Background: an optimization exercise with open tools, aiming at small area. Do not read the settings as production practice.
At most, simulation tests tie the RTL to the original design; equivalence was not proved.
Some runs may be left out. An edit can pass the tests and still lose a function that they never use.
Only the layout flow was run in run 4; the RTL was not checked for function there.

===== flow/run.sh =====
#!/bin/bash
# synth_recipe.tcl (not shown) runs the flow's synth.tcl, then flattens the netlist and writes it again
# the make line also repeats each setting of config.mk as NAME=value (left out here)
make -C /OpenROAD-flow-scripts/flow DESIGN_CONFIG=/design/flow/config.mk WORK_HOME=/design/flow/orfs CLKGATE_MAP_FILE= SYNTH_SCRIPT=/design/flow/synth_recipe.tcl finish

===== flow/config.mk =====
export PLATFORM = sky130hd
export DESIGN_NAME = filter
export DESIGN_NICKNAME = filter
export VERILOG_FILES = /design/flow/design.v
export SDC_FILE = /design/flow/constraint.sdc
export NUM_CORES = 4
export LEC_CHECK = 0
export CAP_MARGIN = 20
export CORE_MARGIN = 2
export CORE_UTILIZATION = 40
export SLEW_MARGIN = 20

===== flow/constraint.sdc =====
create_clock -name core_clock -period 500.0 [get_ports {clk_ref}]
set_input_delay 100.0000 -clock core_clock [delete_from_list [all_inputs] [get_ports {clk_ref}]]
set_output_delay 100.0000 -clock core_clock [all_outputs]
set_load 0.01 [all_outputs]

===== flow/design.v =====
module therm_to_bin #(
    parameter THERM_BITS = 255
)
(
    input  logic [THERM_BITS-1:0] thermometer_code,
    output logic [7:0] binary_representation
);
    logic [255:0] x;
    assign x = {{(256-THERM_BITS){1'b0}}, thermometer_code};
    genvar l, b;
    generate
        for (l = 0; l <= 8; l = l + 1) begin : lv
            logic [(256>>l)-1:0] a;
            logic [7:0] k [0:(256>>l)-1];
            for (b = 0; b < (256>>l); b = b + 1) begin : bk
                if (l == 0) begin : leaf
                    assign a[b] = x[b];
                    assign k[b] = 8'd0;
                end else begin : node
                    assign a[b] = lv[l-1].a[2*b] & lv[l-1].a[2*b+1];
                    assign k[b] = lv[l-1].a[2*b] ? (lv[l-1].k[2*b+1] | (8'd1 << (l-1)))
                                                 : lv[l-1].k[2*b];
                end
            end
        end
    endgenerate
    logic [7:0] cnt;
    assign cnt = lv[8].k[0];
    assign binary_representation = {cnt[7], ~cnt[6:0]};
endmodule
module epu (
    input  logic         clk_ref,
    input  logic         n_rst,
    input  logic [1:0]   freq_lock_range,
    input  logic [7:0]   n,
    input  logic [254:0] tdc_therm,
    input  logic [7:0]   freq,
    output logic [7:0]   epu_out,
    output logic [7:0]   therm_to_bin_out,
    output logic         freq_locked,
    output logic         phase_locked
);
    logic [7:0] tdc_error;
    therm_to_bin #(.THERM_BITS(255)) THERM_TO_BIN (
        .thermometer_code(tdc_therm), .binary_representation(tdc_error));
    assign therm_to_bin_out = tdc_error;
    logic [8:0] d;
    logic [8:0] bc;
    assign bc[0] = 1'b1;
    genvar gi;
    generate for (gi = 0; gi < 8; gi = gi + 1) begin : g_sub
        assign d[gi] = freq[gi] ^ ~n[gi] ^ bc[gi];
        assign bc[gi+1] = (freq[gi] & ~n[gi]) | (freq[gi] & bc[gi]) | (~n[gi] & bc[gi]);
    end endgenerate
    assign d[8] = ~bc[8];
    logic [1:0] r;
    logic lo_wrap, hi_wrap, d_small_pos, d_small_neg, in_win, slow;
    assign r = freq_lock_range;
    assign lo_wrap = (n[7:2] == 6'd0) & (n[1:0] < r);
    assign hi_wrap = (n[7:2] == 6'h3f) & ({1'b0, n[1:0]} + {1'b0, r} > 3'd3);
    assign d_small_pos = (d[8:2] == 7'd0) & (d[1:0] <= r);
    assign d_small_neg = (d[8:2] == 7'h7f) & ({1'b0, d[1:0]} + {1'b0, r} >= 3'd4);
    assign in_win = ~lo_wrap & ~hi_wrap & (d_small_pos | d_small_neg);
    assign slow = d[8];
    logic small_err;
    assign small_err = ($signed(tdc_error) >= -8'sd10) & ($signed(tdc_error) <= 8'sd10);
    logic locked_q;              
    logic [9:0] fcnt, pcnt;      
    logic fsat, psat, both;
    assign fsat = fcnt[9] & fcnt[8] & fcnt[7] & fcnt[6] & fcnt[5] & fcnt[3];
    assign psat = pcnt[9] & pcnt[8] & pcnt[7] & pcnt[6] & pcnt[5] & pcnt[3];
    assign both = in_win & locked_q;
    logic [10:0] fc, pc;
    logic [9:0] finc, pinc;
    assign fc[0] = ~fsat;
    assign pc[0] = ~psat;
    generate for (gi = 0; gi < 10; gi = gi + 1) begin : g_inc
        assign finc[gi] = fcnt[gi] ^ fc[gi];
        assign fc[gi+1] = fcnt[gi] & fc[gi];
        assign pinc[gi] = pcnt[gi] ^ pc[gi];
        assign pc[gi+1] = pcnt[gi] & pc[gi];
    end endgenerate
    always_ff @(posedge clk_ref, negedge n_rst) begin
        if (!n_rst) begin
            locked_q <= 1'b0;
            epu_out <= 8'd0;
            fcnt <= 10'd0;
            pcnt <= 10'd0;
        end else begin
            locked_q <= in_win;
            epu_out <= in_win ? tdc_error : {~slow, {7{slow}}};
            fcnt <= both ? finc : 10'd0;
            pcnt <= (both & small_err) ? pinc : 10'd0;
        end
    end
    assign freq_locked = fsat;
    assign phase_locked = psat;
endmodule
module lf (
    input  logic        clk_ref,
    input  logic        n_rst,
    input  logic        enable,
    input  logic [7:0]  lf_in,
    input  logic [15:0] Kp,
    input  logic [15:0] Ki,
    output logic [15:0] lf_out
);
    logic [23:0] accumulator;
    logic [23:0] next_accumulator;
    logic [15:0] sum;
    logic [7:0]  e;
    logic [24:0] ac;
    logic [23:0] t;
    logic        ovf_pos, ovf_neg;
    assign e = lf_in & {8{enable}};
    assign ac[0] = 1'b0;
    genvar gi;
    generate for (gi = 0; gi < 24; gi = gi + 1) begin : g_acc
        wire eb = e[gi < 8 ? gi : 7];
        assign t[gi] = accumulator[gi] ^ eb ^ ac[gi];
        assign ac[gi+1] = (accumulator[gi] & eb) | (accumulator[gi] & ac[gi]) | (eb & ac[gi]);
    end endgenerate
    assign ovf_pos = ~accumulator[23] & ~e[7] & t[23];
    assign ovf_neg = accumulator[23] & e[7] & ~t[23];
    assign next_accumulator[22:0] = ovf_pos ? {23{1'b1}} : (ovf_neg ? 23'd0 : t[22:0]);
    assign next_accumulator[23] = ovf_pos ? 1'b0 : (ovf_neg ? 1'b1 : t[23]);
    wire pp1;
    wire pp2;
    wire pp3;
    wire pp4;
    wire pp5;
    wire pp6;
    wire pp7;
    wire pp8;
    wire pp9;
    wire pp10;
    wire pp11;
    wire pp12;
    wire pp13;
    wire pp14;
    wire pp15;
    wire pp16;
    wire pp17;
    wire pp18;
    wire pp19;
    wire pp20;
    wire pp21;
    wire pp22;
    wire pp23;
    wire pp24;
    wire pp25;
    wire pp26;
    wire pp27;
    wire pp28;
    wire pp29;
    wire pp30;
    wire pp31;
    wire pp32;
    wire pp33;
    wire pp34;
    wire pp35;
    wire pp36;
    wire pp37;
    wire pp38;
    wire pp39;
    wire pp40;
    wire pp41;
    wire pp42;
    wire pp43;
    wire pp44;
    wire pp45;
    wire pp46;
    wire pp47;
    wire pp48;
    wire pp49;
    wire pp50;
    wire pp51;
    wire pp52;
    wire pp53;
    wire pp54;
    wire pp55;
    wire pp56;
    wire pp57;
    wire pp58;
    wire pp59;
    wire pp60;
    wire pp61;
    wire pp62;
    wire pp63;
    wire pp64;
    wire pp65;
    wire pp66;
    wire pp67;
    wire pp68;
    wire pp69;
    wire pp70;
    wire pp71;
    wire pp72;
    wire pp73;
    wire pp74;
    wire pp75;
    wire pp76;
    wire pp77;
    wire pp78;
    wire pp79;
    wire pp80;
    wire pp81;
    wire pp82;
    wire pp83;
    wire pp84;
    wire pp85;
    wire pp86;
    wire pp87;
    wire pp88;
    wire pp89;
    wire pp90;
    wire pp91;
    wire pp92;
    wire pp93;
    wire pp94;
    wire pp95;
    wire pp96;
    wire pp97;
    wire pp98;
    wire pp99;
    wire pp100;
    wire pp101;
    wire pp102;
    wire pp103;
    wire pp104;
    wire pp105;
    wire pp106;
    wire pp107;
    wire pp108;
    wire pp109;
    wire pp110;
    wire pp111;
    wire pp112;
    wire pp113;
    wire pp114;
    wire pp115;
    wire pp116;
    wire pp117;
    wire pp118;
    wire pp119;
    wire pp120;
    wire pp121;
    wire pp122;
    wire pp123;
    wire pp124;
    wire pp125;
    wire pp126;
    wire pp127;
    wire pp128;
    wire pp129;
    wire pp130;
    wire pp131;
    wire pp132;
    wire pp133;
    wire pp134;
    wire pp135;
    wire pp136;
    wire pp137;
    wire pp138;
    wire pp139;
    wire pp140;
    wire pp141;
    wire pp142;
    wire pp143;
    wire pp144;
    wire pp145;
    wire pp146;
    wire pp147;
    wire pp148;
    wire pp149;
    wire pp150;
    wire pp151;
    wire pp152;
    wire pp153;
    wire pp154;
    wire pp155;
    wire pp156;
    wire pp157;
    wire pp158;
    wire pp159;
    wire pp160;
    wire pp161;
    wire pp162;
    wire pp163;
    wire pp164;
    wire pp165;
    wire pp166;
    wire pp167;
    wire pp168;
    wire pp169;
    wire pp170;
    wire pp171;
    wire pp172;
    wire pp173;
    wire pp174;
    wire pp175;
    wire pp176;
    wire pp177;
    wire pp178;
    wire pp179;
    wire pp180;
    wire pp181;
    wire pp182;
    wire pp183;
    wire pp184;
    wire pp185;
    wire pp186;
    wire pp187;
    wire pp188;
    wire pp189;
    wire pp190;
    wire pp191;
    wire pp192;
    wire pp193;
    wire pp194;
    wire pp195;
    wire pp196;
    wire pp197;
    wire pp198;
    wire pp199;
    wire pp200;
    wire pp201;
    wire pp202;
    wire pp203;
    wire pp204;
    wire pp205;
    wire pp206;
    wire pp207;
    wire pp208;
    wire pp209;
    wire pp210;
    wire pp211;
    wire pp212;
    wire pp213;
    wire pp214;
    wire pp215;
    wire pp216;
    wire pp217;
    wire pp218;
    wire pp219;
    wire pp220;
    wire pp221;
    wire pp222;
    wire pp223;
    wire pp224;
    wire pp225;
    wire pp226;
    wire pp227;
    wire pp228;
    wire pp229;
    wire pp230;
    wire pp231;
    wire pp232;
    wire pp233;
    wire pp234;
    wire pp235;
    wire pp236;
    wire pp237;
    wire pp238;
    wire pp239;
    wire pp240;
    wire pp241;
    wire pp242;
    wire pp243;
    wire pp244;
    wire pp245;
    wire pp246;
    wire pp247;
    wire pp248;
    wire pp249;
    wire pp250;
    wire pp251;
    wire pp252;
    wire pp253;
    wire pp254;
    wire pp255;
    wire pp256;
    wire pp257;
    wire pp258;
    wire pp259;
    wire pp260;
    wire pp261;
    wire pp262;
    wire pp263;
    wire pp264;
    wire pp265;
    wire pp266;
    wire pp267;
    wire pp268;
    wire pp269;
    wire pp270;
    wire pp271;
    wire pp272;
    wire pp273;
    wire pp274;
    wire pp275;
    wire pp276;
    wire pp277;
    wire pp278;
    wire pp279;
    wire pp280;
    wire pp281;
    wire pp282;
    wire pp283;
    wire pp284;
    wire pp285;
    wire pp286;
    wire pp287;
    wire pp288;
    wire pp289;
    wire pp290;
    wire pp291;
    wire pp292;
    wire pp293;
    wire pp294;
    wire pp295;
    wire pp296;
    wire pp297;
    wire pp298;
    wire pp299;
    wire pp300;
    wire pp301;
    wire pp302;
    wire pp303;
    wire pp304;
    wire pp305;
    wire pp306;
    wire pp307;
    wire pp308;
    wire pp309;
    wire pp310;
    wire pp311;
    wire pp312;
    wire pp313;
    wire pp314;
    wire pp315;
    wire pp316;
    wire pp317;
    wire pp318;
    wire pp319;
    wire pp320;
    wire pp321;
    wire pp322;
    wire pp323;
    wire pp324;
    wire pp325;
    wire pp326;
    wire pp327;
    wire pp328;
    wire pp329;
    wire pp330;
    wire pp331;
    wire pp332;
    wire pp333;
    wire pp334;
    wire pp335;
    wire pp336;
    wire pp337;
    wire pp338;
    wire pp339;
    wire pp340;
    wire pp341;
    wire pp342;
    wire pp343;
    wire pp344;
    wire pp345;
    wire pp346;
    wire pp347;
    wire pp348;
    wire pp349;
    wire pp350;
    wire pp351;
    wire pp352;
    wire pp353;
    wire pp354;
    wire pp355;
    wire pp356;
    wire pp357;
    wire pp358;
    wire pp359;
    wire pp360;
    wire pp361;
    wire pp362;
    wire pp363;
    wire pp364;
    wire pp365;
    wire pp366;
    wire pp367;
    wire pp368;
    wire pp369;
    wire pp370;
    wire pp371;
    wire pp372;
    wire pp373;
    wire pp374;
    wire pp375;
    wire pp376;
    wire pp377;
    wire pp378;
    wire pp379;
    wire pp380;
    wire pp381;
    wire pp382;
    wire pp383;
    wire pp384;
    wire pp385;
    wire pp386;
    wire pp387;
    wire pp388;
    wire pp389;
    wire pp390;
    wire pp391;
    wire pp392;
    wire c393;
    wire c394;
    wire s395;
    wire c396;
    wire c397;
    wire s398;
    wire c399;
    wire s400;
    wire c401;
    wire c402;
    wire s403;
    wire c404;
    wire s405;
    wire c406;
    wire s407;
    wire c408;
    wire c409;
    wire s410;
    wire c411;
    wire s412;
    wire c413;
    wire s414;
    wire c415;
    wire s416;
    wire c417;
    wire c418;
    wire s419;
    wire c420;
    wire s421;
    wire c422;
    wire s423;
    wire c424;
    wire s425;
    wire c426;
    wire s427;
    wire c428;
    wire c429;
    wire s430;
    wire c431;
    wire s432;
    wire c433;
    wire s434;
    wire c435;
    wire s436;
    wire c437;
    wire s438;
    wire c439;
    wire s440;
    wire c441;
    wire c442;
    wire c443;
    wire s444;
    wire c445;
    wire c446;
    wire s447;
    wire c448;
    wire s449;
    wire c450;
    wire c451;
    wire s452;
    wire c453;
    wire s454;
    wire c455;
    wire s456;
    wire c457;
    wire c458;
    wire s459;
    wire c460;
    wire s461;
    wire c462;
    wire s463;
    wire c464;
    wire s465;
    wire c466;
    wire c467;
    wire s468;
    wire c469;
    wire s470;
    wire c471;
    wire s472;
    wire c473;
    wire s474;
    wire c475;
    wire s476;
    wire c477;
    wire c478;
    wire s479;
    wire c480;
    wire s481;
    wire c482;
    wire s483;
    wire c484;
    wire s485;
    wire c486;
    wire s487;
    wire c488;
    wire s489;
    wire c490;
    wire c491;
    wire s492;
    wire c493;
    wire s494;
    wire c495;
    wire s496;
    wire c497;
    wire s498;
    wire c499;
    wire s500;
    wire c501;
    wire s502;
    wire c503;
    wire s504;
    wire c505;
    wire s506;
    wire c507;
    wire s508;
    wire c509;
    wire s510;
    wire c511;
    wire s512;
    wire c513;
    wire s514;
    wire c515;
    wire s516;
    wire c517;
    wire s518;
    wire c519;
    wire s520;
    wire c521;
    wire s522;
    wire c523;
    wire s524;
    wire c525;
    wire s526;
    wire c527;
    wire s528;
    wire c529;
    wire s530;
    wire c531;
    wire s532;
    wire c533;
    wire s534;
    wire c535;
    wire s536;
    wire c537;
    wire s538;
    wire c539;
    wire s540;
    wire c541;
    wire s542;
    wire c543;
    wire s544;
    wire c545;
    wire s546;
    wire c547;
    wire s548;
    wire c549;
    wire s550;
    wire c551;
    wire s552;
    wire c553;
    wire s554;
    wire c555;
    wire s556;
    wire c557;
    wire s558;
    wire c559;
    wire s560;
    wire c561;
    wire s562;
    wire c563;
    wire s564;
    wire c565;
    wire s566;
    wire c567;
    wire s568;
    wire c569;
    wire s570;
    wire c571;
    wire s572;
    wire c573;
    wire s574;
    wire c575;
    wire s576;
    wire c577;
    wire s578;
    wire c579;
    wire s580;
    wire c581;
    wire s582;
    wire c583;
    wire s584;
    wire c585;
    wire s586;
    wire c587;
    wire s588;
    wire c589;
    wire s590;
    wire c591;
    wire s592;
    wire c593;
    wire s594;
    wire c595;
    wire s596;
    wire c597;
    wire s598;
    wire c599;
    wire s600;
    wire c601;
    wire s602;
    wire c603;
    wire s604;
    wire c605;
    wire s606;
    wire c607;
    wire s608;
    wire c609;
    wire s610;
    wire c611;
    wire s612;
    wire c613;
    wire s614;
    wire c615;
    wire s616;
    wire c617;
    wire s618;
    wire c619;
    wire s620;
    wire c621;
    wire s622;
    wire c623;
    wire s624;
    wire c625;
    wire s626;
    wire c627;
    wire s628;
    wire c629;
    wire s630;
    wire c631;
    wire s632;
    wire c633;
    wire s634;
    wire c635;
    wire s636;
    wire c637;
    wire s638;
    wire c639;
    wire s640;
    wire c641;
    wire s642;
    wire c643;
    wire s644;
    wire c645;
    wire s646;
    wire c647;
    wire s648;
    wire c649;
    wire s650;
    wire c651;
    wire s652;
    wire c653;
    wire s654;
    wire c655;
    wire s656;
    wire c657;
    wire s658;
    wire c659;
    wire s660;
    wire c661;
    wire s662;
    wire c663;
    wire s664;
    wire c665;
    wire s666;
    wire c667;
    wire s668;
    wire c669;
    wire s670;
    wire c671;
    wire s672;
    wire c673;
    wire s674;
    wire c675;
    wire s676;
    wire c677;
    wire s678;
    wire c679;
    wire s680;
    wire c681;
    wire s682;
    wire c683;
    wire s684;
    wire c685;
    wire s686;
    wire c687;
    wire s688;
    wire c689;
    wire s690;
    wire c691;
    wire s692;
    wire c693;
    wire s694;
    wire c695;
    wire s696;
    wire c697;
    wire s698;
    wire c699;
    wire s700;
    wire c701;
    wire s702;
    wire c703;
    wire s704;
    wire c705;
    wire s706;
    wire c707;
    wire s708;
    wire c709;
    wire s710;
    wire c711;
    wire s712;
    wire c713;
    wire s714;
    wire c715;
    wire s716;
    wire c717;
    wire s718;
    wire c719;
    wire s720;
    wire c721;
    wire s722;
    wire c723;
    wire s724;
    wire c725;
    wire s726;
    wire c727;
    wire s728;
    wire c729;
    wire s730;
    wire c731;
    wire s732;
    wire c733;
    wire s734;
    wire c735;
    wire s736;
    wire c737;
    wire s738;
    wire c739;
    wire s740;
    wire c741;
    wire s742;
    wire c743;
    wire s744;
    wire c745;
    wire s746;
    wire c747;
    wire s748;
    wire c749;
    wire s750;
    wire c751;
    wire s752;
    wire c753;
    wire s754;
    wire c755;
    wire s756;
    wire c757;
    wire s758;
    wire c759;
    wire s760;
    wire c761;
    wire s762;
    wire c763;
    wire s764;
    wire c765;
    wire s766;
    wire c767;
    wire s768;
    wire c769;
    wire s770;
    wire c771;
    wire s772;
    wire c773;
    wire s774;
    wire c775;
    wire s776;
    wire c777;
    wire s778;
    wire c779;
    wire s780;
    wire c781;
    wire s782;
    wire c783;
    wire s784;
    wire c785;
    wire s786;
    wire c787;
    wire s788;
    wire c789;
    wire s790;
    wire c791;
    wire s792;
    wire c793;
    wire s794;
    wire c795;
    wire s796;
    wire c797;
    wire s798;
    wire c799;
    wire s800;
    wire c801;
    wire s802;
    wire c803;
    wire s804;
    wire c805;
    wire s806;
    wire c807;
    wire s808;
    wire c809;
    wire s810;
    wire c811;
    wire s812;
    wire c813;
    wire s814;
    wire c815;
    wire s816;
    wire c817;
    wire s818;
    wire c819;
    wire s820;
    wire c821;
    wire s822;
    wire c823;
    wire s824;
    wire c825;
    wire s826;
    wire c827;
    wire s828;
    wire c829;
    wire s830;
    wire c831;
    wire s832;
    wire c833;
    wire s834;
    wire c835;
    wire s836;
    wire c837;
    wire s838;
    wire c839;
    wire s840;
    wire c841;
    wire s842;
    wire c843;
    wire s844;
    wire c845;
    wire s846;
    wire c847;
    wire s848;
    wire c849;
    wire s850;
    wire c851;
    wire s852;
    wire c853;
    wire s854;
    wire c855;
    wire s856;
    wire c857;
    wire s858;
    wire c859;
    wire s860;
    wire c861;
    wire s862;
    wire c863;
    wire s864;
    wire c865;
    wire s866;
    wire c867;
    wire s868;
    wire c869;
    wire s870;
    wire c871;
    wire s872;
    wire c873;
    wire s874;
    wire c875;
    wire s876;
    wire c877;
    wire s878;
    wire c879;
    wire s880;
    wire c881;
    wire s882;
    wire c883;
    wire s884;
    wire c885;
    wire s886;
    wire c887;
    wire s888;
    wire c889;
    wire s890;
    wire c891;
    wire s892;
    wire c893;
    wire s894;
    wire c895;
    wire s896;
    wire c897;
    wire s898;
    wire c899;
    wire s900;
    wire c901;
    wire s902;
    wire c903;
    wire s904;
    wire c905;
    wire s906;
    wire c907;
    wire s908;
    wire c909;
    wire s910;
    wire c911;
    wire s912;
    wire c913;
    wire s914;
    wire c915;
    wire s916;
    wire c917;
    wire s918;
    wire c919;
    wire s920;
    wire c921;
    wire s922;
    wire c923;
    wire s924;
    wire c925;
    wire s926;
    wire c927;
    wire s928;
    wire c929;
    wire s930;
    wire c931;
    wire s932;
    wire c933;
    wire s934;
    wire c935;
    wire s936;
    wire c937;
    wire s938;
    wire c939;
    wire s940;
    wire c941;
    wire s942;
    wire c943;
    wire s944;
    wire c945;
    wire s946;
    wire c947;
    wire s948;
    wire c949;
    wire s950;
    wire c951;
    wire s952;
    wire c953;
    wire s954;
    wire c955;
    wire s956;
    wire c957;
    wire s958;
    wire c959;
    wire s960;
    wire c961;
    wire s962;
    wire c963;
    wire s964;
    wire c965;
    wire s966;
    wire c967;
    wire s968;
    wire c969;
    wire s970;
    wire c971;
    wire s972;
    wire c973;
    wire s974;
    wire c975;
    wire s976;
    wire c977;
    wire s978;
    wire c979;
    wire s980;
    wire c981;
    wire s982;
    wire c983;
    wire s984;
    wire c985;
    wire s986;
    wire c987;
    wire s988;
    wire c989;
    wire s990;
    wire c991;
    wire s992;
    wire c993;
    wire s994;
    wire c995;
    wire s996;
    wire c997;
    wire s998;
    wire c999;
    wire s1000;
    wire c1001;
    wire s1002;
    wire c1003;
    wire s1004;
    wire c1005;
    wire s1006;
    wire c1007;
    wire s1008;
    wire c1009;
    wire s1010;
    wire c1011;
    wire s1012;
    wire c1013;
    wire s1014;
    wire c1015;
    wire s1016;
    wire c1017;
    wire s1018;
    wire c1019;
    wire s1020;
    wire c1021;
    wire s1022;
    wire c1023;
    wire s1024;
    wire c1025;
    wire s1026;
    wire c1027;
    wire s1028;
    wire c1029;
    wire s1030;
    wire c1031;
    wire s1032;
    wire c1033;
    wire s1034;
    wire c1035;
    wire s1036;
    wire c1037;
    wire s1038;
    wire c1039;
    wire s1040;
    wire c1041;
    wire s1042;
    wire c1043;
    wire s1044;
    wire c1045;
    wire s1046;
    wire c1047;
    wire s1048;
    wire c1049;
    wire s1050;
    wire c1051;
    wire s1052;
    wire c1053;
    wire s1054;
    wire c1055;
    wire s1056;
    wire c1057;
    wire s1058;
    wire c1059;
    wire s1060;
    wire c1061;
    wire s1062;
    wire c1063;
    wire s1064;
    wire c1065;
    wire s1066;
    wire c1067;
    wire s1068;
    wire s1069;
    wire s1070;
    wire s1071;
    wire s1072;
    wire s1073;
    wire s1074;
    wire s1075;
    wire s1076;
    wire s1077;
    wire s1078;
    wire s1079;
    wire s1080;
    wire s1081;
    wire s1082;
    wire s1083;
    wire s1084;
    wire s1085;
    assign pp1 = lf_in[0] & Kp[0];
    assign pp2 = lf_in[0] & Kp[1];
    assign pp3 = lf_in[0] & Kp[2];
    assign pp4 = lf_in[0] & Kp[3];
    assign pp5 = lf_in[0] & Kp[4];
    assign pp6 = lf_in[0] & Kp[5];
    assign pp7 = lf_in[0] & Kp[6];
    assign pp8 = lf_in[0] & Kp[7];
    assign pp9 = lf_in[0] & Kp[8];
    assign pp10 = lf_in[0] & Kp[9];
    assign pp11 = lf_in[0] & Kp[10];
    assign pp12 = lf_in[0] & Kp[11];
    assign pp13 = lf_in[0] & Kp[12];
    assign pp14 = lf_in[0] & Kp[13];
    assign pp15 = lf_in[0] & Kp[14];
    assign pp16 = ~(lf_in[0] & Kp[15]);
    assign pp17 = lf_in[1] & Kp[0];
    assign pp18 = lf_in[1] & Kp[1];
    assign pp19 = lf_in[1] & Kp[2];
    assign pp20 = lf_in[1] & Kp[3];
    assign pp21 = lf_in[1] & Kp[4];
    assign pp22 = lf_in[1] & Kp[5];
    assign pp23 = lf_in[1] & Kp[6];
    assign pp24 = lf_in[1] & Kp[7];
    assign pp25 = lf_in[1] & Kp[8];
    assign pp26 = lf_in[1] & Kp[9];
    assign pp27 = lf_in[1] & Kp[10];
    assign pp28 = lf_in[1] & Kp[11];
    assign pp29 = lf_in[1] & Kp[12];
    assign pp30 = lf_in[1] & Kp[13];
    assign pp31 = lf_in[1] & Kp[14];
    assign pp32 = ~(lf_in[1] & Kp[15]);
    assign pp33 = lf_in[2] & Kp[0];
    assign pp34 = lf_in[2] & Kp[1];
    assign pp35 = lf_in[2] & Kp[2];
    assign pp36 = lf_in[2] & Kp[3];
    assign pp37 = lf_in[2] & Kp[4];
    assign pp38 = lf_in[2] & Kp[5];
    assign pp39 = lf_in[2] & Kp[6];
    assign pp40 = lf_in[2] & Kp[7];
    assign pp41 = lf_in[2] & Kp[8];
    assign pp42 = lf_in[2] & Kp[9];
    assign pp43 = lf_in[2] & Kp[10];
    assign pp44 = lf_in[2] & Kp[11];
    assign pp45 = lf_in[2] & Kp[12];
    assign pp46 = lf_in[2] & Kp[13];
    assign pp47 = lf_in[2] & Kp[14];
    assign pp48 = ~(lf_in[2] & Kp[15]);
    assign pp49 = lf_in[3] & Kp[0];
    assign pp50 = lf_in[3] & Kp[1];
    assign pp51 = lf_in[3] & Kp[2];
    assign pp52 = lf_in[3] & Kp[3];
    assign pp53 = lf_in[3] & Kp[4];
    assign pp54 = lf_in[3] & Kp[5];
    assign pp55 = lf_in[3] & Kp[6];
    assign pp56 = lf_in[3] & Kp[7];
    assign pp57 = lf_in[3] & Kp[8];
    assign pp58 = lf_in[3] & Kp[9];
    assign pp59 = lf_in[3] & Kp[10];
    assign pp60 = lf_in[3] & Kp[11];
    assign pp61 = lf_in[3] & Kp[12];
    assign pp62 = lf_in[3] & Kp[13];
    assign pp63 = lf_in[3] & Kp[14];
    assign pp64 = ~(lf_in[3] & Kp[15]);
    assign pp65 = lf_in[4] & Kp[0];
    assign pp66 = lf_in[4] & Kp[1];
    assign pp67 = lf_in[4] & Kp[2];
    assign pp68 = lf_in[4] & Kp[3];
    assign pp69 = lf_in[4] & Kp[4];
    assign pp70 = lf_in[4] & Kp[5];
    assign pp71 = lf_in[4] & Kp[6];
    assign pp72 = lf_in[4] & Kp[7];
    assign pp73 = lf_in[4] & Kp[8];
    assign pp74 = lf_in[4] & Kp[9];
    assign pp75 = lf_in[4] & Kp[10];
    assign pp76 = lf_in[4] & Kp[11];
    assign pp77 = lf_in[4] & Kp[12];
    assign pp78 = lf_in[4] & Kp[13];
    assign pp79 = lf_in[4] & Kp[14];
    assign pp80 = ~(lf_in[4] & Kp[15]);
    assign pp81 = lf_in[5] & Kp[0];
    assign pp82 = lf_in[5] & Kp[1];
    assign pp83 = lf_in[5] & Kp[2];
    assign pp84 = lf_in[5] & Kp[3];
    assign pp85 = lf_in[5] & Kp[4];
    assign pp86 = lf_in[5] & Kp[5];
    assign pp87 = lf_in[5] & Kp[6];
    assign pp88 = lf_in[5] & Kp[7];
    assign pp89 = lf_in[5] & Kp[8];
    assign pp90 = lf_in[5] & Kp[9];
    assign pp91 = lf_in[5] & Kp[10];
    assign pp92 = lf_in[5] & Kp[11];
    assign pp93 = lf_in[5] & Kp[12];
    assign pp94 = lf_in[5] & Kp[13];
    assign pp95 = lf_in[5] & Kp[14];
    assign pp96 = ~(lf_in[5] & Kp[15]);
    assign pp97 = lf_in[6] & Kp[0];
    assign pp98 = lf_in[6] & Kp[1];
    assign pp99 = lf_in[6] & Kp[2];
    assign pp100 = lf_in[6] & Kp[3];
    assign pp101 = lf_in[6] & Kp[4];
    assign pp102 = lf_in[6] & Kp[5];
    assign pp103 = lf_in[6] & Kp[6];
    assign pp104 = lf_in[6] & Kp[7];
    assign pp105 = lf_in[6] & Kp[8];
    assign pp106 = lf_in[6] & Kp[9];
    assign pp107 = lf_in[6] & Kp[10];
    assign pp108 = lf_in[6] & Kp[11];
    assign pp109 = lf_in[6] & Kp[12];
    assign pp110 = lf_in[6] & Kp[13];
    assign pp111 = lf_in[6] & Kp[14];
    assign pp112 = ~(lf_in[6] & Kp[15]);
    assign pp113 = ~(lf_in[7] & Kp[0]);
    assign pp114 = ~(lf_in[7] & Kp[1]);
    assign pp115 = ~(lf_in[7] & Kp[2]);
    assign pp116 = ~(lf_in[7] & Kp[3]);
    assign pp117 = ~(lf_in[7] & Kp[4]);
    assign pp118 = ~(lf_in[7] & Kp[5]);
    assign pp119 = ~(lf_in[7] & Kp[6]);
    assign pp120 = ~(lf_in[7] & Kp[7]);
    assign pp121 = ~(lf_in[7] & Kp[8]);
    assign pp122 = ~(lf_in[7] & Kp[9]);
    assign pp123 = ~(lf_in[7] & Kp[10]);
    assign pp124 = ~(lf_in[7] & Kp[11]);
    assign pp125 = ~(lf_in[7] & Kp[12]);
    assign pp126 = ~(lf_in[7] & Kp[13]);
    assign pp127 = ~(lf_in[7] & Kp[14]);
    assign pp128 = lf_in[7] & Kp[15];
    assign pp129 = accumulator[0] & Ki[0];
    assign pp130 = accumulator[0] & Ki[1];
    assign pp131 = accumulator[0] & Ki[2];
    assign pp132 = accumulator[0] & Ki[3];
    assign pp133 = accumulator[0] & Ki[4];
    assign pp134 = accumulator[0] & Ki[5];
    assign pp135 = accumulator[0] & Ki[6];
    assign pp136 = accumulator[0] & Ki[7];
    assign pp137 = accumulator[0] & Ki[8];
    assign pp138 = accumulator[0] & Ki[9];
    assign pp139 = accumulator[0] & Ki[10];
    assign pp140 = accumulator[0] & Ki[11];
    assign pp141 = accumulator[0] & Ki[12];
    assign pp142 = accumulator[0] & Ki[13];
    assign pp143 = accumulator[0] & Ki[14];
    assign pp144 = ~(accumulator[0] & Ki[15]);
    assign pp145 = accumulator[1] & Ki[0];
    assign pp146 = accumulator[1] & Ki[1];
    assign pp147 = accumulator[1] & Ki[2];
    assign pp148 = accumulator[1] & Ki[3];
    assign pp149 = accumulator[1] & Ki[4];
    assign pp150 = accumulator[1] & Ki[5];
    assign pp151 = accumulator[1] & Ki[6];
    assign pp152 = accumulator[1] & Ki[7];
    assign pp153 = accumulator[1] & Ki[8];
    assign pp154 = accumulator[1] & Ki[9];
    assign pp155 = accumulator[1] & Ki[10];
    assign pp156 = accumulator[1] & Ki[11];
    assign pp157 = accumulator[1] & Ki[12];
    assign pp158 = accumulator[1] & Ki[13];
    assign pp159 = accumulator[1] & Ki[14];
    assign pp160 = ~(accumulator[1] & Ki[15]);
    assign pp161 = accumulator[2] & Ki[0];
    assign pp162 = accumulator[2] & Ki[1];
    assign pp163 = accumulator[2] & Ki[2];
    assign pp164 = accumulator[2] & Ki[3];
    assign pp165 = accumulator[2] & Ki[4];
    assign pp166 = accumulator[2] & Ki[5];
    assign pp167 = accumulator[2] & Ki[6];
    assign pp168 = accumulator[2] & Ki[7];
    assign pp169 = accumulator[2] & Ki[8];
    assign pp170 = accumulator[2] & Ki[9];
    assign pp171 = accumulator[2] & Ki[10];
    assign pp172 = accumulator[2] & Ki[11];
    assign pp173 = accumulator[2] & Ki[12];
    assign pp174 = accumulator[2] & Ki[13];
    assign pp175 = accumulator[2] & Ki[14];
    assign pp176 = ~(accumulator[2] & Ki[15]);
    assign pp177 = accumulator[3] & Ki[0];
    assign pp178 = accumulator[3] & Ki[1];
    assign pp179 = accumulator[3] & Ki[2];
    assign pp180 = accumulator[3] & Ki[3];
    assign pp181 = accumulator[3] & Ki[4];
    assign pp182 = accumulator[3] & Ki[5];
    assign pp183 = accumulator[3] & Ki[6];
    assign pp184 = accumulator[3] & Ki[7];
    assign pp185 = accumulator[3] & Ki[8];
    assign pp186 = accumulator[3] & Ki[9];
    assign pp187 = accumulator[3] & Ki[10];
    assign pp188 = accumulator[3] & Ki[11];
    assign pp189 = accumulator[3] & Ki[12];
    assign pp190 = accumulator[3] & Ki[13];
    assign pp191 = accumulator[3] & Ki[14];
    assign pp192 = ~(accumulator[3] & Ki[15]);
    assign pp193 = accumulator[4] & Ki[0];
    assign pp194 = accumulator[4] & Ki[1];
    assign pp195 = accumulator[4] & Ki[2];
    assign pp196 = accumulator[4] & Ki[3];
    assign pp197 = accumulator[4] & Ki[4];
    assign pp198 = accumulator[4] & Ki[5];
    assign pp199 = accumulator[4] & Ki[6];
    assign pp200 = accumulator[4] & Ki[7];
    assign pp201 = accumulator[4] & Ki[8];
    assign pp202 = accumulator[4] & Ki[9];
    assign pp203 = accumulator[4] & Ki[10];
    assign pp204 = accumulator[4] & Ki[11];
    assign pp205 = accumulator[4] & Ki[12];
    assign pp206 = accumulator[4] & Ki[13];
    assign pp207 = accumulator[4] & Ki[14];
    assign pp208 = ~(accumulator[4] & Ki[15]);
    assign pp209 = accumulator[5] & Ki[0];
    assign pp210 = accumulator[5] & Ki[1];
    assign pp211 = accumulator[5] & Ki[2];
    assign pp212 = accumulator[5] & Ki[3];
    assign pp213 = accumulator[5] & Ki[4];
    assign pp214 = accumulator[5] & Ki[5];
    assign pp215 = accumulator[5] & Ki[6];
    assign pp216 = accumulator[5] & Ki[7];
    assign pp217 = accumulator[5] & Ki[8];
    assign pp218 = accumulator[5] & Ki[9];
    assign pp219 = accumulator[5] & Ki[10];
    assign pp220 = accumulator[5] & Ki[11];
    assign pp221 = accumulator[5] & Ki[12];
    assign pp222 = accumulator[5] & Ki[13];
    assign pp223 = accumulator[5] & Ki[14];
    assign pp224 = ~(accumulator[5] & Ki[15]);
    assign pp225 = accumulator[6] & Ki[0];
    assign pp226 = accumulator[6] & Ki[1];
    assign pp227 = accumulator[6] & Ki[2];
    assign pp228 = accumulator[6] & Ki[3];
    assign pp229 = accumulator[6] & Ki[4];
    assign pp230 = accumulator[6] & Ki[5];
    assign pp231 = accumulator[6] & Ki[6];
    assign pp232 = accumulator[6] & Ki[7];
    assign pp233 = accumulator[6] & Ki[8];
    assign pp234 = accumulator[6] & Ki[9];
    assign pp235 = accumulator[6] & Ki[10];
    assign pp236 = accumulator[6] & Ki[11];
    assign pp237 = accumulator[6] & Ki[12];
    assign pp238 = accumulator[6] & Ki[13];
    assign pp239 = accumulator[6] & Ki[14];
    assign pp240 = ~(accumulator[6] & Ki[15]);
    assign pp241 = accumulator[7] & Ki[0];
    assign pp242 = accumulator[7] & Ki[1];
    assign pp243 = accumulator[7] & Ki[2];
    assign pp244 = accumulator[7] & Ki[3];
    assign pp245 = accumulator[7] & Ki[4];
    assign pp246 = accumulator[7] & Ki[5];
    assign pp247 = accumulator[7] & Ki[6];
    assign pp248 = accumulator[7] & Ki[7];
    assign pp249 = accumulator[7] & Ki[8];
    assign pp250 = accumulator[7] & Ki[9];
    assign pp251 = accumulator[7] & Ki[10];
    assign pp252 = accumulator[7] & Ki[11];
    assign pp253 = accumulator[7] & Ki[12];
    assign pp254 = accumulator[7] & Ki[13];
    assign pp255 = accumulator[7] & Ki[14];
    assign pp256 = ~(accumulator[7] & Ki[15]);
    assign pp257 = accumulator[8] & Ki[0];
    assign pp258 = accumulator[8] & Ki[1];
    assign pp259 = accumulator[8] & Ki[2];
    assign pp260 = accumulator[8] & Ki[3];
    assign pp261 = accumulator[8] & Ki[4];
    assign pp262 = accumulator[8] & Ki[5];
    assign pp263 = accumulator[8] & Ki[6];
    assign pp264 = accumulator[8] & Ki[7];
    assign pp265 = accumulator[8] & Ki[8];
    assign pp266 = accumulator[8] & Ki[9];
    assign pp267 = accumulator[8] & Ki[10];
    assign pp268 = accumulator[8] & Ki[11];
    assign pp269 = accumulator[8] & Ki[12];
    assign pp270 = accumulator[8] & Ki[13];
    assign pp271 = accumulator[8] & Ki[14];
    assign pp272 = ~(accumulator[8] & Ki[15]);
    assign pp273 = accumulator[9] & Ki[0];
    assign pp274 = accumulator[9] & Ki[1];
    assign pp275 = accumulator[9] & Ki[2];
    assign pp276 = accumulator[9] & Ki[3];
    assign pp277 = accumulator[9] & Ki[4];
    assign pp278 = accumulator[9] & Ki[5];
    assign pp279 = accumulator[9] & Ki[6];
    assign pp280 = accumulator[9] & Ki[7];
    assign pp281 = accumulator[9] & Ki[8];
    assign pp282 = accumulator[9] & Ki[9];
    assign pp283 = accumulator[9] & Ki[10];
    assign pp284 = accumulator[9] & Ki[11];
    assign pp285 = accumulator[9] & Ki[12];
    assign pp286 = accumulator[9] & Ki[13];
    assign pp287 = accumulator[9] & Ki[14];
    assign pp288 = accumulator[10] & Ki[0];
    assign pp289 = accumulator[10] & Ki[1];
    assign pp290 = accumulator[10] & Ki[2];
    assign pp291 = accumulator[10] & Ki[3];
    assign pp292 = accumulator[10] & Ki[4];
    assign pp293 = accumulator[10] & Ki[5];
    assign pp294 = accumulator[10] & Ki[6];
    assign pp295 = accumulator[10] & Ki[7];
    assign pp296 = accumulator[10] & Ki[8];
    assign pp297 = accumulator[10] & Ki[9];
    assign pp298 = accumulator[10] & Ki[10];
    assign pp299 = accumulator[10] & Ki[11];
    assign pp300 = accumulator[10] & Ki[12];
    assign pp301 = accumulator[10] & Ki[13];
    assign pp302 = accumulator[11] & Ki[0];
    assign pp303 = accumulator[11] & Ki[1];
    assign pp304 = accumulator[11] & Ki[2];
    assign pp305 = accumulator[11] & Ki[3];
    assign pp306 = accumulator[11] & Ki[4];
    assign pp307 = accumulator[11] & Ki[5];
    assign pp308 = accumulator[11] & Ki[6];
    assign pp309 = accumulator[11] & Ki[7];
    assign pp310 = accumulator[11] & Ki[8];
    assign pp311 = accumulator[11] & Ki[9];
    assign pp312 = accumulator[11] & Ki[10];
    assign pp313 = accumulator[11] & Ki[11];
    assign pp314 = accumulator[11] & Ki[12];
    assign pp315 = accumulator[12] & Ki[0];
    assign pp316 = accumulator[12] & Ki[1];
    assign pp317 = accumulator[12] & Ki[2];
    assign pp318 = accumulator[12] & Ki[3];
    assign pp319 = accumulator[12] & Ki[4];
    assign pp320 = accumulator[12] & Ki[5];
    assign pp321 = accumulator[12] & Ki[6];
    assign pp322 = accumulator[12] & Ki[7];
    assign pp323 = accumulator[12] & Ki[8];
    assign pp324 = accumulator[12] & Ki[9];
    assign pp325 = accumulator[12] & Ki[10];
    assign pp326 = accumulator[12] & Ki[11];
    assign pp327 = accumulator[13] & Ki[0];
    assign pp328 = accumulator[13] & Ki[1];
    assign pp329 = accumulator[13] & Ki[2];
    assign pp330 = accumulator[13] & Ki[3];
    assign pp331 = accumulator[13] & Ki[4];
    assign pp332 = accumulator[13] & Ki[5];
    assign pp333 = accumulator[13] & Ki[6];
    assign pp334 = accumulator[13] & Ki[7];
    assign pp335 = accumulator[13] & Ki[8];
    assign pp336 = accumulator[13] & Ki[9];
    assign pp337 = accumulator[13] & Ki[10];
    assign pp338 = accumulator[14] & Ki[0];
    assign pp339 = accumulator[14] & Ki[1];
    assign pp340 = accumulator[14] & Ki[2];
    assign pp341 = accumulator[14] & Ki[3];
    assign pp342 = accumulator[14] & Ki[4];
    assign pp343 = accumulator[14] & Ki[5];
    assign pp344 = accumulator[14] & Ki[6];
    assign pp345 = accumulator[14] & Ki[7];
    assign pp346 = accumulator[14] & Ki[8];
    assign pp347 = accumulator[14] & Ki[9];
    assign pp348 = accumulator[15] & Ki[0];
    assign pp349 = accumulator[15] & Ki[1];
    assign pp350 = accumulator[15] & Ki[2];
    assign pp351 = accumulator[15] & Ki[3];
    assign pp352 = accumulator[15] & Ki[4];
    assign pp353 = accumulator[15] & Ki[5];
    assign pp354 = accumulator[15] & Ki[6];
    assign pp355 = accumulator[15] & Ki[7];
    assign pp356 = accumulator[15] & Ki[8];
    assign pp357 = accumulator[16] & Ki[0];
    assign pp358 = accumulator[16] & Ki[1];
    assign pp359 = accumulator[16] & Ki[2];
    assign pp360 = accumulator[16] & Ki[3];
    assign pp361 = accumulator[16] & Ki[4];
    assign pp362 = accumulator[16] & Ki[5];
    assign pp363 = accumulator[16] & Ki[6];
    assign pp364 = accumulator[16] & Ki[7];
    assign pp365 = accumulator[17] & Ki[0];
    assign pp366 = accumulator[17] & Ki[1];
    assign pp367 = accumulator[17] & Ki[2];
    assign pp368 = accumulator[17] & Ki[3];
    assign pp369 = accumulator[17] & Ki[4];
    assign pp370 = accumulator[17] & Ki[5];
    assign pp371 = accumulator[17] & Ki[6];
    assign pp372 = accumulator[18] & Ki[0];
    assign pp373 = accumulator[18] & Ki[1];
    assign pp374 = accumulator[18] & Ki[2];
    assign pp375 = accumulator[18] & Ki[3];
    assign pp376 = accumulator[18] & Ki[4];
    assign pp377 = accumulator[18] & Ki[5];
    assign pp378 = accumulator[19] & Ki[0];
    assign pp379 = accumulator[19] & Ki[1];
    assign pp380 = accumulator[19] & Ki[2];
    assign pp381 = accumulator[19] & Ki[3];
    assign pp382 = accumulator[19] & Ki[4];
    assign pp383 = accumulator[20] & Ki[0];
    assign pp384 = accumulator[20] & Ki[1];
    assign pp385 = accumulator[20] & Ki[2];
    assign pp386 = accumulator[20] & Ki[3];
    assign pp387 = accumulator[21] & Ki[0];
    assign pp388 = accumulator[21] & Ki[1];
    assign pp389 = accumulator[21] & Ki[2];
    assign pp390 = accumulator[22] & Ki[0];
    assign pp391 = accumulator[22] & Ki[1];
    assign pp392 = ~(accumulator[23] & Ki[0]);
    assign c393 = pp2 & pp17;
    assign c394 = (pp3 & pp18) | (pp3 & pp33) | (pp18 & pp33);
    assign s395 = pp3 ^ pp18 ^ pp33;
    assign c396 = c393 & s395;
    assign c397 = (pp4 & pp19) | (pp4 & pp34) | (pp19 & pp34);
    assign s398 = pp4 ^ pp19 ^ pp34;
    assign c399 = (pp49 & c394) | (pp49 & c396) | (c394 & c396);
    assign s400 = pp49 ^ c394 ^ c396;
    assign c401 = s398 & s400;
    assign c402 = (pp5 & pp20) | (pp5 & pp35) | (pp20 & pp35);
    assign s403 = pp5 ^ pp20 ^ pp35;
    assign c404 = (pp50 & pp65) | (pp50 & c397) | (pp65 & c397);
    assign s405 = pp50 ^ pp65 ^ c397;
    assign c406 = (c399 & c401) | (c399 & s403) | (c401 & s403);
    assign s407 = c399 ^ c401 ^ s403;
    assign c408 = s405 & s407;
    assign c409 = (pp6 & pp21) | (pp6 & pp36) | (pp21 & pp36);
    assign s410 = pp6 ^ pp21 ^ pp36;
    assign c411 = (pp51 & pp66) | (pp51 & pp81) | (pp66 & pp81);
    assign s412 = pp51 ^ pp66 ^ pp81;
    assign c413 = (c402 & c404) | (c402 & c406) | (c404 & c406);
    assign s414 = c402 ^ c404 ^ c406;
    assign c415 = (c408 & s410) | (c408 & s412) | (s410 & s412);
    assign s416 = c408 ^ s410 ^ s412;
    assign c417 = s414 & s416;
    assign c418 = (pp7 & pp22) | (pp7 & pp37) | (pp22 & pp37);
    assign s419 = pp7 ^ pp22 ^ pp37;
    assign c420 = (pp52 & pp67) | (pp52 & pp82) | (pp67 & pp82);
    assign s421 = pp52 ^ pp67 ^ pp82;
    assign c422 = (pp97 & c409) | (pp97 & c411) | (c409 & c411);
    assign s423 = pp97 ^ c409 ^ c411;
    assign c424 = (c413 & c415) | (c413 & c417) | (c415 & c417);
    assign s425 = c413 ^ c415 ^ c417;
    assign c426 = (s419 & s421) | (s419 & s423) | (s421 & s423);
    assign s427 = s419 ^ s421 ^ s423;
    assign c428 = s425 & s427;
    assign c429 = (pp8 & pp23) | (pp8 & pp38) | (pp23 & pp38);
    assign s430 = pp8 ^ pp23 ^ pp38;
    assign c431 = (pp53 & pp68) | (pp53 & pp83) | (pp68 & pp83);
    assign s432 = pp53 ^ pp68 ^ pp83;
    assign c433 = (pp98 & pp113) | (pp98 & 1'b1) | (pp113 & 1'b1);
    assign s434 = pp98 ^ pp113 ^ 1'b1;
    assign c435 = (c418 & c420) | (c418 & c422) | (c420 & c422);
    assign s436 = c418 ^ c420 ^ c422;
    assign c437 = (c424 & c426) | (c424 & c428) | (c426 & c428);
    assign s438 = c424 ^ c426 ^ c428;
    assign c439 = (s430 & s432) | (s430 & s434) | (s432 & s434);
    assign s440 = s430 ^ s432 ^ s434;
    assign c441 = (s436 & s438) | (s436 & s440) | (s438 & s440);
    assign c442 = pp130 & pp145;
    assign c443 = (pp131 & pp146) | (pp131 & pp161) | (pp146 & pp161);
    assign s444 = pp131 ^ pp146 ^ pp161;
    assign c445 = c442 & s444;
    assign c446 = (pp132 & pp147) | (pp132 & pp162) | (pp147 & pp162);
    assign s447 = pp132 ^ pp147 ^ pp162;
    assign c448 = (pp177 & c443) | (pp177 & c445) | (c443 & c445);
    assign s449 = pp177 ^ c443 ^ c445;
    assign c450 = s447 & s449;
    assign c451 = (pp133 & pp148) | (pp133 & pp163) | (pp148 & pp163);
    assign s452 = pp133 ^ pp148 ^ pp163;
    assign c453 = (pp178 & pp193) | (pp178 & c446) | (pp193 & c446);
    assign s454 = pp178 ^ pp193 ^ c446;
    assign c455 = (c448 & c450) | (c448 & s452) | (c450 & s452);
    assign s456 = c448 ^ c450 ^ s452;
    assign c457 = s454 & s456;
    assign c458 = (pp134 & pp149) | (pp134 & pp164) | (pp149 & pp164);
    assign s459 = pp134 ^ pp149 ^ pp164;
    assign c460 = (pp179 & pp194) | (pp179 & pp209) | (pp194 & pp209);
    assign s461 = pp179 ^ pp194 ^ pp209;
    assign c462 = (c451 & c453) | (c451 & c455) | (c453 & c455);
    assign s463 = c451 ^ c453 ^ c455;
    assign c464 = (c457 & s459) | (c457 & s461) | (s459 & s461);
    assign s465 = c457 ^ s459 ^ s461;
    assign c466 = s463 & s465;
    assign c467 = (pp135 & pp150) | (pp135 & pp165) | (pp150 & pp165);
    assign s468 = pp135 ^ pp150 ^ pp165;
    assign c469 = (pp180 & pp195) | (pp180 & pp210) | (pp195 & pp210);
    assign s470 = pp180 ^ pp195 ^ pp210;
    assign c471 = (pp225 & c458) | (pp225 & c460) | (c458 & c460);
    assign s472 = pp225 ^ c458 ^ c460;
    assign c473 = (c462 & c464) | (c462 & c466) | (c464 & c466);
    assign s474 = c462 ^ c464 ^ c466;
    assign c475 = (s468 & s470) | (s468 & s472) | (s470 & s472);
    assign s476 = s468 ^ s470 ^ s472;
    assign c477 = s474 & s476;
    assign c478 = (pp136 & pp151) | (pp136 & pp166) | (pp151 & pp166);
    assign s479 = pp136 ^ pp151 ^ pp166;
    assign c480 = (pp181 & pp196) | (pp181 & pp211) | (pp196 & pp211);
    assign s481 = pp181 ^ pp196 ^ pp211;
    assign c482 = (pp226 & pp241) | (pp226 & c467) | (pp241 & c467);
    assign s483 = pp226 ^ pp241 ^ c467;
    assign c484 = (c469 & c471) | (c469 & c473) | (c471 & c473);
    assign s485 = c469 ^ c471 ^ c473;
    assign c486 = (c475 & c477) | (c475 & s479) | (c477 & s479);
    assign s487 = c475 ^ c477 ^ s479;
    assign c488 = (s481 & s483) | (s481 & s485) | (s483 & s485);
    assign s489 = s481 ^ s483 ^ s485;
    assign c490 = s487 & s489;
    assign c491 = (c429 & c431) | (c429 & c433) | (c431 & c433);
    assign s492 = c429 ^ c431 ^ c433;
    assign c493 = (c435 & c437) | (c435 & c439) | (c437 & c439);
    assign s494 = c435 ^ c437 ^ c439;
    assign c495 = (c441 & c478) | (c441 & c480) | (c478 & c480);
    assign s496 = c441 ^ c478 ^ c480;
    assign c497 = (c482 & c484) | (c482 & c486) | (c484 & c486);
    assign s498 = c482 ^ c484 ^ c486;
    assign c499 = (c488 & c490) | (c488 & pp9) | (c490 & pp9);
    assign s500 = c488 ^ c490 ^ pp9;
    assign c501 = (pp24 & pp39) | (pp24 & pp54) | (pp39 & pp54);
    assign s502 = pp24 ^ pp39 ^ pp54;
    assign c503 = (pp69 & pp84) | (pp69 & pp99) | (pp84 & pp99);
    assign s504 = pp69 ^ pp84 ^ pp99;
    assign c505 = (pp114 & pp137) | (pp114 & pp152) | (pp137 & pp152);
    assign s506 = pp114 ^ pp137 ^ pp152;
    assign c507 = (pp167 & pp182) | (pp167 & pp197) | (pp182 & pp197);
    assign s508 = pp167 ^ pp182 ^ pp197;
    assign c509 = (pp212 & pp227) | (pp212 & pp242) | (pp227 & pp242);
    assign s510 = pp212 ^ pp227 ^ pp242;
    assign c511 = (pp257 & s492) | (pp257 & s494) | (s492 & s494);
    assign s512 = pp257 ^ s492 ^ s494;
    assign c513 = (s496 & s498) | (s496 & s500) | (s498 & s500);
    assign s514 = s496 ^ s498 ^ s500;
    assign c515 = (s502 & s504) | (s502 & s506) | (s504 & s506);
    assign s516 = s502 ^ s504 ^ s506;
    assign c517 = (s508 & s510) | (s508 & s512) | (s510 & s512);
    assign s518 = s508 ^ s510 ^ s512;
    assign c519 = (s514 & s516) | (s514 & s518) | (s516 & s518);
    assign s520 = s514 ^ s516 ^ s518;
    assign c521 = (pp10 & pp25) | (pp10 & pp40) | (pp25 & pp40);
    assign s522 = pp10 ^ pp25 ^ pp40;
    assign c523 = (pp55 & pp70) | (pp55 & pp85) | (pp70 & pp85);
    assign s524 = pp55 ^ pp70 ^ pp85;
    assign c525 = (pp100 & pp115) | (pp100 & pp138) | (pp115 & pp138);
    assign s526 = pp100 ^ pp115 ^ pp138;
    assign c527 = (pp153 & pp168) | (pp153 & pp183) | (pp168 & pp183);
    assign s528 = pp153 ^ pp168 ^ pp183;
    assign c529 = (pp198 & pp213) | (pp198 & pp228) | (pp213 & pp228);
    assign s530 = pp198 ^ pp213 ^ pp228;
    assign c531 = (pp243 & pp258) | (pp243 & pp273) | (pp258 & pp273);
    assign s532 = pp243 ^ pp258 ^ pp273;
    assign c533 = (c491 & c493) | (c491 & c495) | (c493 & c495);
    assign s534 = c491 ^ c493 ^ c495;
    assign c535 = (c497 & c499) | (c497 & c501) | (c499 & c501);
    assign s536 = c497 ^ c499 ^ c501;
    assign c537 = (c503 & c505) | (c503 & c507) | (c505 & c507);
    assign s538 = c503 ^ c505 ^ c507;
    assign c539 = (c509 & c511) | (c509 & c513) | (c511 & c513);
    assign s540 = c509 ^ c511 ^ c513;
    assign c541 = (c515 & c517) | (c515 & c519) | (c517 & c519);
    assign s542 = c515 ^ c517 ^ c519;
    assign c543 = (s522 & s524) | (s522 & s526) | (s524 & s526);
    assign s544 = s522 ^ s524 ^ s526;
    assign c545 = (s528 & s530) | (s528 & s532) | (s530 & s532);
    assign s546 = s528 ^ s530 ^ s532;
    assign c547 = (s534 & s536) | (s534 & s538) | (s536 & s538);
    assign s548 = s534 ^ s536 ^ s538;
    assign c549 = (s540 & s542) | (s540 & s544) | (s542 & s544);
    assign s550 = s540 ^ s542 ^ s544;
    assign c551 = (s546 & s548) | (s546 & s550) | (s548 & s550);
    assign s552 = s546 ^ s548 ^ s550;
    assign c553 = (pp11 & pp26) | (pp11 & pp41) | (pp26 & pp41);
    assign s554 = pp11 ^ pp26 ^ pp41;
    assign c555 = (pp56 & pp71) | (pp56 & pp86) | (pp71 & pp86);
    assign s556 = pp56 ^ pp71 ^ pp86;
    assign c557 = (pp101 & pp116) | (pp101 & pp139) | (pp116 & pp139);
    assign s558 = pp101 ^ pp116 ^ pp139;
    assign c559 = (pp154 & pp169) | (pp154 & pp184) | (pp169 & pp184);
    assign s560 = pp154 ^ pp169 ^ pp184;
    assign c561 = (pp199 & pp214) | (pp199 & pp229) | (pp214 & pp229);
    assign s562 = pp199 ^ pp214 ^ pp229;
    assign c563 = (pp244 & pp259) | (pp244 & pp274) | (pp259 & pp274);
    assign s564 = pp244 ^ pp259 ^ pp274;
    assign c565 = (pp288 & c521) | (pp288 & c523) | (c521 & c523);
    assign s566 = pp288 ^ c521 ^ c523;
    assign c567 = (c525 & c527) | (c525 & c529) | (c527 & c529);
    assign s568 = c525 ^ c527 ^ c529;
    assign c569 = (c531 & c533) | (c531 & c535) | (c533 & c535);
    assign s570 = c531 ^ c533 ^ c535;
    assign c571 = (c537 & c539) | (c537 & c541) | (c539 & c541);
    assign s572 = c537 ^ c539 ^ c541;
    assign c573 = (c543 & c545) | (c543 & c547) | (c545 & c547);
    assign s574 = c543 ^ c545 ^ c547;
    assign c575 = (c549 & c551) | (c549 & s554) | (c551 & s554);
    assign s576 = c549 ^ c551 ^ s554;
    assign c577 = (s556 & s558) | (s556 & s560) | (s558 & s560);
    assign s578 = s556 ^ s558 ^ s560;
    assign c579 = (s562 & s564) | (s562 & s566) | (s564 & s566);
    assign s580 = s562 ^ s564 ^ s566;
    assign c581 = (s568 & s570) | (s568 & s572) | (s570 & s572);
    assign s582 = s568 ^ s570 ^ s572;
    assign c583 = (s574 & s576) | (s574 & s578) | (s576 & s578);
    assign s584 = s574 ^ s576 ^ s578;
    assign c585 = (s580 & s582) | (s580 & s584) | (s582 & s584);
    assign s586 = s580 ^ s582 ^ s584;
    assign c587 = (pp12 & pp27) | (pp12 & pp42) | (pp27 & pp42);
    assign s588 = pp12 ^ pp27 ^ pp42;
    assign c589 = (pp57 & pp72) | (pp57 & pp87) | (pp72 & pp87);
    assign s590 = pp57 ^ pp72 ^ pp87;
    assign c591 = (pp102 & pp117) | (pp102 & pp140) | (pp117 & pp140);
    assign s592 = pp102 ^ pp117 ^ pp140;
    assign c593 = (pp155 & pp170) | (pp155 & pp185) | (pp170 & pp185);
    assign s594 = pp155 ^ pp170 ^ pp185;
    assign c595 = (pp200 & pp215) | (pp200 & pp230) | (pp215 & pp230);
    assign s596 = pp200 ^ pp215 ^ pp230;
    assign c597 = (pp245 & pp260) | (pp245 & pp275) | (pp260 & pp275);
    assign s598 = pp245 ^ pp260 ^ pp275;
    assign c599 = (pp289 & pp302) | (pp289 & c553) | (pp302 & c553);
    assign s600 = pp289 ^ pp302 ^ c553;
    assign c601 = (c555 & c557) | (c555 & c559) | (c557 & c559);
    assign s602 = c555 ^ c557 ^ c559;
    assign c603 = (c561 & c563) | (c561 & c565) | (c563 & c565);
    assign s604 = c561 ^ c563 ^ c565;
    assign c605 = (c567 & c569) | (c567 & c571) | (c569 & c571);
    assign s606 = c567 ^ c569 ^ c571;
    assign c607 = (c573 & c575) | (c573 & c577) | (c575 & c577);
    assign s608 = c573 ^ c575 ^ c577;
    assign c609 = (c579 & c581) | (c579 & c583) | (c581 & c583);
    assign s610 = c579 ^ c581 ^ c583;
    assign c611 = (c585 & s588) | (c585 & s590) | (s588 & s590);
    assign s612 = c585 ^ s588 ^ s590;
    assign c613 = (s592 & s594) | (s592 & s596) | (s594 & s596);
    assign s614 = s592 ^ s594 ^ s596;
    assign c615 = (s598 & s600) | (s598 & s602) | (s600 & s602);
    assign s616 = s598 ^ s600 ^ s602;
    assign c617 = (s604 & s606) | (s604 & s608) | (s606 & s608);
    assign s618 = s604 ^ s606 ^ s608;
    assign c619 = (s610 & s612) | (s610 & s614) | (s612 & s614);
    assign s620 = s610 ^ s612 ^ s614;
    assign c621 = (s616 & s618) | (s616 & s620) | (s618 & s620);
    assign s622 = s616 ^ s618 ^ s620;
    assign c623 = (pp13 & pp28) | (pp13 & pp43) | (pp28 & pp43);
    assign s624 = pp13 ^ pp28 ^ pp43;
    assign c625 = (pp58 & pp73) | (pp58 & pp88) | (pp73 & pp88);
    assign s626 = pp58 ^ pp73 ^ pp88;
    assign c627 = (pp103 & pp118) | (pp103 & pp141) | (pp118 & pp141);
    assign s628 = pp103 ^ pp118 ^ pp141;
    assign c629 = (pp156 & pp171) | (pp156 & pp186) | (pp171 & pp186);
    assign s630 = pp156 ^ pp171 ^ pp186;
    assign c631 = (pp201 & pp216) | (pp201 & pp231) | (pp216 & pp231);
    assign s632 = pp201 ^ pp216 ^ pp231;
    assign c633 = (pp246 & pp261) | (pp246 & pp276) | (pp261 & pp276);
    assign s634 = pp246 ^ pp261 ^ pp276;
    assign c635 = (pp290 & pp303) | (pp290 & pp315) | (pp303 & pp315);
    assign s636 = pp290 ^ pp303 ^ pp315;
    assign c637 = (c587 & c589) | (c587 & c591) | (c589 & c591);
    assign s638 = c587 ^ c589 ^ c591;
    assign c639 = (c593 & c595) | (c593 & c597) | (c595 & c597);
    assign s640 = c593 ^ c595 ^ c597;
    assign c641 = (c599 & c601) | (c599 & c603) | (c601 & c603);
    assign s642 = c599 ^ c601 ^ c603;
    assign c643 = (c605 & c607) | (c605 & c609) | (c607 & c609);
    assign s644 = c605 ^ c607 ^ c609;
    assign c645 = (c611 & c613) | (c611 & c615) | (c613 & c615);
    assign s646 = c611 ^ c613 ^ c615;
    assign c647 = (c617 & c619) | (c617 & c621) | (c619 & c621);
    assign s648 = c617 ^ c619 ^ c621;
    assign c649 = (s624 & s626) | (s624 & s628) | (s626 & s628);
    assign s650 = s624 ^ s626 ^ s628;
    assign c651 = (s630 & s632) | (s630 & s634) | (s632 & s634);
    assign s652 = s630 ^ s632 ^ s634;
    assign c653 = (s636 & s638) | (s636 & s640) | (s638 & s640);
    assign s654 = s636 ^ s638 ^ s640;
    assign c655 = (s642 & s644) | (s642 & s646) | (s644 & s646);
    assign s656 = s642 ^ s644 ^ s646;
    assign c657 = (s648 & s650) | (s648 & s652) | (s650 & s652);
    assign s658 = s648 ^ s650 ^ s652;
    assign c659 = (s654 & s656) | (s654 & s658) | (s656 & s658);
    assign s660 = s654 ^ s656 ^ s658;
    assign c661 = (pp14 & pp29) | (pp14 & pp44) | (pp29 & pp44);
    assign s662 = pp14 ^ pp29 ^ pp44;
    assign c663 = (pp59 & pp74) | (pp59 & pp89) | (pp74 & pp89);
    assign s664 = pp59 ^ pp74 ^ pp89;
    assign c665 = (pp104 & pp119) | (pp104 & pp142) | (pp119 & pp142);
    assign s666 = pp104 ^ pp119 ^ pp142;
    assign c667 = (pp157 & pp172) | (pp157 & pp187) | (pp172 & pp187);
    assign s668 = pp157 ^ pp172 ^ pp187;
    assign c669 = (pp202 & pp217) | (pp202 & pp232) | (pp217 & pp232);
    assign s670 = pp202 ^ pp217 ^ pp232;
    assign c671 = (pp247 & pp262) | (pp247 & pp277) | (pp262 & pp277);
    assign s672 = pp247 ^ pp262 ^ pp277;
    assign c673 = (pp291 & pp304) | (pp291 & pp316) | (pp304 & pp316);
    assign s674 = pp291 ^ pp304 ^ pp316;
    assign c675 = (pp327 & c623) | (pp327 & c625) | (c623 & c625);
    assign s676 = pp327 ^ c623 ^ c625;
    assign c677 = (c627 & c629) | (c627 & c631) | (c629 & c631);
    assign s678 = c627 ^ c629 ^ c631;
    assign c679 = (c633 & c635) | (c633 & c637) | (c635 & c637);
    assign s680 = c633 ^ c635 ^ c637;
    assign c681 = (c639 & c641) | (c639 & c643) | (c641 & c643);
    assign s682 = c639 ^ c641 ^ c643;
    assign c683 = (c645 & c647) | (c645 & c649) | (c647 & c649);
    assign s684 = c645 ^ c647 ^ c649;
    assign c685 = (c651 & c653) | (c651 & c655) | (c653 & c655);
    assign s686 = c651 ^ c653 ^ c655;
    assign c687 = (c657 & c659) | (c657 & s662) | (c659 & s662);
    assign s688 = c657 ^ c659 ^ s662;
    assign c689 = (s664 & s666) | (s664 & s668) | (s666 & s668);
    assign s690 = s664 ^ s666 ^ s668;
    assign c691 = (s670 & s672) | (s670 & s674) | (s672 & s674);
    assign s692 = s670 ^ s672 ^ s674;
    assign c693 = (s676 & s678) | (s676 & s680) | (s678 & s680);
    assign s694 = s676 ^ s678 ^ s680;
    assign c695 = (s682 & s684) | (s682 & s686) | (s684 & s686);
    assign s696 = s682 ^ s684 ^ s686;
    assign c697 = (s688 & s690) | (s688 & s692) | (s690 & s692);
    assign s698 = s688 ^ s690 ^ s692;
    assign c699 = (s694 & s696) | (s694 & s698) | (s696 & s698);
    assign s700 = s694 ^ s696 ^ s698;
    assign c701 = (pp15 & pp30) | (pp15 & pp45) | (pp30 & pp45);
    assign s702 = pp15 ^ pp30 ^ pp45;
    assign c703 = (pp60 & pp75) | (pp60 & pp90) | (pp75 & pp90);
    assign s704 = pp60 ^ pp75 ^ pp90;
    assign c705 = (pp105 & pp120) | (pp105 & pp143) | (pp120 & pp143);
    assign s706 = pp105 ^ pp120 ^ pp143;
    assign c707 = (pp158 & pp173) | (pp158 & pp188) | (pp173 & pp188);
    assign s708 = pp158 ^ pp173 ^ pp188;
    assign c709 = (pp203 & pp218) | (pp203 & pp233) | (pp218 & pp233);
    assign s710 = pp203 ^ pp218 ^ pp233;
    assign c711 = (pp248 & pp263) | (pp248 & pp278) | (pp263 & pp278);
    assign s712 = pp248 ^ pp263 ^ pp278;
    assign c713 = (pp292 & pp305) | (pp292 & pp317) | (pp305 & pp317);
    assign s714 = pp292 ^ pp305 ^ pp317;
    assign c715 = (pp328 & pp338) | (pp328 & c661) | (pp338 & c661);
    assign s716 = pp328 ^ pp338 ^ c661;
    assign c717 = (c663 & c665) | (c663 & c667) | (c665 & c667);
    assign s718 = c663 ^ c665 ^ c667;
    assign c719 = (c669 & c671) | (c669 & c673) | (c671 & c673);
    assign s720 = c669 ^ c671 ^ c673;
    assign c721 = (c675 & c677) | (c675 & c679) | (c677 & c679);
    assign s722 = c675 ^ c677 ^ c679;
    assign c723 = (c681 & c683) | (c681 & c685) | (c683 & c685);
    assign s724 = c681 ^ c683 ^ c685;
    assign c725 = (c687 & c689) | (c687 & c691) | (c689 & c691);
    assign s726 = c687 ^ c689 ^ c691;
    assign c727 = (c693 & c695) | (c693 & c697) | (c695 & c697);
    assign s728 = c693 ^ c695 ^ c697;
    assign c729 = (c699 & s702) | (c699 & s704) | (s702 & s704);
    assign s730 = c699 ^ s702 ^ s704;
    assign c731 = (s706 & s708) | (s706 & s710) | (s708 & s710);
    assign s732 = s706 ^ s708 ^ s710;
    assign c733 = (s712 & s714) | (s712 & s716) | (s714 & s716);
    assign s734 = s712 ^ s714 ^ s716;
    assign c735 = (s718 & s720) | (s718 & s722) | (s720 & s722);
    assign s736 = s718 ^ s720 ^ s722;
    assign c737 = (s724 & s726) | (s724 & s728) | (s726 & s728);
    assign s738 = s724 ^ s726 ^ s728;
    assign c739 = (s730 & s732) | (s730 & s734) | (s732 & s734);
    assign s740 = s730 ^ s732 ^ s734;
    assign c741 = (s736 & s738) | (s736 & s740) | (s738 & s740);
    assign s742 = s736 ^ s738 ^ s740;
    assign c743 = (pp16 & pp31) | (pp16 & pp46) | (pp31 & pp46);
    assign s744 = pp16 ^ pp31 ^ pp46;
    assign c745 = (pp61 & pp76) | (pp61 & pp91) | (pp76 & pp91);
    assign s746 = pp61 ^ pp76 ^ pp91;
    assign c747 = (pp106 & pp121) | (pp106 & 1'b1) | (pp121 & 1'b1);
    assign s748 = pp106 ^ pp121 ^ 1'b1;
    assign c749 = (pp144 & pp159) | (pp144 & pp174) | (pp159 & pp174);
    assign s750 = pp144 ^ pp159 ^ pp174;
    assign c751 = (pp189 & pp204) | (pp189 & pp219) | (pp204 & pp219);
    assign s752 = pp189 ^ pp204 ^ pp219;
    assign c753 = (pp234 & pp249) | (pp234 & pp264) | (pp249 & pp264);
    assign s754 = pp234 ^ pp249 ^ pp264;
    assign c755 = (pp279 & pp293) | (pp279 & pp306) | (pp293 & pp306);
    assign s756 = pp279 ^ pp293 ^ pp306;
    assign c757 = (pp318 & pp329) | (pp318 & pp339) | (pp329 & pp339);
    assign s758 = pp318 ^ pp329 ^ pp339;
    assign c759 = (pp348 & 1'b1) | (pp348 & c701) | (1'b1 & c701);
    assign s760 = pp348 ^ 1'b1 ^ c701;
    assign c761 = (c703 & c705) | (c703 & c707) | (c705 & c707);
    assign s762 = c703 ^ c705 ^ c707;
    assign c763 = (c709 & c711) | (c709 & c713) | (c711 & c713);
    assign s764 = c709 ^ c711 ^ c713;
    assign c765 = (c715 & c717) | (c715 & c719) | (c717 & c719);
    assign s766 = c715 ^ c717 ^ c719;
    assign c767 = (c721 & c723) | (c721 & c725) | (c723 & c725);
    assign s768 = c721 ^ c723 ^ c725;
    assign c769 = (c727 & c729) | (c727 & c731) | (c729 & c731);
    assign s770 = c727 ^ c729 ^ c731;
    assign c771 = (c733 & c735) | (c733 & c737) | (c735 & c737);
    assign s772 = c733 ^ c735 ^ c737;
    assign c773 = (c739 & c741) | (c739 & s744) | (c741 & s744);
    assign s774 = c739 ^ c741 ^ s744;
    assign c775 = (s746 & s748) | (s746 & s750) | (s748 & s750);
    assign s776 = s746 ^ s748 ^ s750;
    assign c777 = (s752 & s754) | (s752 & s756) | (s754 & s756);
    assign s778 = s752 ^ s754 ^ s756;
    assign c779 = (s758 & s760) | (s758 & s762) | (s760 & s762);
    assign s780 = s758 ^ s760 ^ s762;
    assign c781 = (s764 & s766) | (s764 & s768) | (s766 & s768);
    assign s782 = s764 ^ s766 ^ s768;
    assign c783 = (s770 & s772) | (s770 & s774) | (s772 & s774);
    assign s784 = s770 ^ s772 ^ s774;
    assign c785 = (s776 & s778) | (s776 & s780) | (s778 & s780);
    assign s786 = s776 ^ s778 ^ s780;
    assign c787 = (s782 & s784) | (s782 & s786) | (s784 & s786);
    assign s788 = s782 ^ s784 ^ s786;
    assign c789 = (pp32 & pp47) | (pp32 & pp62) | (pp47 & pp62);
    assign s790 = pp32 ^ pp47 ^ pp62;
    assign c791 = (pp77 & pp92) | (pp77 & pp107) | (pp92 & pp107);
    assign s792 = pp77 ^ pp92 ^ pp107;
    assign c793 = (pp122 & pp160) | (pp122 & pp175) | (pp160 & pp175);
    assign s794 = pp122 ^ pp160 ^ pp175;
    assign c795 = (pp190 & pp205) | (pp190 & pp220) | (pp205 & pp220);
    assign s796 = pp190 ^ pp205 ^ pp220;
    assign c797 = (pp235 & pp250) | (pp235 & pp265) | (pp250 & pp265);
    assign s798 = pp235 ^ pp250 ^ pp265;
    assign c799 = (pp280 & pp294) | (pp280 & pp307) | (pp294 & pp307);
    assign s800 = pp280 ^ pp294 ^ pp307;
    assign c801 = (pp319 & pp330) | (pp319 & pp340) | (pp330 & pp340);
    assign s802 = pp319 ^ pp330 ^ pp340;
    assign c803 = (pp349 & pp357) | (pp349 & c743) | (pp357 & c743);
    assign s804 = pp349 ^ pp357 ^ c743;
    assign c805 = (c745 & c747) | (c745 & c749) | (c747 & c749);
    assign s806 = c745 ^ c747 ^ c749;
    assign c807 = (c751 & c753) | (c751 & c755) | (c753 & c755);
    assign s808 = c751 ^ c753 ^ c755;
    assign c809 = (c757 & c759) | (c757 & c761) | (c759 & c761);
    assign s810 = c757 ^ c759 ^ c761;
    assign c811 = (c763 & c765) | (c763 & c767) | (c765 & c767);
    assign s812 = c763 ^ c765 ^ c767;
    assign c813 = (c769 & c771) | (c769 & c773) | (c771 & c773);
    assign s814 = c769 ^ c771 ^ c773;
    assign c815 = (c775 & c777) | (c775 & c779) | (c777 & c779);
    assign s816 = c775 ^ c777 ^ c779;
    assign c817 = (c781 & c783) | (c781 & c785) | (c783 & c785);
    assign s818 = c781 ^ c783 ^ c785;
    assign c819 = (c787 & s790) | (c787 & s792) | (s790 & s792);
    assign s820 = c787 ^ s790 ^ s792;
    assign c821 = (s794 & s796) | (s794 & s798) | (s796 & s798);
    assign s822 = s794 ^ s796 ^ s798;
    assign c823 = (s800 & s802) | (s800 & s804) | (s802 & s804);
    assign s824 = s800 ^ s802 ^ s804;
    assign c825 = (s806 & s808) | (s806 & s810) | (s808 & s810);
    assign s826 = s806 ^ s808 ^ s810;
    assign c827 = (s812 & s814) | (s812 & s816) | (s814 & s816);
    assign s828 = s812 ^ s814 ^ s816;
    assign c829 = (s818 & s820) | (s818 & s822) | (s820 & s822);
    assign s830 = s818 ^ s820 ^ s822;
    assign c831 = (s824 & s826) | (s824 & s828) | (s826 & s828);
    assign s832 = s824 ^ s826 ^ s828;
    assign c833 = s830 & s832;
    assign s834 = s830 ^ s832;
    assign c835 = (pp48 & pp63) | (pp48 & pp78) | (pp63 & pp78);
    assign s836 = pp48 ^ pp63 ^ pp78;
    assign c837 = (pp93 & pp108) | (pp93 & pp123) | (pp108 & pp123);
    assign s838 = pp93 ^ pp108 ^ pp123;
    assign c839 = (pp176 & pp191) | (pp176 & pp206) | (pp191 & pp206);
    assign s840 = pp176 ^ pp191 ^ pp206;
    assign c841 = (pp221 & pp236) | (pp221 & pp251) | (pp236 & pp251);
    assign s842 = pp221 ^ pp236 ^ pp251;
    assign c843 = (pp266 & pp281) | (pp266 & pp295) | (pp281 & pp295);
    assign s844 = pp266 ^ pp281 ^ pp295;
    assign c845 = (pp308 & pp320) | (pp308 & pp331) | (pp320 & pp331);
    assign s846 = pp308 ^ pp320 ^ pp331;
    assign c847 = (pp341 & pp350) | (pp341 & pp358) | (pp350 & pp358);
    assign s848 = pp341 ^ pp350 ^ pp358;
    assign c849 = (pp365 & c789) | (pp365 & c791) | (c789 & c791);
    assign s850 = pp365 ^ c789 ^ c791;
    assign c851 = (c793 & c795) | (c793 & c797) | (c795 & c797);
    assign s852 = c793 ^ c795 ^ c797;
    assign c853 = (c799 & c801) | (c799 & c803) | (c801 & c803);
    assign s854 = c799 ^ c801 ^ c803;
    assign c855 = (c805 & c807) | (c805 & c809) | (c807 & c809);
    assign s856 = c805 ^ c807 ^ c809;
    assign c857 = (c811 & c813) | (c811 & c815) | (c813 & c815);
    assign s858 = c811 ^ c813 ^ c815;
    assign c859 = (c817 & c819) | (c817 & c821) | (c819 & c821);
    assign s860 = c817 ^ c819 ^ c821;
    assign c861 = (c823 & c825) | (c823 & c827) | (c825 & c827);
    assign s862 = c823 ^ c825 ^ c827;
    assign c863 = (c829 & c831) | (c829 & c833) | (c831 & c833);
    assign s864 = c829 ^ c831 ^ c833;
    assign c865 = (s836 & s838) | (s836 & s840) | (s838 & s840);
    assign s866 = s836 ^ s838 ^ s840;
    assign c867 = (s842 & s844) | (s842 & s846) | (s844 & s846);
    assign s868 = s842 ^ s844 ^ s846;
    assign c869 = (s848 & s850) | (s848 & s852) | (s850 & s852);
    assign s870 = s848 ^ s850 ^ s852;
    assign c871 = (s854 & s856) | (s854 & s858) | (s856 & s858);
    assign s872 = s854 ^ s856 ^ s858;
    assign c873 = (s860 & s862) | (s860 & s864) | (s862 & s864);
    assign s874 = s860 ^ s862 ^ s864;
    assign c875 = (s866 & s868) | (s866 & s870) | (s868 & s870);
    assign s876 = s866 ^ s868 ^ s870;
    assign c877 = (s872 & s874) | (s872 & s876) | (s874 & s876);
    assign s878 = s872 ^ s874 ^ s876;
    assign c879 = (pp64 & pp79) | (pp64 & pp94) | (pp79 & pp94);
    assign s880 = pp64 ^ pp79 ^ pp94;
    assign c881 = (pp109 & pp124) | (pp109 & pp192) | (pp124 & pp192);
    assign s882 = pp109 ^ pp124 ^ pp192;
    assign c883 = (pp207 & pp222) | (pp207 & pp237) | (pp222 & pp237);
    assign s884 = pp207 ^ pp222 ^ pp237;
    assign c885 = (pp252 & pp267) | (pp252 & pp282) | (pp267 & pp282);
    assign s886 = pp252 ^ pp267 ^ pp282;
    assign c887 = (pp296 & pp309) | (pp296 & pp321) | (pp309 & pp321);
    assign s888 = pp296 ^ pp309 ^ pp321;
    assign c889 = (pp332 & pp342) | (pp332 & pp351) | (pp342 & pp351);
    assign s890 = pp332 ^ pp342 ^ pp351;
    assign c891 = (pp359 & pp366) | (pp359 & pp372) | (pp366 & pp372);
    assign s892 = pp359 ^ pp366 ^ pp372;
    assign c893 = (c835 & c837) | (c835 & c839) | (c837 & c839);
    assign s894 = c835 ^ c837 ^ c839;
    assign c895 = (c841 & c843) | (c841 & c845) | (c843 & c845);
    assign s896 = c841 ^ c843 ^ c845;
    assign c897 = (c847 & c849) | (c847 & c851) | (c849 & c851);
    assign s898 = c847 ^ c849 ^ c851;
    assign c899 = (c853 & c855) | (c853 & c857) | (c855 & c857);
    assign s900 = c853 ^ c855 ^ c857;
    assign c901 = (c859 & c861) | (c859 & c863) | (c861 & c863);
    assign s902 = c859 ^ c861 ^ c863;
    assign c903 = (c865 & c867) | (c865 & c869) | (c867 & c869);
    assign s904 = c865 ^ c867 ^ c869;
    assign c905 = (c871 & c873) | (c871 & c875) | (c873 & c875);
    assign s906 = c871 ^ c873 ^ c875;
    assign c907 = (c877 & s880) | (c877 & s882) | (s880 & s882);
    assign s908 = c877 ^ s880 ^ s882;
    assign c909 = (s884 & s886) | (s884 & s888) | (s886 & s888);
    assign s910 = s884 ^ s886 ^ s888;
    assign c911 = (s890 & s892) | (s890 & s894) | (s892 & s894);
    assign s912 = s890 ^ s892 ^ s894;
    assign c913 = (s896 & s898) | (s896 & s900) | (s898 & s900);
    assign s914 = s896 ^ s898 ^ s900;
    assign c915 = (s902 & s904) | (s902 & s906) | (s904 & s906);
    assign s916 = s902 ^ s904 ^ s906;
    assign c917 = (s908 & s910) | (s908 & s912) | (s910 & s912);
    assign s918 = s908 ^ s910 ^ s912;
    assign c919 = (s914 & s916) | (s914 & s918) | (s916 & s918);
    assign s920 = s914 ^ s916 ^ s918;
    assign c921 = (pp80 & pp95) | (pp80 & pp110) | (pp95 & pp110);
    assign s922 = pp80 ^ pp95 ^ pp110;
    assign c923 = (pp125 & pp208) | (pp125 & pp223) | (pp208 & pp223);
    assign s924 = pp125 ^ pp208 ^ pp223;
    assign c925 = (pp238 & pp253) | (pp238 & pp268) | (pp253 & pp268);
    assign s926 = pp238 ^ pp253 ^ pp268;
    assign c927 = (pp283 & pp297) | (pp283 & pp310) | (pp297 & pp310);
    assign s928 = pp283 ^ pp297 ^ pp310;
    assign c929 = (pp322 & pp333) | (pp322 & pp343) | (pp333 & pp343);
    assign s930 = pp322 ^ pp333 ^ pp343;
    assign c931 = (pp352 & pp360) | (pp352 & pp367) | (pp360 & pp367);
    assign s932 = pp352 ^ pp360 ^ pp367;
    assign c933 = (pp373 & pp378) | (pp373 & c879) | (pp378 & c879);
    assign s934 = pp373 ^ pp378 ^ c879;
    assign c935 = (c881 & c883) | (c881 & c885) | (c883 & c885);
    assign s936 = c881 ^ c883 ^ c885;
    assign c937 = (c887 & c889) | (c887 & c891) | (c889 & c891);
    assign s938 = c887 ^ c889 ^ c891;
    assign c939 = (c893 & c895) | (c893 & c897) | (c895 & c897);
    assign s940 = c893 ^ c895 ^ c897;
    assign c941 = (c899 & c901) | (c899 & c903) | (c901 & c903);
    assign s942 = c899 ^ c901 ^ c903;
    assign c943 = (c905 & c907) | (c905 & c909) | (c907 & c909);
    assign s944 = c905 ^ c907 ^ c909;
    assign c945 = (c911 & c913) | (c911 & c915) | (c913 & c915);
    assign s946 = c911 ^ c913 ^ c915;
    assign c947 = (c917 & c919) | (c917 & s922) | (c919 & s922);
    assign s948 = c917 ^ c919 ^ s922;
    assign c949 = (s924 & s926) | (s924 & s928) | (s926 & s928);
    assign s950 = s924 ^ s926 ^ s928;
    assign c951 = (s930 & s932) | (s930 & s934) | (s932 & s934);
    assign s952 = s930 ^ s932 ^ s934;
    assign c953 = (s936 & s938) | (s936 & s940) | (s938 & s940);
    assign s954 = s936 ^ s938 ^ s940;
    assign c955 = (s942 & s944) | (s942 & s946) | (s944 & s946);
    assign s956 = s942 ^ s944 ^ s946;
    assign c957 = (s948 & s950) | (s948 & s952) | (s950 & s952);
    assign s958 = s948 ^ s950 ^ s952;
    assign c959 = (s954 & s956) | (s954 & s958) | (s956 & s958);
    assign s960 = s954 ^ s956 ^ s958;
    assign c961 = (pp96 & pp111) | (pp96 & pp126) | (pp111 & pp126);
    assign s962 = pp96 ^ pp111 ^ pp126;
    assign c963 = (pp224 & pp239) | (pp224 & pp254) | (pp239 & pp254);
    assign s964 = pp224 ^ pp239 ^ pp254;
    assign c965 = (pp269 & pp284) | (pp269 & pp298) | (pp284 & pp298);
    assign s966 = pp269 ^ pp284 ^ pp298;
    assign c967 = (pp311 & pp323) | (pp311 & pp334) | (pp323 & pp334);
    assign s968 = pp311 ^ pp323 ^ pp334;
    assign c969 = (pp344 & pp353) | (pp344 & pp361) | (pp353 & pp361);
    assign s970 = pp344 ^ pp353 ^ pp361;
    assign c971 = (pp368 & pp374) | (pp368 & pp379) | (pp374 & pp379);
    assign s972 = pp368 ^ pp374 ^ pp379;
    assign c973 = (pp383 & c921) | (pp383 & c923) | (c921 & c923);
    assign s974 = pp383 ^ c921 ^ c923;
    assign c975 = (c925 & c927) | (c925 & c929) | (c927 & c929);
    assign s976 = c925 ^ c927 ^ c929;
    assign c977 = (c931 & c933) | (c931 & c935) | (c933 & c935);
    assign s978 = c931 ^ c933 ^ c935;
    assign c979 = (c937 & c939) | (c937 & c941) | (c939 & c941);
    assign s980 = c937 ^ c939 ^ c941;
    assign c981 = (c943 & c945) | (c943 & c947) | (c945 & c947);
    assign s982 = c943 ^ c945 ^ c947;
    assign c983 = (c949 & c951) | (c949 & c953) | (c951 & c953);
    assign s984 = c949 ^ c951 ^ c953;
    assign c985 = (c955 & c957) | (c955 & c959) | (c957 & c959);
    assign s986 = c955 ^ c957 ^ c959;
    assign c987 = (s962 & s964) | (s962 & s966) | (s964 & s966);
    assign s988 = s962 ^ s964 ^ s966;
    assign c989 = (s968 & s970) | (s968 & s972) | (s970 & s972);
    assign s990 = s968 ^ s970 ^ s972;
    assign c991 = (s974 & s976) | (s974 & s978) | (s976 & s978);
    assign s992 = s974 ^ s976 ^ s978;
    assign c993 = (s980 & s982) | (s980 & s984) | (s982 & s984);
    assign s994 = s980 ^ s982 ^ s984;
    assign c995 = (s986 & s988) | (s986 & s990) | (s988 & s990);
    assign s996 = s986 ^ s988 ^ s990;
    assign c997 = (s992 & s994) | (s992 & s996) | (s994 & s996);
    assign s998 = s992 ^ s994 ^ s996;
    assign c999 = (pp112 & pp127) | (pp112 & pp240) | (pp127 & pp240);
    assign s1000 = pp112 ^ pp127 ^ pp240;
    assign c1001 = (pp255 & pp270) | (pp255 & pp285) | (pp270 & pp285);
    assign s1002 = pp255 ^ pp270 ^ pp285;
    assign c1003 = (pp299 & pp312) | (pp299 & pp324) | (pp312 & pp324);
    assign s1004 = pp299 ^ pp312 ^ pp324;
    assign c1005 = (pp335 & pp345) | (pp335 & pp354) | (pp345 & pp354);
    assign s1006 = pp335 ^ pp345 ^ pp354;
    assign c1007 = (pp362 & pp369) | (pp362 & pp375) | (pp369 & pp375);
    assign s1008 = pp362 ^ pp369 ^ pp375;
    assign c1009 = (pp380 & pp384) | (pp380 & pp387) | (pp384 & pp387);
    assign s1010 = pp380 ^ pp384 ^ pp387;
    assign c1011 = (c961 & c963) | (c961 & c965) | (c963 & c965);
    assign s1012 = c961 ^ c963 ^ c965;
    assign c1013 = (c967 & c969) | (c967 & c971) | (c969 & c971);
    assign s1014 = c967 ^ c969 ^ c971;
    assign c1015 = (c973 & c975) | (c973 & c977) | (c975 & c977);
    assign s1016 = c973 ^ c975 ^ c977;
    assign c1017 = (c979 & c981) | (c979 & c983) | (c981 & c983);
    assign s1018 = c979 ^ c981 ^ c983;
    assign c1019 = (c985 & c987) | (c985 & c989) | (c987 & c989);
    assign s1020 = c985 ^ c987 ^ c989;
    assign c1021 = (c991 & c993) | (c991 & c995) | (c993 & c995);
    assign s1022 = c991 ^ c993 ^ c995;
    assign c1023 = (c997 & s1000) | (c997 & s1002) | (s1000 & s1002);
    assign s1024 = c997 ^ s1000 ^ s1002;
    assign c1025 = (s1004 & s1006) | (s1004 & s1008) | (s1006 & s1008);
    assign s1026 = s1004 ^ s1006 ^ s1008;
    assign c1027 = (s1010 & s1012) | (s1010 & s1014) | (s1012 & s1014);
    assign s1028 = s1010 ^ s1012 ^ s1014;
    assign c1029 = (s1016 & s1018) | (s1016 & s1020) | (s1018 & s1020);
    assign s1030 = s1016 ^ s1018 ^ s1020;
    assign c1031 = (s1022 & s1024) | (s1022 & s1026) | (s1024 & s1026);
    assign s1032 = s1022 ^ s1024 ^ s1026;
    assign c1033 = (s1028 & s1030) | (s1028 & s1032) | (s1030 & s1032);
    assign s1034 = s1028 ^ s1030 ^ s1032;
    assign c1035 = (pp128 & pp256) | (pp128 & pp271) | (pp256 & pp271);
    assign s1036 = pp128 ^ pp256 ^ pp271;
    assign c1037 = (pp286 & pp300) | (pp286 & pp313) | (pp300 & pp313);
    assign s1038 = pp286 ^ pp300 ^ pp313;
    assign c1039 = (pp325 & pp336) | (pp325 & pp346) | (pp336 & pp346);
    assign s1040 = pp325 ^ pp336 ^ pp346;
    assign c1041 = (pp355 & pp363) | (pp355 & pp370) | (pp363 & pp370);
    assign s1042 = pp355 ^ pp363 ^ pp370;
    assign c1043 = (pp376 & pp381) | (pp376 & pp385) | (pp381 & pp385);
    assign s1044 = pp376 ^ pp381 ^ pp385;
    assign c1045 = (pp388 & pp390) | (pp388 & c999) | (pp390 & c999);
    assign s1046 = pp388 ^ pp390 ^ c999;
    assign c1047 = (c1001 & c1003) | (c1001 & c1005) | (c1003 & c1005);
    assign s1048 = c1001 ^ c1003 ^ c1005;
    assign c1049 = (c1007 & c1009) | (c1007 & c1011) | (c1009 & c1011);
    assign s1050 = c1007 ^ c1009 ^ c1011;
    assign c1051 = (c1013 & c1015) | (c1013 & c1017) | (c1015 & c1017);
    assign s1052 = c1013 ^ c1015 ^ c1017;
    assign c1053 = (c1019 & c1021) | (c1019 & c1023) | (c1021 & c1023);
    assign s1054 = c1019 ^ c1021 ^ c1023;
    assign c1055 = (c1025 & c1027) | (c1025 & c1029) | (c1027 & c1029);
    assign s1056 = c1025 ^ c1027 ^ c1029;
    assign c1057 = (c1031 & c1033) | (c1031 & s1036) | (c1033 & s1036);
    assign s1058 = c1031 ^ c1033 ^ s1036;
    assign c1059 = (s1038 & s1040) | (s1038 & s1042) | (s1040 & s1042);
    assign s1060 = s1038 ^ s1040 ^ s1042;
    assign c1061 = (s1044 & s1046) | (s1044 & s1048) | (s1046 & s1048);
    assign s1062 = s1044 ^ s1046 ^ s1048;
    assign c1063 = (s1050 & s1052) | (s1050 & s1054) | (s1052 & s1054);
    assign s1064 = s1050 ^ s1052 ^ s1054;
    assign c1065 = (s1056 & s1058) | (s1056 & s1060) | (s1058 & s1060);
    assign s1066 = s1056 ^ s1058 ^ s1060;
    assign c1067 = (s1062 & s1064) | (s1062 & s1066) | (s1064 & s1066);
    assign s1068 = s1062 ^ s1064 ^ s1066;
    assign s1069 = 1'b1 ^ pp272 ^ pp287;
    assign s1070 = pp301 ^ pp314 ^ pp326;
    assign s1071 = pp337 ^ pp347 ^ pp356;
    assign s1072 = pp364 ^ pp371 ^ pp377;
    assign s1073 = pp382 ^ pp386 ^ pp389;
    assign s1074 = pp391 ^ pp392 ^ 1'b1;
    assign s1075 = c1035 ^ c1037 ^ c1039;
    assign s1076 = c1041 ^ c1043 ^ c1045;
    assign s1077 = c1047 ^ c1049 ^ c1051;
    assign s1078 = c1053 ^ c1055 ^ c1057;
    assign s1079 = c1059 ^ c1061 ^ c1063;
    assign s1080 = c1065 ^ c1067 ^ s1069;
    assign s1081 = s1070 ^ s1071 ^ s1072;
    assign s1082 = s1073 ^ s1074 ^ s1075;
    assign s1083 = s1076 ^ s1077 ^ s1078;
    assign s1084 = s1079 ^ s1080 ^ s1081;
    assign s1085 = s1082 ^ s1083 ^ s1084;
    assign sum = {s1085, s1068, s1034, s998, s960, s920, s878, s834, s788, s742, s700, s660, s622, s586, s552, s520};
    always_ff @(posedge clk_ref, negedge n_rst) begin
        if (!n_rst) begin
            accumulator <= 24'd0;
            lf_out <= 16'd0;
        end else begin
            accumulator <= next_accumulator;
            if (enable)
                lf_out <= {~sum[15], sum[14:0]};
        end
    end
endmodule
module dsdac_mod (
    input  logic        clk_ref,
    input  logic        n_rst,
    input  logic        enable,
    input  logic [15:0] din,
    output logic [4:0]  mod_out,
    output logic [31:0] dout,
    output logic [31:0] dout_neg
);
    logic [10:0] accum;
    logic [10:0] f;
    logic [11:0] c;
    logic [10:0] s;
    assign f = din[10:0] & {11{enable}};
    assign c[0] = 1'b0;
    genvar gi;
    generate for (gi = 0; gi < 11; gi = gi + 1) begin : g_add
        assign s[gi] = accum[gi] ^ f[gi] ^ c[gi];
        assign c[gi+1] = (accum[gi] & f[gi]) | (accum[gi] & c[gi]) | (f[gi] & c[gi]);
    end endgenerate
    logic [4:0] di;
    logic [5:0] ic;
    logic [4:0] inc;
    assign di = din[15:11];
    assign ic[0] = c[11] & ~(&di);
    generate for (gi = 0; gi < 5; gi = gi + 1) begin : g_inc
        assign inc[gi] = di[gi] ^ ic[gi];
        assign ic[gi+1] = di[gi] & ic[gi];
    end endgenerate
    assign mod_out = inc & {5{enable}};
    logic [4:0] tw_q;    
    always_ff @(posedge clk_ref, negedge n_rst) begin
        if (!n_rst) begin
            accum <= 11'd0;
            tw_q <= 5'd15;
        end else begin
            accum <= s;
            tw_q <= mod_out;
        end
    end
    genvar gj;
    generate for (gj = 0; gj < 32; gj = gj + 1) begin : g_dec
        assign dout[gj] = (tw_q == gj);
    end endgenerate
    assign dout_neg = ~dout;
endmodule
module filter #(
    parameter ERR_SIZE = 8,
    parameter N_SIZE = 8,
    parameter TDC_SIZE = 255,
    parameter K_INT_SIZE = 8,
    parameter K_FRAC_SIZE = 8,
    parameter ACCUMULATOR_SIZE = 24,
    parameter LF_OUT_SIZE = 16,
    parameter FILTER_OUT_SIZE = 5,
    parameter DOUT_SIZE = 32
)(
    input logic clk_ref,
    input logic n_rst,
    input logic enable,
    input logic [1 : 0] freq_lock_range,
    input logic [N_SIZE - 1: 0] n,
    input logic [TDC_SIZE - 1:0] tdc_therm,
    input logic [7:0] freq,
    input signed [(K_INT_SIZE + K_FRAC_SIZE) - 1:0] kp,
    input signed [(K_INT_SIZE + K_FRAC_SIZE)- 1:0] ki,
    output logic [FILTER_OUT_SIZE - 1 : 0] filter_out,
    output logic [DOUT_SIZE - 1: 0] dout,
    output logic [DOUT_SIZE - 1: 0] dout_neg,
    output logic [LF_OUT_SIZE - 1 : 0] lf_out,
    output logic [ERR_SIZE - 1: 0] therm_to_bin_out,
    output logic freq_locked,
    output logic phase_locked
);
    logic [7:0] lf_in;
    epu epu0 (
        .clk_ref(clk_ref), .n_rst(n_rst), .freq_lock_range(freq_lock_range), .n(n),
        .tdc_therm(tdc_therm), .freq(freq),
        .epu_out(lf_in), .therm_to_bin_out(therm_to_bin_out),
        .freq_locked(freq_locked), .phase_locked(phase_locked));
    lf lf0 (
        .clk_ref(clk_ref), .n_rst(n_rst), .enable(enable), .lf_in(lf_in),
        .Kp(kp), .Ki(ki), .lf_out(lf_out));
    dsdac_mod dsdac_mod0 (
        .clk_ref(clk_ref), .n_rst(n_rst), .enable(enable), .din(lf_out),
        .mod_out(filter_out), .dout(dout), .dout_neg(dout_neg));
endmodule

==> run_1/worst_path.png <==
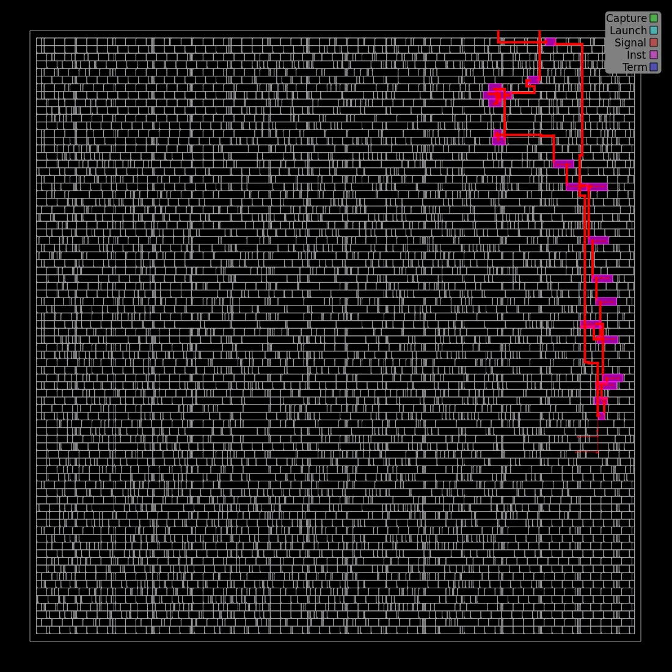
Cell Count, Final, Fillers Out: 3014
final worst slack: 292.86 ns
minimum clock period: 207.14 ns
final core occ: 51.5%
setup TNS: 0 ns

==> run_1/io_fan.png <==
Drawn at 1.5 px/micron.
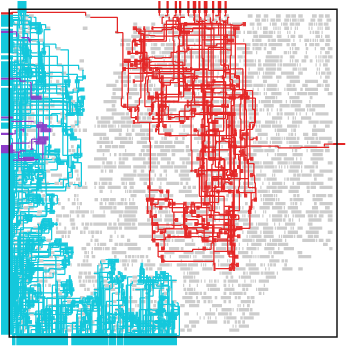
port	colour	bits	direction	end cells	buffers	wire
tdc_therm	cyan	255	input	332	255	11300 microns
freq	purple	8	input	8	8	174 microns
ki	red	16	input	262	28	6280 microns
port bufs: 402
# IOs: 403

==> flow_summary_export.csv, run 1 <==
group,metric,value,unit
yosys,synth-simple-area-share,23.7,%
yosys,synth_top_area_share,40.3,%
cts,h-tree-depth,3,
cts,cts_root_buffer,"clkbuf_16",
cells_and_area,final_cell_mix,"408 x inv_1, 401 x clkdlybuf4s50_1, 367 x fa_1",
yosys,synth_most_common_cell,"inv_1",
worst_setup_path,r2r_setup_slack,472.27,ns
yosys,async_reset_ff_share,100,%
outcome,outcome,"complete, no violations",
global_route,grt_usage,26.8,%
yosys,synth_enable_flop_cells,0,
floorplan,start_util,40.4,%
global_route,grt_pass1_vias,17500,
route,routedWlPerCell,20.4,microns
cts,cts_tree,"built",
yosys,synth_compound_area_share,9.46,%
floorplan,die_x,218,microns
yosys,muxShareOfSynthArea,0.981,%
global_route,grt_overflow,0,
timing,slew_headroom,33.1,%
floorplan,core_area,45200,sq um
yosys,yosys-top-cells-count,"408 x inv_1, 367 x fa_1, 276 x and2_1",
yosys,synthCells,2029,
cells_and_area,multiInputGateArea,14300,sq um
yosys,synth_xor_area_share,1.68,%
cells_and_area,nFillCells,4233,
timing,hold_viol,0,
yosys,synth-main-ff-cell,"dfrtp_1",
timing,setup_viol,0,
worst_setup_path,start_kind,"primary input",
worst_hold_path,hold_path_end,"dsdac_mod0.accum[0]$_DFF_PN0_",
timing,rsz0062_at_grt,"false",
timing,fmax,4.83,MHz
timing,tightestPinTransition,1.00,ns
timing,period_share,41.4,%
floorplan,fp-row-count,78,
==> run_1/flops_by_reg.png <==
Drawn at 2 px/micron.
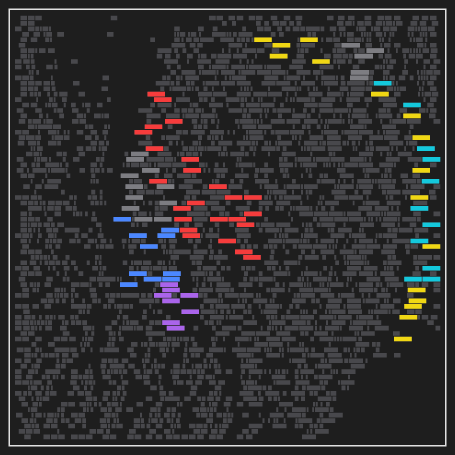
name in the netlist	colour	placed flops
lf0.lf_out	yellow	16
epu0.pcnt	blue	10
lf0.accumulator	red	24
epu0.epu_out	purple	8
dsdac_mod0.accum	cyan	11
not coloured	16

## run 1: final cells by class
type / instances / share of cell area, %
inverter: 409 / 6.62
clock buffer: 10 / 0.985
clock inverter: 6 / 0.248
multi-input combinational: 1479 / 61.7
tap: 600 / 3.23
timing repair buffer: 425 / 18.0
sequential: 85 / 9.17
## run 1: kinds of logic after synthesis
kind of cell | count (synthesis)
fa+ha+maj | 404
mux | 16
buf+inv | 465
xor+xnor | 35
compound gates | 246
simple gates | 778
flops | 85
## run 1: per-stage QoR
step,area (sq um),instances
after floorplan,18200,2029
after global routing,23200,3014
final,23200,3014
after global placement,23000,2998
after detailed placement,23000,2998
after CTS,23200,3014
## run 1: layer usage
layer  vias to the layer above  GRT usage (%)  wire length [microns]
met2                       566           49.9                  32300
met1                      7946           30.8                  23200
met3                        96           5.44                   4190
li1                       7129              -                      -
met4                         0           8.04                   1780
met5                         -              0                      0
## run 1: sequential cells by signal (all words and copies together) (netlist names)
signal            cells
lf0.lf_out           16
dsdac_mod0.tw_q       5
epu0.locked_q         1
lf0.accumulator      24
epu0.fcnt            10
epu0.pcnt            10
epu0.epu_out          8
dsdac_mod0.accum     11
## run 1: how the worst max path moves through the flow
| stage | to |
|---|---|
| floorplan | filter_out[4] |
| global placement | filter_out[4] |
| detailed placement | filter_out[4] |
| CTS | filter_out[4] |
| global route | filter_out[4] |
| finish | filter_out[4] |
## run 1: worst max-delay path, stage by stage
cell and delay, ns:
clkdlybuf4s50_1 0.65, and2_1 0.26, ha_1 0.21, fa_1 0.42
fa_1 0.44, fa_1 0.44, fa_1 0.44, fa_1 0.43
fa_1 0.43, fa_1 0.44, fa_1 0.43, fa_1 0.43
fa_1 0.42, o21a_1 0.12, ha_1 0.19, ha_1 0.18
ha_1 0.18, ha_1 0.18, xor2_1 0.13, and2_1 0.16
clkdlybuf4s50_1 0.55
--- run 2 (changed files replaced; the others as in run 1) ---
removed: flow/run.sh
==> flow/design.v <==
module therm_to_bin #(
    parameter THERM_BITS = 255
)
(
    input  logic [THERM_BITS-1:0] thermometer_code,
    output logic [7:0] binary_representation
);
    logic [255:0] x;
    assign x = {{(256-THERM_BITS){1'b0}}, thermometer_code};
    genvar l, b;
    generate
        for (l = 0; l <= 8; l = l + 1) begin : lv
            logic [(256>>l)-1:0] a;
            logic [7:0] k [0:(256>>l)-1];
            for (b = 0; b < (256>>l); b = b + 1) begin : bk
                if (l == 0) begin : leaf
                    assign a[b] = x[b];
                    assign k[b] = 8'd0;
                end else begin : node
                    assign a[b] = lv[l-1].a[2*b] & lv[l-1].a[2*b+1];
                    assign k[b] = lv[l-1].a[2*b] ? (lv[l-1].k[2*b+1] | (8'd1 << (l-1)))
                                                 : lv[l-1].k[2*b];
                end
            end
        end
    endgenerate
    logic [7:0] cnt;
    assign cnt = lv[8].k[0];
    assign binary_representation = {cnt[7], ~cnt[6:0]};
endmodule
module epu (
    input  logic         clk_ref,
    input  logic         n_rst,
    input  logic [1:0]   freq_lock_range,
    input  logic [7:0]   n,
    input  logic [254:0] tdc_therm,
    input  logic [7:0]   freq,
    output logic [7:0]   epu_out,
    output logic [7:0]   therm_to_bin_out,
    output logic         freq_locked,
    output logic         phase_locked
);
    logic [7:0] tdc_error;
    therm_to_bin #(.THERM_BITS(255)) THERM_TO_BIN (
        .thermometer_code(tdc_therm), .binary_representation(tdc_error));
    assign therm_to_bin_out = tdc_error;
    logic [8:0] d;
    logic [8:0] bc;
    assign d[0] = freq[0] ^ n[0];
    assign bc[1] = freq[0] | ~n[0];
    genvar gi;
    generate for (gi = 1; gi < 8; gi = gi + 1) begin : g_sub
        fa_cell u (.a(freq[gi]), .b(~n[gi]), .c(bc[gi]), .s(d[gi]), .co(bc[gi+1]));
    end endgenerate
    assign d[8] = ~bc[8];
    logic [1:0] r;
    logic lo_wrap, hi_wrap, d_small_pos, d_small_neg, in_win, slow;
    assign r = freq_lock_range;
    assign lo_wrap = (n[7:2] == 6'd0) & (n[1:0] < r);
    assign hi_wrap = (n[7:2] == 6'h3f) & ({1'b0, n[1:0]} + {1'b0, r} > 3'd3);
    assign d_small_pos = (d[8:2] == 7'd0) & (d[1:0] <= r);
    assign d_small_neg = (d[8:2] == 7'h7f) & ({1'b0, d[1:0]} + {1'b0, r} >= 3'd4);
    assign in_win = ~lo_wrap & ~hi_wrap & (d_small_pos | d_small_neg);
    assign slow = d[8];
    logic small_err;
    assign small_err = ($signed(tdc_error) >= -8'sd10) & ($signed(tdc_error) <= 8'sd10);
    logic locked_q;              
    logic [9:0] fcnt, pcnt;      
    logic fsat, psat, both;
    assign fsat = fcnt[9] & fcnt[8] & fcnt[7] & fcnt[6] & fcnt[5] & fcnt[3];
    assign psat = pcnt[9] & pcnt[8] & pcnt[7] & pcnt[6] & pcnt[5] & pcnt[3];
    assign both = in_win & locked_q;
    logic [10:0] fc, pc;
    logic [9:0] finc, pinc;
    assign fc[0] = ~fsat;
    assign pc[0] = ~psat;
    generate for (gi = 0; gi < 10; gi = gi + 1) begin : g_inc
        ha_cell uf (.a(fcnt[gi]), .b(fc[gi]), .s(finc[gi]), .co(fc[gi+1]));
        ha_cell up (.a(pcnt[gi]), .b(pc[gi]), .s(pinc[gi]), .co(pc[gi+1]));
    end endgenerate
    always_ff @(posedge clk_ref, negedge n_rst) begin
        if (!n_rst) begin
            locked_q <= 1'b0;
            epu_out <= 8'd0;
            fcnt <= 10'd0;
            pcnt <= 10'd0;
        end else begin
            locked_q <= in_win;
            epu_out <= in_win ? tdc_error : {~slow, {7{slow}}};
            fcnt <= both ? finc : 10'd0;
            pcnt <= (both & small_err) ? pinc : 10'd0;
        end
    end
    assign freq_locked = fsat;
    assign phase_locked = psat;
endmodule
module lf (
    input  logic        clk_ref,
    input  logic        n_rst,
    input  logic        enable,
    input  logic [7:0]  lf_in,
    input  logic [15:0] Kp,
    input  logic [15:0] Ki,
    output logic [15:0] lf_out
);
    logic [23:0] accumulator;
    logic [23:0] next_accumulator;
    logic [15:0] sum;
    logic [7:0]  e;
    logic [24:0] ac;
    logic [23:0] t;
    logic        ovf_pos, ovf_neg;
    assign e = lf_in & {8{enable}};
    assign ac[0] = 1'b0;   
    genvar gi;
    generate for (gi = 0; gi < 24; gi = gi + 1) begin : g_acc
        wire eb = e[gi < 8 ? gi : 7];
        if (gi == 0) begin : g_h
            ha_cell u (.a(accumulator[gi]), .b(eb), .s(t[gi]), .co(ac[gi+1]));
        end else if (gi == 23) begin : g_x
            assign t[gi] = accumulator[gi] ^ eb ^ ac[gi];
        end else begin : g_f
            fa_cell u (.a(accumulator[gi]), .b(eb), .c(ac[gi]), .s(t[gi]), .co(ac[gi+1]));
        end
    end endgenerate
    assign ovf_pos = ~accumulator[23] & ~e[7] & t[23];
    assign ovf_neg = accumulator[23] & e[7] & ~t[23];
    assign next_accumulator[22:0] = ovf_pos ? {23{1'b1}} : (ovf_neg ? 23'd0 : t[22:0]);
    assign next_accumulator[23] = ovf_pos ? 1'b0 : (ovf_neg ? 1'b1 : t[23]);
    wire pp1;
    wire pp2;
    wire pp3;
    wire pp4;
    wire pp5;
    wire pp6;
    wire pp7;
    wire pp8;
    wire pp9;
    wire pp10;
    wire pp11;
    wire pp12;
    wire pp13;
    wire pp14;
    wire pp15;
    wire pp16;
    wire pp17;
    wire pp18;
    wire pp19;
    wire pp20;
    wire pp21;
    wire pp22;
    wire pp23;
    wire pp24;
    wire pp25;
    wire pp26;
    wire pp27;
    wire pp28;
    wire pp29;
    wire pp30;
    wire pp31;
    wire pp32;
    wire pp33;
    wire pp34;
    wire pp35;
    wire pp36;
    wire pp37;
    wire pp38;
    wire pp39;
    wire pp40;
    wire pp41;
    wire pp42;
    wire pp43;
    wire pp44;
    wire pp45;
    wire pp46;
    wire pp47;
    wire pp48;
    wire pp49;
    wire pp50;
    wire pp51;
    wire pp52;
    wire pp53;
    wire pp54;
    wire pp55;
    wire pp56;
    wire pp57;
    wire pp58;
    wire pp59;
    wire pp60;
    wire pp61;
    wire pp62;
    wire pp63;
    wire pp64;
    wire pp65;
    wire pp66;
    wire pp67;
    wire pp68;
    wire pp69;
    wire pp70;
    wire pp71;
    wire pp72;
    wire pp73;
    wire pp74;
    wire pp75;
    wire pp76;
    wire pp77;
    wire pp78;
    wire pp79;
    wire pp80;
    wire pp81;
    wire pp82;
    wire pp83;
    wire pp84;
    wire pp85;
    wire pp86;
    wire pp87;
    wire pp88;
    wire pp89;
    wire pp90;
    wire pp91;
    wire pp92;
    wire pp93;
    wire pp94;
    wire pp95;
    wire pp96;
    wire pp97;
    wire pp98;
    wire pp99;
    wire pp100;
    wire pp101;
    wire pp102;
    wire pp103;
    wire pp104;
    wire pp105;
    wire pp106;
    wire pp107;
    wire pp108;
    wire pp109;
    wire pp110;
    wire pp111;
    wire pp112;
    wire pp113;
    wire pp114;
    wire pp115;
    wire pp116;
    wire pp117;
    wire pp118;
    wire pp119;
    wire pp120;
    wire pp121;
    wire pp122;
    wire pp123;
    wire pp124;
    wire pp125;
    wire pp126;
    wire pp127;
    wire pp128;
    wire pp129;
    wire pp130;
    wire pp131;
    wire pp132;
    wire pp133;
    wire pp134;
    wire pp135;
    wire pp136;
    wire pp137;
    wire pp138;
    wire pp139;
    wire pp140;
    wire pp141;
    wire pp142;
    wire pp143;
    wire pp144;
    wire pp145;
    wire pp146;
    wire pp147;
    wire pp148;
    wire pp149;
    wire pp150;
    wire pp151;
    wire pp152;
    wire pp153;
    wire pp154;
    wire pp155;
    wire pp156;
    wire pp157;
    wire pp158;
    wire pp159;
    wire pp160;
    wire pp161;
    wire pp162;
    wire pp163;
    wire pp164;
    wire pp165;
    wire pp166;
    wire pp167;
    wire pp168;
    wire pp169;
    wire pp170;
    wire pp171;
    wire pp172;
    wire pp173;
    wire pp174;
    wire pp175;
    wire pp176;
    wire pp177;
    wire pp178;
    wire pp179;
    wire pp180;
    wire pp181;
    wire pp182;
    wire pp183;
    wire pp184;
    wire pp185;
    wire pp186;
    wire pp187;
    wire pp188;
    wire pp189;
    wire pp190;
    wire pp191;
    wire pp192;
    wire pp193;
    wire pp194;
    wire pp195;
    wire pp196;
    wire pp197;
    wire pp198;
    wire pp199;
    wire pp200;
    wire pp201;
    wire pp202;
    wire pp203;
    wire pp204;
    wire pp205;
    wire pp206;
    wire pp207;
    wire pp208;
    wire pp209;
    wire pp210;
    wire pp211;
    wire pp212;
    wire pp213;
    wire pp214;
    wire pp215;
    wire pp216;
    wire pp217;
    wire pp218;
    wire pp219;
    wire pp220;
    wire pp221;
    wire pp222;
    wire pp223;
    wire pp224;
    wire pp225;
    wire pp226;
    wire pp227;
    wire pp228;
    wire pp229;
    wire pp230;
    wire pp231;
    wire pp232;
    wire pp233;
    wire pp234;
    wire pp235;
    wire pp236;
    wire pp237;
    wire pp238;
    wire pp239;
    wire pp240;
    wire pp241;
    wire pp242;
    wire pp243;
    wire pp244;
    wire pp245;
    wire pp246;
    wire pp247;
    wire pp248;
    wire pp249;
    wire pp250;
    wire pp251;
    wire pp252;
    wire pp253;
    wire pp254;
    wire pp255;
    wire pp256;
    wire pp257;
    wire pp258;
    wire pp259;
    wire pp260;
    wire pp261;
    wire pp262;
    wire pp263;
    wire pp264;
    wire pp265;
    wire pp266;
    wire pp267;
    wire pp268;
    wire pp269;
    wire pp270;
    wire pp271;
    wire pp272;
    wire pp273;
    wire pp274;
    wire pp275;
    wire pp276;
    wire pp277;
    wire pp278;
    wire pp279;
    wire pp280;
    wire pp281;
    wire pp282;
    wire pp283;
    wire pp284;
    wire pp285;
    wire pp286;
    wire pp287;
    wire pp288;
    wire pp289;
    wire pp290;
    wire pp291;
    wire pp292;
    wire pp293;
    wire pp294;
    wire pp295;
    wire pp296;
    wire pp297;
    wire pp298;
    wire pp299;
    wire pp300;
    wire pp301;
    wire pp302;
    wire pp303;
    wire pp304;
    wire pp305;
    wire pp306;
    wire pp307;
    wire pp308;
    wire pp309;
    wire pp310;
    wire pp311;
    wire pp312;
    wire pp313;
    wire pp314;
    wire pp315;
    wire pp316;
    wire pp317;
    wire pp318;
    wire pp319;
    wire pp320;
    wire pp321;
    wire pp322;
    wire pp323;
    wire pp324;
    wire pp325;
    wire pp326;
    wire pp327;
    wire pp328;
    wire pp329;
    wire pp330;
    wire pp331;
    wire pp332;
    wire pp333;
    wire pp334;
    wire pp335;
    wire pp336;
    wire pp337;
    wire pp338;
    wire pp339;
    wire pp340;
    wire pp341;
    wire pp342;
    wire pp343;
    wire pp344;
    wire pp345;
    wire pp346;
    wire pp347;
    wire pp348;
    wire pp349;
    wire pp350;
    wire pp351;
    wire pp352;
    wire pp353;
    wire pp354;
    wire pp355;
    wire pp356;
    wire pp357;
    wire pp358;
    wire pp359;
    wire pp360;
    wire pp361;
    wire pp362;
    wire pp363;
    wire pp364;
    wire pp365;
    wire pp366;
    wire pp367;
    wire pp368;
    wire pp369;
    wire pp370;
    wire pp371;
    wire pp372;
    wire pp373;
    wire pp374;
    wire pp375;
    wire pp376;
    wire pp377;
    wire pp378;
    wire pp379;
    wire pp380;
    wire pp381;
    wire pp382;
    wire pp383;
    wire pp384;
    wire pp385;
    wire pp386;
    wire pp387;
    wire pp388;
    wire pp389;
    wire pp390;
    wire pp391;
    wire pp392;
    wire c393;
    wire s394;
    wire c395;
    wire c396;
    wire s397;
    wire c398;
    wire s399;
    wire c400;
    wire c401;
    wire s402;
    wire c403;
    wire s404;
    wire c405;
    wire s406;
    wire c407;
    wire c408;
    wire s409;
    wire c410;
    wire s411;
    wire c412;
    wire s413;
    wire c414;
    wire s415;
    wire c416;
    wire c417;
    wire s418;
    wire c419;
    wire s420;
    wire c421;
    wire s422;
    wire c423;
    wire s424;
    wire c425;
    wire s426;
    wire c427;
    wire c428;
    wire s429;
    wire c430;
    wire s431;
    wire c432;
    wire s433;
    wire c434;
    wire s435;
    wire c436;
    wire s437;
    wire c438;
    wire s439;
    wire c440;
    wire c441;
    wire c442;
    wire s443;
    wire c444;
    wire c445;
    wire s446;
    wire c447;
    wire s448;
    wire c449;
    wire c450;
    wire s451;
    wire c452;
    wire s453;
    wire c454;
    wire s455;
    wire c456;
    wire c457;
    wire s458;
    wire c459;
    wire s460;
    wire c461;
    wire s462;
    wire c463;
    wire s464;
    wire c465;
    wire c466;
    wire s467;
    wire c468;
    wire s469;
    wire c470;
    wire s471;
    wire c472;
    wire s473;
    wire c474;
    wire s475;
    wire c476;
    wire c477;
    wire s478;
    wire c479;
    wire s480;
    wire c481;
    wire s482;
    wire c483;
    wire s484;
    wire c485;
    wire s486;
    wire c487;
    wire s488;
    wire c489;
    wire c490;
    wire s491;
    wire c492;
    wire s493;
    wire c494;
    wire s495;
    wire c496;
    wire s497;
    wire c498;
    wire s499;
    wire c500;
    wire s501;
    wire c502;
    wire s503;
    wire c504;
    wire s505;
    wire c506;
    wire s507;
    wire c508;
    wire s509;
    wire c510;
    wire s511;
    wire c512;
    wire s513;
    wire c514;
    wire s515;
    wire c516;
    wire s517;
    wire c518;
    wire s519;
    wire c520;
    wire s521;
    wire c522;
    wire s523;
    wire c524;
    wire s525;
    wire c526;
    wire s527;
    wire c528;
    wire s529;
    wire c530;
    wire s531;
    wire c532;
    wire s533;
    wire c534;
    wire s535;
    wire c536;
    wire s537;
    wire c538;
    wire s539;
    wire c540;
    wire s541;
    wire c542;
    wire s543;
    wire c544;
    wire s545;
    wire c546;
    wire s547;
    wire c548;
    wire s549;
    wire c550;
    wire s551;
    wire c552;
    wire s553;
    wire c554;
    wire s555;
    wire c556;
    wire s557;
    wire c558;
    wire s559;
    wire c560;
    wire s561;
    wire c562;
    wire s563;
    wire c564;
    wire s565;
    wire c566;
    wire s567;
    wire c568;
    wire s569;
    wire c570;
    wire s571;
    wire c572;
    wire s573;
    wire c574;
    wire s575;
    wire c576;
    wire s577;
    wire c578;
    wire s579;
    wire c580;
    wire s581;
    wire c582;
    wire s583;
    wire c584;
    wire s585;
    wire c586;
    wire s587;
    wire c588;
    wire s589;
    wire c590;
    wire s591;
    wire c592;
    wire s593;
    wire c594;
    wire s595;
    wire c596;
    wire s597;
    wire c598;
    wire s599;
    wire c600;
    wire s601;
    wire c602;
    wire s603;
    wire c604;
    wire s605;
    wire c606;
    wire s607;
    wire c608;
    wire s609;
    wire c610;
    wire s611;
    wire c612;
    wire s613;
    wire c614;
    wire s615;
    wire c616;
    wire s617;
    wire c618;
    wire s619;
    wire c620;
    wire s621;
    wire c622;
    wire s623;
    wire c624;
    wire s625;
    wire c626;
    wire s627;
    wire c628;
    wire s629;
    wire c630;
    wire s631;
    wire c632;
    wire s633;
    wire c634;
    wire s635;
    wire c636;
    wire s637;
    wire c638;
    wire s639;
    wire c640;
    wire s641;
    wire c642;
    wire s643;
    wire c644;
    wire s645;
    wire c646;
    wire s647;
    wire c648;
    wire s649;
    wire c650;
    wire s651;
    wire c652;
    wire s653;
    wire c654;
    wire s655;
    wire c656;
    wire s657;
    wire c658;
    wire s659;
    wire c660;
    wire s661;
    wire c662;
    wire s663;
    wire c664;
    wire s665;
    wire c666;
    wire s667;
    wire c668;
    wire s669;
    wire c670;
    wire s671;
    wire c672;
    wire s673;
    wire c674;
    wire s675;
    wire c676;
    wire s677;
    wire c678;
    wire s679;
    wire c680;
    wire s681;
    wire c682;
    wire s683;
    wire c684;
    wire s685;
    wire c686;
    wire s687;
    wire c688;
    wire s689;
    wire c690;
    wire s691;
    wire c692;
    wire s693;
    wire c694;
    wire s695;
    wire c696;
    wire s697;
    wire c698;
    wire s699;
    wire c700;
    wire s701;
    wire c702;
    wire s703;
    wire c704;
    wire s705;
    wire c706;
    wire s707;
    wire c708;
    wire s709;
    wire c710;
    wire s711;
    wire c712;
    wire s713;
    wire c714;
    wire s715;
    wire c716;
    wire s717;
    wire c718;
    wire s719;
    wire c720;
    wire s721;
    wire c722;
    wire s723;
    wire c724;
    wire s725;
    wire c726;
    wire s727;
    wire c728;
    wire s729;
    wire c730;
    wire s731;
    wire c732;
    wire s733;
    wire c734;
    wire s735;
    wire c736;
    wire s737;
    wire c738;
    wire s739;
    wire c740;
    wire s741;
    wire c742;
    wire s743;
    wire c744;
    wire s745;
    wire c746;
    wire s747;
    wire c748;
    wire s749;
    wire c750;
    wire s751;
    wire c752;
    wire s753;
    wire c754;
    wire s755;
    wire c756;
    wire s757;
    wire c758;
    wire s759;
    wire c760;
    wire s761;
    wire c762;
    wire s763;
    wire c764;
    wire s765;
    wire c766;
    wire s767;
    wire c768;
    wire s769;
    wire c770;
    wire s771;
    wire c772;
    wire s773;
    wire c774;
    wire s775;
    wire c776;
    wire s777;
    wire c778;
    wire s779;
    wire c780;
    wire s781;
    wire c782;
    wire s783;
    wire c784;
    wire s785;
    wire c786;
    wire s787;
    wire c788;
    wire s789;
    wire c790;
    wire s791;
    wire c792;
    wire s793;
    wire c794;
    wire s795;
    wire c796;
    wire s797;
    wire c798;
    wire s799;
    wire c800;
    wire s801;
    wire c802;
    wire s803;
    wire c804;
    wire s805;
    wire c806;
    wire s807;
    wire c808;
    wire s809;
    wire c810;
    wire s811;
    wire c812;
    wire s813;
    wire c814;
    wire s815;
    wire c816;
    wire s817;
    wire c818;
    wire s819;
    wire c820;
    wire s821;
    wire c822;
    wire s823;
    wire c824;
    wire s825;
    wire c826;
    wire s827;
    wire c828;
    wire s829;
    wire c830;
    wire s831;
    wire c832;
    wire s833;
    wire c834;
    wire s835;
    wire c836;
    wire s837;
    wire c838;
    wire s839;
    wire c840;
    wire s841;
    wire c842;
    wire s843;
    wire c844;
    wire s845;
    wire c846;
    wire s847;
    wire c848;
    wire s849;
    wire c850;
    wire s851;
    wire c852;
    wire s853;
    wire c854;
    wire s855;
    wire c856;
    wire s857;
    wire c858;
    wire s859;
    wire c860;
    wire s861;
    wire c862;
    wire s863;
    wire c864;
    wire s865;
    wire c866;
    wire s867;
    wire c868;
    wire s869;
    wire c870;
    wire s871;
    wire c872;
    wire s873;
    wire c874;
    wire s875;
    wire c876;
    wire s877;
    wire c878;
    wire s879;
    wire c880;
    wire s881;
    wire c882;
    wire s883;
    wire c884;
    wire s885;
    wire c886;
    wire s887;
    wire c888;
    wire s889;
    wire c890;
    wire s891;
    wire c892;
    wire s893;
    wire c894;
    wire s895;
    wire c896;
    wire s897;
    wire c898;
    wire s899;
    wire c900;
    wire s901;
    wire c902;
    wire s903;
    wire c904;
    wire s905;
    wire c906;
    wire s907;
    wire c908;
    wire s909;
    wire c910;
    wire s911;
    wire c912;
    wire s913;
    wire c914;
    wire s915;
    wire c916;
    wire s917;
    wire c918;
    wire s919;
    wire c920;
    wire s921;
    wire c922;
    wire s923;
    wire c924;
    wire s925;
    wire c926;
    wire s927;
    wire c928;
    wire s929;
    wire c930;
    wire s931;
    wire c932;
    wire s933;
    wire c934;
    wire s935;
    wire c936;
    wire s937;
    wire c938;
    wire s939;
    wire c940;
    wire s941;
    wire c942;
    wire s943;
    wire c944;
    wire s945;
    wire c946;
    wire s947;
    wire c948;
    wire s949;
    wire c950;
    wire s951;
    wire c952;
    wire s953;
    wire c954;
    wire s955;
    wire c956;
    wire s957;
    wire c958;
    wire s959;
    wire c960;
    wire s961;
    wire c962;
    wire s963;
    wire c964;
    wire s965;
    wire c966;
    wire s967;
    wire c968;
    wire s969;
    wire c970;
    wire s971;
    wire c972;
    wire s973;
    wire c974;
    wire s975;
    wire c976;
    wire s977;
    wire c978;
    wire s979;
    wire c980;
    wire s981;
    wire c982;
    wire s983;
    wire c984;
    wire s985;
    wire c986;
    wire s987;
    wire c988;
    wire s989;
    wire c990;
    wire s991;
    wire c992;
    wire s993;
    wire c994;
    wire s995;
    wire c996;
    wire s997;
    wire c998;
    wire s999;
    wire c1000;
    wire s1001;
    wire c1002;
    wire s1003;
    wire c1004;
    wire s1005;
    wire c1006;
    wire s1007;
    wire c1008;
    wire s1009;
    wire c1010;
    wire s1011;
    wire c1012;
    wire s1013;
    wire c1014;
    wire s1015;
    wire c1016;
    wire s1017;
    wire c1018;
    wire s1019;
    wire c1020;
    wire s1021;
    wire c1022;
    wire s1023;
    wire c1024;
    wire s1025;
    wire c1026;
    wire s1027;
    wire c1028;
    wire s1029;
    wire c1030;
    wire s1031;
    wire c1032;
    wire s1033;
    wire c1034;
    wire s1035;
    wire c1036;
    wire s1037;
    wire c1038;
    wire s1039;
    wire c1040;
    wire s1041;
    wire c1042;
    wire s1043;
    wire c1044;
    wire s1045;
    wire c1046;
    wire s1047;
    wire c1048;
    wire s1049;
    wire c1050;
    wire s1051;
    wire c1052;
    wire s1053;
    wire c1054;
    wire s1055;
    wire c1056;
    wire s1057;
    wire c1058;
    wire s1059;
    wire c1060;
    wire s1061;
    wire c1062;
    wire s1063;
    wire c1064;
    wire s1065;
    wire c1066;
    wire s1067;
    wire c1068;
    wire s1069;
    wire s1070;
    wire s1071;
    wire s1072;
    wire s1073;
    wire s1074;
    wire s1075;
    wire s1076;
    wire s1077;
    wire s1078;
    wire s1079;
    wire s1080;
    wire s1081;
    wire s1082;
    wire s1083;
    wire s1084;
    wire s1085;
    assign pp1 = lf_in[0] & Kp[0];
    assign pp2 = lf_in[0] & Kp[1];
    assign pp3 = lf_in[0] & Kp[2];
    assign pp4 = lf_in[0] & Kp[3];
    assign pp5 = lf_in[0] & Kp[4];
    assign pp6 = lf_in[0] & Kp[5];
    assign pp7 = lf_in[0] & Kp[6];
    assign pp8 = lf_in[0] & Kp[7];
    assign pp9 = lf_in[0] & Kp[8];
    assign pp10 = lf_in[0] & Kp[9];
    assign pp11 = lf_in[0] & Kp[10];
    assign pp12 = lf_in[0] & Kp[11];
    assign pp13 = lf_in[0] & Kp[12];
    assign pp14 = lf_in[0] & Kp[13];
    assign pp15 = lf_in[0] & Kp[14];
    assign pp16 = ~(lf_in[0] & Kp[15]);
    assign pp17 = lf_in[1] & Kp[0];
    assign pp18 = lf_in[1] & Kp[1];
    assign pp19 = lf_in[1] & Kp[2];
    assign pp20 = lf_in[1] & Kp[3];
    assign pp21 = lf_in[1] & Kp[4];
    assign pp22 = lf_in[1] & Kp[5];
    assign pp23 = lf_in[1] & Kp[6];
    assign pp24 = lf_in[1] & Kp[7];
    assign pp25 = lf_in[1] & Kp[8];
    assign pp26 = lf_in[1] & Kp[9];
    assign pp27 = lf_in[1] & Kp[10];
    assign pp28 = lf_in[1] & Kp[11];
    assign pp29 = lf_in[1] & Kp[12];
    assign pp30 = lf_in[1] & Kp[13];
    assign pp31 = lf_in[1] & Kp[14];
    assign pp32 = ~(lf_in[1] & Kp[15]);
    assign pp33 = lf_in[2] & Kp[0];
    assign pp34 = lf_in[2] & Kp[1];
    assign pp35 = lf_in[2] & Kp[2];
    assign pp36 = lf_in[2] & Kp[3];
    assign pp37 = lf_in[2] & Kp[4];
    assign pp38 = lf_in[2] & Kp[5];
    assign pp39 = lf_in[2] & Kp[6];
    assign pp40 = lf_in[2] & Kp[7];
    assign pp41 = lf_in[2] & Kp[8];
    assign pp42 = lf_in[2] & Kp[9];
    assign pp43 = lf_in[2] & Kp[10];
    assign pp44 = lf_in[2] & Kp[11];
    assign pp45 = lf_in[2] & Kp[12];
    assign pp46 = lf_in[2] & Kp[13];
    assign pp47 = lf_in[2] & Kp[14];
    assign pp48 = ~(lf_in[2] & Kp[15]);
    assign pp49 = lf_in[3] & Kp[0];
    assign pp50 = lf_in[3] & Kp[1];
    assign pp51 = lf_in[3] & Kp[2];
    assign pp52 = lf_in[3] & Kp[3];
    assign pp53 = lf_in[3] & Kp[4];
    assign pp54 = lf_in[3] & Kp[5];
    assign pp55 = lf_in[3] & Kp[6];
    assign pp56 = lf_in[3] & Kp[7];
    assign pp57 = lf_in[3] & Kp[8];
    assign pp58 = lf_in[3] & Kp[9];
    assign pp59 = lf_in[3] & Kp[10];
    assign pp60 = lf_in[3] & Kp[11];
    assign pp61 = lf_in[3] & Kp[12];
    assign pp62 = lf_in[3] & Kp[13];
    assign pp63 = lf_in[3] & Kp[14];
    assign pp64 = ~(lf_in[3] & Kp[15]);
    assign pp65 = lf_in[4] & Kp[0];
    assign pp66 = lf_in[4] & Kp[1];
    assign pp67 = lf_in[4] & Kp[2];
    assign pp68 = lf_in[4] & Kp[3];
    assign pp69 = lf_in[4] & Kp[4];
    assign pp70 = lf_in[4] & Kp[5];
    assign pp71 = lf_in[4] & Kp[6];
    assign pp72 = lf_in[4] & Kp[7];
    assign pp73 = lf_in[4] & Kp[8];
    assign pp74 = lf_in[4] & Kp[9];
    assign pp75 = lf_in[4] & Kp[10];
    assign pp76 = lf_in[4] & Kp[11];
    assign pp77 = lf_in[4] & Kp[12];
    assign pp78 = lf_in[4] & Kp[13];
    assign pp79 = lf_in[4] & Kp[14];
    assign pp80 = ~(lf_in[4] & Kp[15]);
    assign pp81 = lf_in[5] & Kp[0];
    assign pp82 = lf_in[5] & Kp[1];
    assign pp83 = lf_in[5] & Kp[2];
    assign pp84 = lf_in[5] & Kp[3];
    assign pp85 = lf_in[5] & Kp[4];
    assign pp86 = lf_in[5] & Kp[5];
    assign pp87 = lf_in[5] & Kp[6];
    assign pp88 = lf_in[5] & Kp[7];
    assign pp89 = lf_in[5] & Kp[8];
    assign pp90 = lf_in[5] & Kp[9];
    assign pp91 = lf_in[5] & Kp[10];
    assign pp92 = lf_in[5] & Kp[11];
    assign pp93 = lf_in[5] & Kp[12];
    assign pp94 = lf_in[5] & Kp[13];
    assign pp95 = lf_in[5] & Kp[14];
    assign pp96 = ~(lf_in[5] & Kp[15]);
    assign pp97 = lf_in[6] & Kp[0];
    assign pp98 = lf_in[6] & Kp[1];
    assign pp99 = lf_in[6] & Kp[2];
    assign pp100 = lf_in[6] & Kp[3];
    assign pp101 = lf_in[6] & Kp[4];
    assign pp102 = lf_in[6] & Kp[5];
    assign pp103 = lf_in[6] & Kp[6];
    assign pp104 = lf_in[6] & Kp[7];
    assign pp105 = lf_in[6] & Kp[8];
    assign pp106 = lf_in[6] & Kp[9];
    assign pp107 = lf_in[6] & Kp[10];
    assign pp108 = lf_in[6] & Kp[11];
    assign pp109 = lf_in[6] & Kp[12];
    assign pp110 = lf_in[6] & Kp[13];
    assign pp111 = lf_in[6] & Kp[14];
    assign pp112 = ~(lf_in[6] & Kp[15]);
    assign pp113 = ~(lf_in[7] & Kp[0]);
    assign pp114 = ~(lf_in[7] & Kp[1]);
    assign pp115 = ~(lf_in[7] & Kp[2]);
    assign pp116 = ~(lf_in[7] & Kp[3]);
    assign pp117 = ~(lf_in[7] & Kp[4]);
    assign pp118 = ~(lf_in[7] & Kp[5]);
    assign pp119 = ~(lf_in[7] & Kp[6]);
    assign pp120 = ~(lf_in[7] & Kp[7]);
    assign pp121 = ~(lf_in[7] & Kp[8]);
    assign pp122 = ~(lf_in[7] & Kp[9]);
    assign pp123 = ~(lf_in[7] & Kp[10]);
    assign pp124 = ~(lf_in[7] & Kp[11]);
    assign pp125 = ~(lf_in[7] & Kp[12]);
    assign pp126 = ~(lf_in[7] & Kp[13]);
    assign pp127 = ~(lf_in[7] & Kp[14]);
    assign pp128 = lf_in[7] & Kp[15];
    assign pp129 = accumulator[0] & Ki[0];
    assign pp130 = accumulator[0] & Ki[1];
    assign pp131 = accumulator[0] & Ki[2];
    assign pp132 = accumulator[0] & Ki[3];
    assign pp133 = accumulator[0] & Ki[4];
    assign pp134 = accumulator[0] & Ki[5];
    assign pp135 = accumulator[0] & Ki[6];
    assign pp136 = accumulator[0] & Ki[7];
    assign pp137 = accumulator[0] & Ki[8];
    assign pp138 = accumulator[0] & Ki[9];
    assign pp139 = accumulator[0] & Ki[10];
    assign pp140 = accumulator[0] & Ki[11];
    assign pp141 = accumulator[0] & Ki[12];
    assign pp142 = accumulator[0] & Ki[13];
    assign pp143 = accumulator[0] & Ki[14];
    assign pp144 = ~(accumulator[0] & Ki[15]);
    assign pp145 = accumulator[1] & Ki[0];
    assign pp146 = accumulator[1] & Ki[1];
    assign pp147 = accumulator[1] & Ki[2];
    assign pp148 = accumulator[1] & Ki[3];
    assign pp149 = accumulator[1] & Ki[4];
    assign pp150 = accumulator[1] & Ki[5];
    assign pp151 = accumulator[1] & Ki[6];
    assign pp152 = accumulator[1] & Ki[7];
    assign pp153 = accumulator[1] & Ki[8];
    assign pp154 = accumulator[1] & Ki[9];
    assign pp155 = accumulator[1] & Ki[10];
    assign pp156 = accumulator[1] & Ki[11];
    assign pp157 = accumulator[1] & Ki[12];
    assign pp158 = accumulator[1] & Ki[13];
    assign pp159 = accumulator[1] & Ki[14];
    assign pp160 = ~(accumulator[1] & Ki[15]);
    assign pp161 = accumulator[2] & Ki[0];
    assign pp162 = accumulator[2] & Ki[1];
    assign pp163 = accumulator[2] & Ki[2];
    assign pp164 = accumulator[2] & Ki[3];
    assign pp165 = accumulator[2] & Ki[4];
    assign pp166 = accumulator[2] & Ki[5];
    assign pp167 = accumulator[2] & Ki[6];
    assign pp168 = accumulator[2] & Ki[7];
    assign pp169 = accumulator[2] & Ki[8];
    assign pp170 = accumulator[2] & Ki[9];
    assign pp171 = accumulator[2] & Ki[10];
    assign pp172 = accumulator[2] & Ki[11];
    assign pp173 = accumulator[2] & Ki[12];
    assign pp174 = accumulator[2] & Ki[13];
    assign pp175 = accumulator[2] & Ki[14];
    assign pp176 = ~(accumulator[2] & Ki[15]);
    assign pp177 = accumulator[3] & Ki[0];
    assign pp178 = accumulator[3] & Ki[1];
    assign pp179 = accumulator[3] & Ki[2];
    assign pp180 = accumulator[3] & Ki[3];
    assign pp181 = accumulator[3] & Ki[4];
    assign pp182 = accumulator[3] & Ki[5];
    assign pp183 = accumulator[3] & Ki[6];
    assign pp184 = accumulator[3] & Ki[7];
    assign pp185 = accumulator[3] & Ki[8];
    assign pp186 = accumulator[3] & Ki[9];
    assign pp187 = accumulator[3] & Ki[10];
    assign pp188 = accumulator[3] & Ki[11];
    assign pp189 = accumulator[3] & Ki[12];
    assign pp190 = accumulator[3] & Ki[13];
    assign pp191 = accumulator[3] & Ki[14];
    assign pp192 = ~(accumulator[3] & Ki[15]);
    assign pp193 = accumulator[4] & Ki[0];
    assign pp194 = accumulator[4] & Ki[1];
    assign pp195 = accumulator[4] & Ki[2];
    assign pp196 = accumulator[4] & Ki[3];
    assign pp197 = accumulator[4] & Ki[4];
    assign pp198 = accumulator[4] & Ki[5];
    assign pp199 = accumulator[4] & Ki[6];
    assign pp200 = accumulator[4] & Ki[7];
    assign pp201 = accumulator[4] & Ki[8];
    assign pp202 = accumulator[4] & Ki[9];
    assign pp203 = accumulator[4] & Ki[10];
    assign pp204 = accumulator[4] & Ki[11];
    assign pp205 = accumulator[4] & Ki[12];
    assign pp206 = accumulator[4] & Ki[13];
    assign pp207 = accumulator[4] & Ki[14];
    assign pp208 = ~(accumulator[4] & Ki[15]);
    assign pp209 = accumulator[5] & Ki[0];
    assign pp210 = accumulator[5] & Ki[1];
    assign pp211 = accumulator[5] & Ki[2];
    assign pp212 = accumulator[5] & Ki[3];
    assign pp213 = accumulator[5] & Ki[4];
    assign pp214 = accumulator[5] & Ki[5];
    assign pp215 = accumulator[5] & Ki[6];
    assign pp216 = accumulator[5] & Ki[7];
    assign pp217 = accumulator[5] & Ki[8];
    assign pp218 = accumulator[5] & Ki[9];
    assign pp219 = accumulator[5] & Ki[10];
    assign pp220 = accumulator[5] & Ki[11];
    assign pp221 = accumulator[5] & Ki[12];
    assign pp222 = accumulator[5] & Ki[13];
    assign pp223 = accumulator[5] & Ki[14];
    assign pp224 = ~(accumulator[5] & Ki[15]);
    assign pp225 = accumulator[6] & Ki[0];
    assign pp226 = accumulator[6] & Ki[1];
    assign pp227 = accumulator[6] & Ki[2];
    assign pp228 = accumulator[6] & Ki[3];
    assign pp229 = accumulator[6] & Ki[4];
    assign pp230 = accumulator[6] & Ki[5];
    assign pp231 = accumulator[6] & Ki[6];
    assign pp232 = accumulator[6] & Ki[7];
    assign pp233 = accumulator[6] & Ki[8];
    assign pp234 = accumulator[6] & Ki[9];
    assign pp235 = accumulator[6] & Ki[10];
    assign pp236 = accumulator[6] & Ki[11];
    assign pp237 = accumulator[6] & Ki[12];
    assign pp238 = accumulator[6] & Ki[13];
    assign pp239 = accumulator[6] & Ki[14];
    assign pp240 = ~(accumulator[6] & Ki[15]);
    assign pp241 = accumulator[7] & Ki[0];
    assign pp242 = accumulator[7] & Ki[1];
    assign pp243 = accumulator[7] & Ki[2];
    assign pp244 = accumulator[7] & Ki[3];
    assign pp245 = accumulator[7] & Ki[4];
    assign pp246 = accumulator[7] & Ki[5];
    assign pp247 = accumulator[7] & Ki[6];
    assign pp248 = accumulator[7] & Ki[7];
    assign pp249 = accumulator[7] & Ki[8];
    assign pp250 = accumulator[7] & Ki[9];
    assign pp251 = accumulator[7] & Ki[10];
    assign pp252 = accumulator[7] & Ki[11];
    assign pp253 = accumulator[7] & Ki[12];
    assign pp254 = accumulator[7] & Ki[13];
    assign pp255 = accumulator[7] & Ki[14];
    assign pp256 = ~(accumulator[7] & Ki[15]);
    assign pp257 = accumulator[8] & Ki[0];
    assign pp258 = accumulator[8] & Ki[1];
    assign pp259 = accumulator[8] & Ki[2];
    assign pp260 = accumulator[8] & Ki[3];
    assign pp261 = accumulator[8] & Ki[4];
    assign pp262 = accumulator[8] & Ki[5];
    assign pp263 = accumulator[8] & Ki[6];
    assign pp264 = accumulator[8] & Ki[7];
    assign pp265 = accumulator[8] & Ki[8];
    assign pp266 = accumulator[8] & Ki[9];
    assign pp267 = accumulator[8] & Ki[10];
    assign pp268 = accumulator[8] & Ki[11];
    assign pp269 = accumulator[8] & Ki[12];
    assign pp270 = accumulator[8] & Ki[13];
    assign pp271 = accumulator[8] & Ki[14];
    assign pp272 = ~(accumulator[8] & Ki[15]);
    assign pp273 = accumulator[9] & Ki[0];
    assign pp274 = accumulator[9] & Ki[1];
    assign pp275 = accumulator[9] & Ki[2];
    assign pp276 = accumulator[9] & Ki[3];
    assign pp277 = accumulator[9] & Ki[4];
    assign pp278 = accumulator[9] & Ki[5];
    assign pp279 = accumulator[9] & Ki[6];
    assign pp280 = accumulator[9] & Ki[7];
    assign pp281 = accumulator[9] & Ki[8];
    assign pp282 = accumulator[9] & Ki[9];
    assign pp283 = accumulator[9] & Ki[10];
    assign pp284 = accumulator[9] & Ki[11];
    assign pp285 = accumulator[9] & Ki[12];
    assign pp286 = accumulator[9] & Ki[13];
    assign pp287 = accumulator[9] & Ki[14];
    assign pp288 = accumulator[10] & Ki[0];
    assign pp289 = accumulator[10] & Ki[1];
    assign pp290 = accumulator[10] & Ki[2];
    assign pp291 = accumulator[10] & Ki[3];
    assign pp292 = accumulator[10] & Ki[4];
    assign pp293 = accumulator[10] & Ki[5];
    assign pp294 = accumulator[10] & Ki[6];
    assign pp295 = accumulator[10] & Ki[7];
    assign pp296 = accumulator[10] & Ki[8];
    assign pp297 = accumulator[10] & Ki[9];
    assign pp298 = accumulator[10] & Ki[10];
    assign pp299 = accumulator[10] & Ki[11];
    assign pp300 = accumulator[10] & Ki[12];
    assign pp301 = accumulator[10] & Ki[13];
    assign pp302 = accumulator[11] & Ki[0];
    assign pp303 = accumulator[11] & Ki[1];
    assign pp304 = accumulator[11] & Ki[2];
    assign pp305 = accumulator[11] & Ki[3];
    assign pp306 = accumulator[11] & Ki[4];
    assign pp307 = accumulator[11] & Ki[5];
    assign pp308 = accumulator[11] & Ki[6];
    assign pp309 = accumulator[11] & Ki[7];
    assign pp310 = accumulator[11] & Ki[8];
    assign pp311 = accumulator[11] & Ki[9];
    assign pp312 = accumulator[11] & Ki[10];
    assign pp313 = accumulator[11] & Ki[11];
    assign pp314 = accumulator[11] & Ki[12];
    assign pp315 = accumulator[12] & Ki[0];
    assign pp316 = accumulator[12] & Ki[1];
    assign pp317 = accumulator[12] & Ki[2];
    assign pp318 = accumulator[12] & Ki[3];
    assign pp319 = accumulator[12] & Ki[4];
    assign pp320 = accumulator[12] & Ki[5];
    assign pp321 = accumulator[12] & Ki[6];
    assign pp322 = accumulator[12] & Ki[7];
    assign pp323 = accumulator[12] & Ki[8];
    assign pp324 = accumulator[12] & Ki[9];
    assign pp325 = accumulator[12] & Ki[10];
    assign pp326 = accumulator[12] & Ki[11];
    assign pp327 = accumulator[13] & Ki[0];
    assign pp328 = accumulator[13] & Ki[1];
    assign pp329 = accumulator[13] & Ki[2];
    assign pp330 = accumulator[13] & Ki[3];
    assign pp331 = accumulator[13] & Ki[4];
    assign pp332 = accumulator[13] & Ki[5];
    assign pp333 = accumulator[13] & Ki[6];
    assign pp334 = accumulator[13] & Ki[7];
    assign pp335 = accumulator[13] & Ki[8];
    assign pp336 = accumulator[13] & Ki[9];
    assign pp337 = accumulator[13] & Ki[10];
    assign pp338 = accumulator[14] & Ki[0];
    assign pp339 = accumulator[14] & Ki[1];
    assign pp340 = accumulator[14] & Ki[2];
    assign pp341 = accumulator[14] & Ki[3];
    assign pp342 = accumulator[14] & Ki[4];
    assign pp343 = accumulator[14] & Ki[5];
    assign pp344 = accumulator[14] & Ki[6];
    assign pp345 = accumulator[14] & Ki[7];
    assign pp346 = accumulator[14] & Ki[8];
    assign pp347 = accumulator[14] & Ki[9];
    assign pp348 = accumulator[15] & Ki[0];
    assign pp349 = accumulator[15] & Ki[1];
    assign pp350 = accumulator[15] & Ki[2];
    assign pp351 = accumulator[15] & Ki[3];
    assign pp352 = accumulator[15] & Ki[4];
    assign pp353 = accumulator[15] & Ki[5];
    assign pp354 = accumulator[15] & Ki[6];
    assign pp355 = accumulator[15] & Ki[7];
    assign pp356 = accumulator[15] & Ki[8];
    assign pp357 = accumulator[16] & Ki[0];
    assign pp358 = accumulator[16] & Ki[1];
    assign pp359 = accumulator[16] & Ki[2];
    assign pp360 = accumulator[16] & Ki[3];
    assign pp361 = accumulator[16] & Ki[4];
    assign pp362 = accumulator[16] & Ki[5];
    assign pp363 = accumulator[16] & Ki[6];
    assign pp364 = accumulator[16] & Ki[7];
    assign pp365 = accumulator[17] & Ki[0];
    assign pp366 = accumulator[17] & Ki[1];
    assign pp367 = accumulator[17] & Ki[2];
    assign pp368 = accumulator[17] & Ki[3];
    assign pp369 = accumulator[17] & Ki[4];
    assign pp370 = accumulator[17] & Ki[5];
    assign pp371 = accumulator[17] & Ki[6];
    assign pp372 = accumulator[18] & Ki[0];
    assign pp373 = accumulator[18] & Ki[1];
    assign pp374 = accumulator[18] & Ki[2];
    assign pp375 = accumulator[18] & Ki[3];
    assign pp376 = accumulator[18] & Ki[4];
    assign pp377 = accumulator[18] & Ki[5];
    assign pp378 = accumulator[19] & Ki[0];
    assign pp379 = accumulator[19] & Ki[1];
    assign pp380 = accumulator[19] & Ki[2];
    assign pp381 = accumulator[19] & Ki[3];
    assign pp382 = accumulator[19] & Ki[4];
    assign pp383 = accumulator[20] & Ki[0];
    assign pp384 = accumulator[20] & Ki[1];
    assign pp385 = accumulator[20] & Ki[2];
    assign pp386 = accumulator[20] & Ki[3];
    assign pp387 = accumulator[21] & Ki[0];
    assign pp388 = accumulator[21] & Ki[1];
    assign pp389 = accumulator[21] & Ki[2];
    assign pp390 = accumulator[22] & Ki[0];
    assign pp391 = accumulator[22] & Ki[1];
    assign pp392 = ~(accumulator[23] & Ki[0]);
    assign c393 = pp2 & pp17;
    assign c396 = c393 & s394;
    assign c401 = s397 & s399;
    assign c408 = s404 & s406;
    assign c417 = s413 & s415;
    assign c428 = s424 & s426;
    assign c441 = (s435 & s437) | (s435 & s439) | (s437 & s439);
    assign c442 = pp130 & pp145;
    assign c445 = c442 & s443;
    assign c450 = s446 & s448;
    assign c457 = s453 & s455;
    assign c466 = s462 & s464;
    assign c477 = s473 & s475;
    assign c490 = s486 & s488;
    assign s1069 = 1'b1 ^ pp272 ^ pp287;
    assign s1070 = pp301 ^ pp314 ^ pp326;
    assign s1071 = pp337 ^ pp347 ^ pp356;
    assign s1072 = pp364 ^ pp371 ^ pp377;
    assign s1073 = pp382 ^ pp386 ^ pp389;
    assign s1074 = pp391 ^ pp392 ^ 1'b1;
    assign s1075 = c1036 ^ c1038 ^ c1040;
    assign s1076 = c1042 ^ c1044 ^ c1046;
    assign s1077 = c1048 ^ c1050 ^ c1052;
    assign s1078 = c1054 ^ c1056 ^ c1058;
    assign s1079 = c1060 ^ c1062 ^ c1064;
    assign s1080 = c1066 ^ c1068 ^ s1069;
    assign s1081 = s1070 ^ s1071 ^ s1072;
    assign s1082 = s1073 ^ s1074 ^ s1075;
    assign s1083 = s1076 ^ s1077 ^ s1078;
    assign s1084 = s1079 ^ s1080 ^ s1081;
    assign s1085 = s1082 ^ s1083 ^ s1084;
    fa_cell u_s394 (.a(pp3), .b(pp18), .c(pp33), .s(s394), .co(c395));
    fa_cell u_s397 (.a(pp4), .b(pp19), .c(pp34), .s(s397), .co(c398));
    fa_cell u_s399 (.a(pp49), .b(c395), .c(c396), .s(s399), .co(c400));
    fa_cell u_s402 (.a(pp5), .b(pp20), .c(pp35), .s(s402), .co(c403));
    fa_cell u_s404 (.a(pp50), .b(pp65), .c(c398), .s(s404), .co(c405));
    fa_cell u_s406 (.a(c400), .b(c401), .c(s402), .s(s406), .co(c407));
    fa_cell u_s409 (.a(pp6), .b(pp21), .c(pp36), .s(s409), .co(c410));
    fa_cell u_s411 (.a(pp51), .b(pp66), .c(pp81), .s(s411), .co(c412));
    fa_cell u_s413 (.a(c403), .b(c405), .c(c407), .s(s413), .co(c414));
    fa_cell u_s415 (.a(c408), .b(s409), .c(s411), .s(s415), .co(c416));
    fa_cell u_s418 (.a(pp7), .b(pp22), .c(pp37), .s(s418), .co(c419));
    fa_cell u_s420 (.a(pp52), .b(pp67), .c(pp82), .s(s420), .co(c421));
    fa_cell u_s422 (.a(pp97), .b(c410), .c(c412), .s(s422), .co(c423));
    fa_cell u_s424 (.a(c414), .b(c416), .c(c417), .s(s424), .co(c425));
    fa_cell u_s426 (.a(s418), .b(s420), .c(s422), .s(s426), .co(c427));
    fa_cell u_s429 (.a(pp8), .b(pp23), .c(pp38), .s(s429), .co(c430));
    fa_cell u_s431 (.a(pp53), .b(pp68), .c(pp83), .s(s431), .co(c432));
    fa_cell u_s433 (.a(pp98), .b(pp113), .c(1'b1), .s(s433), .co(c434));
    fa_cell u_s435 (.a(c419), .b(c421), .c(c423), .s(s435), .co(c436));
    fa_cell u_s437 (.a(c425), .b(c427), .c(c428), .s(s437), .co(c438));
    fa_cell u_s439 (.a(s429), .b(s431), .c(s433), .s(s439), .co(c440));
    fa_cell u_s443 (.a(pp131), .b(pp146), .c(pp161), .s(s443), .co(c444));
    fa_cell u_s446 (.a(pp132), .b(pp147), .c(pp162), .s(s446), .co(c447));
    fa_cell u_s448 (.a(pp177), .b(c444), .c(c445), .s(s448), .co(c449));
    fa_cell u_s451 (.a(pp133), .b(pp148), .c(pp163), .s(s451), .co(c452));
    fa_cell u_s453 (.a(pp178), .b(pp193), .c(c447), .s(s453), .co(c454));
    fa_cell u_s455 (.a(c449), .b(c450), .c(s451), .s(s455), .co(c456));
    fa_cell u_s458 (.a(pp134), .b(pp149), .c(pp164), .s(s458), .co(c459));
    fa_cell u_s460 (.a(pp179), .b(pp194), .c(pp209), .s(s460), .co(c461));
    fa_cell u_s462 (.a(c452), .b(c454), .c(c456), .s(s462), .co(c463));
    fa_cell u_s464 (.a(c457), .b(s458), .c(s460), .s(s464), .co(c465));
    fa_cell u_s467 (.a(pp135), .b(pp150), .c(pp165), .s(s467), .co(c468));
    fa_cell u_s469 (.a(pp180), .b(pp195), .c(pp210), .s(s469), .co(c470));
    fa_cell u_s471 (.a(pp225), .b(c459), .c(c461), .s(s471), .co(c472));
    fa_cell u_s473 (.a(c463), .b(c465), .c(c466), .s(s473), .co(c474));
    fa_cell u_s475 (.a(s467), .b(s469), .c(s471), .s(s475), .co(c476));
    fa_cell u_s478 (.a(pp136), .b(pp151), .c(pp166), .s(s478), .co(c479));
    fa_cell u_s480 (.a(pp181), .b(pp196), .c(pp211), .s(s480), .co(c481));
    fa_cell u_s482 (.a(pp226), .b(pp241), .c(c468), .s(s482), .co(c483));
    fa_cell u_s484 (.a(c470), .b(c472), .c(c474), .s(s484), .co(c485));
    fa_cell u_s486 (.a(c476), .b(c477), .c(s478), .s(s486), .co(c487));
    fa_cell u_s488 (.a(s480), .b(s482), .c(s484), .s(s488), .co(c489));
    fa_cell u_s491 (.a(c430), .b(c432), .c(c434), .s(s491), .co(c492));
    fa_cell u_s493 (.a(c436), .b(c438), .c(c440), .s(s493), .co(c494));
    fa_cell u_s495 (.a(c441), .b(c479), .c(c481), .s(s495), .co(c496));
    fa_cell u_s497 (.a(c483), .b(c485), .c(c487), .s(s497), .co(c498));
    fa_cell u_s499 (.a(c489), .b(c490), .c(pp9), .s(s499), .co(c500));
    fa_cell u_s501 (.a(pp24), .b(pp39), .c(pp54), .s(s501), .co(c502));
    fa_cell u_s503 (.a(pp69), .b(pp84), .c(pp99), .s(s503), .co(c504));
    fa_cell u_s505 (.a(pp114), .b(pp137), .c(pp152), .s(s505), .co(c506));
    fa_cell u_s507 (.a(pp167), .b(pp182), .c(pp197), .s(s507), .co(c508));
    fa_cell u_s509 (.a(pp212), .b(pp227), .c(pp242), .s(s509), .co(c510));
    fa_cell u_s511 (.a(pp257), .b(s491), .c(s493), .s(s511), .co(c512));
    fa_cell u_s513 (.a(s495), .b(s497), .c(s499), .s(s513), .co(c514));
    fa_cell u_s515 (.a(s501), .b(s503), .c(s505), .s(s515), .co(c516));
    fa_cell u_s517 (.a(s507), .b(s509), .c(s511), .s(s517), .co(c518));
    fa_cell u_s519 (.a(s513), .b(s515), .c(s517), .s(s519), .co(c520));
    fa_cell u_s521 (.a(pp10), .b(pp25), .c(pp40), .s(s521), .co(c522));
    fa_cell u_s523 (.a(pp55), .b(pp70), .c(pp85), .s(s523), .co(c524));
    fa_cell u_s525 (.a(pp100), .b(pp115), .c(pp138), .s(s525), .co(c526));
    fa_cell u_s527 (.a(pp153), .b(pp168), .c(pp183), .s(s527), .co(c528));
    fa_cell u_s529 (.a(pp198), .b(pp213), .c(pp228), .s(s529), .co(c530));
    fa_cell u_s531 (.a(pp243), .b(pp258), .c(pp273), .s(s531), .co(c532));
    fa_cell u_s533 (.a(c492), .b(c494), .c(c496), .s(s533), .co(c534));
    fa_cell u_s535 (.a(c498), .b(c500), .c(c502), .s(s535), .co(c536));
    fa_cell u_s537 (.a(c504), .b(c506), .c(c508), .s(s537), .co(c538));
    fa_cell u_s539 (.a(c510), .b(c512), .c(c514), .s(s539), .co(c540));
    fa_cell u_s541 (.a(c516), .b(c518), .c(c520), .s(s541), .co(c542));
    fa_cell u_s543 (.a(s521), .b(s523), .c(s525), .s(s543), .co(c544));
    fa_cell u_s545 (.a(s527), .b(s529), .c(s531), .s(s545), .co(c546));
    fa_cell u_s547 (.a(s533), .b(s535), .c(s537), .s(s547), .co(c548));
    fa_cell u_s549 (.a(s539), .b(s541), .c(s543), .s(s549), .co(c550));
    fa_cell u_s551 (.a(s545), .b(s547), .c(s549), .s(s551), .co(c552));
    fa_cell u_s553 (.a(pp11), .b(pp26), .c(pp41), .s(s553), .co(c554));
    fa_cell u_s555 (.a(pp56), .b(pp71), .c(pp86), .s(s555), .co(c556));
    fa_cell u_s557 (.a(pp101), .b(pp116), .c(pp139), .s(s557), .co(c558));
    fa_cell u_s559 (.a(pp154), .b(pp169), .c(pp184), .s(s559), .co(c560));
    fa_cell u_s561 (.a(pp199), .b(pp214), .c(pp229), .s(s561), .co(c562));
    fa_cell u_s563 (.a(pp244), .b(pp259), .c(pp274), .s(s563), .co(c564));
    fa_cell u_s565 (.a(pp288), .b(c522), .c(c524), .s(s565), .co(c566));
    fa_cell u_s567 (.a(c526), .b(c528), .c(c530), .s(s567), .co(c568));
    fa_cell u_s569 (.a(c532), .b(c534), .c(c536), .s(s569), .co(c570));
    fa_cell u_s571 (.a(c538), .b(c540), .c(c542), .s(s571), .co(c572));
    fa_cell u_s573 (.a(c544), .b(c546), .c(c548), .s(s573), .co(c574));
    fa_cell u_s575 (.a(c550), .b(c552), .c(s553), .s(s575), .co(c576));
    fa_cell u_s577 (.a(s555), .b(s557), .c(s559), .s(s577), .co(c578));
    fa_cell u_s579 (.a(s561), .b(s563), .c(s565), .s(s579), .co(c580));
    fa_cell u_s581 (.a(s567), .b(s569), .c(s571), .s(s581), .co(c582));
    fa_cell u_s583 (.a(s573), .b(s575), .c(s577), .s(s583), .co(c584));
    fa_cell u_s585 (.a(s579), .b(s581), .c(s583), .s(s585), .co(c586));
    fa_cell u_s587 (.a(pp12), .b(pp27), .c(pp42), .s(s587), .co(c588));
    fa_cell u_s589 (.a(pp57), .b(pp72), .c(pp87), .s(s589), .co(c590));
    fa_cell u_s591 (.a(pp102), .b(pp117), .c(pp140), .s(s591), .co(c592));
    fa_cell u_s593 (.a(pp155), .b(pp170), .c(pp185), .s(s593), .co(c594));
    fa_cell u_s595 (.a(pp200), .b(pp215), .c(pp230), .s(s595), .co(c596));
    fa_cell u_s597 (.a(pp245), .b(pp260), .c(pp275), .s(s597), .co(c598));
    fa_cell u_s599 (.a(pp289), .b(pp302), .c(c554), .s(s599), .co(c600));
    fa_cell u_s601 (.a(c556), .b(c558), .c(c560), .s(s601), .co(c602));
    fa_cell u_s603 (.a(c562), .b(c564), .c(c566), .s(s603), .co(c604));
    fa_cell u_s605 (.a(c568), .b(c570), .c(c572), .s(s605), .co(c606));
    fa_cell u_s607 (.a(c574), .b(c576), .c(c578), .s(s607), .co(c608));
    fa_cell u_s609 (.a(c580), .b(c582), .c(c584), .s(s609), .co(c610));
    fa_cell u_s611 (.a(c586), .b(s587), .c(s589), .s(s611), .co(c612));
    fa_cell u_s613 (.a(s591), .b(s593), .c(s595), .s(s613), .co(c614));
    fa_cell u_s615 (.a(s597), .b(s599), .c(s601), .s(s615), .co(c616));
    fa_cell u_s617 (.a(s603), .b(s605), .c(s607), .s(s617), .co(c618));
    fa_cell u_s619 (.a(s609), .b(s611), .c(s613), .s(s619), .co(c620));
    fa_cell u_s621 (.a(s615), .b(s617), .c(s619), .s(s621), .co(c622));
    fa_cell u_s623 (.a(pp13), .b(pp28), .c(pp43), .s(s623), .co(c624));
    fa_cell u_s625 (.a(pp58), .b(pp73), .c(pp88), .s(s625), .co(c626));
    fa_cell u_s627 (.a(pp103), .b(pp118), .c(pp141), .s(s627), .co(c628));
    fa_cell u_s629 (.a(pp156), .b(pp171), .c(pp186), .s(s629), .co(c630));
    fa_cell u_s631 (.a(pp201), .b(pp216), .c(pp231), .s(s631), .co(c632));
    fa_cell u_s633 (.a(pp246), .b(pp261), .c(pp276), .s(s633), .co(c634));
    fa_cell u_s635 (.a(pp290), .b(pp303), .c(pp315), .s(s635), .co(c636));
    fa_cell u_s637 (.a(c588), .b(c590), .c(c592), .s(s637), .co(c638));
    fa_cell u_s639 (.a(c594), .b(c596), .c(c598), .s(s639), .co(c640));
    fa_cell u_s641 (.a(c600), .b(c602), .c(c604), .s(s641), .co(c642));
    fa_cell u_s643 (.a(c606), .b(c608), .c(c610), .s(s643), .co(c644));
    fa_cell u_s645 (.a(c612), .b(c614), .c(c616), .s(s645), .co(c646));
    fa_cell u_s647 (.a(c618), .b(c620), .c(c622), .s(s647), .co(c648));
    fa_cell u_s649 (.a(s623), .b(s625), .c(s627), .s(s649), .co(c650));
    fa_cell u_s651 (.a(s629), .b(s631), .c(s633), .s(s651), .co(c652));
    fa_cell u_s653 (.a(s635), .b(s637), .c(s639), .s(s653), .co(c654));
    fa_cell u_s655 (.a(s641), .b(s643), .c(s645), .s(s655), .co(c656));
    fa_cell u_s657 (.a(s647), .b(s649), .c(s651), .s(s657), .co(c658));
    fa_cell u_s659 (.a(s653), .b(s655), .c(s657), .s(s659), .co(c660));
    fa_cell u_s661 (.a(pp14), .b(pp29), .c(pp44), .s(s661), .co(c662));
    fa_cell u_s663 (.a(pp59), .b(pp74), .c(pp89), .s(s663), .co(c664));
    fa_cell u_s665 (.a(pp104), .b(pp119), .c(pp142), .s(s665), .co(c666));
    fa_cell u_s667 (.a(pp157), .b(pp172), .c(pp187), .s(s667), .co(c668));
    fa_cell u_s669 (.a(pp202), .b(pp217), .c(pp232), .s(s669), .co(c670));
    fa_cell u_s671 (.a(pp247), .b(pp262), .c(pp277), .s(s671), .co(c672));
    fa_cell u_s673 (.a(pp291), .b(pp304), .c(pp316), .s(s673), .co(c674));
    fa_cell u_s675 (.a(pp327), .b(c624), .c(c626), .s(s675), .co(c676));
    fa_cell u_s677 (.a(c628), .b(c630), .c(c632), .s(s677), .co(c678));
    fa_cell u_s679 (.a(c634), .b(c636), .c(c638), .s(s679), .co(c680));
    fa_cell u_s681 (.a(c640), .b(c642), .c(c644), .s(s681), .co(c682));
    fa_cell u_s683 (.a(c646), .b(c648), .c(c650), .s(s683), .co(c684));
    fa_cell u_s685 (.a(c652), .b(c654), .c(c656), .s(s685), .co(c686));
    fa_cell u_s687 (.a(c658), .b(c660), .c(s661), .s(s687), .co(c688));
    fa_cell u_s689 (.a(s663), .b(s665), .c(s667), .s(s689), .co(c690));
    fa_cell u_s691 (.a(s669), .b(s671), .c(s673), .s(s691), .co(c692));
    fa_cell u_s693 (.a(s675), .b(s677), .c(s679), .s(s693), .co(c694));
    fa_cell u_s695 (.a(s681), .b(s683), .c(s685), .s(s695), .co(c696));
    fa_cell u_s697 (.a(s687), .b(s689), .c(s691), .s(s697), .co(c698));
    fa_cell u_s699 (.a(s693), .b(s695), .c(s697), .s(s699), .co(c700));
    fa_cell u_s701 (.a(pp15), .b(pp30), .c(pp45), .s(s701), .co(c702));
    fa_cell u_s703 (.a(pp60), .b(pp75), .c(pp90), .s(s703), .co(c704));
    fa_cell u_s705 (.a(pp105), .b(pp120), .c(pp143), .s(s705), .co(c706));
    fa_cell u_s707 (.a(pp158), .b(pp173), .c(pp188), .s(s707), .co(c708));
    fa_cell u_s709 (.a(pp203), .b(pp218), .c(pp233), .s(s709), .co(c710));
    fa_cell u_s711 (.a(pp248), .b(pp263), .c(pp278), .s(s711), .co(c712));
    fa_cell u_s713 (.a(pp292), .b(pp305), .c(pp317), .s(s713), .co(c714));
    fa_cell u_s715 (.a(pp328), .b(pp338), .c(c662), .s(s715), .co(c716));
    fa_cell u_s717 (.a(c664), .b(c666), .c(c668), .s(s717), .co(c718));
    fa_cell u_s719 (.a(c670), .b(c672), .c(c674), .s(s719), .co(c720));
    fa_cell u_s721 (.a(c676), .b(c678), .c(c680), .s(s721), .co(c722));
    fa_cell u_s723 (.a(c682), .b(c684), .c(c686), .s(s723), .co(c724));
    fa_cell u_s725 (.a(c688), .b(c690), .c(c692), .s(s725), .co(c726));
    fa_cell u_s727 (.a(c694), .b(c696), .c(c698), .s(s727), .co(c728));
    fa_cell u_s729 (.a(c700), .b(s701), .c(s703), .s(s729), .co(c730));
    fa_cell u_s731 (.a(s705), .b(s707), .c(s709), .s(s731), .co(c732));
    fa_cell u_s733 (.a(s711), .b(s713), .c(s715), .s(s733), .co(c734));
    fa_cell u_s735 (.a(s717), .b(s719), .c(s721), .s(s735), .co(c736));
    fa_cell u_s737 (.a(s723), .b(s725), .c(s727), .s(s737), .co(c738));
    fa_cell u_s739 (.a(s729), .b(s731), .c(s733), .s(s739), .co(c740));
    fa_cell u_s741 (.a(s735), .b(s737), .c(s739), .s(s741), .co(c742));
    fa_cell u_s743 (.a(pp16), .b(pp31), .c(pp46), .s(s743), .co(c744));
    fa_cell u_s745 (.a(pp61), .b(pp76), .c(pp91), .s(s745), .co(c746));
    fa_cell u_s747 (.a(pp106), .b(pp121), .c(1'b1), .s(s747), .co(c748));
    fa_cell u_s749 (.a(pp144), .b(pp159), .c(pp174), .s(s749), .co(c750));
    fa_cell u_s751 (.a(pp189), .b(pp204), .c(pp219), .s(s751), .co(c752));
    fa_cell u_s753 (.a(pp234), .b(pp249), .c(pp264), .s(s753), .co(c754));
    fa_cell u_s755 (.a(pp279), .b(pp293), .c(pp306), .s(s755), .co(c756));
    fa_cell u_s757 (.a(pp318), .b(pp329), .c(pp339), .s(s757), .co(c758));
    fa_cell u_s759 (.a(pp348), .b(1'b1), .c(c702), .s(s759), .co(c760));
    fa_cell u_s761 (.a(c704), .b(c706), .c(c708), .s(s761), .co(c762));
    fa_cell u_s763 (.a(c710), .b(c712), .c(c714), .s(s763), .co(c764));
    fa_cell u_s765 (.a(c716), .b(c718), .c(c720), .s(s765), .co(c766));
    fa_cell u_s767 (.a(c722), .b(c724), .c(c726), .s(s767), .co(c768));
    fa_cell u_s769 (.a(c728), .b(c730), .c(c732), .s(s769), .co(c770));
    fa_cell u_s771 (.a(c734), .b(c736), .c(c738), .s(s771), .co(c772));
    fa_cell u_s773 (.a(c740), .b(c742), .c(s743), .s(s773), .co(c774));
    fa_cell u_s775 (.a(s745), .b(s747), .c(s749), .s(s775), .co(c776));
    fa_cell u_s777 (.a(s751), .b(s753), .c(s755), .s(s777), .co(c778));
    fa_cell u_s779 (.a(s757), .b(s759), .c(s761), .s(s779), .co(c780));
    fa_cell u_s781 (.a(s763), .b(s765), .c(s767), .s(s781), .co(c782));
    fa_cell u_s783 (.a(s769), .b(s771), .c(s773), .s(s783), .co(c784));
    fa_cell u_s785 (.a(s775), .b(s777), .c(s779), .s(s785), .co(c786));
    fa_cell u_s787 (.a(s781), .b(s783), .c(s785), .s(s787), .co(c788));
    fa_cell u_s789 (.a(pp32), .b(pp47), .c(pp62), .s(s789), .co(c790));
    fa_cell u_s791 (.a(pp77), .b(pp92), .c(pp107), .s(s791), .co(c792));
    fa_cell u_s793 (.a(pp122), .b(pp160), .c(pp175), .s(s793), .co(c794));
    fa_cell u_s795 (.a(pp190), .b(pp205), .c(pp220), .s(s795), .co(c796));
    fa_cell u_s797 (.a(pp235), .b(pp250), .c(pp265), .s(s797), .co(c798));
    fa_cell u_s799 (.a(pp280), .b(pp294), .c(pp307), .s(s799), .co(c800));
    fa_cell u_s801 (.a(pp319), .b(pp330), .c(pp340), .s(s801), .co(c802));
    fa_cell u_s803 (.a(pp349), .b(pp357), .c(c744), .s(s803), .co(c804));
    fa_cell u_s805 (.a(c746), .b(c748), .c(c750), .s(s805), .co(c806));
    fa_cell u_s807 (.a(c752), .b(c754), .c(c756), .s(s807), .co(c808));
    fa_cell u_s809 (.a(c758), .b(c760), .c(c762), .s(s809), .co(c810));
    fa_cell u_s811 (.a(c764), .b(c766), .c(c768), .s(s811), .co(c812));
    fa_cell u_s813 (.a(c770), .b(c772), .c(c774), .s(s813), .co(c814));
    fa_cell u_s815 (.a(c776), .b(c778), .c(c780), .s(s815), .co(c816));
    fa_cell u_s817 (.a(c782), .b(c784), .c(c786), .s(s817), .co(c818));
    fa_cell u_s819 (.a(c788), .b(s789), .c(s791), .s(s819), .co(c820));
    fa_cell u_s821 (.a(s793), .b(s795), .c(s797), .s(s821), .co(c822));
    fa_cell u_s823 (.a(s799), .b(s801), .c(s803), .s(s823), .co(c824));
    fa_cell u_s825 (.a(s805), .b(s807), .c(s809), .s(s825), .co(c826));
    fa_cell u_s827 (.a(s811), .b(s813), .c(s815), .s(s827), .co(c828));
    fa_cell u_s829 (.a(s817), .b(s819), .c(s821), .s(s829), .co(c830));
    fa_cell u_s831 (.a(s823), .b(s825), .c(s827), .s(s831), .co(c832));
    ha_cell u_s833 (.a(s829), .b(s831), .s(s833), .co(c834));
    fa_cell u_s835 (.a(pp48), .b(pp63), .c(pp78), .s(s835), .co(c836));
    fa_cell u_s837 (.a(pp93), .b(pp108), .c(pp123), .s(s837), .co(c838));
    fa_cell u_s839 (.a(pp176), .b(pp191), .c(pp206), .s(s839), .co(c840));
    fa_cell u_s841 (.a(pp221), .b(pp236), .c(pp251), .s(s841), .co(c842));
    fa_cell u_s843 (.a(pp266), .b(pp281), .c(pp295), .s(s843), .co(c844));
    fa_cell u_s845 (.a(pp308), .b(pp320), .c(pp331), .s(s845), .co(c846));
    fa_cell u_s847 (.a(pp341), .b(pp350), .c(pp358), .s(s847), .co(c848));
    fa_cell u_s849 (.a(pp365), .b(c790), .c(c792), .s(s849), .co(c850));
    fa_cell u_s851 (.a(c794), .b(c796), .c(c798), .s(s851), .co(c852));
    fa_cell u_s853 (.a(c800), .b(c802), .c(c804), .s(s853), .co(c854));
    fa_cell u_s855 (.a(c806), .b(c808), .c(c810), .s(s855), .co(c856));
    fa_cell u_s857 (.a(c812), .b(c814), .c(c816), .s(s857), .co(c858));
    fa_cell u_s859 (.a(c818), .b(c820), .c(c822), .s(s859), .co(c860));
    fa_cell u_s861 (.a(c824), .b(c826), .c(c828), .s(s861), .co(c862));
    fa_cell u_s863 (.a(c830), .b(c832), .c(c834), .s(s863), .co(c864));
    fa_cell u_s865 (.a(s835), .b(s837), .c(s839), .s(s865), .co(c866));
    fa_cell u_s867 (.a(s841), .b(s843), .c(s845), .s(s867), .co(c868));
    fa_cell u_s869 (.a(s847), .b(s849), .c(s851), .s(s869), .co(c870));
    fa_cell u_s871 (.a(s853), .b(s855), .c(s857), .s(s871), .co(c872));
    fa_cell u_s873 (.a(s859), .b(s861), .c(s863), .s(s873), .co(c874));
    fa_cell u_s875 (.a(s865), .b(s867), .c(s869), .s(s875), .co(c876));
    fa_cell u_s877 (.a(s871), .b(s873), .c(s875), .s(s877), .co(c878));
    fa_cell u_s879 (.a(pp64), .b(pp79), .c(pp94), .s(s879), .co(c880));
    fa_cell u_s881 (.a(pp109), .b(pp124), .c(pp192), .s(s881), .co(c882));
    fa_cell u_s883 (.a(pp207), .b(pp222), .c(pp237), .s(s883), .co(c884));
    fa_cell u_s885 (.a(pp252), .b(pp267), .c(pp282), .s(s885), .co(c886));
    fa_cell u_s887 (.a(pp296), .b(pp309), .c(pp321), .s(s887), .co(c888));
    fa_cell u_s889 (.a(pp332), .b(pp342), .c(pp351), .s(s889), .co(c890));
    fa_cell u_s891 (.a(pp359), .b(pp366), .c(pp372), .s(s891), .co(c892));
    fa_cell u_s893 (.a(c836), .b(c838), .c(c840), .s(s893), .co(c894));
    fa_cell u_s895 (.a(c842), .b(c844), .c(c846), .s(s895), .co(c896));
    fa_cell u_s897 (.a(c848), .b(c850), .c(c852), .s(s897), .co(c898));
    fa_cell u_s899 (.a(c854), .b(c856), .c(c858), .s(s899), .co(c900));
    fa_cell u_s901 (.a(c860), .b(c862), .c(c864), .s(s901), .co(c902));
    fa_cell u_s903 (.a(c866), .b(c868), .c(c870), .s(s903), .co(c904));
    fa_cell u_s905 (.a(c872), .b(c874), .c(c876), .s(s905), .co(c906));
    fa_cell u_s907 (.a(c878), .b(s879), .c(s881), .s(s907), .co(c908));
    fa_cell u_s909 (.a(s883), .b(s885), .c(s887), .s(s909), .co(c910));
    fa_cell u_s911 (.a(s889), .b(s891), .c(s893), .s(s911), .co(c912));
    fa_cell u_s913 (.a(s895), .b(s897), .c(s899), .s(s913), .co(c914));
    fa_cell u_s915 (.a(s901), .b(s903), .c(s905), .s(s915), .co(c916));
    fa_cell u_s917 (.a(s907), .b(s909), .c(s911), .s(s917), .co(c918));
    fa_cell u_s919 (.a(s913), .b(s915), .c(s917), .s(s919), .co(c920));
    fa_cell u_s921 (.a(pp80), .b(pp95), .c(pp110), .s(s921), .co(c922));
    fa_cell u_s923 (.a(pp125), .b(pp208), .c(pp223), .s(s923), .co(c924));
    fa_cell u_s925 (.a(pp238), .b(pp253), .c(pp268), .s(s925), .co(c926));
    fa_cell u_s927 (.a(pp283), .b(pp297), .c(pp310), .s(s927), .co(c928));
    fa_cell u_s929 (.a(pp322), .b(pp333), .c(pp343), .s(s929), .co(c930));
    fa_cell u_s931 (.a(pp352), .b(pp360), .c(pp367), .s(s931), .co(c932));
    fa_cell u_s933 (.a(pp373), .b(pp378), .c(c880), .s(s933), .co(c934));
    fa_cell u_s935 (.a(c882), .b(c884), .c(c886), .s(s935), .co(c936));
    fa_cell u_s937 (.a(c888), .b(c890), .c(c892), .s(s937), .co(c938));
    fa_cell u_s939 (.a(c894), .b(c896), .c(c898), .s(s939), .co(c940));
    fa_cell u_s941 (.a(c900), .b(c902), .c(c904), .s(s941), .co(c942));
    fa_cell u_s943 (.a(c906), .b(c908), .c(c910), .s(s943), .co(c944));
    fa_cell u_s945 (.a(c912), .b(c914), .c(c916), .s(s945), .co(c946));
    fa_cell u_s947 (.a(c918), .b(c920), .c(s921), .s(s947), .co(c948));
    fa_cell u_s949 (.a(s923), .b(s925), .c(s927), .s(s949), .co(c950));
    fa_cell u_s951 (.a(s929), .b(s931), .c(s933), .s(s951), .co(c952));
    fa_cell u_s953 (.a(s935), .b(s937), .c(s939), .s(s953), .co(c954));
    fa_cell u_s955 (.a(s941), .b(s943), .c(s945), .s(s955), .co(c956));
    fa_cell u_s957 (.a(s947), .b(s949), .c(s951), .s(s957), .co(c958));
    fa_cell u_s959 (.a(s953), .b(s955), .c(s957), .s(s959), .co(c960));
    fa_cell u_s961 (.a(pp96), .b(pp111), .c(pp126), .s(s961), .co(c962));
    fa_cell u_s963 (.a(pp224), .b(pp239), .c(pp254), .s(s963), .co(c964));
    fa_cell u_s965 (.a(pp269), .b(pp284), .c(pp298), .s(s965), .co(c966));
    fa_cell u_s967 (.a(pp311), .b(pp323), .c(pp334), .s(s967), .co(c968));
    fa_cell u_s969 (.a(pp344), .b(pp353), .c(pp361), .s(s969), .co(c970));
    fa_cell u_s971 (.a(pp368), .b(pp374), .c(pp379), .s(s971), .co(c972));
    fa_cell u_s973 (.a(pp383), .b(c922), .c(c924), .s(s973), .co(c974));
    fa_cell u_s975 (.a(c926), .b(c928), .c(c930), .s(s975), .co(c976));
    fa_cell u_s977 (.a(c932), .b(c934), .c(c936), .s(s977), .co(c978));
    fa_cell u_s979 (.a(c938), .b(c940), .c(c942), .s(s979), .co(c980));
    fa_cell u_s981 (.a(c944), .b(c946), .c(c948), .s(s981), .co(c982));
    fa_cell u_s983 (.a(c950), .b(c952), .c(c954), .s(s983), .co(c984));
    fa_cell u_s985 (.a(c956), .b(c958), .c(c960), .s(s985), .co(c986));
    fa_cell u_s987 (.a(s961), .b(s963), .c(s965), .s(s987), .co(c988));
    fa_cell u_s989 (.a(s967), .b(s969), .c(s971), .s(s989), .co(c990));
    fa_cell u_s991 (.a(s973), .b(s975), .c(s977), .s(s991), .co(c992));
    fa_cell u_s993 (.a(s979), .b(s981), .c(s983), .s(s993), .co(c994));
    fa_cell u_s995 (.a(s985), .b(s987), .c(s989), .s(s995), .co(c996));
    fa_cell u_s997 (.a(s991), .b(s993), .c(s995), .s(s997), .co(c998));
    fa_cell u_s999 (.a(pp112), .b(pp127), .c(pp240), .s(s999), .co(c1000));
    fa_cell u_s1001 (.a(pp255), .b(pp270), .c(pp285), .s(s1001), .co(c1002));
    fa_cell u_s1003 (.a(pp299), .b(pp312), .c(pp324), .s(s1003), .co(c1004));
    fa_cell u_s1005 (.a(pp335), .b(pp345), .c(pp354), .s(s1005), .co(c1006));
    fa_cell u_s1007 (.a(pp362), .b(pp369), .c(pp375), .s(s1007), .co(c1008));
    fa_cell u_s1009 (.a(pp380), .b(pp384), .c(pp387), .s(s1009), .co(c1010));
    fa_cell u_s1011 (.a(c962), .b(c964), .c(c966), .s(s1011), .co(c1012));
    fa_cell u_s1013 (.a(c968), .b(c970), .c(c972), .s(s1013), .co(c1014));
    fa_cell u_s1015 (.a(c974), .b(c976), .c(c978), .s(s1015), .co(c1016));
    fa_cell u_s1017 (.a(c980), .b(c982), .c(c984), .s(s1017), .co(c1018));
    fa_cell u_s1019 (.a(c986), .b(c988), .c(c990), .s(s1019), .co(c1020));
    fa_cell u_s1021 (.a(c992), .b(c994), .c(c996), .s(s1021), .co(c1022));
    fa_cell u_s1023 (.a(c998), .b(s999), .c(s1001), .s(s1023), .co(c1024));
    fa_cell u_s1025 (.a(s1003), .b(s1005), .c(s1007), .s(s1025), .co(c1026));
    fa_cell u_s1027 (.a(s1009), .b(s1011), .c(s1013), .s(s1027), .co(c1028));
    fa_cell u_s1029 (.a(s1015), .b(s1017), .c(s1019), .s(s1029), .co(c1030));
    fa_cell u_s1031 (.a(s1021), .b(s1023), .c(s1025), .s(s1031), .co(c1032));
    fa_cell u_s1033 (.a(s1027), .b(s1029), .c(s1031), .s(s1033), .co(c1034));
    fa_cell u_s1035 (.a(pp128), .b(pp256), .c(pp271), .s(s1035), .co(c1036));
    fa_cell u_s1037 (.a(pp286), .b(pp300), .c(pp313), .s(s1037), .co(c1038));
    fa_cell u_s1039 (.a(pp325), .b(pp336), .c(pp346), .s(s1039), .co(c1040));
    fa_cell u_s1041 (.a(pp355), .b(pp363), .c(pp370), .s(s1041), .co(c1042));
    fa_cell u_s1043 (.a(pp376), .b(pp381), .c(pp385), .s(s1043), .co(c1044));
    fa_cell u_s1045 (.a(pp388), .b(pp390), .c(c1000), .s(s1045), .co(c1046));
    fa_cell u_s1047 (.a(c1002), .b(c1004), .c(c1006), .s(s1047), .co(c1048));
    fa_cell u_s1049 (.a(c1008), .b(c1010), .c(c1012), .s(s1049), .co(c1050));
    fa_cell u_s1051 (.a(c1014), .b(c1016), .c(c1018), .s(s1051), .co(c1052));
    fa_cell u_s1053 (.a(c1020), .b(c1022), .c(c1024), .s(s1053), .co(c1054));
    fa_cell u_s1055 (.a(c1026), .b(c1028), .c(c1030), .s(s1055), .co(c1056));
    fa_cell u_s1057 (.a(c1032), .b(c1034), .c(s1035), .s(s1057), .co(c1058));
    fa_cell u_s1059 (.a(s1037), .b(s1039), .c(s1041), .s(s1059), .co(c1060));
    fa_cell u_s1061 (.a(s1043), .b(s1045), .c(s1047), .s(s1061), .co(c1062));
    fa_cell u_s1063 (.a(s1049), .b(s1051), .c(s1053), .s(s1063), .co(c1064));
    fa_cell u_s1065 (.a(s1055), .b(s1057), .c(s1059), .s(s1065), .co(c1066));
    fa_cell u_s1067 (.a(s1061), .b(s1063), .c(s1065), .s(s1067), .co(c1068));
    assign sum = {s1085, s1067, s1033, s997, s959, s919, s877, s833, s787, s741, s699, s659, s621, s585, s551, s519};
    always_ff @(posedge clk_ref, negedge n_rst) begin
        if (!n_rst) begin
            accumulator <= 24'd0;
            lf_out <= 16'd0;
        end else begin
            accumulator <= next_accumulator;
            if (enable)
                lf_out <= {~sum[15], sum[14:0]};
        end
    end
endmodule
module fa_cell (input logic a, input logic b, input logic c, output logic s, output logic co);
    assign s = a ^ b ^ c;
    assign co = (a & b) | (a & c) | (b & c);
endmodule
module ha_cell (input logic a, input logic b, output logic s, output logic co);
    assign s = a ^ b;
    assign co = a & b;
endmodule
module dsdac_mod (
    input  logic        clk_ref,
    input  logic        n_rst,
    input  logic        enable,
    input  logic [15:0] din,
    output logic [4:0]  mod_out,
    output logic [31:0] dout,
    output logic [31:0] dout_neg
);
    logic [10:0] accum;
    logic [10:0] f;
    logic [11:0] c;
    logic [10:0] s;
    assign f = din[10:0] & {11{enable}};
    assign c[0] = 1'b0;   
    genvar gi;
    generate for (gi = 0; gi < 11; gi = gi + 1) begin : g_add
        if (gi == 0) begin : g_h
            ha_cell u (.a(accum[gi]), .b(f[gi]), .s(s[gi]), .co(c[gi+1]));
        end else begin : g_f
            fa_cell u (.a(accum[gi]), .b(f[gi]), .c(c[gi]), .s(s[gi]), .co(c[gi+1]));
        end
    end endgenerate
    logic [4:0] di;
    logic [5:0] ic;
    logic [4:0] inc;
    assign di = din[15:11];
    assign ic[0] = c[11] & ~(&di);
    generate for (gi = 0; gi < 5; gi = gi + 1) begin : g_inc
        ha_cell u (.a(di[gi]), .b(ic[gi]), .s(inc[gi]), .co(ic[gi+1]));
    end endgenerate
    assign mod_out = inc & {5{enable}};
    logic [4:0] tw_q;    
    always_ff @(posedge clk_ref, negedge n_rst) begin
        if (!n_rst) begin
            accum <= 11'd0;
            tw_q <= 5'd15;
        end else begin
            accum <= s;
            tw_q <= mod_out;
        end
    end
    genvar gj;
    generate for (gj = 0; gj < 32; gj = gj + 1) begin : g_dec
        assign dout[gj] = (tw_q == gj);
    end endgenerate
    assign dout_neg = ~dout;
endmodule
module filter #(
    parameter ERR_SIZE = 8,
    parameter N_SIZE = 8,
    parameter TDC_SIZE = 255,
    parameter K_INT_SIZE = 8,
    parameter K_FRAC_SIZE = 8,
    parameter ACCUMULATOR_SIZE = 24,
    parameter LF_OUT_SIZE = 16,
    parameter FILTER_OUT_SIZE = 5,
    parameter DOUT_SIZE = 32
)(
    input logic clk_ref,
    input logic n_rst,
    input logic enable,
    input logic [1 : 0] freq_lock_range,
    input logic [N_SIZE - 1: 0] n,
    input logic [TDC_SIZE - 1:0] tdc_therm,
    input logic [7:0] freq,
    input signed [(K_INT_SIZE + K_FRAC_SIZE) - 1:0] kp,
    input signed [(K_INT_SIZE + K_FRAC_SIZE)- 1:0] ki,
    output logic [FILTER_OUT_SIZE - 1 : 0] filter_out,
    output logic [DOUT_SIZE - 1: 0] dout,
    output logic [DOUT_SIZE - 1: 0] dout_neg,
    output logic [LF_OUT_SIZE - 1 : 0] lf_out,
    output logic [ERR_SIZE - 1: 0] therm_to_bin_out,
    output logic freq_locked,
    output logic phase_locked
);
    logic [7:0] lf_in;
    epu epu0 (
        .clk_ref(clk_ref), .n_rst(n_rst), .freq_lock_range(freq_lock_range), .n(n),
        .tdc_therm(tdc_therm), .freq(freq),
        .epu_out(lf_in), .therm_to_bin_out(therm_to_bin_out),
        .freq_locked(freq_locked), .phase_locked(phase_locked));
    lf lf0 (
        .clk_ref(clk_ref), .n_rst(n_rst), .enable(enable), .lf_in(lf_in),
        .Kp(kp), .Ki(ki), .lf_out(lf_out));
    dsdac_mod dsdac_mod0 (
        .clk_ref(clk_ref), .n_rst(n_rst), .enable(enable), .din(lf_out),
        .mod_out(filter_out), .dout(dout), .dout_neg(dout_neg));
endmodule
==> flow/flow/run.sh <==
#!/bin/bash
# Layout flow: the standard ORFS layout, with each port buffered by the
# smallest buffer cell instead of the cell buffer_ports picks by default.
set -euo pipefail
bash standard.sh BUFFER_PORTS_ARGS="-buffer_cell sky130_fd_sc_hd__buf_1" finish > standard_make.log 2>&1
==> flow/standard.sh <==
#!/bin/bash
# synth_recipe.tcl (not shown) runs the flow's synth.tcl, then flattens the netlist and writes it again
# the make line also repeats each setting of config.mk as NAME=value (left out here)
make -C /OpenROAD-flow-scripts/flow DESIGN_CONFIG=/design/flow/config.mk WORK_HOME=/design/flow/orfs CLKGATE_MAP_FILE= SYNTH_SCRIPT=/design/flow/synth_recipe.tcl "${@:-finish}"
==> flow/config.mk <==
export PLATFORM = sky130hd
export DESIGN_NAME = filter
export DESIGN_NICKNAME = filter
export VERILOG_FILES = /design/flow/design.v
export SDC_FILE = /design/flow/constraint.sdc
export NUM_CORES = 4
export LEC_CHECK = 0
export CAP_MARGIN = 20
export CORE_MARGIN = 2
export CORE_UTILIZATION = 40
export SLEW_MARGIN = 20
export SYNTH_HIERARCHICAL = 1
export SYNTH_MINIMUM_KEEP_SIZE = 0
==> run 2 against run 1 <==
Net effect: highest routed layer unchanged; die area decreased by 5.7%; still clean; setup slack improved by 0.79 ns; worst hold slack improved by 0.013 ns; non-clock buffer count increased by 2; sequential share of layout area increased by 1.7 points; critical path type unchanged; fmax increased by 0.38%.
==> flow_summary_export.csv, run 2 <==
group,metric,value,unit
outcome,outcome,"complete, no violations",
worst_setup_path,critPathSlowestCell,"clkbuf_2",
worst_hold_path,hold_path_end,"dsdac_mod0.accum[0]$_DFF_PN0_",
yosys,synth_top_area_share,43.0,%
worst_setup_path,r2r_setup_slack,472.24,ns
floorplan,core_area,42100,sq um
route,routedWlPerCell,21.4,microns
worst_setup_path,cp_common_cell,"fa_1",
timing,fmax,4.85,MHz
cts,post_cts_resized,0,
worst_setup_path,max_stage_delay,0.47,ns
worst_setup_path,cp_top_family,"adder cells",
global_route,grt_pass1_vias,15800,
worst_setup_path,start_kind,"primary input",
cells_and_area,nFillCells,4023,
timing,rsz0062_at_grt,"false",
cells_and_area,reg.largest.list,"lf0.accumulator (24), lf0.lf_out (16), dsdac_mod0.accum (11)",
timing,setup_viol,0,
cells_and_area,largest_register,"lf0.accumulator",
floorplan,fp-row-count,75,
floorplan,start_util,40.8,%
worst_setup_path,timing.rr.start,"epu0.epu_out[1]$_DFF_PN0_",
timing,hold_viol,0,
floorplan,io_pins,403,
yosys,async_reset_ff_share,100,%
yosys,synth_most_common_cell,"and2_1",
floorplan,die_x,211,microns
yosys,synth-main-ff-cell,"dfrtp_1",
yosys,synthCells,1725,
place,globalplace.congestion,0.924,
timing,period_share,41.3,%
timing,slew_headroom,35.6,%
global_route,grt_usage,26.1,%
yosys,synth_enable_flop_cells,0,
cts,cts_tree,"built",
timing,final.setup.tns,0,ns
timing,period_needed,206.36,ns
cells_and_area,final_cell_mix,"400 x buf_1, 370 x and2_1, 369 x fa_1",
run 2: area by class of cell:
type                       count  area [sq um]  area share [%]
timing repair buffer         427          1700            8.68
clock buffer                   9           225            1.15
clock inverter                 7          80.1           0.408
multi-input combinational   1498         14500            73.9
sequential                    85          2130            10.9
antenna                        6          15.0          0.0766
inverter                      78           293            1.49
tap                          539           674            3.44
run 2: through the flow:
stage / setup slack (ns) / instances / hold WS [ns] / instance area (sq um)
after global routing: 293.33 / 2649 / 0.492 / 19600
after global placement: 293.65 / 2627 / 0.468 / 19300
after CTS: 293.59 / 2643 / 0.490 / 19600
after detailed placement: 293.57 / 2627 / 0.471 / 19300
after floorplan: 294.71 / 1727 / 0.456 / 17200
final: 293.65 / 2649 / 0.486 / 19600
run 2: routing by layer:
metal / GRT usage (%) / wire [microns] / up-vias / part of all wire, %
met4: 11.7 / 2480 / 0 / 4.4
met2: 46.8 / 29100 / 578 / 51
li1: - / - / 6451 / -
met3: 4.00 / 3350 / 98 / 5.9
met5: 0 / 0 / - / 0
met1: 30.9 / 21600 / 7364 / 38
run 2: kinds of logic (layout without fill, tap and decap cells):
| family | Yosys count | after routing | synth area share, % |
|---|---|---|---|
| compound gates | 229 | 229 | 8.57 |
| fa+ha+maj | 407 | 407 | 45.8 |
| other cells | 1 | 9 | 0.0218 |
| xor+xnor | 31 | 31 | 1.79 |
| simple gates | 804 | 804 | 26.6 |
| mux | 24 | 24 | 1.54 |
| flops | 85 | 85 | 12.4 |
| buf+inv | 144 | 521 | 3.32 |
run 2: worst max-delay path by stage:
| stage | start | end | slack (ns) | depth (start not counted) |
|---|---|---|---|---|
| after floorplan | enable | filter_out[4] | 294.71 | 19 |
| after global placement | enable | filter_out[4] | 293.65 | 21 |
| after detailed placement | enable | filter_out[4] | 293.57 | 21 |
| after CTS | enable | filter_out[4] | 293.59 | 21 |
| after global routing | enable | filter_out[4] | 293.33 | 21 |
| final | enable | filter_out[4] | 293.65 | 21 |
run 2: modules after synthesis, one instance, submodules excluded, a selection:
module     copies in the design  cells inside
fa_cell                     369             1
dsdac_mod                     1           133
lf                            1           576
epu                           1           122
ha_cell                      28             1
==> run_2/logic_types.png <==
Drawn at 3 px/micron.
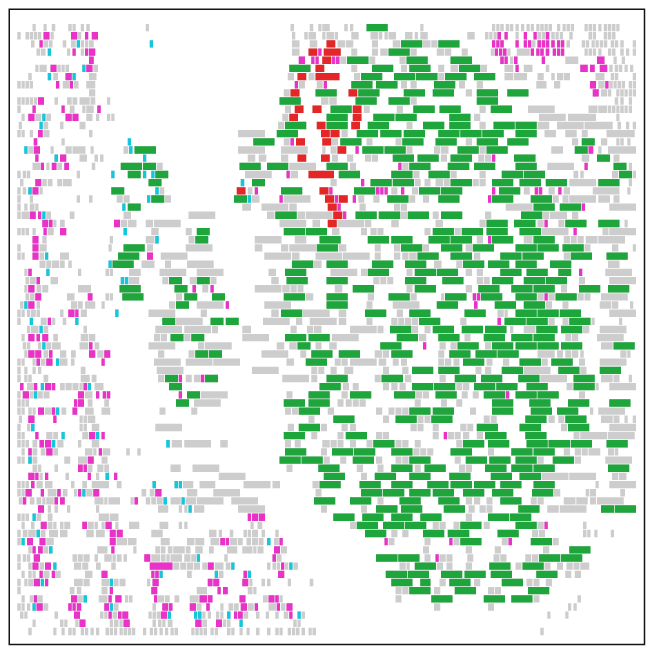
family	colour	cells	most used
inverters	cyan	78	inv_1
adder and majority cells	green	407	fa_1
NAND gates	magenta	281	nand2_1
XOR/XNOR gates	red	31	xnor2_1
multi-input combinational area share: 73.9%
Cell Count, Final, Fillers Out: 2649
leading cell type in the layout, fill and taps excluded: buf_1

==> run_2/flops_by_reg.png <==
Drawn at 3 px/micron.
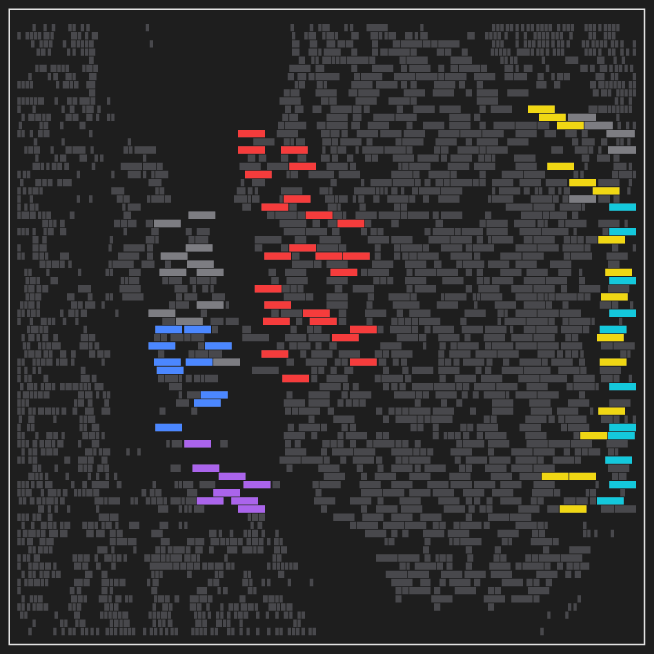
name in the netlist	colour	placed flops
lf0.lf_out	yellow	16
epu0.pcnt	blue	10
lf0.accumulator	red	24
dsdac_mod0.accum	cyan	11
epu0.epu_out	purple	8
register area: 2130 sq um
final core occ: 46.5%
Seq area share: 10.9%

==> inputs of run 3 (changes only) <==
==> flow/run.sh (new file) <==
#!/bin/bash
# synth_recipe.tcl (not shown) runs the flow's synth.tcl, then flattens the netlist and writes it again
# the make line also repeats each setting of config.mk as NAME=value (left out here)
make -C /OpenROAD-flow-scripts/flow DESIGN_CONFIG=/design/flow/config.mk WORK_HOME=/design/flow/orfs CLKGATE_MAP_FILE= SYNTH_SCRIPT=/design/flow/synth_recipe.tcl finish
removed: flow/flow/run.sh
removed: flow/standard.sh
==> run 3 against run 2 <==
Net effect: still clean; utilization grew 6.0 points; global-route usage grew 0.98 points; routed wire length grew 3.3%.
==> flow_summary_export.csv, run 3 <==
group,metric,value,unit
outcome,outcome,"complete, no violations",
global_route,grt_first_pass_wirelength,91.7,mm
cells_and_area,final_cell_mix,"401 x clkdlybuf4s50_1, 370 x and2_1, 369 x fa_1",
cells_and_area,nFillCells,3870,
worst_setup_path,cp_common_cell,"fa_1",
yosys,yosys_warnings,19,
floorplan,die_x,211,microns
timing,hold_viol,0,
yosys,synthCells,1725,
yosys,async_reset_ff_share,100,%
worst_setup_path,start_kind,"primary input",
timing,rsz0062_at_grt,"false",
yosys,synth-main-ff-cell,"dfrtp_1",
floorplan,fp-row-count,75,
worst_hold_path,hold_path_end,"dsdac_mod0.accum[0]$_DFF_PN0_",
worst_setup_path,r2r_setup_slack,472.40,ns
timing,slew_headroom,33.3,%
timing,fmax,4.84,MHz
yosys,yosys-top-cells-count,"370 x and2_1, 369 x fa_1, 166 x nand2_1",
timing,tightestPinTransition,1.00,ns
cts,cts_root_buffer,"clkbuf_16",
timing,setup_viol,0,
route,routedWlPerCell,22.1,microns
global_route,grt_usage,27.1,%
cells_and_area,largest_reg_flops,24,
worst_setup_path,crit_start,"enable",
cells_and_area,reg.largest.list,"lf0.accumulator (24), lf0.lf_out (16), dsdac_mod0.accum (11)",
cts,cts.clk_slew.worst_paths,0.08,ns
timing,final.setup.tns,0,ns
worst_setup_path,critPathSlowestCell,"clkdlybuf4s50_1",
worst_setup_path,worstPathCellList,"clkdlybuf4s50_1, buf_4, and2_1, ha_1, fa_1, fa_1, fa_1, fa_1, fa_1, fa_1, fa_1, fa_1, fa_1, fa_1, o21a_1, ha_1, ha_1, ha_1, ha_1, ha_1, and2_1, clkdlybuf4s50_1",
yosys,synth_most_common_cell,"and2_1",
yosys,ys_ff_latch,85,
cts,post_cts_resized,0,
place,globalplace.congestion,0.954,
yosys,synth_top_area_share,43.0,%
floorplan,io_pins,403,
place,port_buffers,402,
cts,post_cts_buffers,0,
timing,period_share,41.3,%
cells_and_area,layout_commonest_cell,"clkdlybuf4s50_1",
yosys,syn_area,17200,sq um
worst_setup_path,timing.rr.start,"epu0.epu_out[2]$_DFF_PN0_",
worst_setup_path,max_stage_delay,0.53,ns
yosys,synth_enable_flop_cells,0,
worst_setup_path,cp.arrival,106.75,ns
route,drtIter0Drc,854,
global_route,grt_overflow,0,
## run 3: cell types whose count changed in the layout (fill, tap and decap cells not counted), moves of 2 or more
cell,before,now
clkdlybuf4s50_1,0,401
clkinv_8,2,0
buf_1,400,0
diode_2,6,4
inv_6,1,3
## run 3: routing by layer
metal  track usage [%]  wire length (microns)
met1              32.5                  22800
met2              48.6                  29700
met3              4.97                   3800
met4              9.93                   2130
met5                 0                     26
## run 3: final cells by class
class	count	area (sq um)	area share, %
antenna	4	10.0	0.0453
clock buffer	9	225	1.02
clock inverter	7	86.3	0.390
inverter	78	293	1.32
multi-input combinational	1498	14500	65.5
sequential	85	2130	9.64
tap	539	674	3.05
timing repair buffer	427	4210	19.0
## run 3: critical path, delay by kind of cell
| family | cells | cell delay (ns) |
|---|---|---|
| AND/OR/NAND/NOR | 2 | 0.33 |
| buffers and inverters | 3 | 1.19 |
| AO/OA/AOI/OAI | 1 | 0.12 |
| adder cells (fa/ha/maj) | 16 | 5.10 |
## run 3: modules after synthesis, one instance, submodules excluded, excerpt
module | flip-flops and latches | times used | cells | cell area [sq um]
dsdac_mod | 16 | 1 | 133 | 992
epu | 29 | 1 | 122 | 1340
ha_cell | 0 | 28 | 1 | 12.5
fa_cell | 0 | 369 | 1 | 20.0
lf | 40 | 1 | 576 | 4350
## run 3: worst max path at each step
stage | depth (start not counted) | endpoint | slack (ns)
CTS | 22 | filter_out[4] | 293.21
floorplan | 19 | filter_out[4] | 294.71
finish | 22 | filter_out[4] | 293.25
global route | 22 | filter_out[4] | 292.94
detailed placement | 22 | filter_out[4] | 293.20
global placement | 22 | filter_out[4] | 293.22
## run 3: stage by stage
step / cells / hold WS [ns] / area [sq um] / utilization [%] / setup slack (ns)
finish: 2647 / 0.502 / 22100 / 52.5 / 293.25
global route: 2647 / 0.523 / 22100 / 52.5 / 292.94
CTS: 2643 / 0.514 / 22100 / 52.5 / 293.21
detailed placement: 2627 / 0.496 / 21800 / 51.7 / 293.20
global placement: 2627 / 0.467 / 21800 / 51.7 / 293.22
floorplan: 1727 / 0.456 / 17200 / - / 294.71
## run 3: cell families (layout without fill, tap and decap cells)
family	after synthesis	after routing	synth area share (%)
simple gates	804	804	26.6
fa+ha+maj	407	407	45.8
compound gates	229	229	8.57
buf+inv	144	521	3.32
flops	85	85	12.4
xor+xnor	31	31	1.79
mux	24	24	1.54
other cells	1	7	0.0218
==> run_3/worst_path.png <==
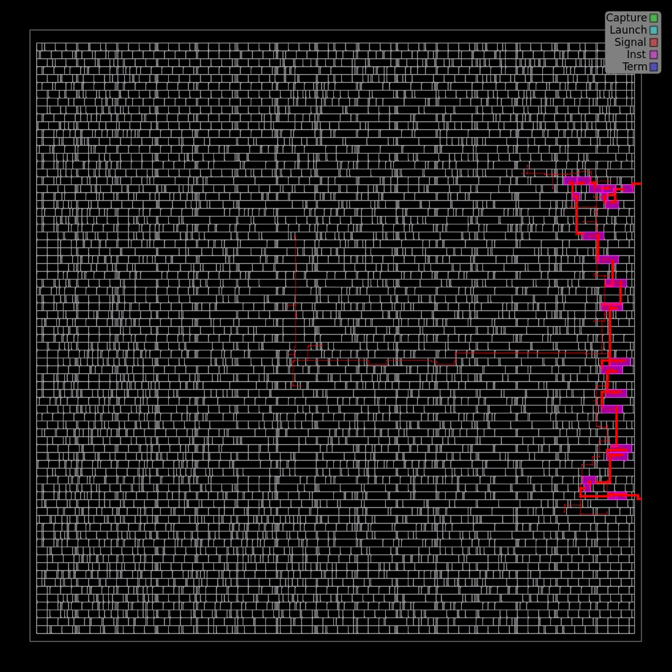
Cell Count, Final, Fillers Out: 2647
final core occ: 52.5%
minimum clock period: 206.75 ns

==> run_3/flops_by_reg.png <==
Drawn at 3 px/micron.
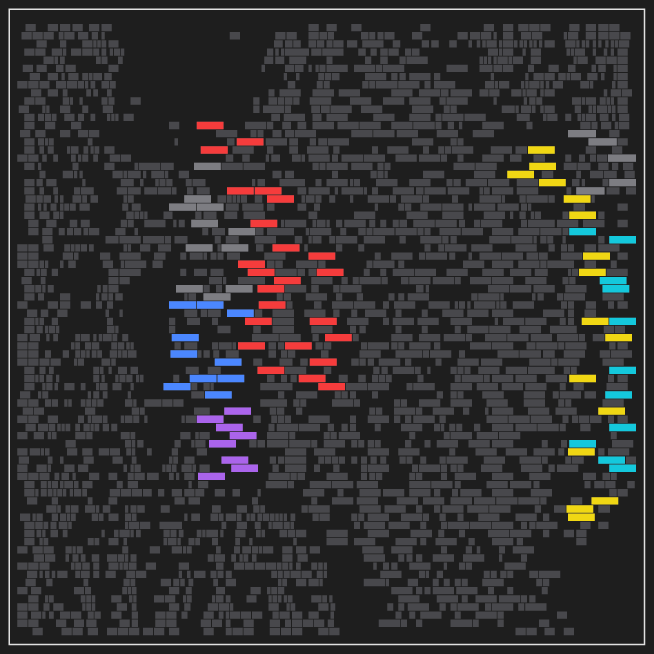
name in the netlist	colour	placed flops
lf0.accumulator	red	24
epu0.pcnt	blue	10
lf0.lf_out	yellow	16
epu0.epu_out	purple	8
dsdac_mod0.accum	cyan	11
not coloured	16

==> run_3/logic_types.png <==
Drawn at 3 px/micron.
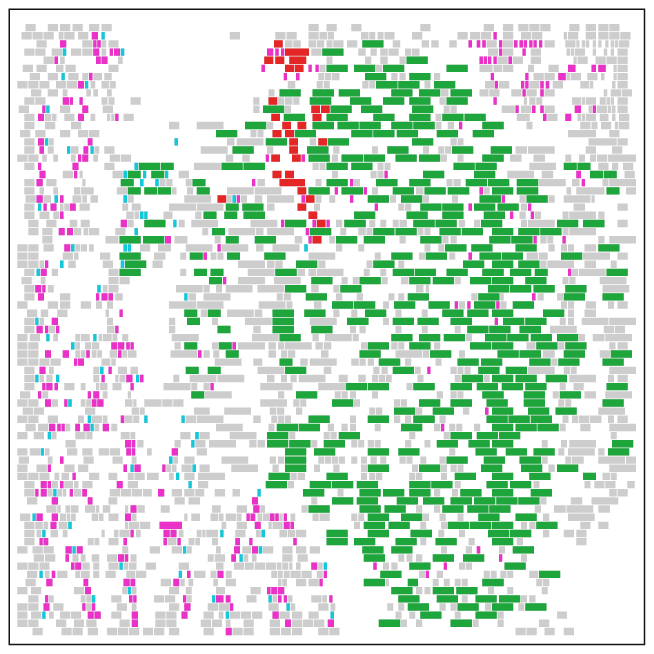

==> run 4: a larger rewrite; changed files in full <==
==> flow/design.v <==
`timescale 1ns/1ps
module therm_to_bin #(
    parameter THERM_BITS = 255
)
(
    input logic [THERM_BITS-1:0] thermometer_code,
    output logic [$clog2(THERM_BITS + 1)-1 : 0] binary_representation
);
    always_comb begin
        integer i;
        logic stop;  
        binary_representation = 8'sd127;
        stop = 1'b0;
        for (i = 0; i < THERM_BITS; i = i + 1) begin
            if (!stop) begin
                if (i == 0 && thermometer_code[i] == 0 && thermometer_code > 1) begin
                    binary_representation = {($clog2(THERM_BITS + 1)-1){1'b1}};
                end
                if(thermometer_code[i])
                    binary_representation = binary_representation - 1;
                else begin
                    binary_representation = binary_representation;
                    stop = 1'b1;
                end
            end
        end
    end
endmodule
module epu#(
    parameter ERR_SIZE = 8, 
    parameter N_SIZE = 8,
    parameter TDC_SIZE = 255
)(
    input logic clk_ref, 
    input logic n_rst,
    input logic enable,
    input logic [1 : 0] freq_lock_range,
    input logic [N_SIZE - 1: 0] n,
    input logic [TDC_SIZE - 1:0] tdc_therm,
    input logic [7:0] freq,                   
    output logic [ERR_SIZE - 1:0] epu_out,
    output logic [ERR_SIZE - 1:0] therm_to_bin_out,
    output logic freq_locked,                
    output logic phase_locked
);
    logic signed [ERR_SIZE - 1:0] tdc_error;  
    therm_to_bin #(.THERM_BITS(TDC_SIZE))
    THERM_TO_BIN(.thermometer_code(tdc_therm), .binary_representation(tdc_error));
    assign therm_to_bin_out = tdc_error;
    typedef enum logic [1:0] {RESET, F_LOCKED, F_SLOW, F_FAST} freq_mode;
    freq_mode f_mode, next_f_mode;
    logic [9:0] freq_locked_count, next_freq_locked_count;
    logic [9:0] phase_locked_count, next_phase_locked_count;
    logic signed [ERR_SIZE - 1:0] next_epu_out;
    always_comb begin
        next_f_mode = f_mode;
        next_epu_out = epu_out;
        if (freq >= (n - freq_lock_range) && freq <= (n + freq_lock_range)) begin
            next_f_mode = F_LOCKED;
            next_epu_out = tdc_error;
        end
        else if (freq < n) begin
            next_f_mode = F_SLOW;
            next_epu_out =  8'sd127;
        end
        else begin
            next_f_mode = F_FAST;
            next_epu_out = -8'sd128;
        end
        if (next_f_mode == F_LOCKED && f_mode == F_LOCKED) begin
            if (freq_locked_count == 1000) begin
                next_freq_locked_count = 1000;
            end
            else begin
                next_freq_locked_count = freq_locked_count + 1;
            end
            if (tdc_error >= -10 && tdc_error <= 10) begin
                if (phase_locked_count == 1000) begin
                    next_phase_locked_count = 1000;
                end
                else begin
                next_phase_locked_count = phase_locked_count + 1;
                end
            end
            else begin
                next_phase_locked_count = 0;
            end
        end
        else begin 
            next_freq_locked_count = 0;
            next_phase_locked_count = 0;
        end
    end
    always_ff @ (posedge clk_ref, negedge n_rst) begin
        if (!n_rst) begin
            f_mode <= RESET;
            epu_out <= 0;
            freq_locked_count <= 0;
            phase_locked_count <= 0;
        end
        else begin
            f_mode <= next_f_mode;
            epu_out <= next_epu_out;
            freq_locked_count <= next_freq_locked_count;
            phase_locked_count <= next_phase_locked_count;
        end
    end
    assign freq_locked = freq_locked_count == 1000? 1: 0;
    assign phase_locked = phase_locked_count == 1000? 1: 0;
endmodule
`timescale 1ns/1ps
module lf #(
    parameter ERR_SIZE = 8,
    parameter ACCUMULATOR_SIZE = 24,
    parameter K_INT_SIZE = 8,
    parameter K_FRAC_SIZE = 8,
    parameter LF_OUT_SIZE = 16
) (
    input wire clk_ref,
    input wire n_rst,
    input logic enable,
    input signed [ERR_SIZE - 1:0] lf_in,                 
    input signed [(K_INT_SIZE + K_FRAC_SIZE) - 1:0] Kp,  
    input signed [(K_INT_SIZE + K_FRAC_SIZE)- 1:0] Ki,   
    output logic [LF_OUT_SIZE - 1:0] lf_out              
);
logic signed [ACCUMULATOR_SIZE - 1 : 0] accumulator;
logic signed [ACCUMULATOR_SIZE - 1 : 0] temp_next_accumulator;
logic signed [ACCUMULATOR_SIZE - 1 : 0] next_accumulator;
logic signed [LF_OUT_SIZE - 1:0] intermediate_lf_out;
logic [LF_OUT_SIZE - 1:0] next_lf_out;
always_ff @ (posedge clk_ref,negedge n_rst) begin
    if (!n_rst) begin
        accumulator <= 0;
        lf_out <= 0;
    end
    else if (enable) begin
        accumulator <= next_accumulator;
        lf_out <= next_lf_out;
    end
end
always_comb begin
    temp_next_accumulator = accumulator + lf_in;
    if (!accumulator[ACCUMULATOR_SIZE-1] && !lf_in[ERR_SIZE-1] && (temp_next_accumulator) < 0)
        next_accumulator = {1'b0, {ACCUMULATOR_SIZE-1{1'b1}}};  
    else if (accumulator[ACCUMULATOR_SIZE-1] && lf_in[ERR_SIZE-1] && (temp_next_accumulator) >= 0)
        next_accumulator = {1'b1, {ACCUMULATOR_SIZE-1{1'b0}}};  
    else
        next_accumulator = accumulator + lf_in;
    intermediate_lf_out = ((lf_in * Kp) >> K_FRAC_SIZE) + ((accumulator * Ki) >> K_FRAC_SIZE);
    next_lf_out = $unsigned(intermediate_lf_out) + (1 << (LF_OUT_SIZE - 1));
end
endmodule
module dsdac_mod
	#(
		parameter DIN_W = 16,
		parameter DOUT_BITS = 5,
		parameter DOUT_W = 2**DOUT_BITS
	)
	(
		input logic clk_ref,
		input logic n_rst,
		input logic enable,
		input logic [DIN_W-1:0] din,
		input logic [DOUT_BITS-1:0] out_set,
		output logic [DOUT_BITS-1:0] mod_out,
		output logic signed [DIN_W-DOUT_BITS:0] mod_err,
		output logic [DOUT_W-1:0] dout,
		output logic [DOUT_W-1:0] dout_neg
	);
	localparam DOUT_RESET = {{(DOUT_W/2){1'b0}} , 1'b1, {(DOUT_W/2 -1){1'b0}}};
	localparam W_QUANT = DIN_W-DOUT_BITS+1;  
	localparam QUANT_THRESH = 2**(W_QUANT-1);
	logic signed [W_QUANT-1:0] accum;
	logic [DOUT_W-1:0] dout_next;
	logic signed [W_QUANT-1:0] accum_next;
	logic signed [W_QUANT:0] quant_in;
	logic quant_out;
	logic [DOUT_BITS-1:0] tw;
	logic [DOUT_BITS-1:0] din_int;
	logic signed [W_QUANT-1:0] din_frac;
	assign din_int = din[DIN_W-1:W_QUANT-1];
	assign din_frac = $signed({1'b0,din[W_QUANT-2:0]});
	integer i;
	always_comb begin
		if(enable == 1'b1) begin
			quant_in = din_frac + accum;
			quant_out = (quant_in >= QUANT_THRESH) ? 1'b1 : 1'b0;
			accum_next = {1'b0, quant_in[(DIN_W - DOUT_BITS-1):0]};
			tw = (&din_int) ? (DOUT_W-1) : din_int + quant_out;
		end else begin
			quant_in = 0;
			quant_out = 0;
			accum_next = accum;
			tw = out_set;
		end
		for(i=0; i< DOUT_W; i=i+1) begin
			if(tw == i) begin
				dout_next[i] = 1'b1;
			end else begin
				dout_next[i] = 1'b0;
			end
		end
	end
	always_ff @ (posedge clk_ref, negedge n_rst) begin
		if(n_rst == 1'b0) begin
			dout <= DOUT_RESET;
			dout_neg <= ~DOUT_RESET;
			accum <= 0;
		end else begin
			dout <= dout_next;
			dout_neg <= ~dout_next;
			accum <= accum_next;
		end
	end
	assign mod_out = tw;
	assign mod_err = $signed({quant_out, din[W_QUANT-2:0]});
endmodule
module filter#(
    parameter ERR_SIZE = 8, 
    parameter N_SIZE = 8,
    parameter TDC_SIZE = 255,
    parameter K_INT_SIZE = 8,
    parameter K_FRAC_SIZE = 8,
    parameter ACCUMULATOR_SIZE = 24,
    parameter LF_OUT_SIZE = 16,
    parameter FILTER_OUT_SIZE = 5,
    parameter DOUT_SIZE = 32
)(
    input logic clk_ref, 
    input logic n_rst,
    input logic enable,
    input logic [1 : 0] freq_lock_range,
    input logic [N_SIZE - 1: 0] n,                       
    input logic [TDC_SIZE - 1:0] tdc_therm,
    input logic [7:0] freq,                              
    input signed [(K_INT_SIZE + K_FRAC_SIZE) - 1:0] kp,  
    input signed [(K_INT_SIZE + K_FRAC_SIZE)- 1:0] ki,
    output logic [FILTER_OUT_SIZE - 1 : 0] filter_out,   
    output logic [DOUT_SIZE - 1: 0] dout,
    output logic [DOUT_SIZE - 1: 0] dout_neg,
    output logic [LF_OUT_SIZE - 1 : 0] lf_out,           
    output logic [ERR_SIZE - 1: 0] therm_to_bin_out,
    output logic freq_locked,
    output logic phase_locked
);
    logic signed [ERR_SIZE - 1:0] lf_in;
    logic [LF_OUT_SIZE - 1 : 0] int_lf_out;
    epu #(  .ERR_SIZE(ERR_SIZE), .N_SIZE(N_SIZE), .TDC_SIZE(TDC_SIZE))                                                                                                       
    epu0 (                                  
            .clk_ref(clk_ref), .n_rst(n_rst), .n(n), .enable(enable),.freq_lock_range(freq_lock_range), .tdc_therm(tdc_therm), .freq(freq),      
            .epu_out(lf_in), .therm_to_bin_out(therm_to_bin_out), .freq_locked(freq_locked), .phase_locked(phase_locked));                                                   
    lf #(   .ERR_SIZE(ERR_SIZE), .ACCUMULATOR_SIZE(ACCUMULATOR_SIZE), .K_INT_SIZE(K_INT_SIZE), .K_FRAC_SIZE(K_FRAC_SIZE), .LF_OUT_SIZE(LF_OUT_SIZE))     
    lf0 (   
            .lf_in(lf_in), .Kp(kp), .Ki(ki), .clk_ref(clk_ref), .n_rst(n_rst), .enable(enable),                                    
            .lf_out(int_lf_out));                                                                                                                        
    assign lf_out = int_lf_out;
    dsdac_mod dsdac_mod0(
            .clk_ref(clk_ref), .n_rst(n_rst), .enable(enable), .din(int_lf_out), .out_set({FILTER_OUT_SIZE{1'b0}}),                
            .mod_out(filter_out), .mod_err(), .dout(dout), .dout_neg(dout_neg));                                                                         
endmodule
==> flow/config.mk <==
export PLATFORM = sky130hd
export DESIGN_NAME = filter
export DESIGN_NICKNAME = filter
export VERILOG_FILES = /design/flow/design.v
export SDC_FILE = /design/flow/constraint.sdc
export NUM_CORES = 4
export LEC_CHECK = 0
export CAP_MARGIN = 20
export CORE_MARGIN = 2
export CORE_UTILIZATION = 40
export SLEW_MARGIN = 20
==> run_4/logic_types.png <==
Drawn at 1.5 px/micron.
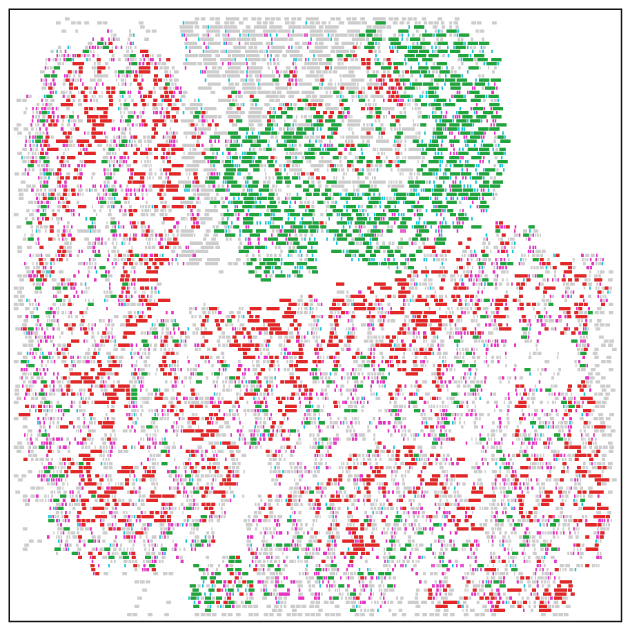
family	colour	cells	most used
NAND gates	magenta	1900	nand2_1
XOR/XNOR gates	red	1245	xnor2_1
adder and majority cells	green	783	ha_1
inverters	cyan	715	inv_1

==> run 4 against run 3 <==
Net effect: first-iteration DRC count increased to 5.6 times the previous value; critical path depth increased by 1094; final cell count increased to 4.3 times the previous value; largest cell class unchanged; highest routed layer unchanged.
==> flow_summary_export.csv, run 4 <==
group,metric,value,unit
cts,post_cts_resized,0,
yosys,ys_ff_latch,145,
cts,cts.clk_slew.worst_paths,0.06,ns
cells_and_area,nFillCells,16500,
worst_setup_path,r2r_setup_slack,490.37,ns
worst_setup_path,cp.depth,1116,
global_route,grt_first_pass_wirelength,351,mm
worst_setup_path,max_stage_delay,0.60,ns
yosys,async_reset_ff_share,100,%
floorplan,core_area,161000,sq um
timing,period_share,74.6,%
timing,period_needed,372.89,ns
floorplan,io_pins,403,
place,port_buffers,402,
timing,fin_ws,127.11,ns
yosys,yosys_warnings,4,
outcome,outcome,"complete, no violations",
floorplan,start_util,40.4,%
cts,post_cts_buffers,0,
timing,tightestPinTransition,1.24,ns
worst_hold_path,hold_path_end,"dsdac_mod0.accum[9]$_DFFE_PN0P_",
global_route,grt_overflow,0,
cells_and_area,final_cell_mix,"1236 x nand2_1, 804 x nor2_1, 715 x inv_1",
yosys,synth_top_area_share,9.15,%
==> run_4/io_fan.png <==
Drawn at 1 px/micron.
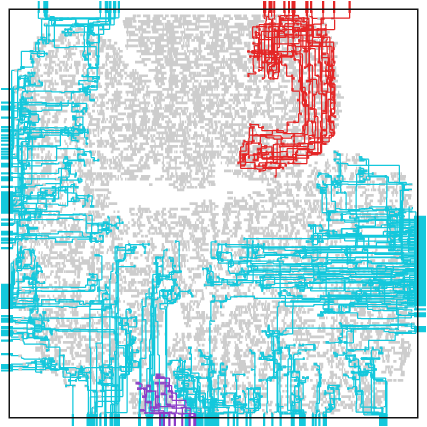
port	colour	bits	direction	end cells	buffers	wire
freq	purple	8	input	22	8	489 microns
tdc_therm	cyan	255	input	1170	255	30.3 mm
ki	red	16	input	257	23	5260 microns

[run 4: changes by cell type after synthesis, moves of 168 or more]
cell,before,now
nand2_1,166,1236
nor2_1,58,804
inv_1,78,715
xnor2_1,23,656
ha_1,37,465
a21oi_1,44,417
xor2_1,5,354
nand3_1,20,359
o21ai_0,66,396
nor3_1,9,284
mux2i_1,8,178
clkbuf_1,54,222
[run 4: kinds of logic after synthesis]
family,synth area share (%)
buf+inv,5.69
compound gates,15.6
simple gates,29.3
fa+ha+maj,18.4
mux,3.97
other cells,0.00577
flops,5.64
xor+xnor,21.4
[run 4: per-stage QoR]
stage	hold WS (ns)	utilization [%]
final	0.514	44.6
after global placement	0.493	44.2
after floorplan	0.481	-
after detailed placement	0.503	44.2
after CTS	0.519	44.6
after global routing	0.530	44.6
[run 4: final cells by class]
type	instances	area [sq um]	share of cell area (%)
antenna	12	30.0	0.0418
tap	2160	2700	3.76
multi-input combinational	7774	57700	80.3
sequential	145	3670	5.11
inverter	715	2680	3.74
timing repair buffer	461	4460	6.21
clock buffer	17	425	0.592
clock inverter	15	164	0.228
[run 4: per-layer routing]
layer | up-vias | GRT usage (%) | share of wire (%)
met2 | 1844 | 45.4 | 47
met5 | - | 0 | 0.13
li1 | 31100 | - | -
met1 | 31200 | 35.0 | 44
met3 | 333 | 3.19 | 6.3
met4 | 42 | 6.92 | 2.6
--- run 5: outline of the changes from run 4 ---
flow/design.v: 261 -> 1293 lines; modules unchanged: 0
  therm_to_bin: edited, 27 -> 30 lines
  epu: edited, 82 -> 66 lines
  lf: edited, 42 -> 1100 lines
  fa_cell: new, 4 lines
  ha_cell: new, 4 lines
  dsdac_mod: edited, 65 -> 48 lines
  filter: edited, 43 -> 41 lines
==> module therm_to_bin as of run 5 <==
module therm_to_bin #(
    parameter THERM_BITS = 255
)
(
    input  logic [THERM_BITS-1:0] thermometer_code,
    output logic [7:0] binary_representation
);
    logic [255:0] x;
    assign x = {{(256-THERM_BITS){1'b0}}, thermometer_code};
    genvar l, b;
    generate
        for (l = 0; l <= 8; l = l + 1) begin : lv
            logic [(256>>l)-1:0] a;
            logic [7:0] k [0:(256>>l)-1];
            for (b = 0; b < (256>>l); b = b + 1) begin : bk
                if (l == 0) begin : leaf
                    assign a[b] = x[b];
                    assign k[b] = 8'd0;
                end else begin : node
                    assign a[b] = lv[l-1].a[2*b] & lv[l-1].a[2*b+1];
                    assign k[b] = lv[l-1].a[2*b] ? (lv[l-1].k[2*b+1] | (8'd1 << (l-1)))
                                                 : lv[l-1].k[2*b];
                end
            end
        end
    endgenerate
    logic [7:0] cnt;
    assign cnt = lv[8].k[0];
    assign binary_representation = {cnt[7], ~cnt[6:0]};
endmodule
==> module fa_cell as of run 5 <==
module fa_cell (input logic a, input logic b, input logic c, output logic s, output logic co);
    assign s = a ^ b ^ c;
    assign co = (a & b) | (a & c) | (b & c);
endmodule
==> module epu as of run 5 <==
module epu (
    input  logic         clk_ref,
    input  logic         n_rst,
    input  logic [1:0]   freq_lock_range,
    input  logic [7:0]   n,
    input  logic [254:0] tdc_therm,
    input  logic [7:0]   freq,
    output logic [7:0]   epu_out,
    output logic [7:0]   therm_to_bin_out,
    output logic         freq_locked,
    output logic         phase_locked
);
    logic [7:0] tdc_error;
    therm_to_bin #(.THERM_BITS(255)) THERM_TO_BIN (
        .thermometer_code(tdc_therm), .binary_representation(tdc_error));
    assign therm_to_bin_out = tdc_error;
    logic [8:0] d;
    logic [8:0] bc;
    assign d[0] = freq[0] ^ n[0];
    assign bc[1] = freq[0] | ~n[0];
    genvar gi;
    generate for (gi = 1; gi < 8; gi = gi + 1) begin : g_sub
        fa_cell u (.a(freq[gi]), .b(~n[gi]), .c(bc[gi]), .s(d[gi]), .co(bc[gi+1]));
    end endgenerate
    assign d[8] = ~bc[8];
    logic [1:0] r;
    logic lo_wrap, hi_wrap, d_small_pos, d_small_neg, in_win, slow;
    assign r = freq_lock_range;
    assign lo_wrap = (n[7:2] == 6'd0) & (n[1:0] < r);
    assign hi_wrap = (n[7:2] == 6'h3f) & ({1'b0, n[1:0]} + {1'b0, r} > 3'd3);
    assign d_small_pos = (d[8:2] == 7'd0) & (d[1:0] <= r);
    assign d_small_neg = (d[8:2] == 7'h7f) & ({1'b0, d[1:0]} + {1'b0, r} >= 3'd4);
    assign in_win = ~lo_wrap & ~hi_wrap & (d_small_pos | d_small_neg);
    assign slow = d[8];
    logic small_err;
    assign small_err = ($signed(tdc_error) >= -8'sd10) & ($signed(tdc_error) <= 8'sd10);
    logic locked_q;              
    logic [9:0] fcnt, pcnt;      
    logic fsat, psat, both;
    assign fsat = fcnt[9] & fcnt[8] & fcnt[7] & fcnt[6] & fcnt[5] & fcnt[3];
    assign psat = pcnt[9] & pcnt[8] & pcnt[7] & pcnt[6] & pcnt[5] & pcnt[3];
    assign both = in_win & locked_q;
    logic [10:0] fc, pc;
    logic [9:0] finc, pinc;
    assign fc[0] = ~fsat;
    assign pc[0] = ~psat;
    generate for (gi = 0; gi < 10; gi = gi + 1) begin : g_inc
        ha_cell uf (.a(fcnt[gi]), .b(fc[gi]), .s(finc[gi]), .co(fc[gi+1]));
        ha_cell up (.a(pcnt[gi]), .b(pc[gi]), .s(pinc[gi]), .co(pc[gi+1]));
    end endgenerate
    always_ff @(posedge clk_ref, negedge n_rst) begin
        if (!n_rst) begin
            locked_q <= 1'b0;
            epu_out <= 8'd0;
            fcnt <= 10'd0;
            pcnt <= 10'd0;
        end else begin
            locked_q <= in_win;
            epu_out <= in_win ? tdc_error : {~slow, {7{slow}}};
            fcnt <= both ? finc : 10'd0;
            pcnt <= (both & small_err) ? pinc : 10'd0;
        end
    end
    assign freq_locked = fsat;
    assign phase_locked = psat;
endmodule
==> module filter as of run 5 <==
module filter #(
    parameter ERR_SIZE = 8,
    parameter N_SIZE = 8,
    parameter TDC_SIZE = 255,
    parameter K_INT_SIZE = 8,
    parameter K_FRAC_SIZE = 8,
    parameter ACCUMULATOR_SIZE = 24,
    parameter LF_OUT_SIZE = 16,
    parameter FILTER_OUT_SIZE = 5,
    parameter DOUT_SIZE = 32
)(
    input logic clk_ref,
    input logic n_rst,
    input logic enable,
    input logic [1 : 0] freq_lock_range,
    input logic [N_SIZE - 1: 0] n,
    input logic [TDC_SIZE - 1:0] tdc_therm,
    input logic [7:0] freq,
    input signed [(K_INT_SIZE + K_FRAC_SIZE) - 1:0] kp,
    input signed [(K_INT_SIZE + K_FRAC_SIZE)- 1:0] ki,
    output logic [FILTER_OUT_SIZE - 1 : 0] filter_out,
    output logic [DOUT_SIZE - 1: 0] dout,
    output logic [DOUT_SIZE - 1: 0] dout_neg,
    output logic [LF_OUT_SIZE - 1 : 0] lf_out,
    output logic [ERR_SIZE - 1: 0] therm_to_bin_out,
    output logic freq_locked,
    output logic phase_locked
);
    logic [7:0] lf_in;
    epu epu0 (
        .clk_ref(clk_ref), .n_rst(n_rst), .freq_lock_range(freq_lock_range), .n(n),
        .tdc_therm(tdc_therm), .freq(freq),
        .epu_out(lf_in), .therm_to_bin_out(therm_to_bin_out),
        .freq_locked(freq_locked), .phase_locked(phase_locked));
    lf lf0 (
        .clk_ref(clk_ref), .n_rst(n_rst), .enable(enable), .lf_in(lf_in),
        .Kp(kp), .Ki(ki), .lf_out(lf_out));
    dsdac_mod dsdac_mod0 (
        .clk_ref(clk_ref), .n_rst(n_rst), .enable(enable), .din(lf_out),
        .mod_out(filter_out), .dout(dout), .dout_neg(dout_neg));
endmodule
==> module dsdac_mod as of run 5 <==
module dsdac_mod (
    input  logic        clk_ref,
    input  logic        n_rst,
    input  logic        enable,
    input  logic [15:0] din,
    output logic [4:0]  mod_out,
    output logic [31:0] dout,
    output logic [31:0] dout_neg
);
    logic [10:0] accum;
    logic [10:0] f;
    logic [11:0] c;
    logic [10:0] s;
    assign f = din[10:0] & {11{enable}};
    assign c[0] = 1'b0;   
    genvar gi;
    generate for (gi = 0; gi < 11; gi = gi + 1) begin : g_add
        if (gi == 0) begin : g_h
            ha_cell u (.a(accum[gi]), .b(f[gi]), .s(s[gi]), .co(c[gi+1]));
        end else begin : g_f
            fa_cell u (.a(accum[gi]), .b(f[gi]), .c(c[gi]), .s(s[gi]), .co(c[gi+1]));
        end
    end endgenerate
    logic [4:0] di;
    logic [5:0] ic;
    logic [4:0] inc;
    assign di = din[15:11];
    assign ic[0] = c[11] & ~(&di);
    generate for (gi = 0; gi < 5; gi = gi + 1) begin : g_inc
        ha_cell u (.a(di[gi]), .b(ic[gi]), .s(inc[gi]), .co(ic[gi+1]));
    end endgenerate
    assign mod_out = inc & {5{enable}};
    logic [4:0] tw_q;    
    always_ff @(posedge clk_ref, negedge n_rst) begin
        if (!n_rst) begin
            accum <= 11'd0;
            tw_q <= 5'd15;
        end else begin
            accum <= s;
            tw_q <= mod_out;
        end
    end
    genvar gj;
    generate for (gj = 0; gj < 32; gj = gj + 1) begin : g_dec
        assign dout[gj] = (tw_q == gj);
    end endgenerate
    assign dout_neg = ~dout;
endmodule
==> module ha_cell as of run 5 <==
module ha_cell (input logic a, input logic b, output logic s, output logic co);
    assign s = a ^ b;
    assign co = a & b;
endmodule
==> flow/flow/run.sh (new file) <==
#!/bin/bash
# Layout flow: the standard ORFS layout with two changes:
#  - synthesis maps with an area-oriented abc script (flow/synth.tcl);
#  - each port is buffered by the smallest buffer cell (buf_1) instead of the
#    cell buffer_ports picks by default.
set -euo pipefail
work=$(pwd)
export FLOW_WORK=$work
export FLOW_ABC_SCRIPT=$work/flow/abc_area.script
bash standard.sh SYNTH_SCRIPT=$work/flow/synth.tcl \
  BUFFER_PORTS_ARGS="-buffer_cell sky130_fd_sc_hd__buf_1" finish > standard_make.log 2>&1
==> flow/flow/abc_area.script (new file) <==
strash
dch -f
map -a
topo
==> flow/flow/synth.tcl (new file) <==
# The standard flow's synthesis script (synth_recipe.tcl in the work folder) run unchanged,
# except that the final technology mapping by abc uses an area-oriented abc
# script (flow/abc_area.script) in place of ORFS's delay-oriented one.
proc abc {args} {
  set i [lsearch -exact $args -script]
  if {$i >= 0} { lset args [expr {$i + 1}] $::env(FLOW_ABC_SCRIPT) }
  yosys abc {*}$args
}
source $::env(FLOW_WORK)/synth_recipe.tcl
==> flow/standard.sh (new file) <==
#!/bin/bash
# synth_recipe.tcl (not shown) runs the flow's synth.tcl, then flattens the netlist and writes it again
# the make line also repeats each setting of config.mk as NAME=value (left out here)
make -C /OpenROAD-flow-scripts/flow DESIGN_CONFIG=/design/flow/config.mk WORK_HOME=/design/flow/orfs CLKGATE_MAP_FILE= SYNTH_SCRIPT=/design/flow/synth_recipe.tcl "${@:-finish}"
--- a/flow/config.mk
+++ b/flow/config.mk
@@ -10,2 +10,4 @@
 export CORE_UTILIZATION = 40
 export SLEW_MARGIN = 20
+export SYNTH_HIERARCHICAL = 1
+export SYNTH_MINIMUM_KEEP_SIZE = 0
removed: flow/run.sh
==> run_5/io_fan.png <==
Drawn at 2 px/micron.
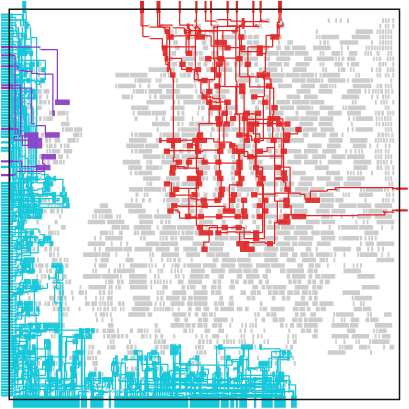
port	colour	bits	direction	end cells	buffers	wire
ki	red	16	input	171	24	2300 microns
tdc_therm	cyan	255	input	242	255	7780 microns
freq	purple	8	input	8	8	273 microns

==> run_5/sizes.png <==
Drawn at 2 px/micron.
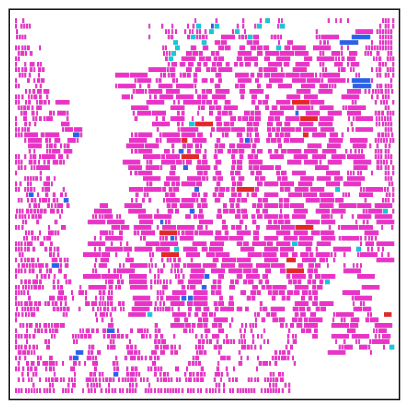
size	colour	cells	most used
_0 and _1 cells	magenta	2117	buf_1
_3 and _4 cells	cyan	24	buf_4
_2 cells	blue	25	and2_2
_6 and larger	red	13	clkbuf_16

==> run 5 against run 4 <==
Net effect: still clean on timing, DRC and antenna; clock-buffer cell count fell by 7; non-clock buffer count shrank 37; fmax rose by 81%; via count shrank 78%; utilization is 3.2 points higher; first-iteration DRC count shrank 80%; sequential cell count shrank 60; die area decreased by 77%; register-to-register slack worse by 14 ns; critical path type unchanged.
==> flow_summary_export.csv, run 5 <==
group,metric,value,unit
yosys,yosys-top-cells-count,"270 x clkinv_1, 216 x nand2_1, 212 x fa_1",
cts,cts_root_buffer,"clkbuf_16",
yosys,ys_ff_latch,85,
global_route,busiest_layer,"met2",
timing,tightestPinTransition,1.12,ns
worst_setup_path,critPathBufInv,5,
place,port_buffers,402,
yosys,synth_enable_flop_cells,0,
worst_setup_path,cp_top_family,"adder cells",
route,wl_met1,19.3,mm
floorplan,die_x,194,microns
timing,rsz0062_at_grt,"false",
timing,period_share,41.3,%
cells_and_area,layout_commonest_cell,"buf_1",
outcome,outcome,"complete, no violations",
route,routed.top_layer,"met4",
route,routedWlPerCell,17.9,microns
place,globalplace.congestion,0.965,
yosys,synth-main-ff-cell,"dfrtp_1",
cells_and_area,utilization,47.8,%
route,drtIter0Drc,972,
yosys,synth_top_area_share,29.3,%
yosys,synth_most_common_cell,"clkinv_1",
timing,slew_headroom,25.3,%
global_route,grtUsageMet2,44.2,%
worst_setup_path,critPathSlowestCell,"fa_1",
cts,h-tree-depth,3,
## run 5: cell count changes in the layout (fill, tap and decap cells not counted), sizes merged, moves of 327 or more
cell and delta:
xnor2 -693, a21oi -358, buf +361, clkdlybuf4s50 -400
nor2 -652, inv -722, nand3 -327, ha -418
nand2 -1021
## run 5: cell type report
type	instances	share of cell area (%)
Multi-Input combinational cell	1384	66.6
Sequential cell	85	12.5
Timing Repair Buffer	424	9.87
Inverter	270	5.94
Tap cell	461	3.38
Clock buffer	10	1.40
Clock inverter	6	0.264
Antenna cell	3	0.0440
## run 5: metrics by stage
step / cell area, sq um / std cells / hold WS [ns]
2_1_floorplan: 14500 / 1740 / 0.456
3_3_place_gp: 16800 / 2624 / 0.482
3_5_place_dp: 16800 / 2624 / 0.480
4_1_cts: 17000 / 2640 / 0.495
5_1_grt: 17100 / 2642 / 0.505
6_report: 17100 / 2643 / 0.490
## run 5: kinds of logic (layout without fill, tap and decap cells)
| group | count (synthesis) | in the layout | share of synthesized area, % |
|---|---|---|---|
| AOI/OAI and AO/OA | 413 | 413 | 17.5 |
| buffers and inverters | 271 | 710 | 7.04 |
| DFF | 85 | 85 | 14.7 |
| muxes | 1 | 1 | 0.0690 |
| xor gates and xnor gates | 211 | 211 | 12.7 |
| other | 1 | 7 | 0.0259 |
| and+or+nand+nor | 496 | 496 | 14.6 |
| adders and majority gates | 259 | 259 | 33.3 |
## run 5: worst paths after layout
| check | startpoint | to | slack [ns] |
|---|---|---|---|
| setup / recovery | enable | filter_out[4] | 293.75 |
| hold / removal | dsdac_mod0.accum[0]$_DFF_PN0_ | dsdac_mod0.accum[0]$_DFF_PN0_ | 0.49 |
| hold reg to reg | dsdac_mod0.accum[0]$_DFF_PN0_ | dsdac_mod0.accum[0]$_DFF_PN0_ | 0.49 |
| max in group asynchronous | n_rst | epu0.epu_out[0]$_DFF_PN0_ | 399.54 |
| min in group asynchronous | n_rst | epu0.fcnt[9]$_DFF_PN0_ | 99.49 |
| setup reg to reg | epu0.epu_out[3]$_DFF_PN0_ | lf0.lf_out[15]$_DFFE_PN0P_ | 476.54 |
==> run_5/flops_by_reg.png <==
Drawn at 3 px/micron.
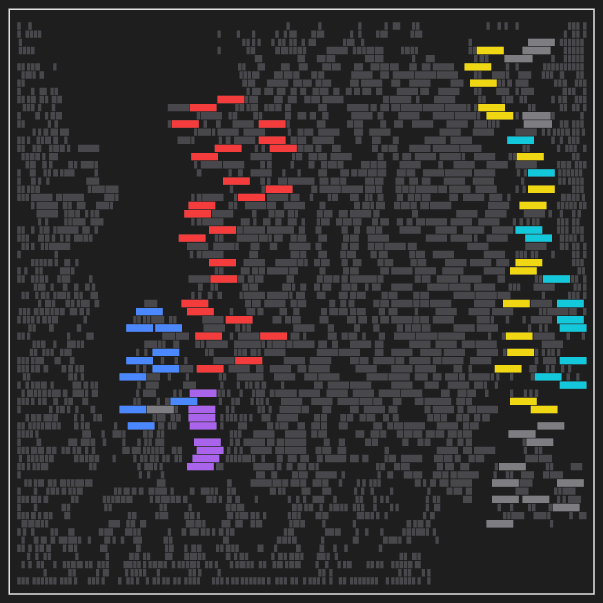

==> inputs of run 6 (changes only) <==
--- a/flow/design.v
+++ b/flow/design.v
@@ -83,15 +83,15 @@
             locked_q <= 1'b0;
             epu_out <= 8'd0;
-            fcnt <= 10'd0;
-            pcnt <= 10'd0;
         end else begin
             locked_q <= in_win;
             epu_out <= in_win ? tdc_error : {~slow, {7{slow}}};
-            fcnt <= both ? finc : 10'd0;
-            pcnt <= (both & small_err) ? pinc : 10'd0;
         end
     end
-    assign freq_locked = fsat;
-    assign phase_locked = psat;
+    always_ff @(posedge clk_ref) begin
+        fcnt <= both ? finc : 10'd0;
+        pcnt <= (both & small_err) ? pinc : 10'd0;
+    end
+    assign freq_locked = fsat & locked_q;
+    assign phase_locked = psat & locked_q;
 endmodule
 module lf (
@@ -991,5 +991,13 @@
     assign c285 = s281 & s283;
     assign c292 = s288 & s290;
-    assign s611 = 1'b1 ^ bp102 ^ bp126;
+    assign s463 = ~(bp70 ^ bp95);
+    assign c464 = bp70 | bp95;
+    assign s487 = ~(bp96 ^ bp120);
+    assign c488 = bp96 | bp120;
+    assign s531 = ~(bp56 ^ bp73);
+    assign c532 = bp56 | bp73;
+    assign s573 = ~(bp75 ^ bp100);
+    assign c574 = bp75 | bp100;
+    assign s611 = ~(bp102 ^ bp126);
     assign s612 = bp148 ^ bp168 ^ bp186;
     assign s613 = bp202 ^ bp216 ^ bp228;
@@ -1109,5 +1117,4 @@
     ha_cell u_s459 (.a(s455), .b(s457), .s(s459), .co(c460));
     fa_cell u_s461 (.a(bs19), .b(bp36), .c(bp53), .s(s461), .co(c462));
-    fa_cell u_s463 (.a(bp70), .b(1'b1), .c(bp95), .s(s463), .co(c464));
     fa_cell u_s465 (.a(bp119), .b(bp141), .c(bp161), .s(s465), .co(c466));
     fa_cell u_s467 (.a(bp179), .b(bp195), .c(bp209), .s(s467), .co(c468));
@@ -1121,5 +1128,4 @@
     fa_cell u_s483 (.a(s477), .b(s479), .c(s481), .s(s483), .co(c484));
     fa_cell u_s485 (.a(bp37), .b(bp54), .c(bp71), .s(s485), .co(c486));
-    fa_cell u_s487 (.a(1'b1), .b(bp96), .c(bp120), .s(s487), .co(c488));
     fa_cell u_s489 (.a(bp142), .b(bp162), .c(bp180), .s(s489), .co(c490));
     fa_cell u_s491 (.a(bp196), .b(bp210), .c(bp222), .s(s491), .co(c492));
@@ -1143,5 +1149,4 @@
     fa_cell u_s527 (.a(s517), .b(s519), .c(s521), .s(s527), .co(c528));
     fa_cell u_s529 (.a(s523), .b(s525), .c(s527), .s(s529), .co(c530));
-    fa_cell u_s531 (.a(bp56), .b(bp73), .c(1'b1), .s(s531), .co(c532));
     fa_cell u_s533 (.a(bp98), .b(bp122), .c(bp144), .s(s533), .co(c534));
     fa_cell u_s535 (.a(bp164), .b(bp182), .c(bp198), .s(s535), .co(c536));
@@ -1164,5 +1169,4 @@
     fa_cell u_s569 (.a(s559), .b(s561), .c(s563), .s(s569), .co(c570));
     fa_cell u_s571 (.a(s565), .b(s567), .c(s569), .s(s571), .co(c572));
-    fa_cell u_s573 (.a(bp75), .b(1'b1), .c(bp100), .s(s573), .co(c574));
     fa_cell u_s575 (.a(bp124), .b(bp146), .c(bp166), .s(s575), .co(c576));
     fa_cell u_s577 (.a(bp184), .b(bp200), .c(bp214), .s(s577), .co(c578));
==> flow/flow/abc_area.script (replaced) <==
&get -n
&st
&dch -f
&nf -a -R 1000
&put
==> run_6/flops_by_reg.png <==
Drawn at 3 px/micron.
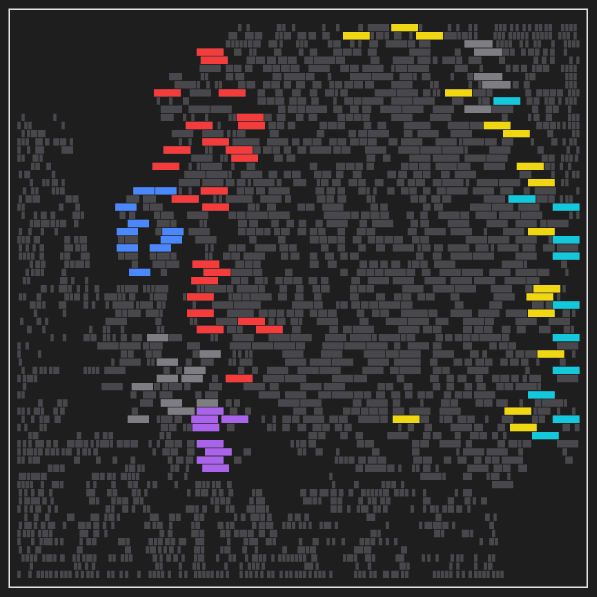
name in the netlist	colour	placed flops
lf0.accumulator	red	24
dsdac_mod0.accum	cyan	11
epu0.pcnt	blue	10
epu0.epu_out	purple	8
lf0.lf_out	yellow	16
final core occ: 48.3%
register area: 2030 sq um

==> run 6 against run 5 <==
Net effect: final cell count is 8.9% lower; synthesized cell count is 14% lower; synthesized area shrank 2.3%; cell area fell by 1.7%; via count fell by 6.4%; fmax barely moved; worst hold slack better by 0.011 ns; critical path type unchanged.
==> flow_summary_export.csv, run 6 <==
group,metric,value,unit
floorplan,core_area,34700,sq um
cells_and_area,layout_commonest_cell,"buf_1",
worst_setup_path,critPathSlowestCell,"fa_1",
cts,post_cts_resized,0,
place,placed_cells,2390,
timing,hold_viol,0,
worst_setup_path,max_stage_delay,0.41,ns
outcome,outcome,"complete, no violations",
place,globalplace.congestion,0.906,
floorplan,die_x,192,microns
yosys,synth_top_area_share,29.4,%
timing,timing.hold.ws,0.501,ns
timing,fmax,4.85,MHz
yosys,synth_enable_flop_cells,0,
timing,setup_viol,0,
yosys,synth_most_common_cell,"fa_1",
timing,tightestPinTransition,1.02,ns
cells_and_area,final-instance-count-excl-fill,2407,
cells_and_area,final_cell_mix,"397 x buf_1, 208 x fa_1, 198 x xnor2_1",
global_route,grt_pass1_vias,13600,
yosys,yosys-top-cells-count,"208 x fa_1, 198 x xnor2_1, 185 x a22oi_1",
==> run_6/sizes.png <==
Drawn at 2 px/micron.
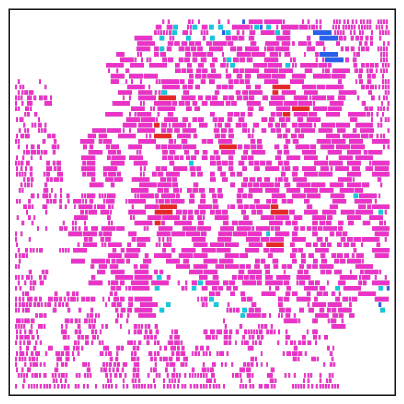
size	colour	cells
_2 cells	blue	9
_6 and larger	red	14
_0 and _1 cells	magenta	1894
_3 and _4 cells	cyan	34

==> run 6: changes by cell type after synthesis, sizes merged, moves of 25 or more <==
cell    before  now
nand3       32    7
clkinv     270   81
o22ai      183    1
xnor2       10  198
nand2      216  166
nor2       154   40
and3         0   29
xor2       201   24
and2        12   44
a22oi        2  185
==> run 6: cell families after synthesis <==
logic type                 after synthesis  share of synthesized area [%]
AOI/OAI and AO/OA                      428                           20.2
xor gates and xnor gates               222                           13.7
adders and majority gates              259                           33.9
buffers and inverters                   82                           2.20
DFF                                     85                           14.3
muxes                                   16                           1.27
and+or+nand+nor                        410                           14.3
==> run 6: routing by layer <==
metal	share of wire (%)	global-route usage [%]	up-vias
met5	0.063	0	-
met4	2.6	7.40	4
met3	6.9	3.91	60
met2	48	43.2	512
met1	42	33.8	6587
li1	-	-	6341
==> run 6: worst paths after layout <==
path	start	slack (ns)	depth (start not counted)	endpoint
setup reg to reg	epu0.epu_out[1]$_DFF_PN0_	477.25	65	lf0.lf_out[15]$_DFFE_PN0P_
max in group asynchronous	n_rst	399.56	2	lf0.accumulator[12]$_DFF_PN0_
min in group asynchronous	n_rst	99.83	2	dsdac_mod0.accum[0]$_DFF_PN0_
setup / recovery	enable	293.83	22	filter_out[4]
hold reg to reg	dsdac_mod0.accum[0]$_DFF_PN0_	0.50	1	dsdac_mod0.accum[0]$_DFF_PN0_
hold / removal	dsdac_mod0.accum[0]$_DFF_PN0_	0.50	1	dsdac_mod0.accum[0]$_DFF_PN0_
==> run 6: layout make-up <==
class / count / area (sq um) / area share, %
inverters: 81 / 304 / 1.81
repair buffers: 434 / 1760 / 10.5
clock inverters: 7 / 63.8 / 0.380
clock buffers: 9 / 225 / 1.34
multi-input cells: 1335 / 11800 / 70.5
diodes: 1 / 2.50 / 0.0149
well taps: 455 / 569 / 3.39
flip-flops and latches: 85 / 2030 / 12.1
==> run 6: per-stage QoR <==
step / cell area (sq um) / worst slack, ns
CTS: 16800 / 293.75
detailed placement: 16500 / 293.76
global route: 16800 / 293.56
floorplan: 14200 / 294.69
finish: 16800 / 293.83
global placement: 16500 / 293.89
==> inputs of run 7 (changes only) <==
--- a/flow/design.v
+++ b/flow/design.v
@@ -19,6 +19,7 @@
                 end else begin : node
                     assign a[b] = lv[l-1].a[2*b] & lv[l-1].a[2*b+1];
-                    assign k[b] = lv[l-1].a[2*b] ? (lv[l-1].k[2*b+1] | (8'd1 << (l-1)))
-                                                 : lv[l-1].k[2*b];
+                    assign k[b] = (lv[l-1].k[2*b] & (~{8{lv[l-1].a[2*b]}} | lv[l-1].k[2*b+1])
+                                   & ~(8'd1 << (l-1)))
+                                | (lv[l-1].a[2*b] ? (8'd1 << (l-1)) : 8'd0);
                 end
             end
@@ -1239,19 +1240,28 @@
     end endgenerate
     assign mod_out = inc & {5{enable}};
-    logic [4:0] tw_q;    
+    logic [4:0] tw_x, tw_q;
     always_ff @(posedge clk_ref, negedge n_rst) begin
         if (!n_rst) begin
             accum <= 11'd0;
-            tw_q <= 5'd15;
+            tw_x <= 5'd0;
         end else begin
             accum <= s;
-            tw_q <= mod_out;
+            tw_x <= mod_out ^ 5'd15;
         end
     end
+    assign tw_q = tw_x ^ 5'd15;
+    logic [3:0] lo;
+    logic [7:0] hi;
     genvar gj;
+    generate for (gj = 0; gj < 4; gj = gj + 1) begin : g_lo
+        assign lo[gj] = (tw_q[1:0] == gj);
+    end endgenerate
+    generate for (gj = 0; gj < 8; gj = gj + 1) begin : g_hi
+        assign hi[gj] = (tw_q[4:2] == gj);
+    end endgenerate
     generate for (gj = 0; gj < 32; gj = gj + 1) begin : g_dec
-        assign dout[gj] = (tw_q == gj);
+        assign dout[gj] = lo[gj % 4] & hi[gj / 4];
+        assign dout_neg[gj] = ~(lo[gj % 4] & hi[gj / 4]);
     end endgenerate
-    assign dout_neg = ~dout;
 endmodule
 module filter #(
==> flow/flow/run.sh (replaced) <==
#!/bin/bash
# Layout flow: the standard ORFS layout with these changes:
#  - synthesis maps with an area-oriented abc script (flow/synth.tcl);
#  - each port is buffered by the smallest buffer cell (buf_1) instead of the
#    cell buffer_ports picks by default;
#  - clock tree synthesis uses clkbuf_4 (clkbuf_8 at the root) and inserts
#    no dummy loads.
set -euo pipefail
work=$(pwd)
export FLOW_WORK=$work
export FLOW_ABC_SCRIPT=$work/flow/abc_area.script
bash standard.sh SYNTH_SCRIPT=$work/flow/synth.tcl \
  BUFFER_PORTS_ARGS="-buffer_cell sky130_fd_sc_hd__buf_1" \
  CTS_ARGS="-sink_clustering_enable -repair_clock_nets -dont_use_dummy_load -root_buf sky130_fd_sc_hd__clkbuf_8 -buf_list sky130_fd_sc_hd__clkbuf_4" \
  finish > standard_make.log 2>&1
--- a/flow/config.mk
+++ b/flow/config.mk
@@ -6,8 +6,10 @@
 export NUM_CORES = 4
 export LEC_CHECK = 0
-export CAP_MARGIN = 20
+export CAP_MARGIN = 0
 export CORE_MARGIN = 2
-export CORE_UTILIZATION = 40
-export SLEW_MARGIN = 20
+export CORE_UTILIZATION = 70
+export GPL_TIMING_DRIVEN = 0
+export PLACE_DENSITY = 0.8
+export SLEW_MARGIN = 0
 export SYNTH_HIERARCHICAL = 1
 export SYNTH_MINIMUM_KEEP_SIZE = 0
==> run_7/worst_path.png <==
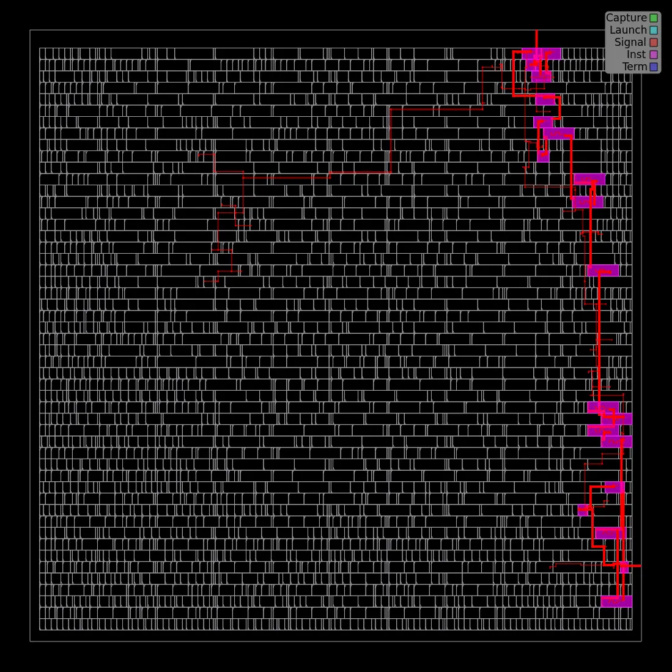
Cell Count, Final, Fillers Out: 2239
minimum clock period: 206.37 ns
final worst slack: 293.63 ns

==> run 7 against run 6 <==
Net effect: the layout now fails its checks (max-capacitance violations, max-slew violations); register-to-register slack worse by 2.7 ns; critical endpoint unchanged; sequential share of layout area is 0.42 points higher; largest cell class unchanged; die area is 42% lower; synthesized area is 0.72% lower; cell area is 3.6% lower; clock skew is 0.031 ns higher.
==> flow_summary_export.csv, run 7 <==
group,metric,value,unit
timing,period_share,41.3,%
cells_and_area,reg.largest.list,"lf0.accumulator (24), lf0.lf_out (16), dsdac_mod0.accum (11)",
timing,drv_slew,61,
yosys,yosys-top-cells-count,"222 x nand2_1, 208 x fa_1, 200 x xnor2_1",
worst_setup_path,start_kind,"primary input",
timing,hold_viol,0,
worst_setup_path,critPathBufInv,2,
timing,rsz0062_at_grt,"false",
floorplan,die_x,146,microns
worst_setup_path,cp_top_family,"adder cells",
worst_setup_path,max_stage_delay,0.44,ns
worst_setup_path,timing.rr.start,"epu0.epu_out[1]$_DFF_PN0_",
cells_and_area,multiInputGateArea,11700,sq um
timing,tightestPinTransition,1.56,ns
yosys,yosys_warnings,19,
cts,cts.clk_slew.worst_paths,0.06,ns
floorplan,start_util,71.8,%
place,globalplace.congestion,0.989,
job,max_cap_violations,3,
cells_and_area,largest_reg_flops,24,
cts,cts_root_buffer,"clkbuf_8",
cts,post_cts_resized,0,
floorplan,core_area,19600,sq um
outcome,outcome,"failed layout checks",
yosys,synth_most_common_cell,"nand2_1",
cells_and_area,seq_area,2030,sq um
outcome,violations,"max-capacitance violations, max-slew violations",
==> run_7/sizes.png <==
Drawn at 3 px/micron.
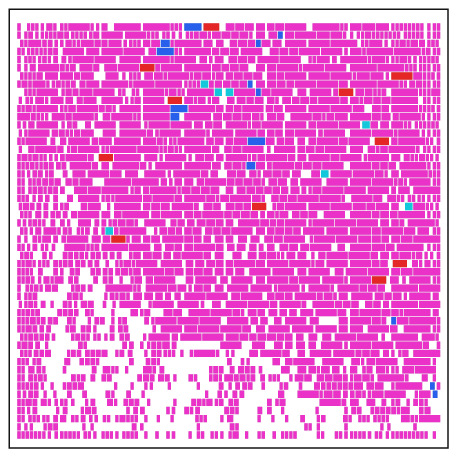
size	colour	cells	most used
_2 cells	blue	14	buf_2
_0 and _1 cells	magenta	1937	buf_1
_6 and larger	red	11	clkbuf_8
_3 and _4 cells	cyan	7	buf_4

[run 7: cell types whose count changed in the layout (fill, tap and decap cells not counted), sizes merged, moves of 6 or more]
cell    delta
nand2     +56
o221ai    -21
a31oi     -11
a21oi     +40
o21ai     +65
nand2b     -8
nor4      -10
and3      -16
a21boi    -10
nand4     -10
o21a      -12
inv        -6
buf       -20
clkinv     +9
[run 7: worst paths after layout]
kind	to	slack, ns	cells past startpoint
max	filter_out[4]	293.63	21
min	lf0.lf_out[6]$_DFFE_PN0P_	0.52	1
max reg2reg	lf0.lf_out[15]$_DFFE_PN0P_	474.56	64
min reg2reg	lf0.lf_out[6]$_DFFE_PN0P_	0.52	1
max in group asynchronous	epu0.epu_out[0]$_DFF_PN0_	399.75	2
min in group asynchronous	lf0.lf_out[0]$_DFFE_PN0P_	99.61	1
[run 7: modules after synthesis (local to each module, per instance), a selection]
module     copies in the design  cells inside  flip-flops and latches
ha_cell                      38             1                       0
lf                            1           611                      40
dsdac_mod                     1           117                      16
fa_cell                     207             1                       0
epu                           1           113                      29
[run 7: layer usage]
metal	share of wire (%)	wire, microns	track usage (%)	vias to the layer above
met5	0.067	37	0	-
met4	8.9	4950	32.7	6
met3	15	8410	22.6	547
met2	44	24400	81.4	1495
met1	32	17500	58.4	7226
li1	-	-	-	6340
[run 7: logic make-up after synthesis]
group	count (synthesis)	share of synthesized area, %
simple gates	412	13.6
buf+inv	92	2.48
xor+xnor	222	13.8
mux	16	1.28
fa+ha+maj	259	34.1
compound gates	464	20.3
flops	85	14.4
[run 7: layout make-up]
| class | instances | area share (%) |
|---|---|---|
| multi-input cells | 1373 | 72.5 |
| flip-flops and latches | 85 | 12.5 |
| repair buffers | 410 | 9.88 |
| inverters | 91 | 2.11 |
| well taps | 265 | 2.05 |
| clock buffers | 9 | 0.766 |
| diodes | 5 | 0.0774 |
| plain buffers | 1 | 0.0464 |
[run 7: through the flow]
stage | instance area [sq um] | utilization (%) | worst slack, ns
global route | 16200 | 82.5 | 293.46
floorplan | 14100 | - | 294.69
detailed placement | 16000 | 81.8 | 293.67
global placement | 15900 | 81.2 | 293.35
CTS | 16100 | 82.4 | 293.68
finish | 16200 | 82.5 | 293.63
==> run_7/logic_types.png <==
Drawn at 4 px/micron.
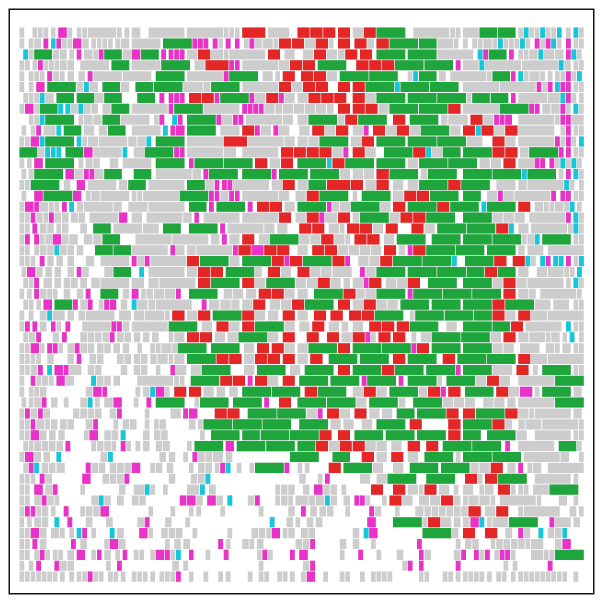

==> inputs of run 8 (changes only) <==
==> flow/flow/run.sh (replaced) <==
#!/bin/bash
# Layout flow: the standard ORFS layout with these changes:
#  - synthesis maps with an area-oriented abc script (flow/synth.tcl);
#  - each port is buffered by the smallest buffer cell (buf_1) instead of the
#    cell buffer_ports picks by default;
#  - clock tree synthesis uses clkbuf_8 and inserts
#    no dummy loads.
set -euo pipefail
work=$(pwd)
export FLOW_WORK=$work
export FLOW_ABC_SCRIPT=$work/flow/abc_area.script
bash standard.sh SYNTH_SCRIPT=$work/flow/synth.tcl \
  BUFFER_PORTS_ARGS="-buffer_cell sky130_fd_sc_hd__buf_1" \
  CTS_ARGS="-sink_clustering_enable -repair_clock_nets -dont_use_dummy_load -root_buf sky130_fd_sc_hd__clkbuf_8 -buf_list sky130_fd_sc_hd__clkbuf_8" \
  finish > standard_make.log 2>&1
==> flow/flow/abc_area.script (replaced) <==
&get -n
&st
&dch -f
&nf -a -p -F 8 -A 4 -C 32 -R 1000
&put
--- a/flow/config.mk
+++ b/flow/config.mk
@@ -6,10 +6,9 @@
 export NUM_CORES = 4
 export LEC_CHECK = 0
-export CAP_MARGIN = 0
+export CAP_MARGIN = 10
 export CORE_MARGIN = 2
-export CORE_UTILIZATION = 70
+export CORE_UTILIZATION = 50
 export GPL_TIMING_DRIVEN = 0
-export PLACE_DENSITY = 0.8
-export SLEW_MARGIN = 0
+export SLEW_MARGIN = 10
 export SYNTH_HIERARCHICAL = 1
 export SYNTH_MINIMUM_KEEP_SIZE = 0
==> run_8/logic_types.png <==
Drawn at 4 px/micron.
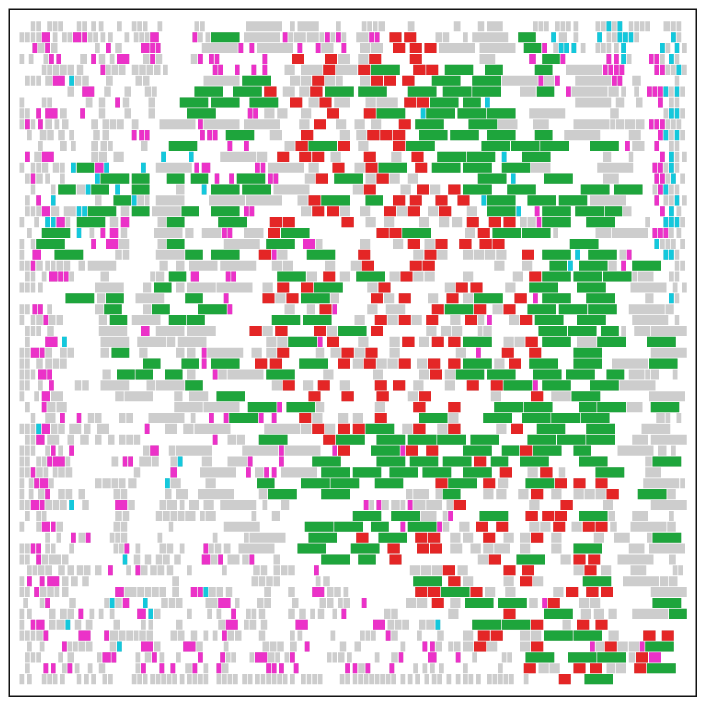
family	colour	cells	most used
XOR/XNOR gates	red	214	xnor2_1
adder and majority cells	green	259	fa_1
NAND gates	magenta	272	nand2_1
inverters	cyan	74	clkinv_1
Cell Count, Final, Fillers Out: 2329
multi-input combinational area share: 71.9%

==> run_8/worst_path.png <==
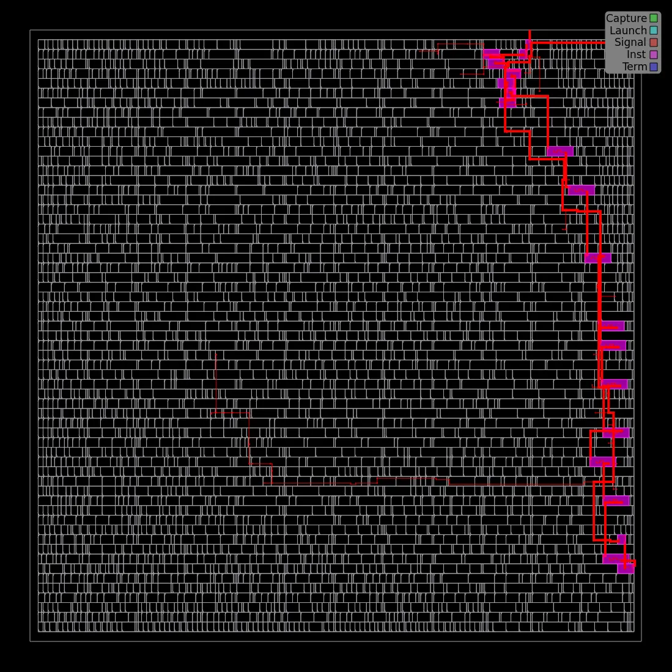
final core occ: 58.9%
final worst slack: 293.76 ns
minimum clock period: 206.24 ns

==> run 8 against run 7 <==
Net effect: the run now finishes clean; final cell count is 4.0% higher; synthesized cell count down 1.5%; register-to-register slack better by 1.4 ns; cell area increased by 0.84%; setup slack better by 0.13 ns; worst hold slack lost 0.031 ns; clock-buffer cell count stayed put; sequential share of layout area is 0.10 points lower; routed wire length is 21% lower; critical path type unchanged.
==> flow_summary_export.csv, run 8 <==
group,metric,value,unit
cts,cts_root_buffer,"clkbuf_8",
outcome,outcome,"complete, no violations",
floorplan,die_x,171,microns
place,globalplace.congestion,0.930,
yosys,synth-main-ff-cell,"dfrtp_1",
timing,rsz0062_at_grt,"false",
cells_and_area,layout_commonest_cell,"buf_1",
yosys,synth_enable_flop_cells,0,
timing,slew_headroom,17.1,%
timing,hold_viol,0,
global_route,grtUsageMet3,3.70,%
cts,cts.clk_slew.worst_paths,0.07,ns
floorplan,start_util,50.5,%
route,drtIter0Drc,870,
floorplan,core_area,27700,sq um
timing,tightestPinTransition,1.24,ns
yosys,syn_area,14000,sq um
yosys,synthCells,1526,
yosys,synth_most_common_cell,"nand2_1",
cells_and_area,final_cell_mix,"394 x buf_1, 218 x nand2_1, 208 x fa_1",
global_route,grt_first_pass_wirelength,69.3,mm
worst_setup_path,cp.arrival,106.24,ns
-- run 8: changes by cell type after synthesis, moves of 2 or more --
cell	previous run	this run
nor2_1	43	41
clkinv_1	91	74
nor2b_1	6	26
and2_0	39	29
nand4_1	46	26
xor2_1	22	14
a21oi_1	113	111
a221oi_1	0	2
nand4b_1	2	21
nand2_1	222	218
nor4_1	8	6
-- run 8: area by class of cell --
cell class / count / area, sq um
plain buffers: 1 / 7.51
clock buffers: 9 / 124
flip-flops and latches: 85 / 2030
well taps: 378 / 473
diodes: 2 / 5.00
fillers: 2596 / 11400
multi-input cells: 1366 / 11700
inverters: 74 / 278
repair buffers: 414 / 1670
-- run 8: final timing paths --
| check | slack [ns] | to | cells after the start | from |
|---|---|---|---|---|
| max reg2reg | 476.01 | lf0.lf_out[15]$_DFFE_PN0P_ | 63 | epu0.epu_out[1]$_DFF_PN0_ |
| min reg2reg | 0.49 | dsdac_mod0.accum[0]$_DFF_PN0_ | 1 | dsdac_mod0.accum[0]$_DFF_PN0_ |
| max | 293.76 | filter_out[4] | 21 | enable |
| min | 0.49 | dsdac_mod0.accum[0]$_DFF_PN0_ | 1 | dsdac_mod0.accum[0]$_DFF_PN0_ |
| min in group asynchronous | 99.69 | dsdac_mod0.accum[0]$_DFF_PN0_ | 1 | n_rst |
| max in group asynchronous | 399.65 | lf0.accumulator[16]$_DFF_PN0_ | 2 | n_rst |
-- run 8: logic make-up after synthesis --
kind of cell | synth area share, %
DFF | 14.5
AOI/OAI and AO/OA | 20.4
and+or+nand+nor | 14.2
buffers and inverters | 2.04
adders and majority gates | 34.3
muxes | 1.29
xor gates and xnor gates | 13.4
-- run 8: metrics by stage --
step	hold slack [ns]
finish	0.488
global route	0.522
CTS	0.492
detailed placement	0.477
global placement	0.465
floorplan	0.456
-- run 8: per-module statistics from Yosys (local to each module, per instance), a selection --
module / area [sq um] / flops+latches
lf: 5200 / 40
epu: 1150 / 29
dsdac_mod: 846 / 16
fa_cell: 20.0 / 0
ha_cell: 12.5 / 0
-- run 8: worst reg2reg max path, delay by kind of cell (launching register included) --
family | cells | cell delay, ns
flops | 1 | 1.01
fa+ha+maj | 47 | 19.43
xor+xnor | 7 | 1.15
simple gates | 6 | 1.77
compound gates | 3 | 0.46
==> inputs of run 9 (changes only) <==
--- a/flow/config.mk
+++ b/flow/config.mk
@@ -6,9 +6,9 @@
 export NUM_CORES = 4
 export LEC_CHECK = 0
-export CAP_MARGIN = 10
+export CAP_MARGIN = 20
 export CORE_MARGIN = 2
 export CORE_UTILIZATION = 50
 export GPL_TIMING_DRIVEN = 0
-export SLEW_MARGIN = 10
+export SLEW_MARGIN = 20
 export SYNTH_HIERARCHICAL = 1
 export SYNTH_MINIMUM_KEEP_SIZE = 0
==> run_9/flops_by_reg.png <==
Drawn at 3 px/micron.
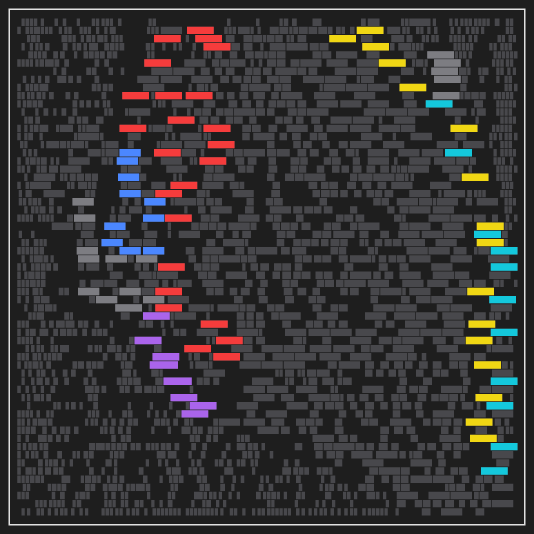
name in the netlist	colour	placed flops
epu0.pcnt	blue	10
dsdac_mod0.accum	cyan	11
epu0.epu_out	purple	8
lf0.lf_out	yellow	16
lf0.accumulator	red	24
not coloured	16

==> run 9 against run 8 <==
Net effect: register-to-register slack better by 0.06 ns; first-iteration DRC count up 9.4%; worst hold slack worse by 0.0070 ns.
==> flow_summary_export.csv, run 9 <==
group,metric,value,unit
cells_and_area,utilization,59.1,%
place,placed_cells,2319,
timing,timing.hold.ws,0.481,ns
cells_and_area,layout_commonest_cell,"buf_1",
timing,hold_viol,0,
yosys,synth_top_area_share,29.7,%
floorplan,core_area,27700,sq um
cts,cts_tree,"built",
floorplan,start_util,50.5,%
global_route,grt_first_pass_wirelength,68.9,mm
place,dpl_worst_slack,293.82,ns
timing,slew_headroom,23.6,%
cells_and_area,largest_reg_flops,24,
timing,drv_slew,0,
worst_setup_path,cp.arrival,106.13,ns
cts,post_cts_buffers,0,
yosys,synth_fa_ha_area_share,34.3,%
yosys,synth_top_family_by_area,"adder cells",
timing,setup_viol,0,
yosys,yosys_warnings,19,
yosys,yosys-top-cells-count,"218 x nand2_1, 208 x fa_1, 200 x xnor2_1",
worst_hold_path,min_from,"dsdac_mod0.accum[0]$_DFF_PN0_",
yosys,synth-main-ff-cell,"dfrtp_1",
timing,fin_ws,293.87,ns
cts,post_cts_resized,0,
timing,fmax,4.85,MHz
cells_and_area,reg.largest.list,"lf0.accumulator (24), lf0.lf_out (16), dsdac_mod0.accum (11)",
yosys,synthCells,1526,
timing,rsz0062_at_grt,"false",
worst_hold_path,hold_path_end,"dsdac_mod0.accum[0]$_DFF_PN0_",
global_route,grt_pass1_vias,12900,
timing,final.setup.tns,0,ns
yosys,async_reset_ff_share,76.5,%
timing,tightestPinTransition,1.15,ns
outcome,outcome,"complete, no violations",
cts,cts.clk_slew.worst_paths,0.07,ns
timing,period_share,41.2,%
route,drtIter0Drc,952,
timing,period_needed,206.13,ns
cells_and_area,final_cell_mix,"392 x buf_1, 218 x nand2_1, 208 x fa_1",
floorplan,io_pins,403,
yosys,synth_most_common_cell,"nand2_1",
yosys,synth_xor_area_share,13.4,%
==> run_9/logic_types.png <==
Drawn at 4 px/micron.
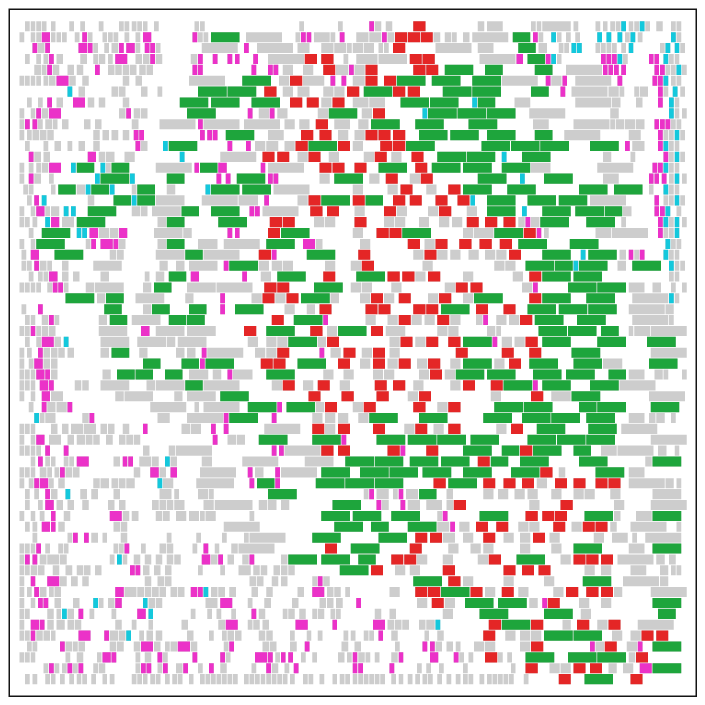
family	colour	cells	most used
adder and majority cells	green	259	fa_1
NAND gates	magenta	272	nand2_1
XOR/XNOR gates	red	214	xnor2_1
inverters	cyan	74	clkinv_1
multi-input combinational area share: 71.7%
Cell Count, Final, Fillers Out: 2333

## run 9: cell types whose count changed in the layout (fill, tap and decap cells not counted), moves of 2 or more
cell and change:
buf_12 +3, diode_2 +3, o21ai_1 -3, o21ai_2 +3, buf_1 -2, buf_8 -2
clkbuf_2 +2, dfrtp_1 -2, dfrtp_2 +2
## run 9: worst max path at each step
stage	start	endpoint	slack, ns	depth (start not counted)
finish	enable	filter_out[4]	293.87	22
global route	enable	filter_out[4]	293.64	22
CTS	enable	filter_out[4]	293.81	22
detailed placement	enable	filter_out[4]	293.82	22
global placement	enable	filter_out[4]	293.17	21
floorplan	enable	filter_out[4]	294.69	19
## run 9: logic make-up after synthesis
logic type | Yosys count
flops | 85
xor+xnor | 214
fa+ha+maj | 259
simple gates | 414
mux | 16
buf+inv | 75
compound gates | 463
## run 9: worst max-delay path, stage by stage
cell and delay (ns):
buf_2 0.16, buf_12 0.18, and2_0 0.16, ha_1 0.18
fa_1 0.39, fa_1 0.40, fa_1 0.40, fa_1 0.40
fa_1 0.40, fa_1 0.39, fa_1 0.40, fa_1 0.40
fa_1 0.40, fa_1 0.39, o21a_1 0.12, ha_1 0.18
ha_1 0.18, ha_1 0.18, ha_1 0.18, ha_1 0.27
and2_0 0.16, buf_1 0.16
## run 9: cell type report
cell class	instances	area (sq um)	share of cell area [%]
well taps	378	473	2.89
diodes	5	12.5	0.0765
inverters	74	278	1.70
plain buffers	1	7.51	0.0459
repair buffers	415	1710	10.4
multi-input cells	1366	11700	71.7
clock buffers	9	124	0.757
flip-flops and latches	85	2030	12.4
## run 9: modules after synthesis, one instance, submodules excluded, excerpt
module     copies in the design  flops+latches  cell area (sq um)  cells
dsdac_mod                     1             16                846    117
epu                           1             29               1150    112
fa_cell                     207              0               20.0      1
ha_cell                      38              0               12.5      1
lf                            1             40               5200    611
## run 9: metal layers
| layer | global-route usage, % | vias to the layer above | share of wire, % |
|---|---|---|---|
| met5 | 0 | - | 0 |
| met4 | 10.9 | 0 | 3.8 |
| met3 | 3.87 | 75 | 6.0 |
| met2 | 51.8 | 524 | 49 |
| met1 | 39.6 | 6464 | 41 |
| li1 | - | 6297 | - |

==> gallery <==
Sequential cells coloured by netlist name.
(a)
Drawn at 1.5 px/micron.
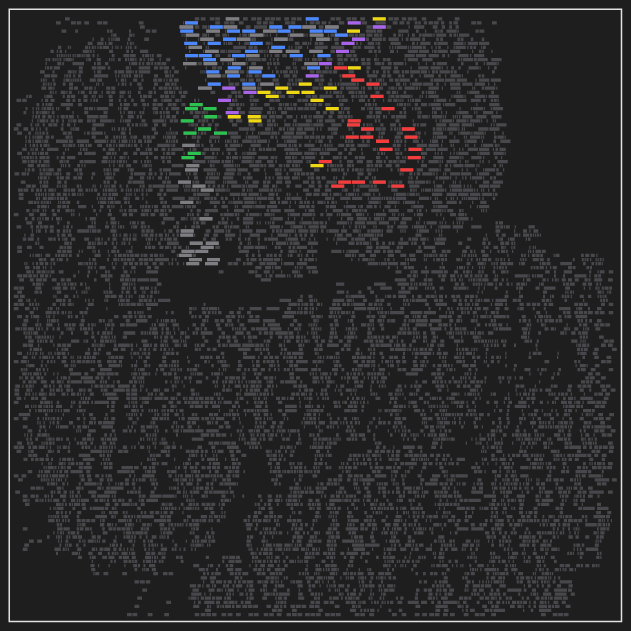
(b)
Drawn at 4 px/micron.
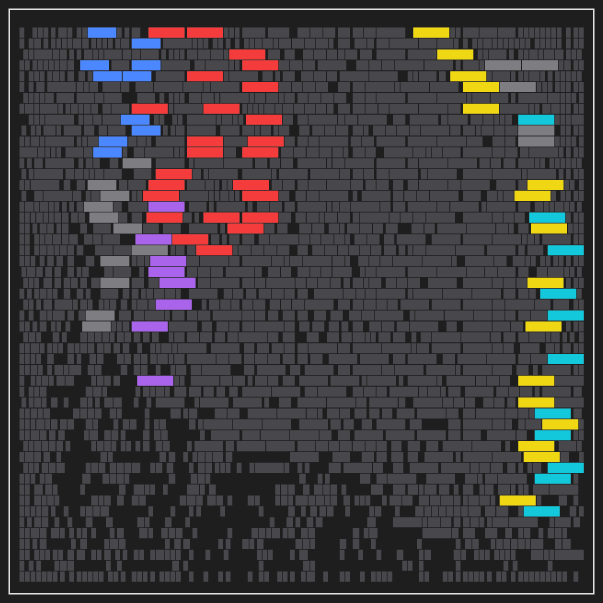
(c)
Drawn at 3 px/micron.
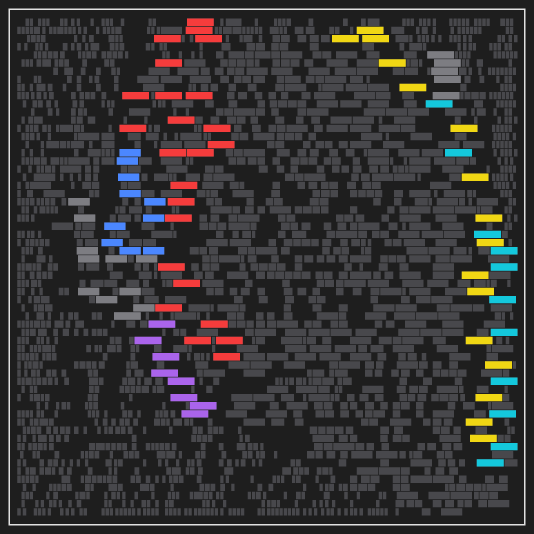
run 7: (b)
run 8: (c)
run 4: (a)
- most sequential cells: (a)


==> screenshots <==
Critical path on the layout.
image #1
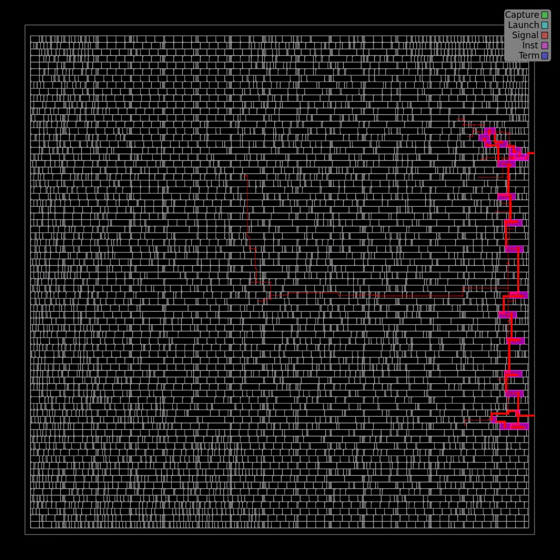
image #2
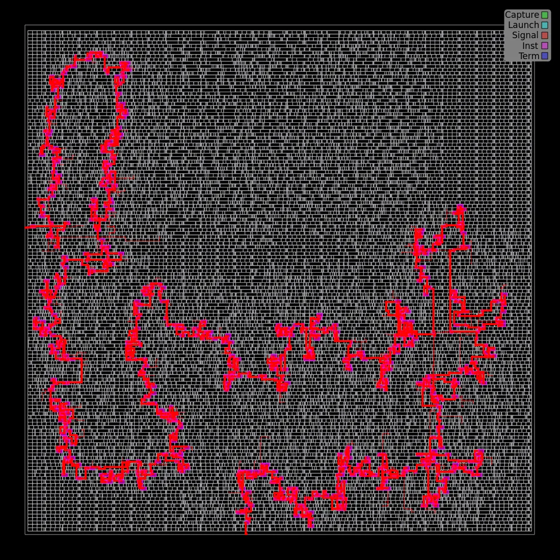
Run 4 is image #2.
Run 2 is image #1.

## what the ideal ports hide
The results above use ideal ports. As a check the final layouts listed here were re-extracted and re-timed, cells and wires unchanged. Step 1, drivers: a clkbuf_16 drives clk_ref and a buf_2 each remaining input, both assumed. Step 2 moves the port delays by t, midway between the first and last clock arrival at a register: inputs arrive t later, outputs are due t later. That takes back most of the time a late clock gives input paths. Three values: ideal, step 1, step 2; two values: the first two.
| run | t, ns | slack for setup (ns) | latest minus earliest clock arrival (ns) | worst register clock-pin slew, ns |
|---|---|---|---|---|
| run 1 | 0.409 | 292.858 / 292.826 / 292.826 | 0.013 / 0.013 | 0.08 / 0.08 |
| run 2 | 0.410 | 293.645 / 293.621 / 293.621 | 0.018 / 0.018 | 0.08 / 0.08 |
| run 3 | 0.402 | 293.254 / 293.230 / 293.230 | 0.014 / 0.014 | 0.08 / 0.08 |
| run 4 | 0.470 | 127.110 / 127.084 / 127.084 | 0.018 / 0.018 | 0.08 / 0.08 |
| run 5 | 0.397 | 293.747 / 293.724 / 293.724 | 0.006 / 0.006 | 0.07 / 0.07 |
| run 6 | 0.402 | 293.831 / 293.807 / 293.807 | 0.017 / 0.018 | 0.09 / 0.09 |
| run 7 | 0.452 | 293.627 / 293.608 / 293.608 | 0.049 / 0.049 | 0.12 / 0.12 |
| run 8 | 0.416 | 293.761 / 293.743 / 293.743 | 0.035 / 0.034 | 0.10 / 0.10 |
| run 9 | 0.411 | 293.870 / 293.851 / 293.851 | 0.028 / 0.027 | 0.09 / 0.09 |
The setup slack of run 1, which loses most, moves by -0.032 ns with the drivers and by -0.032 ns with both steps.
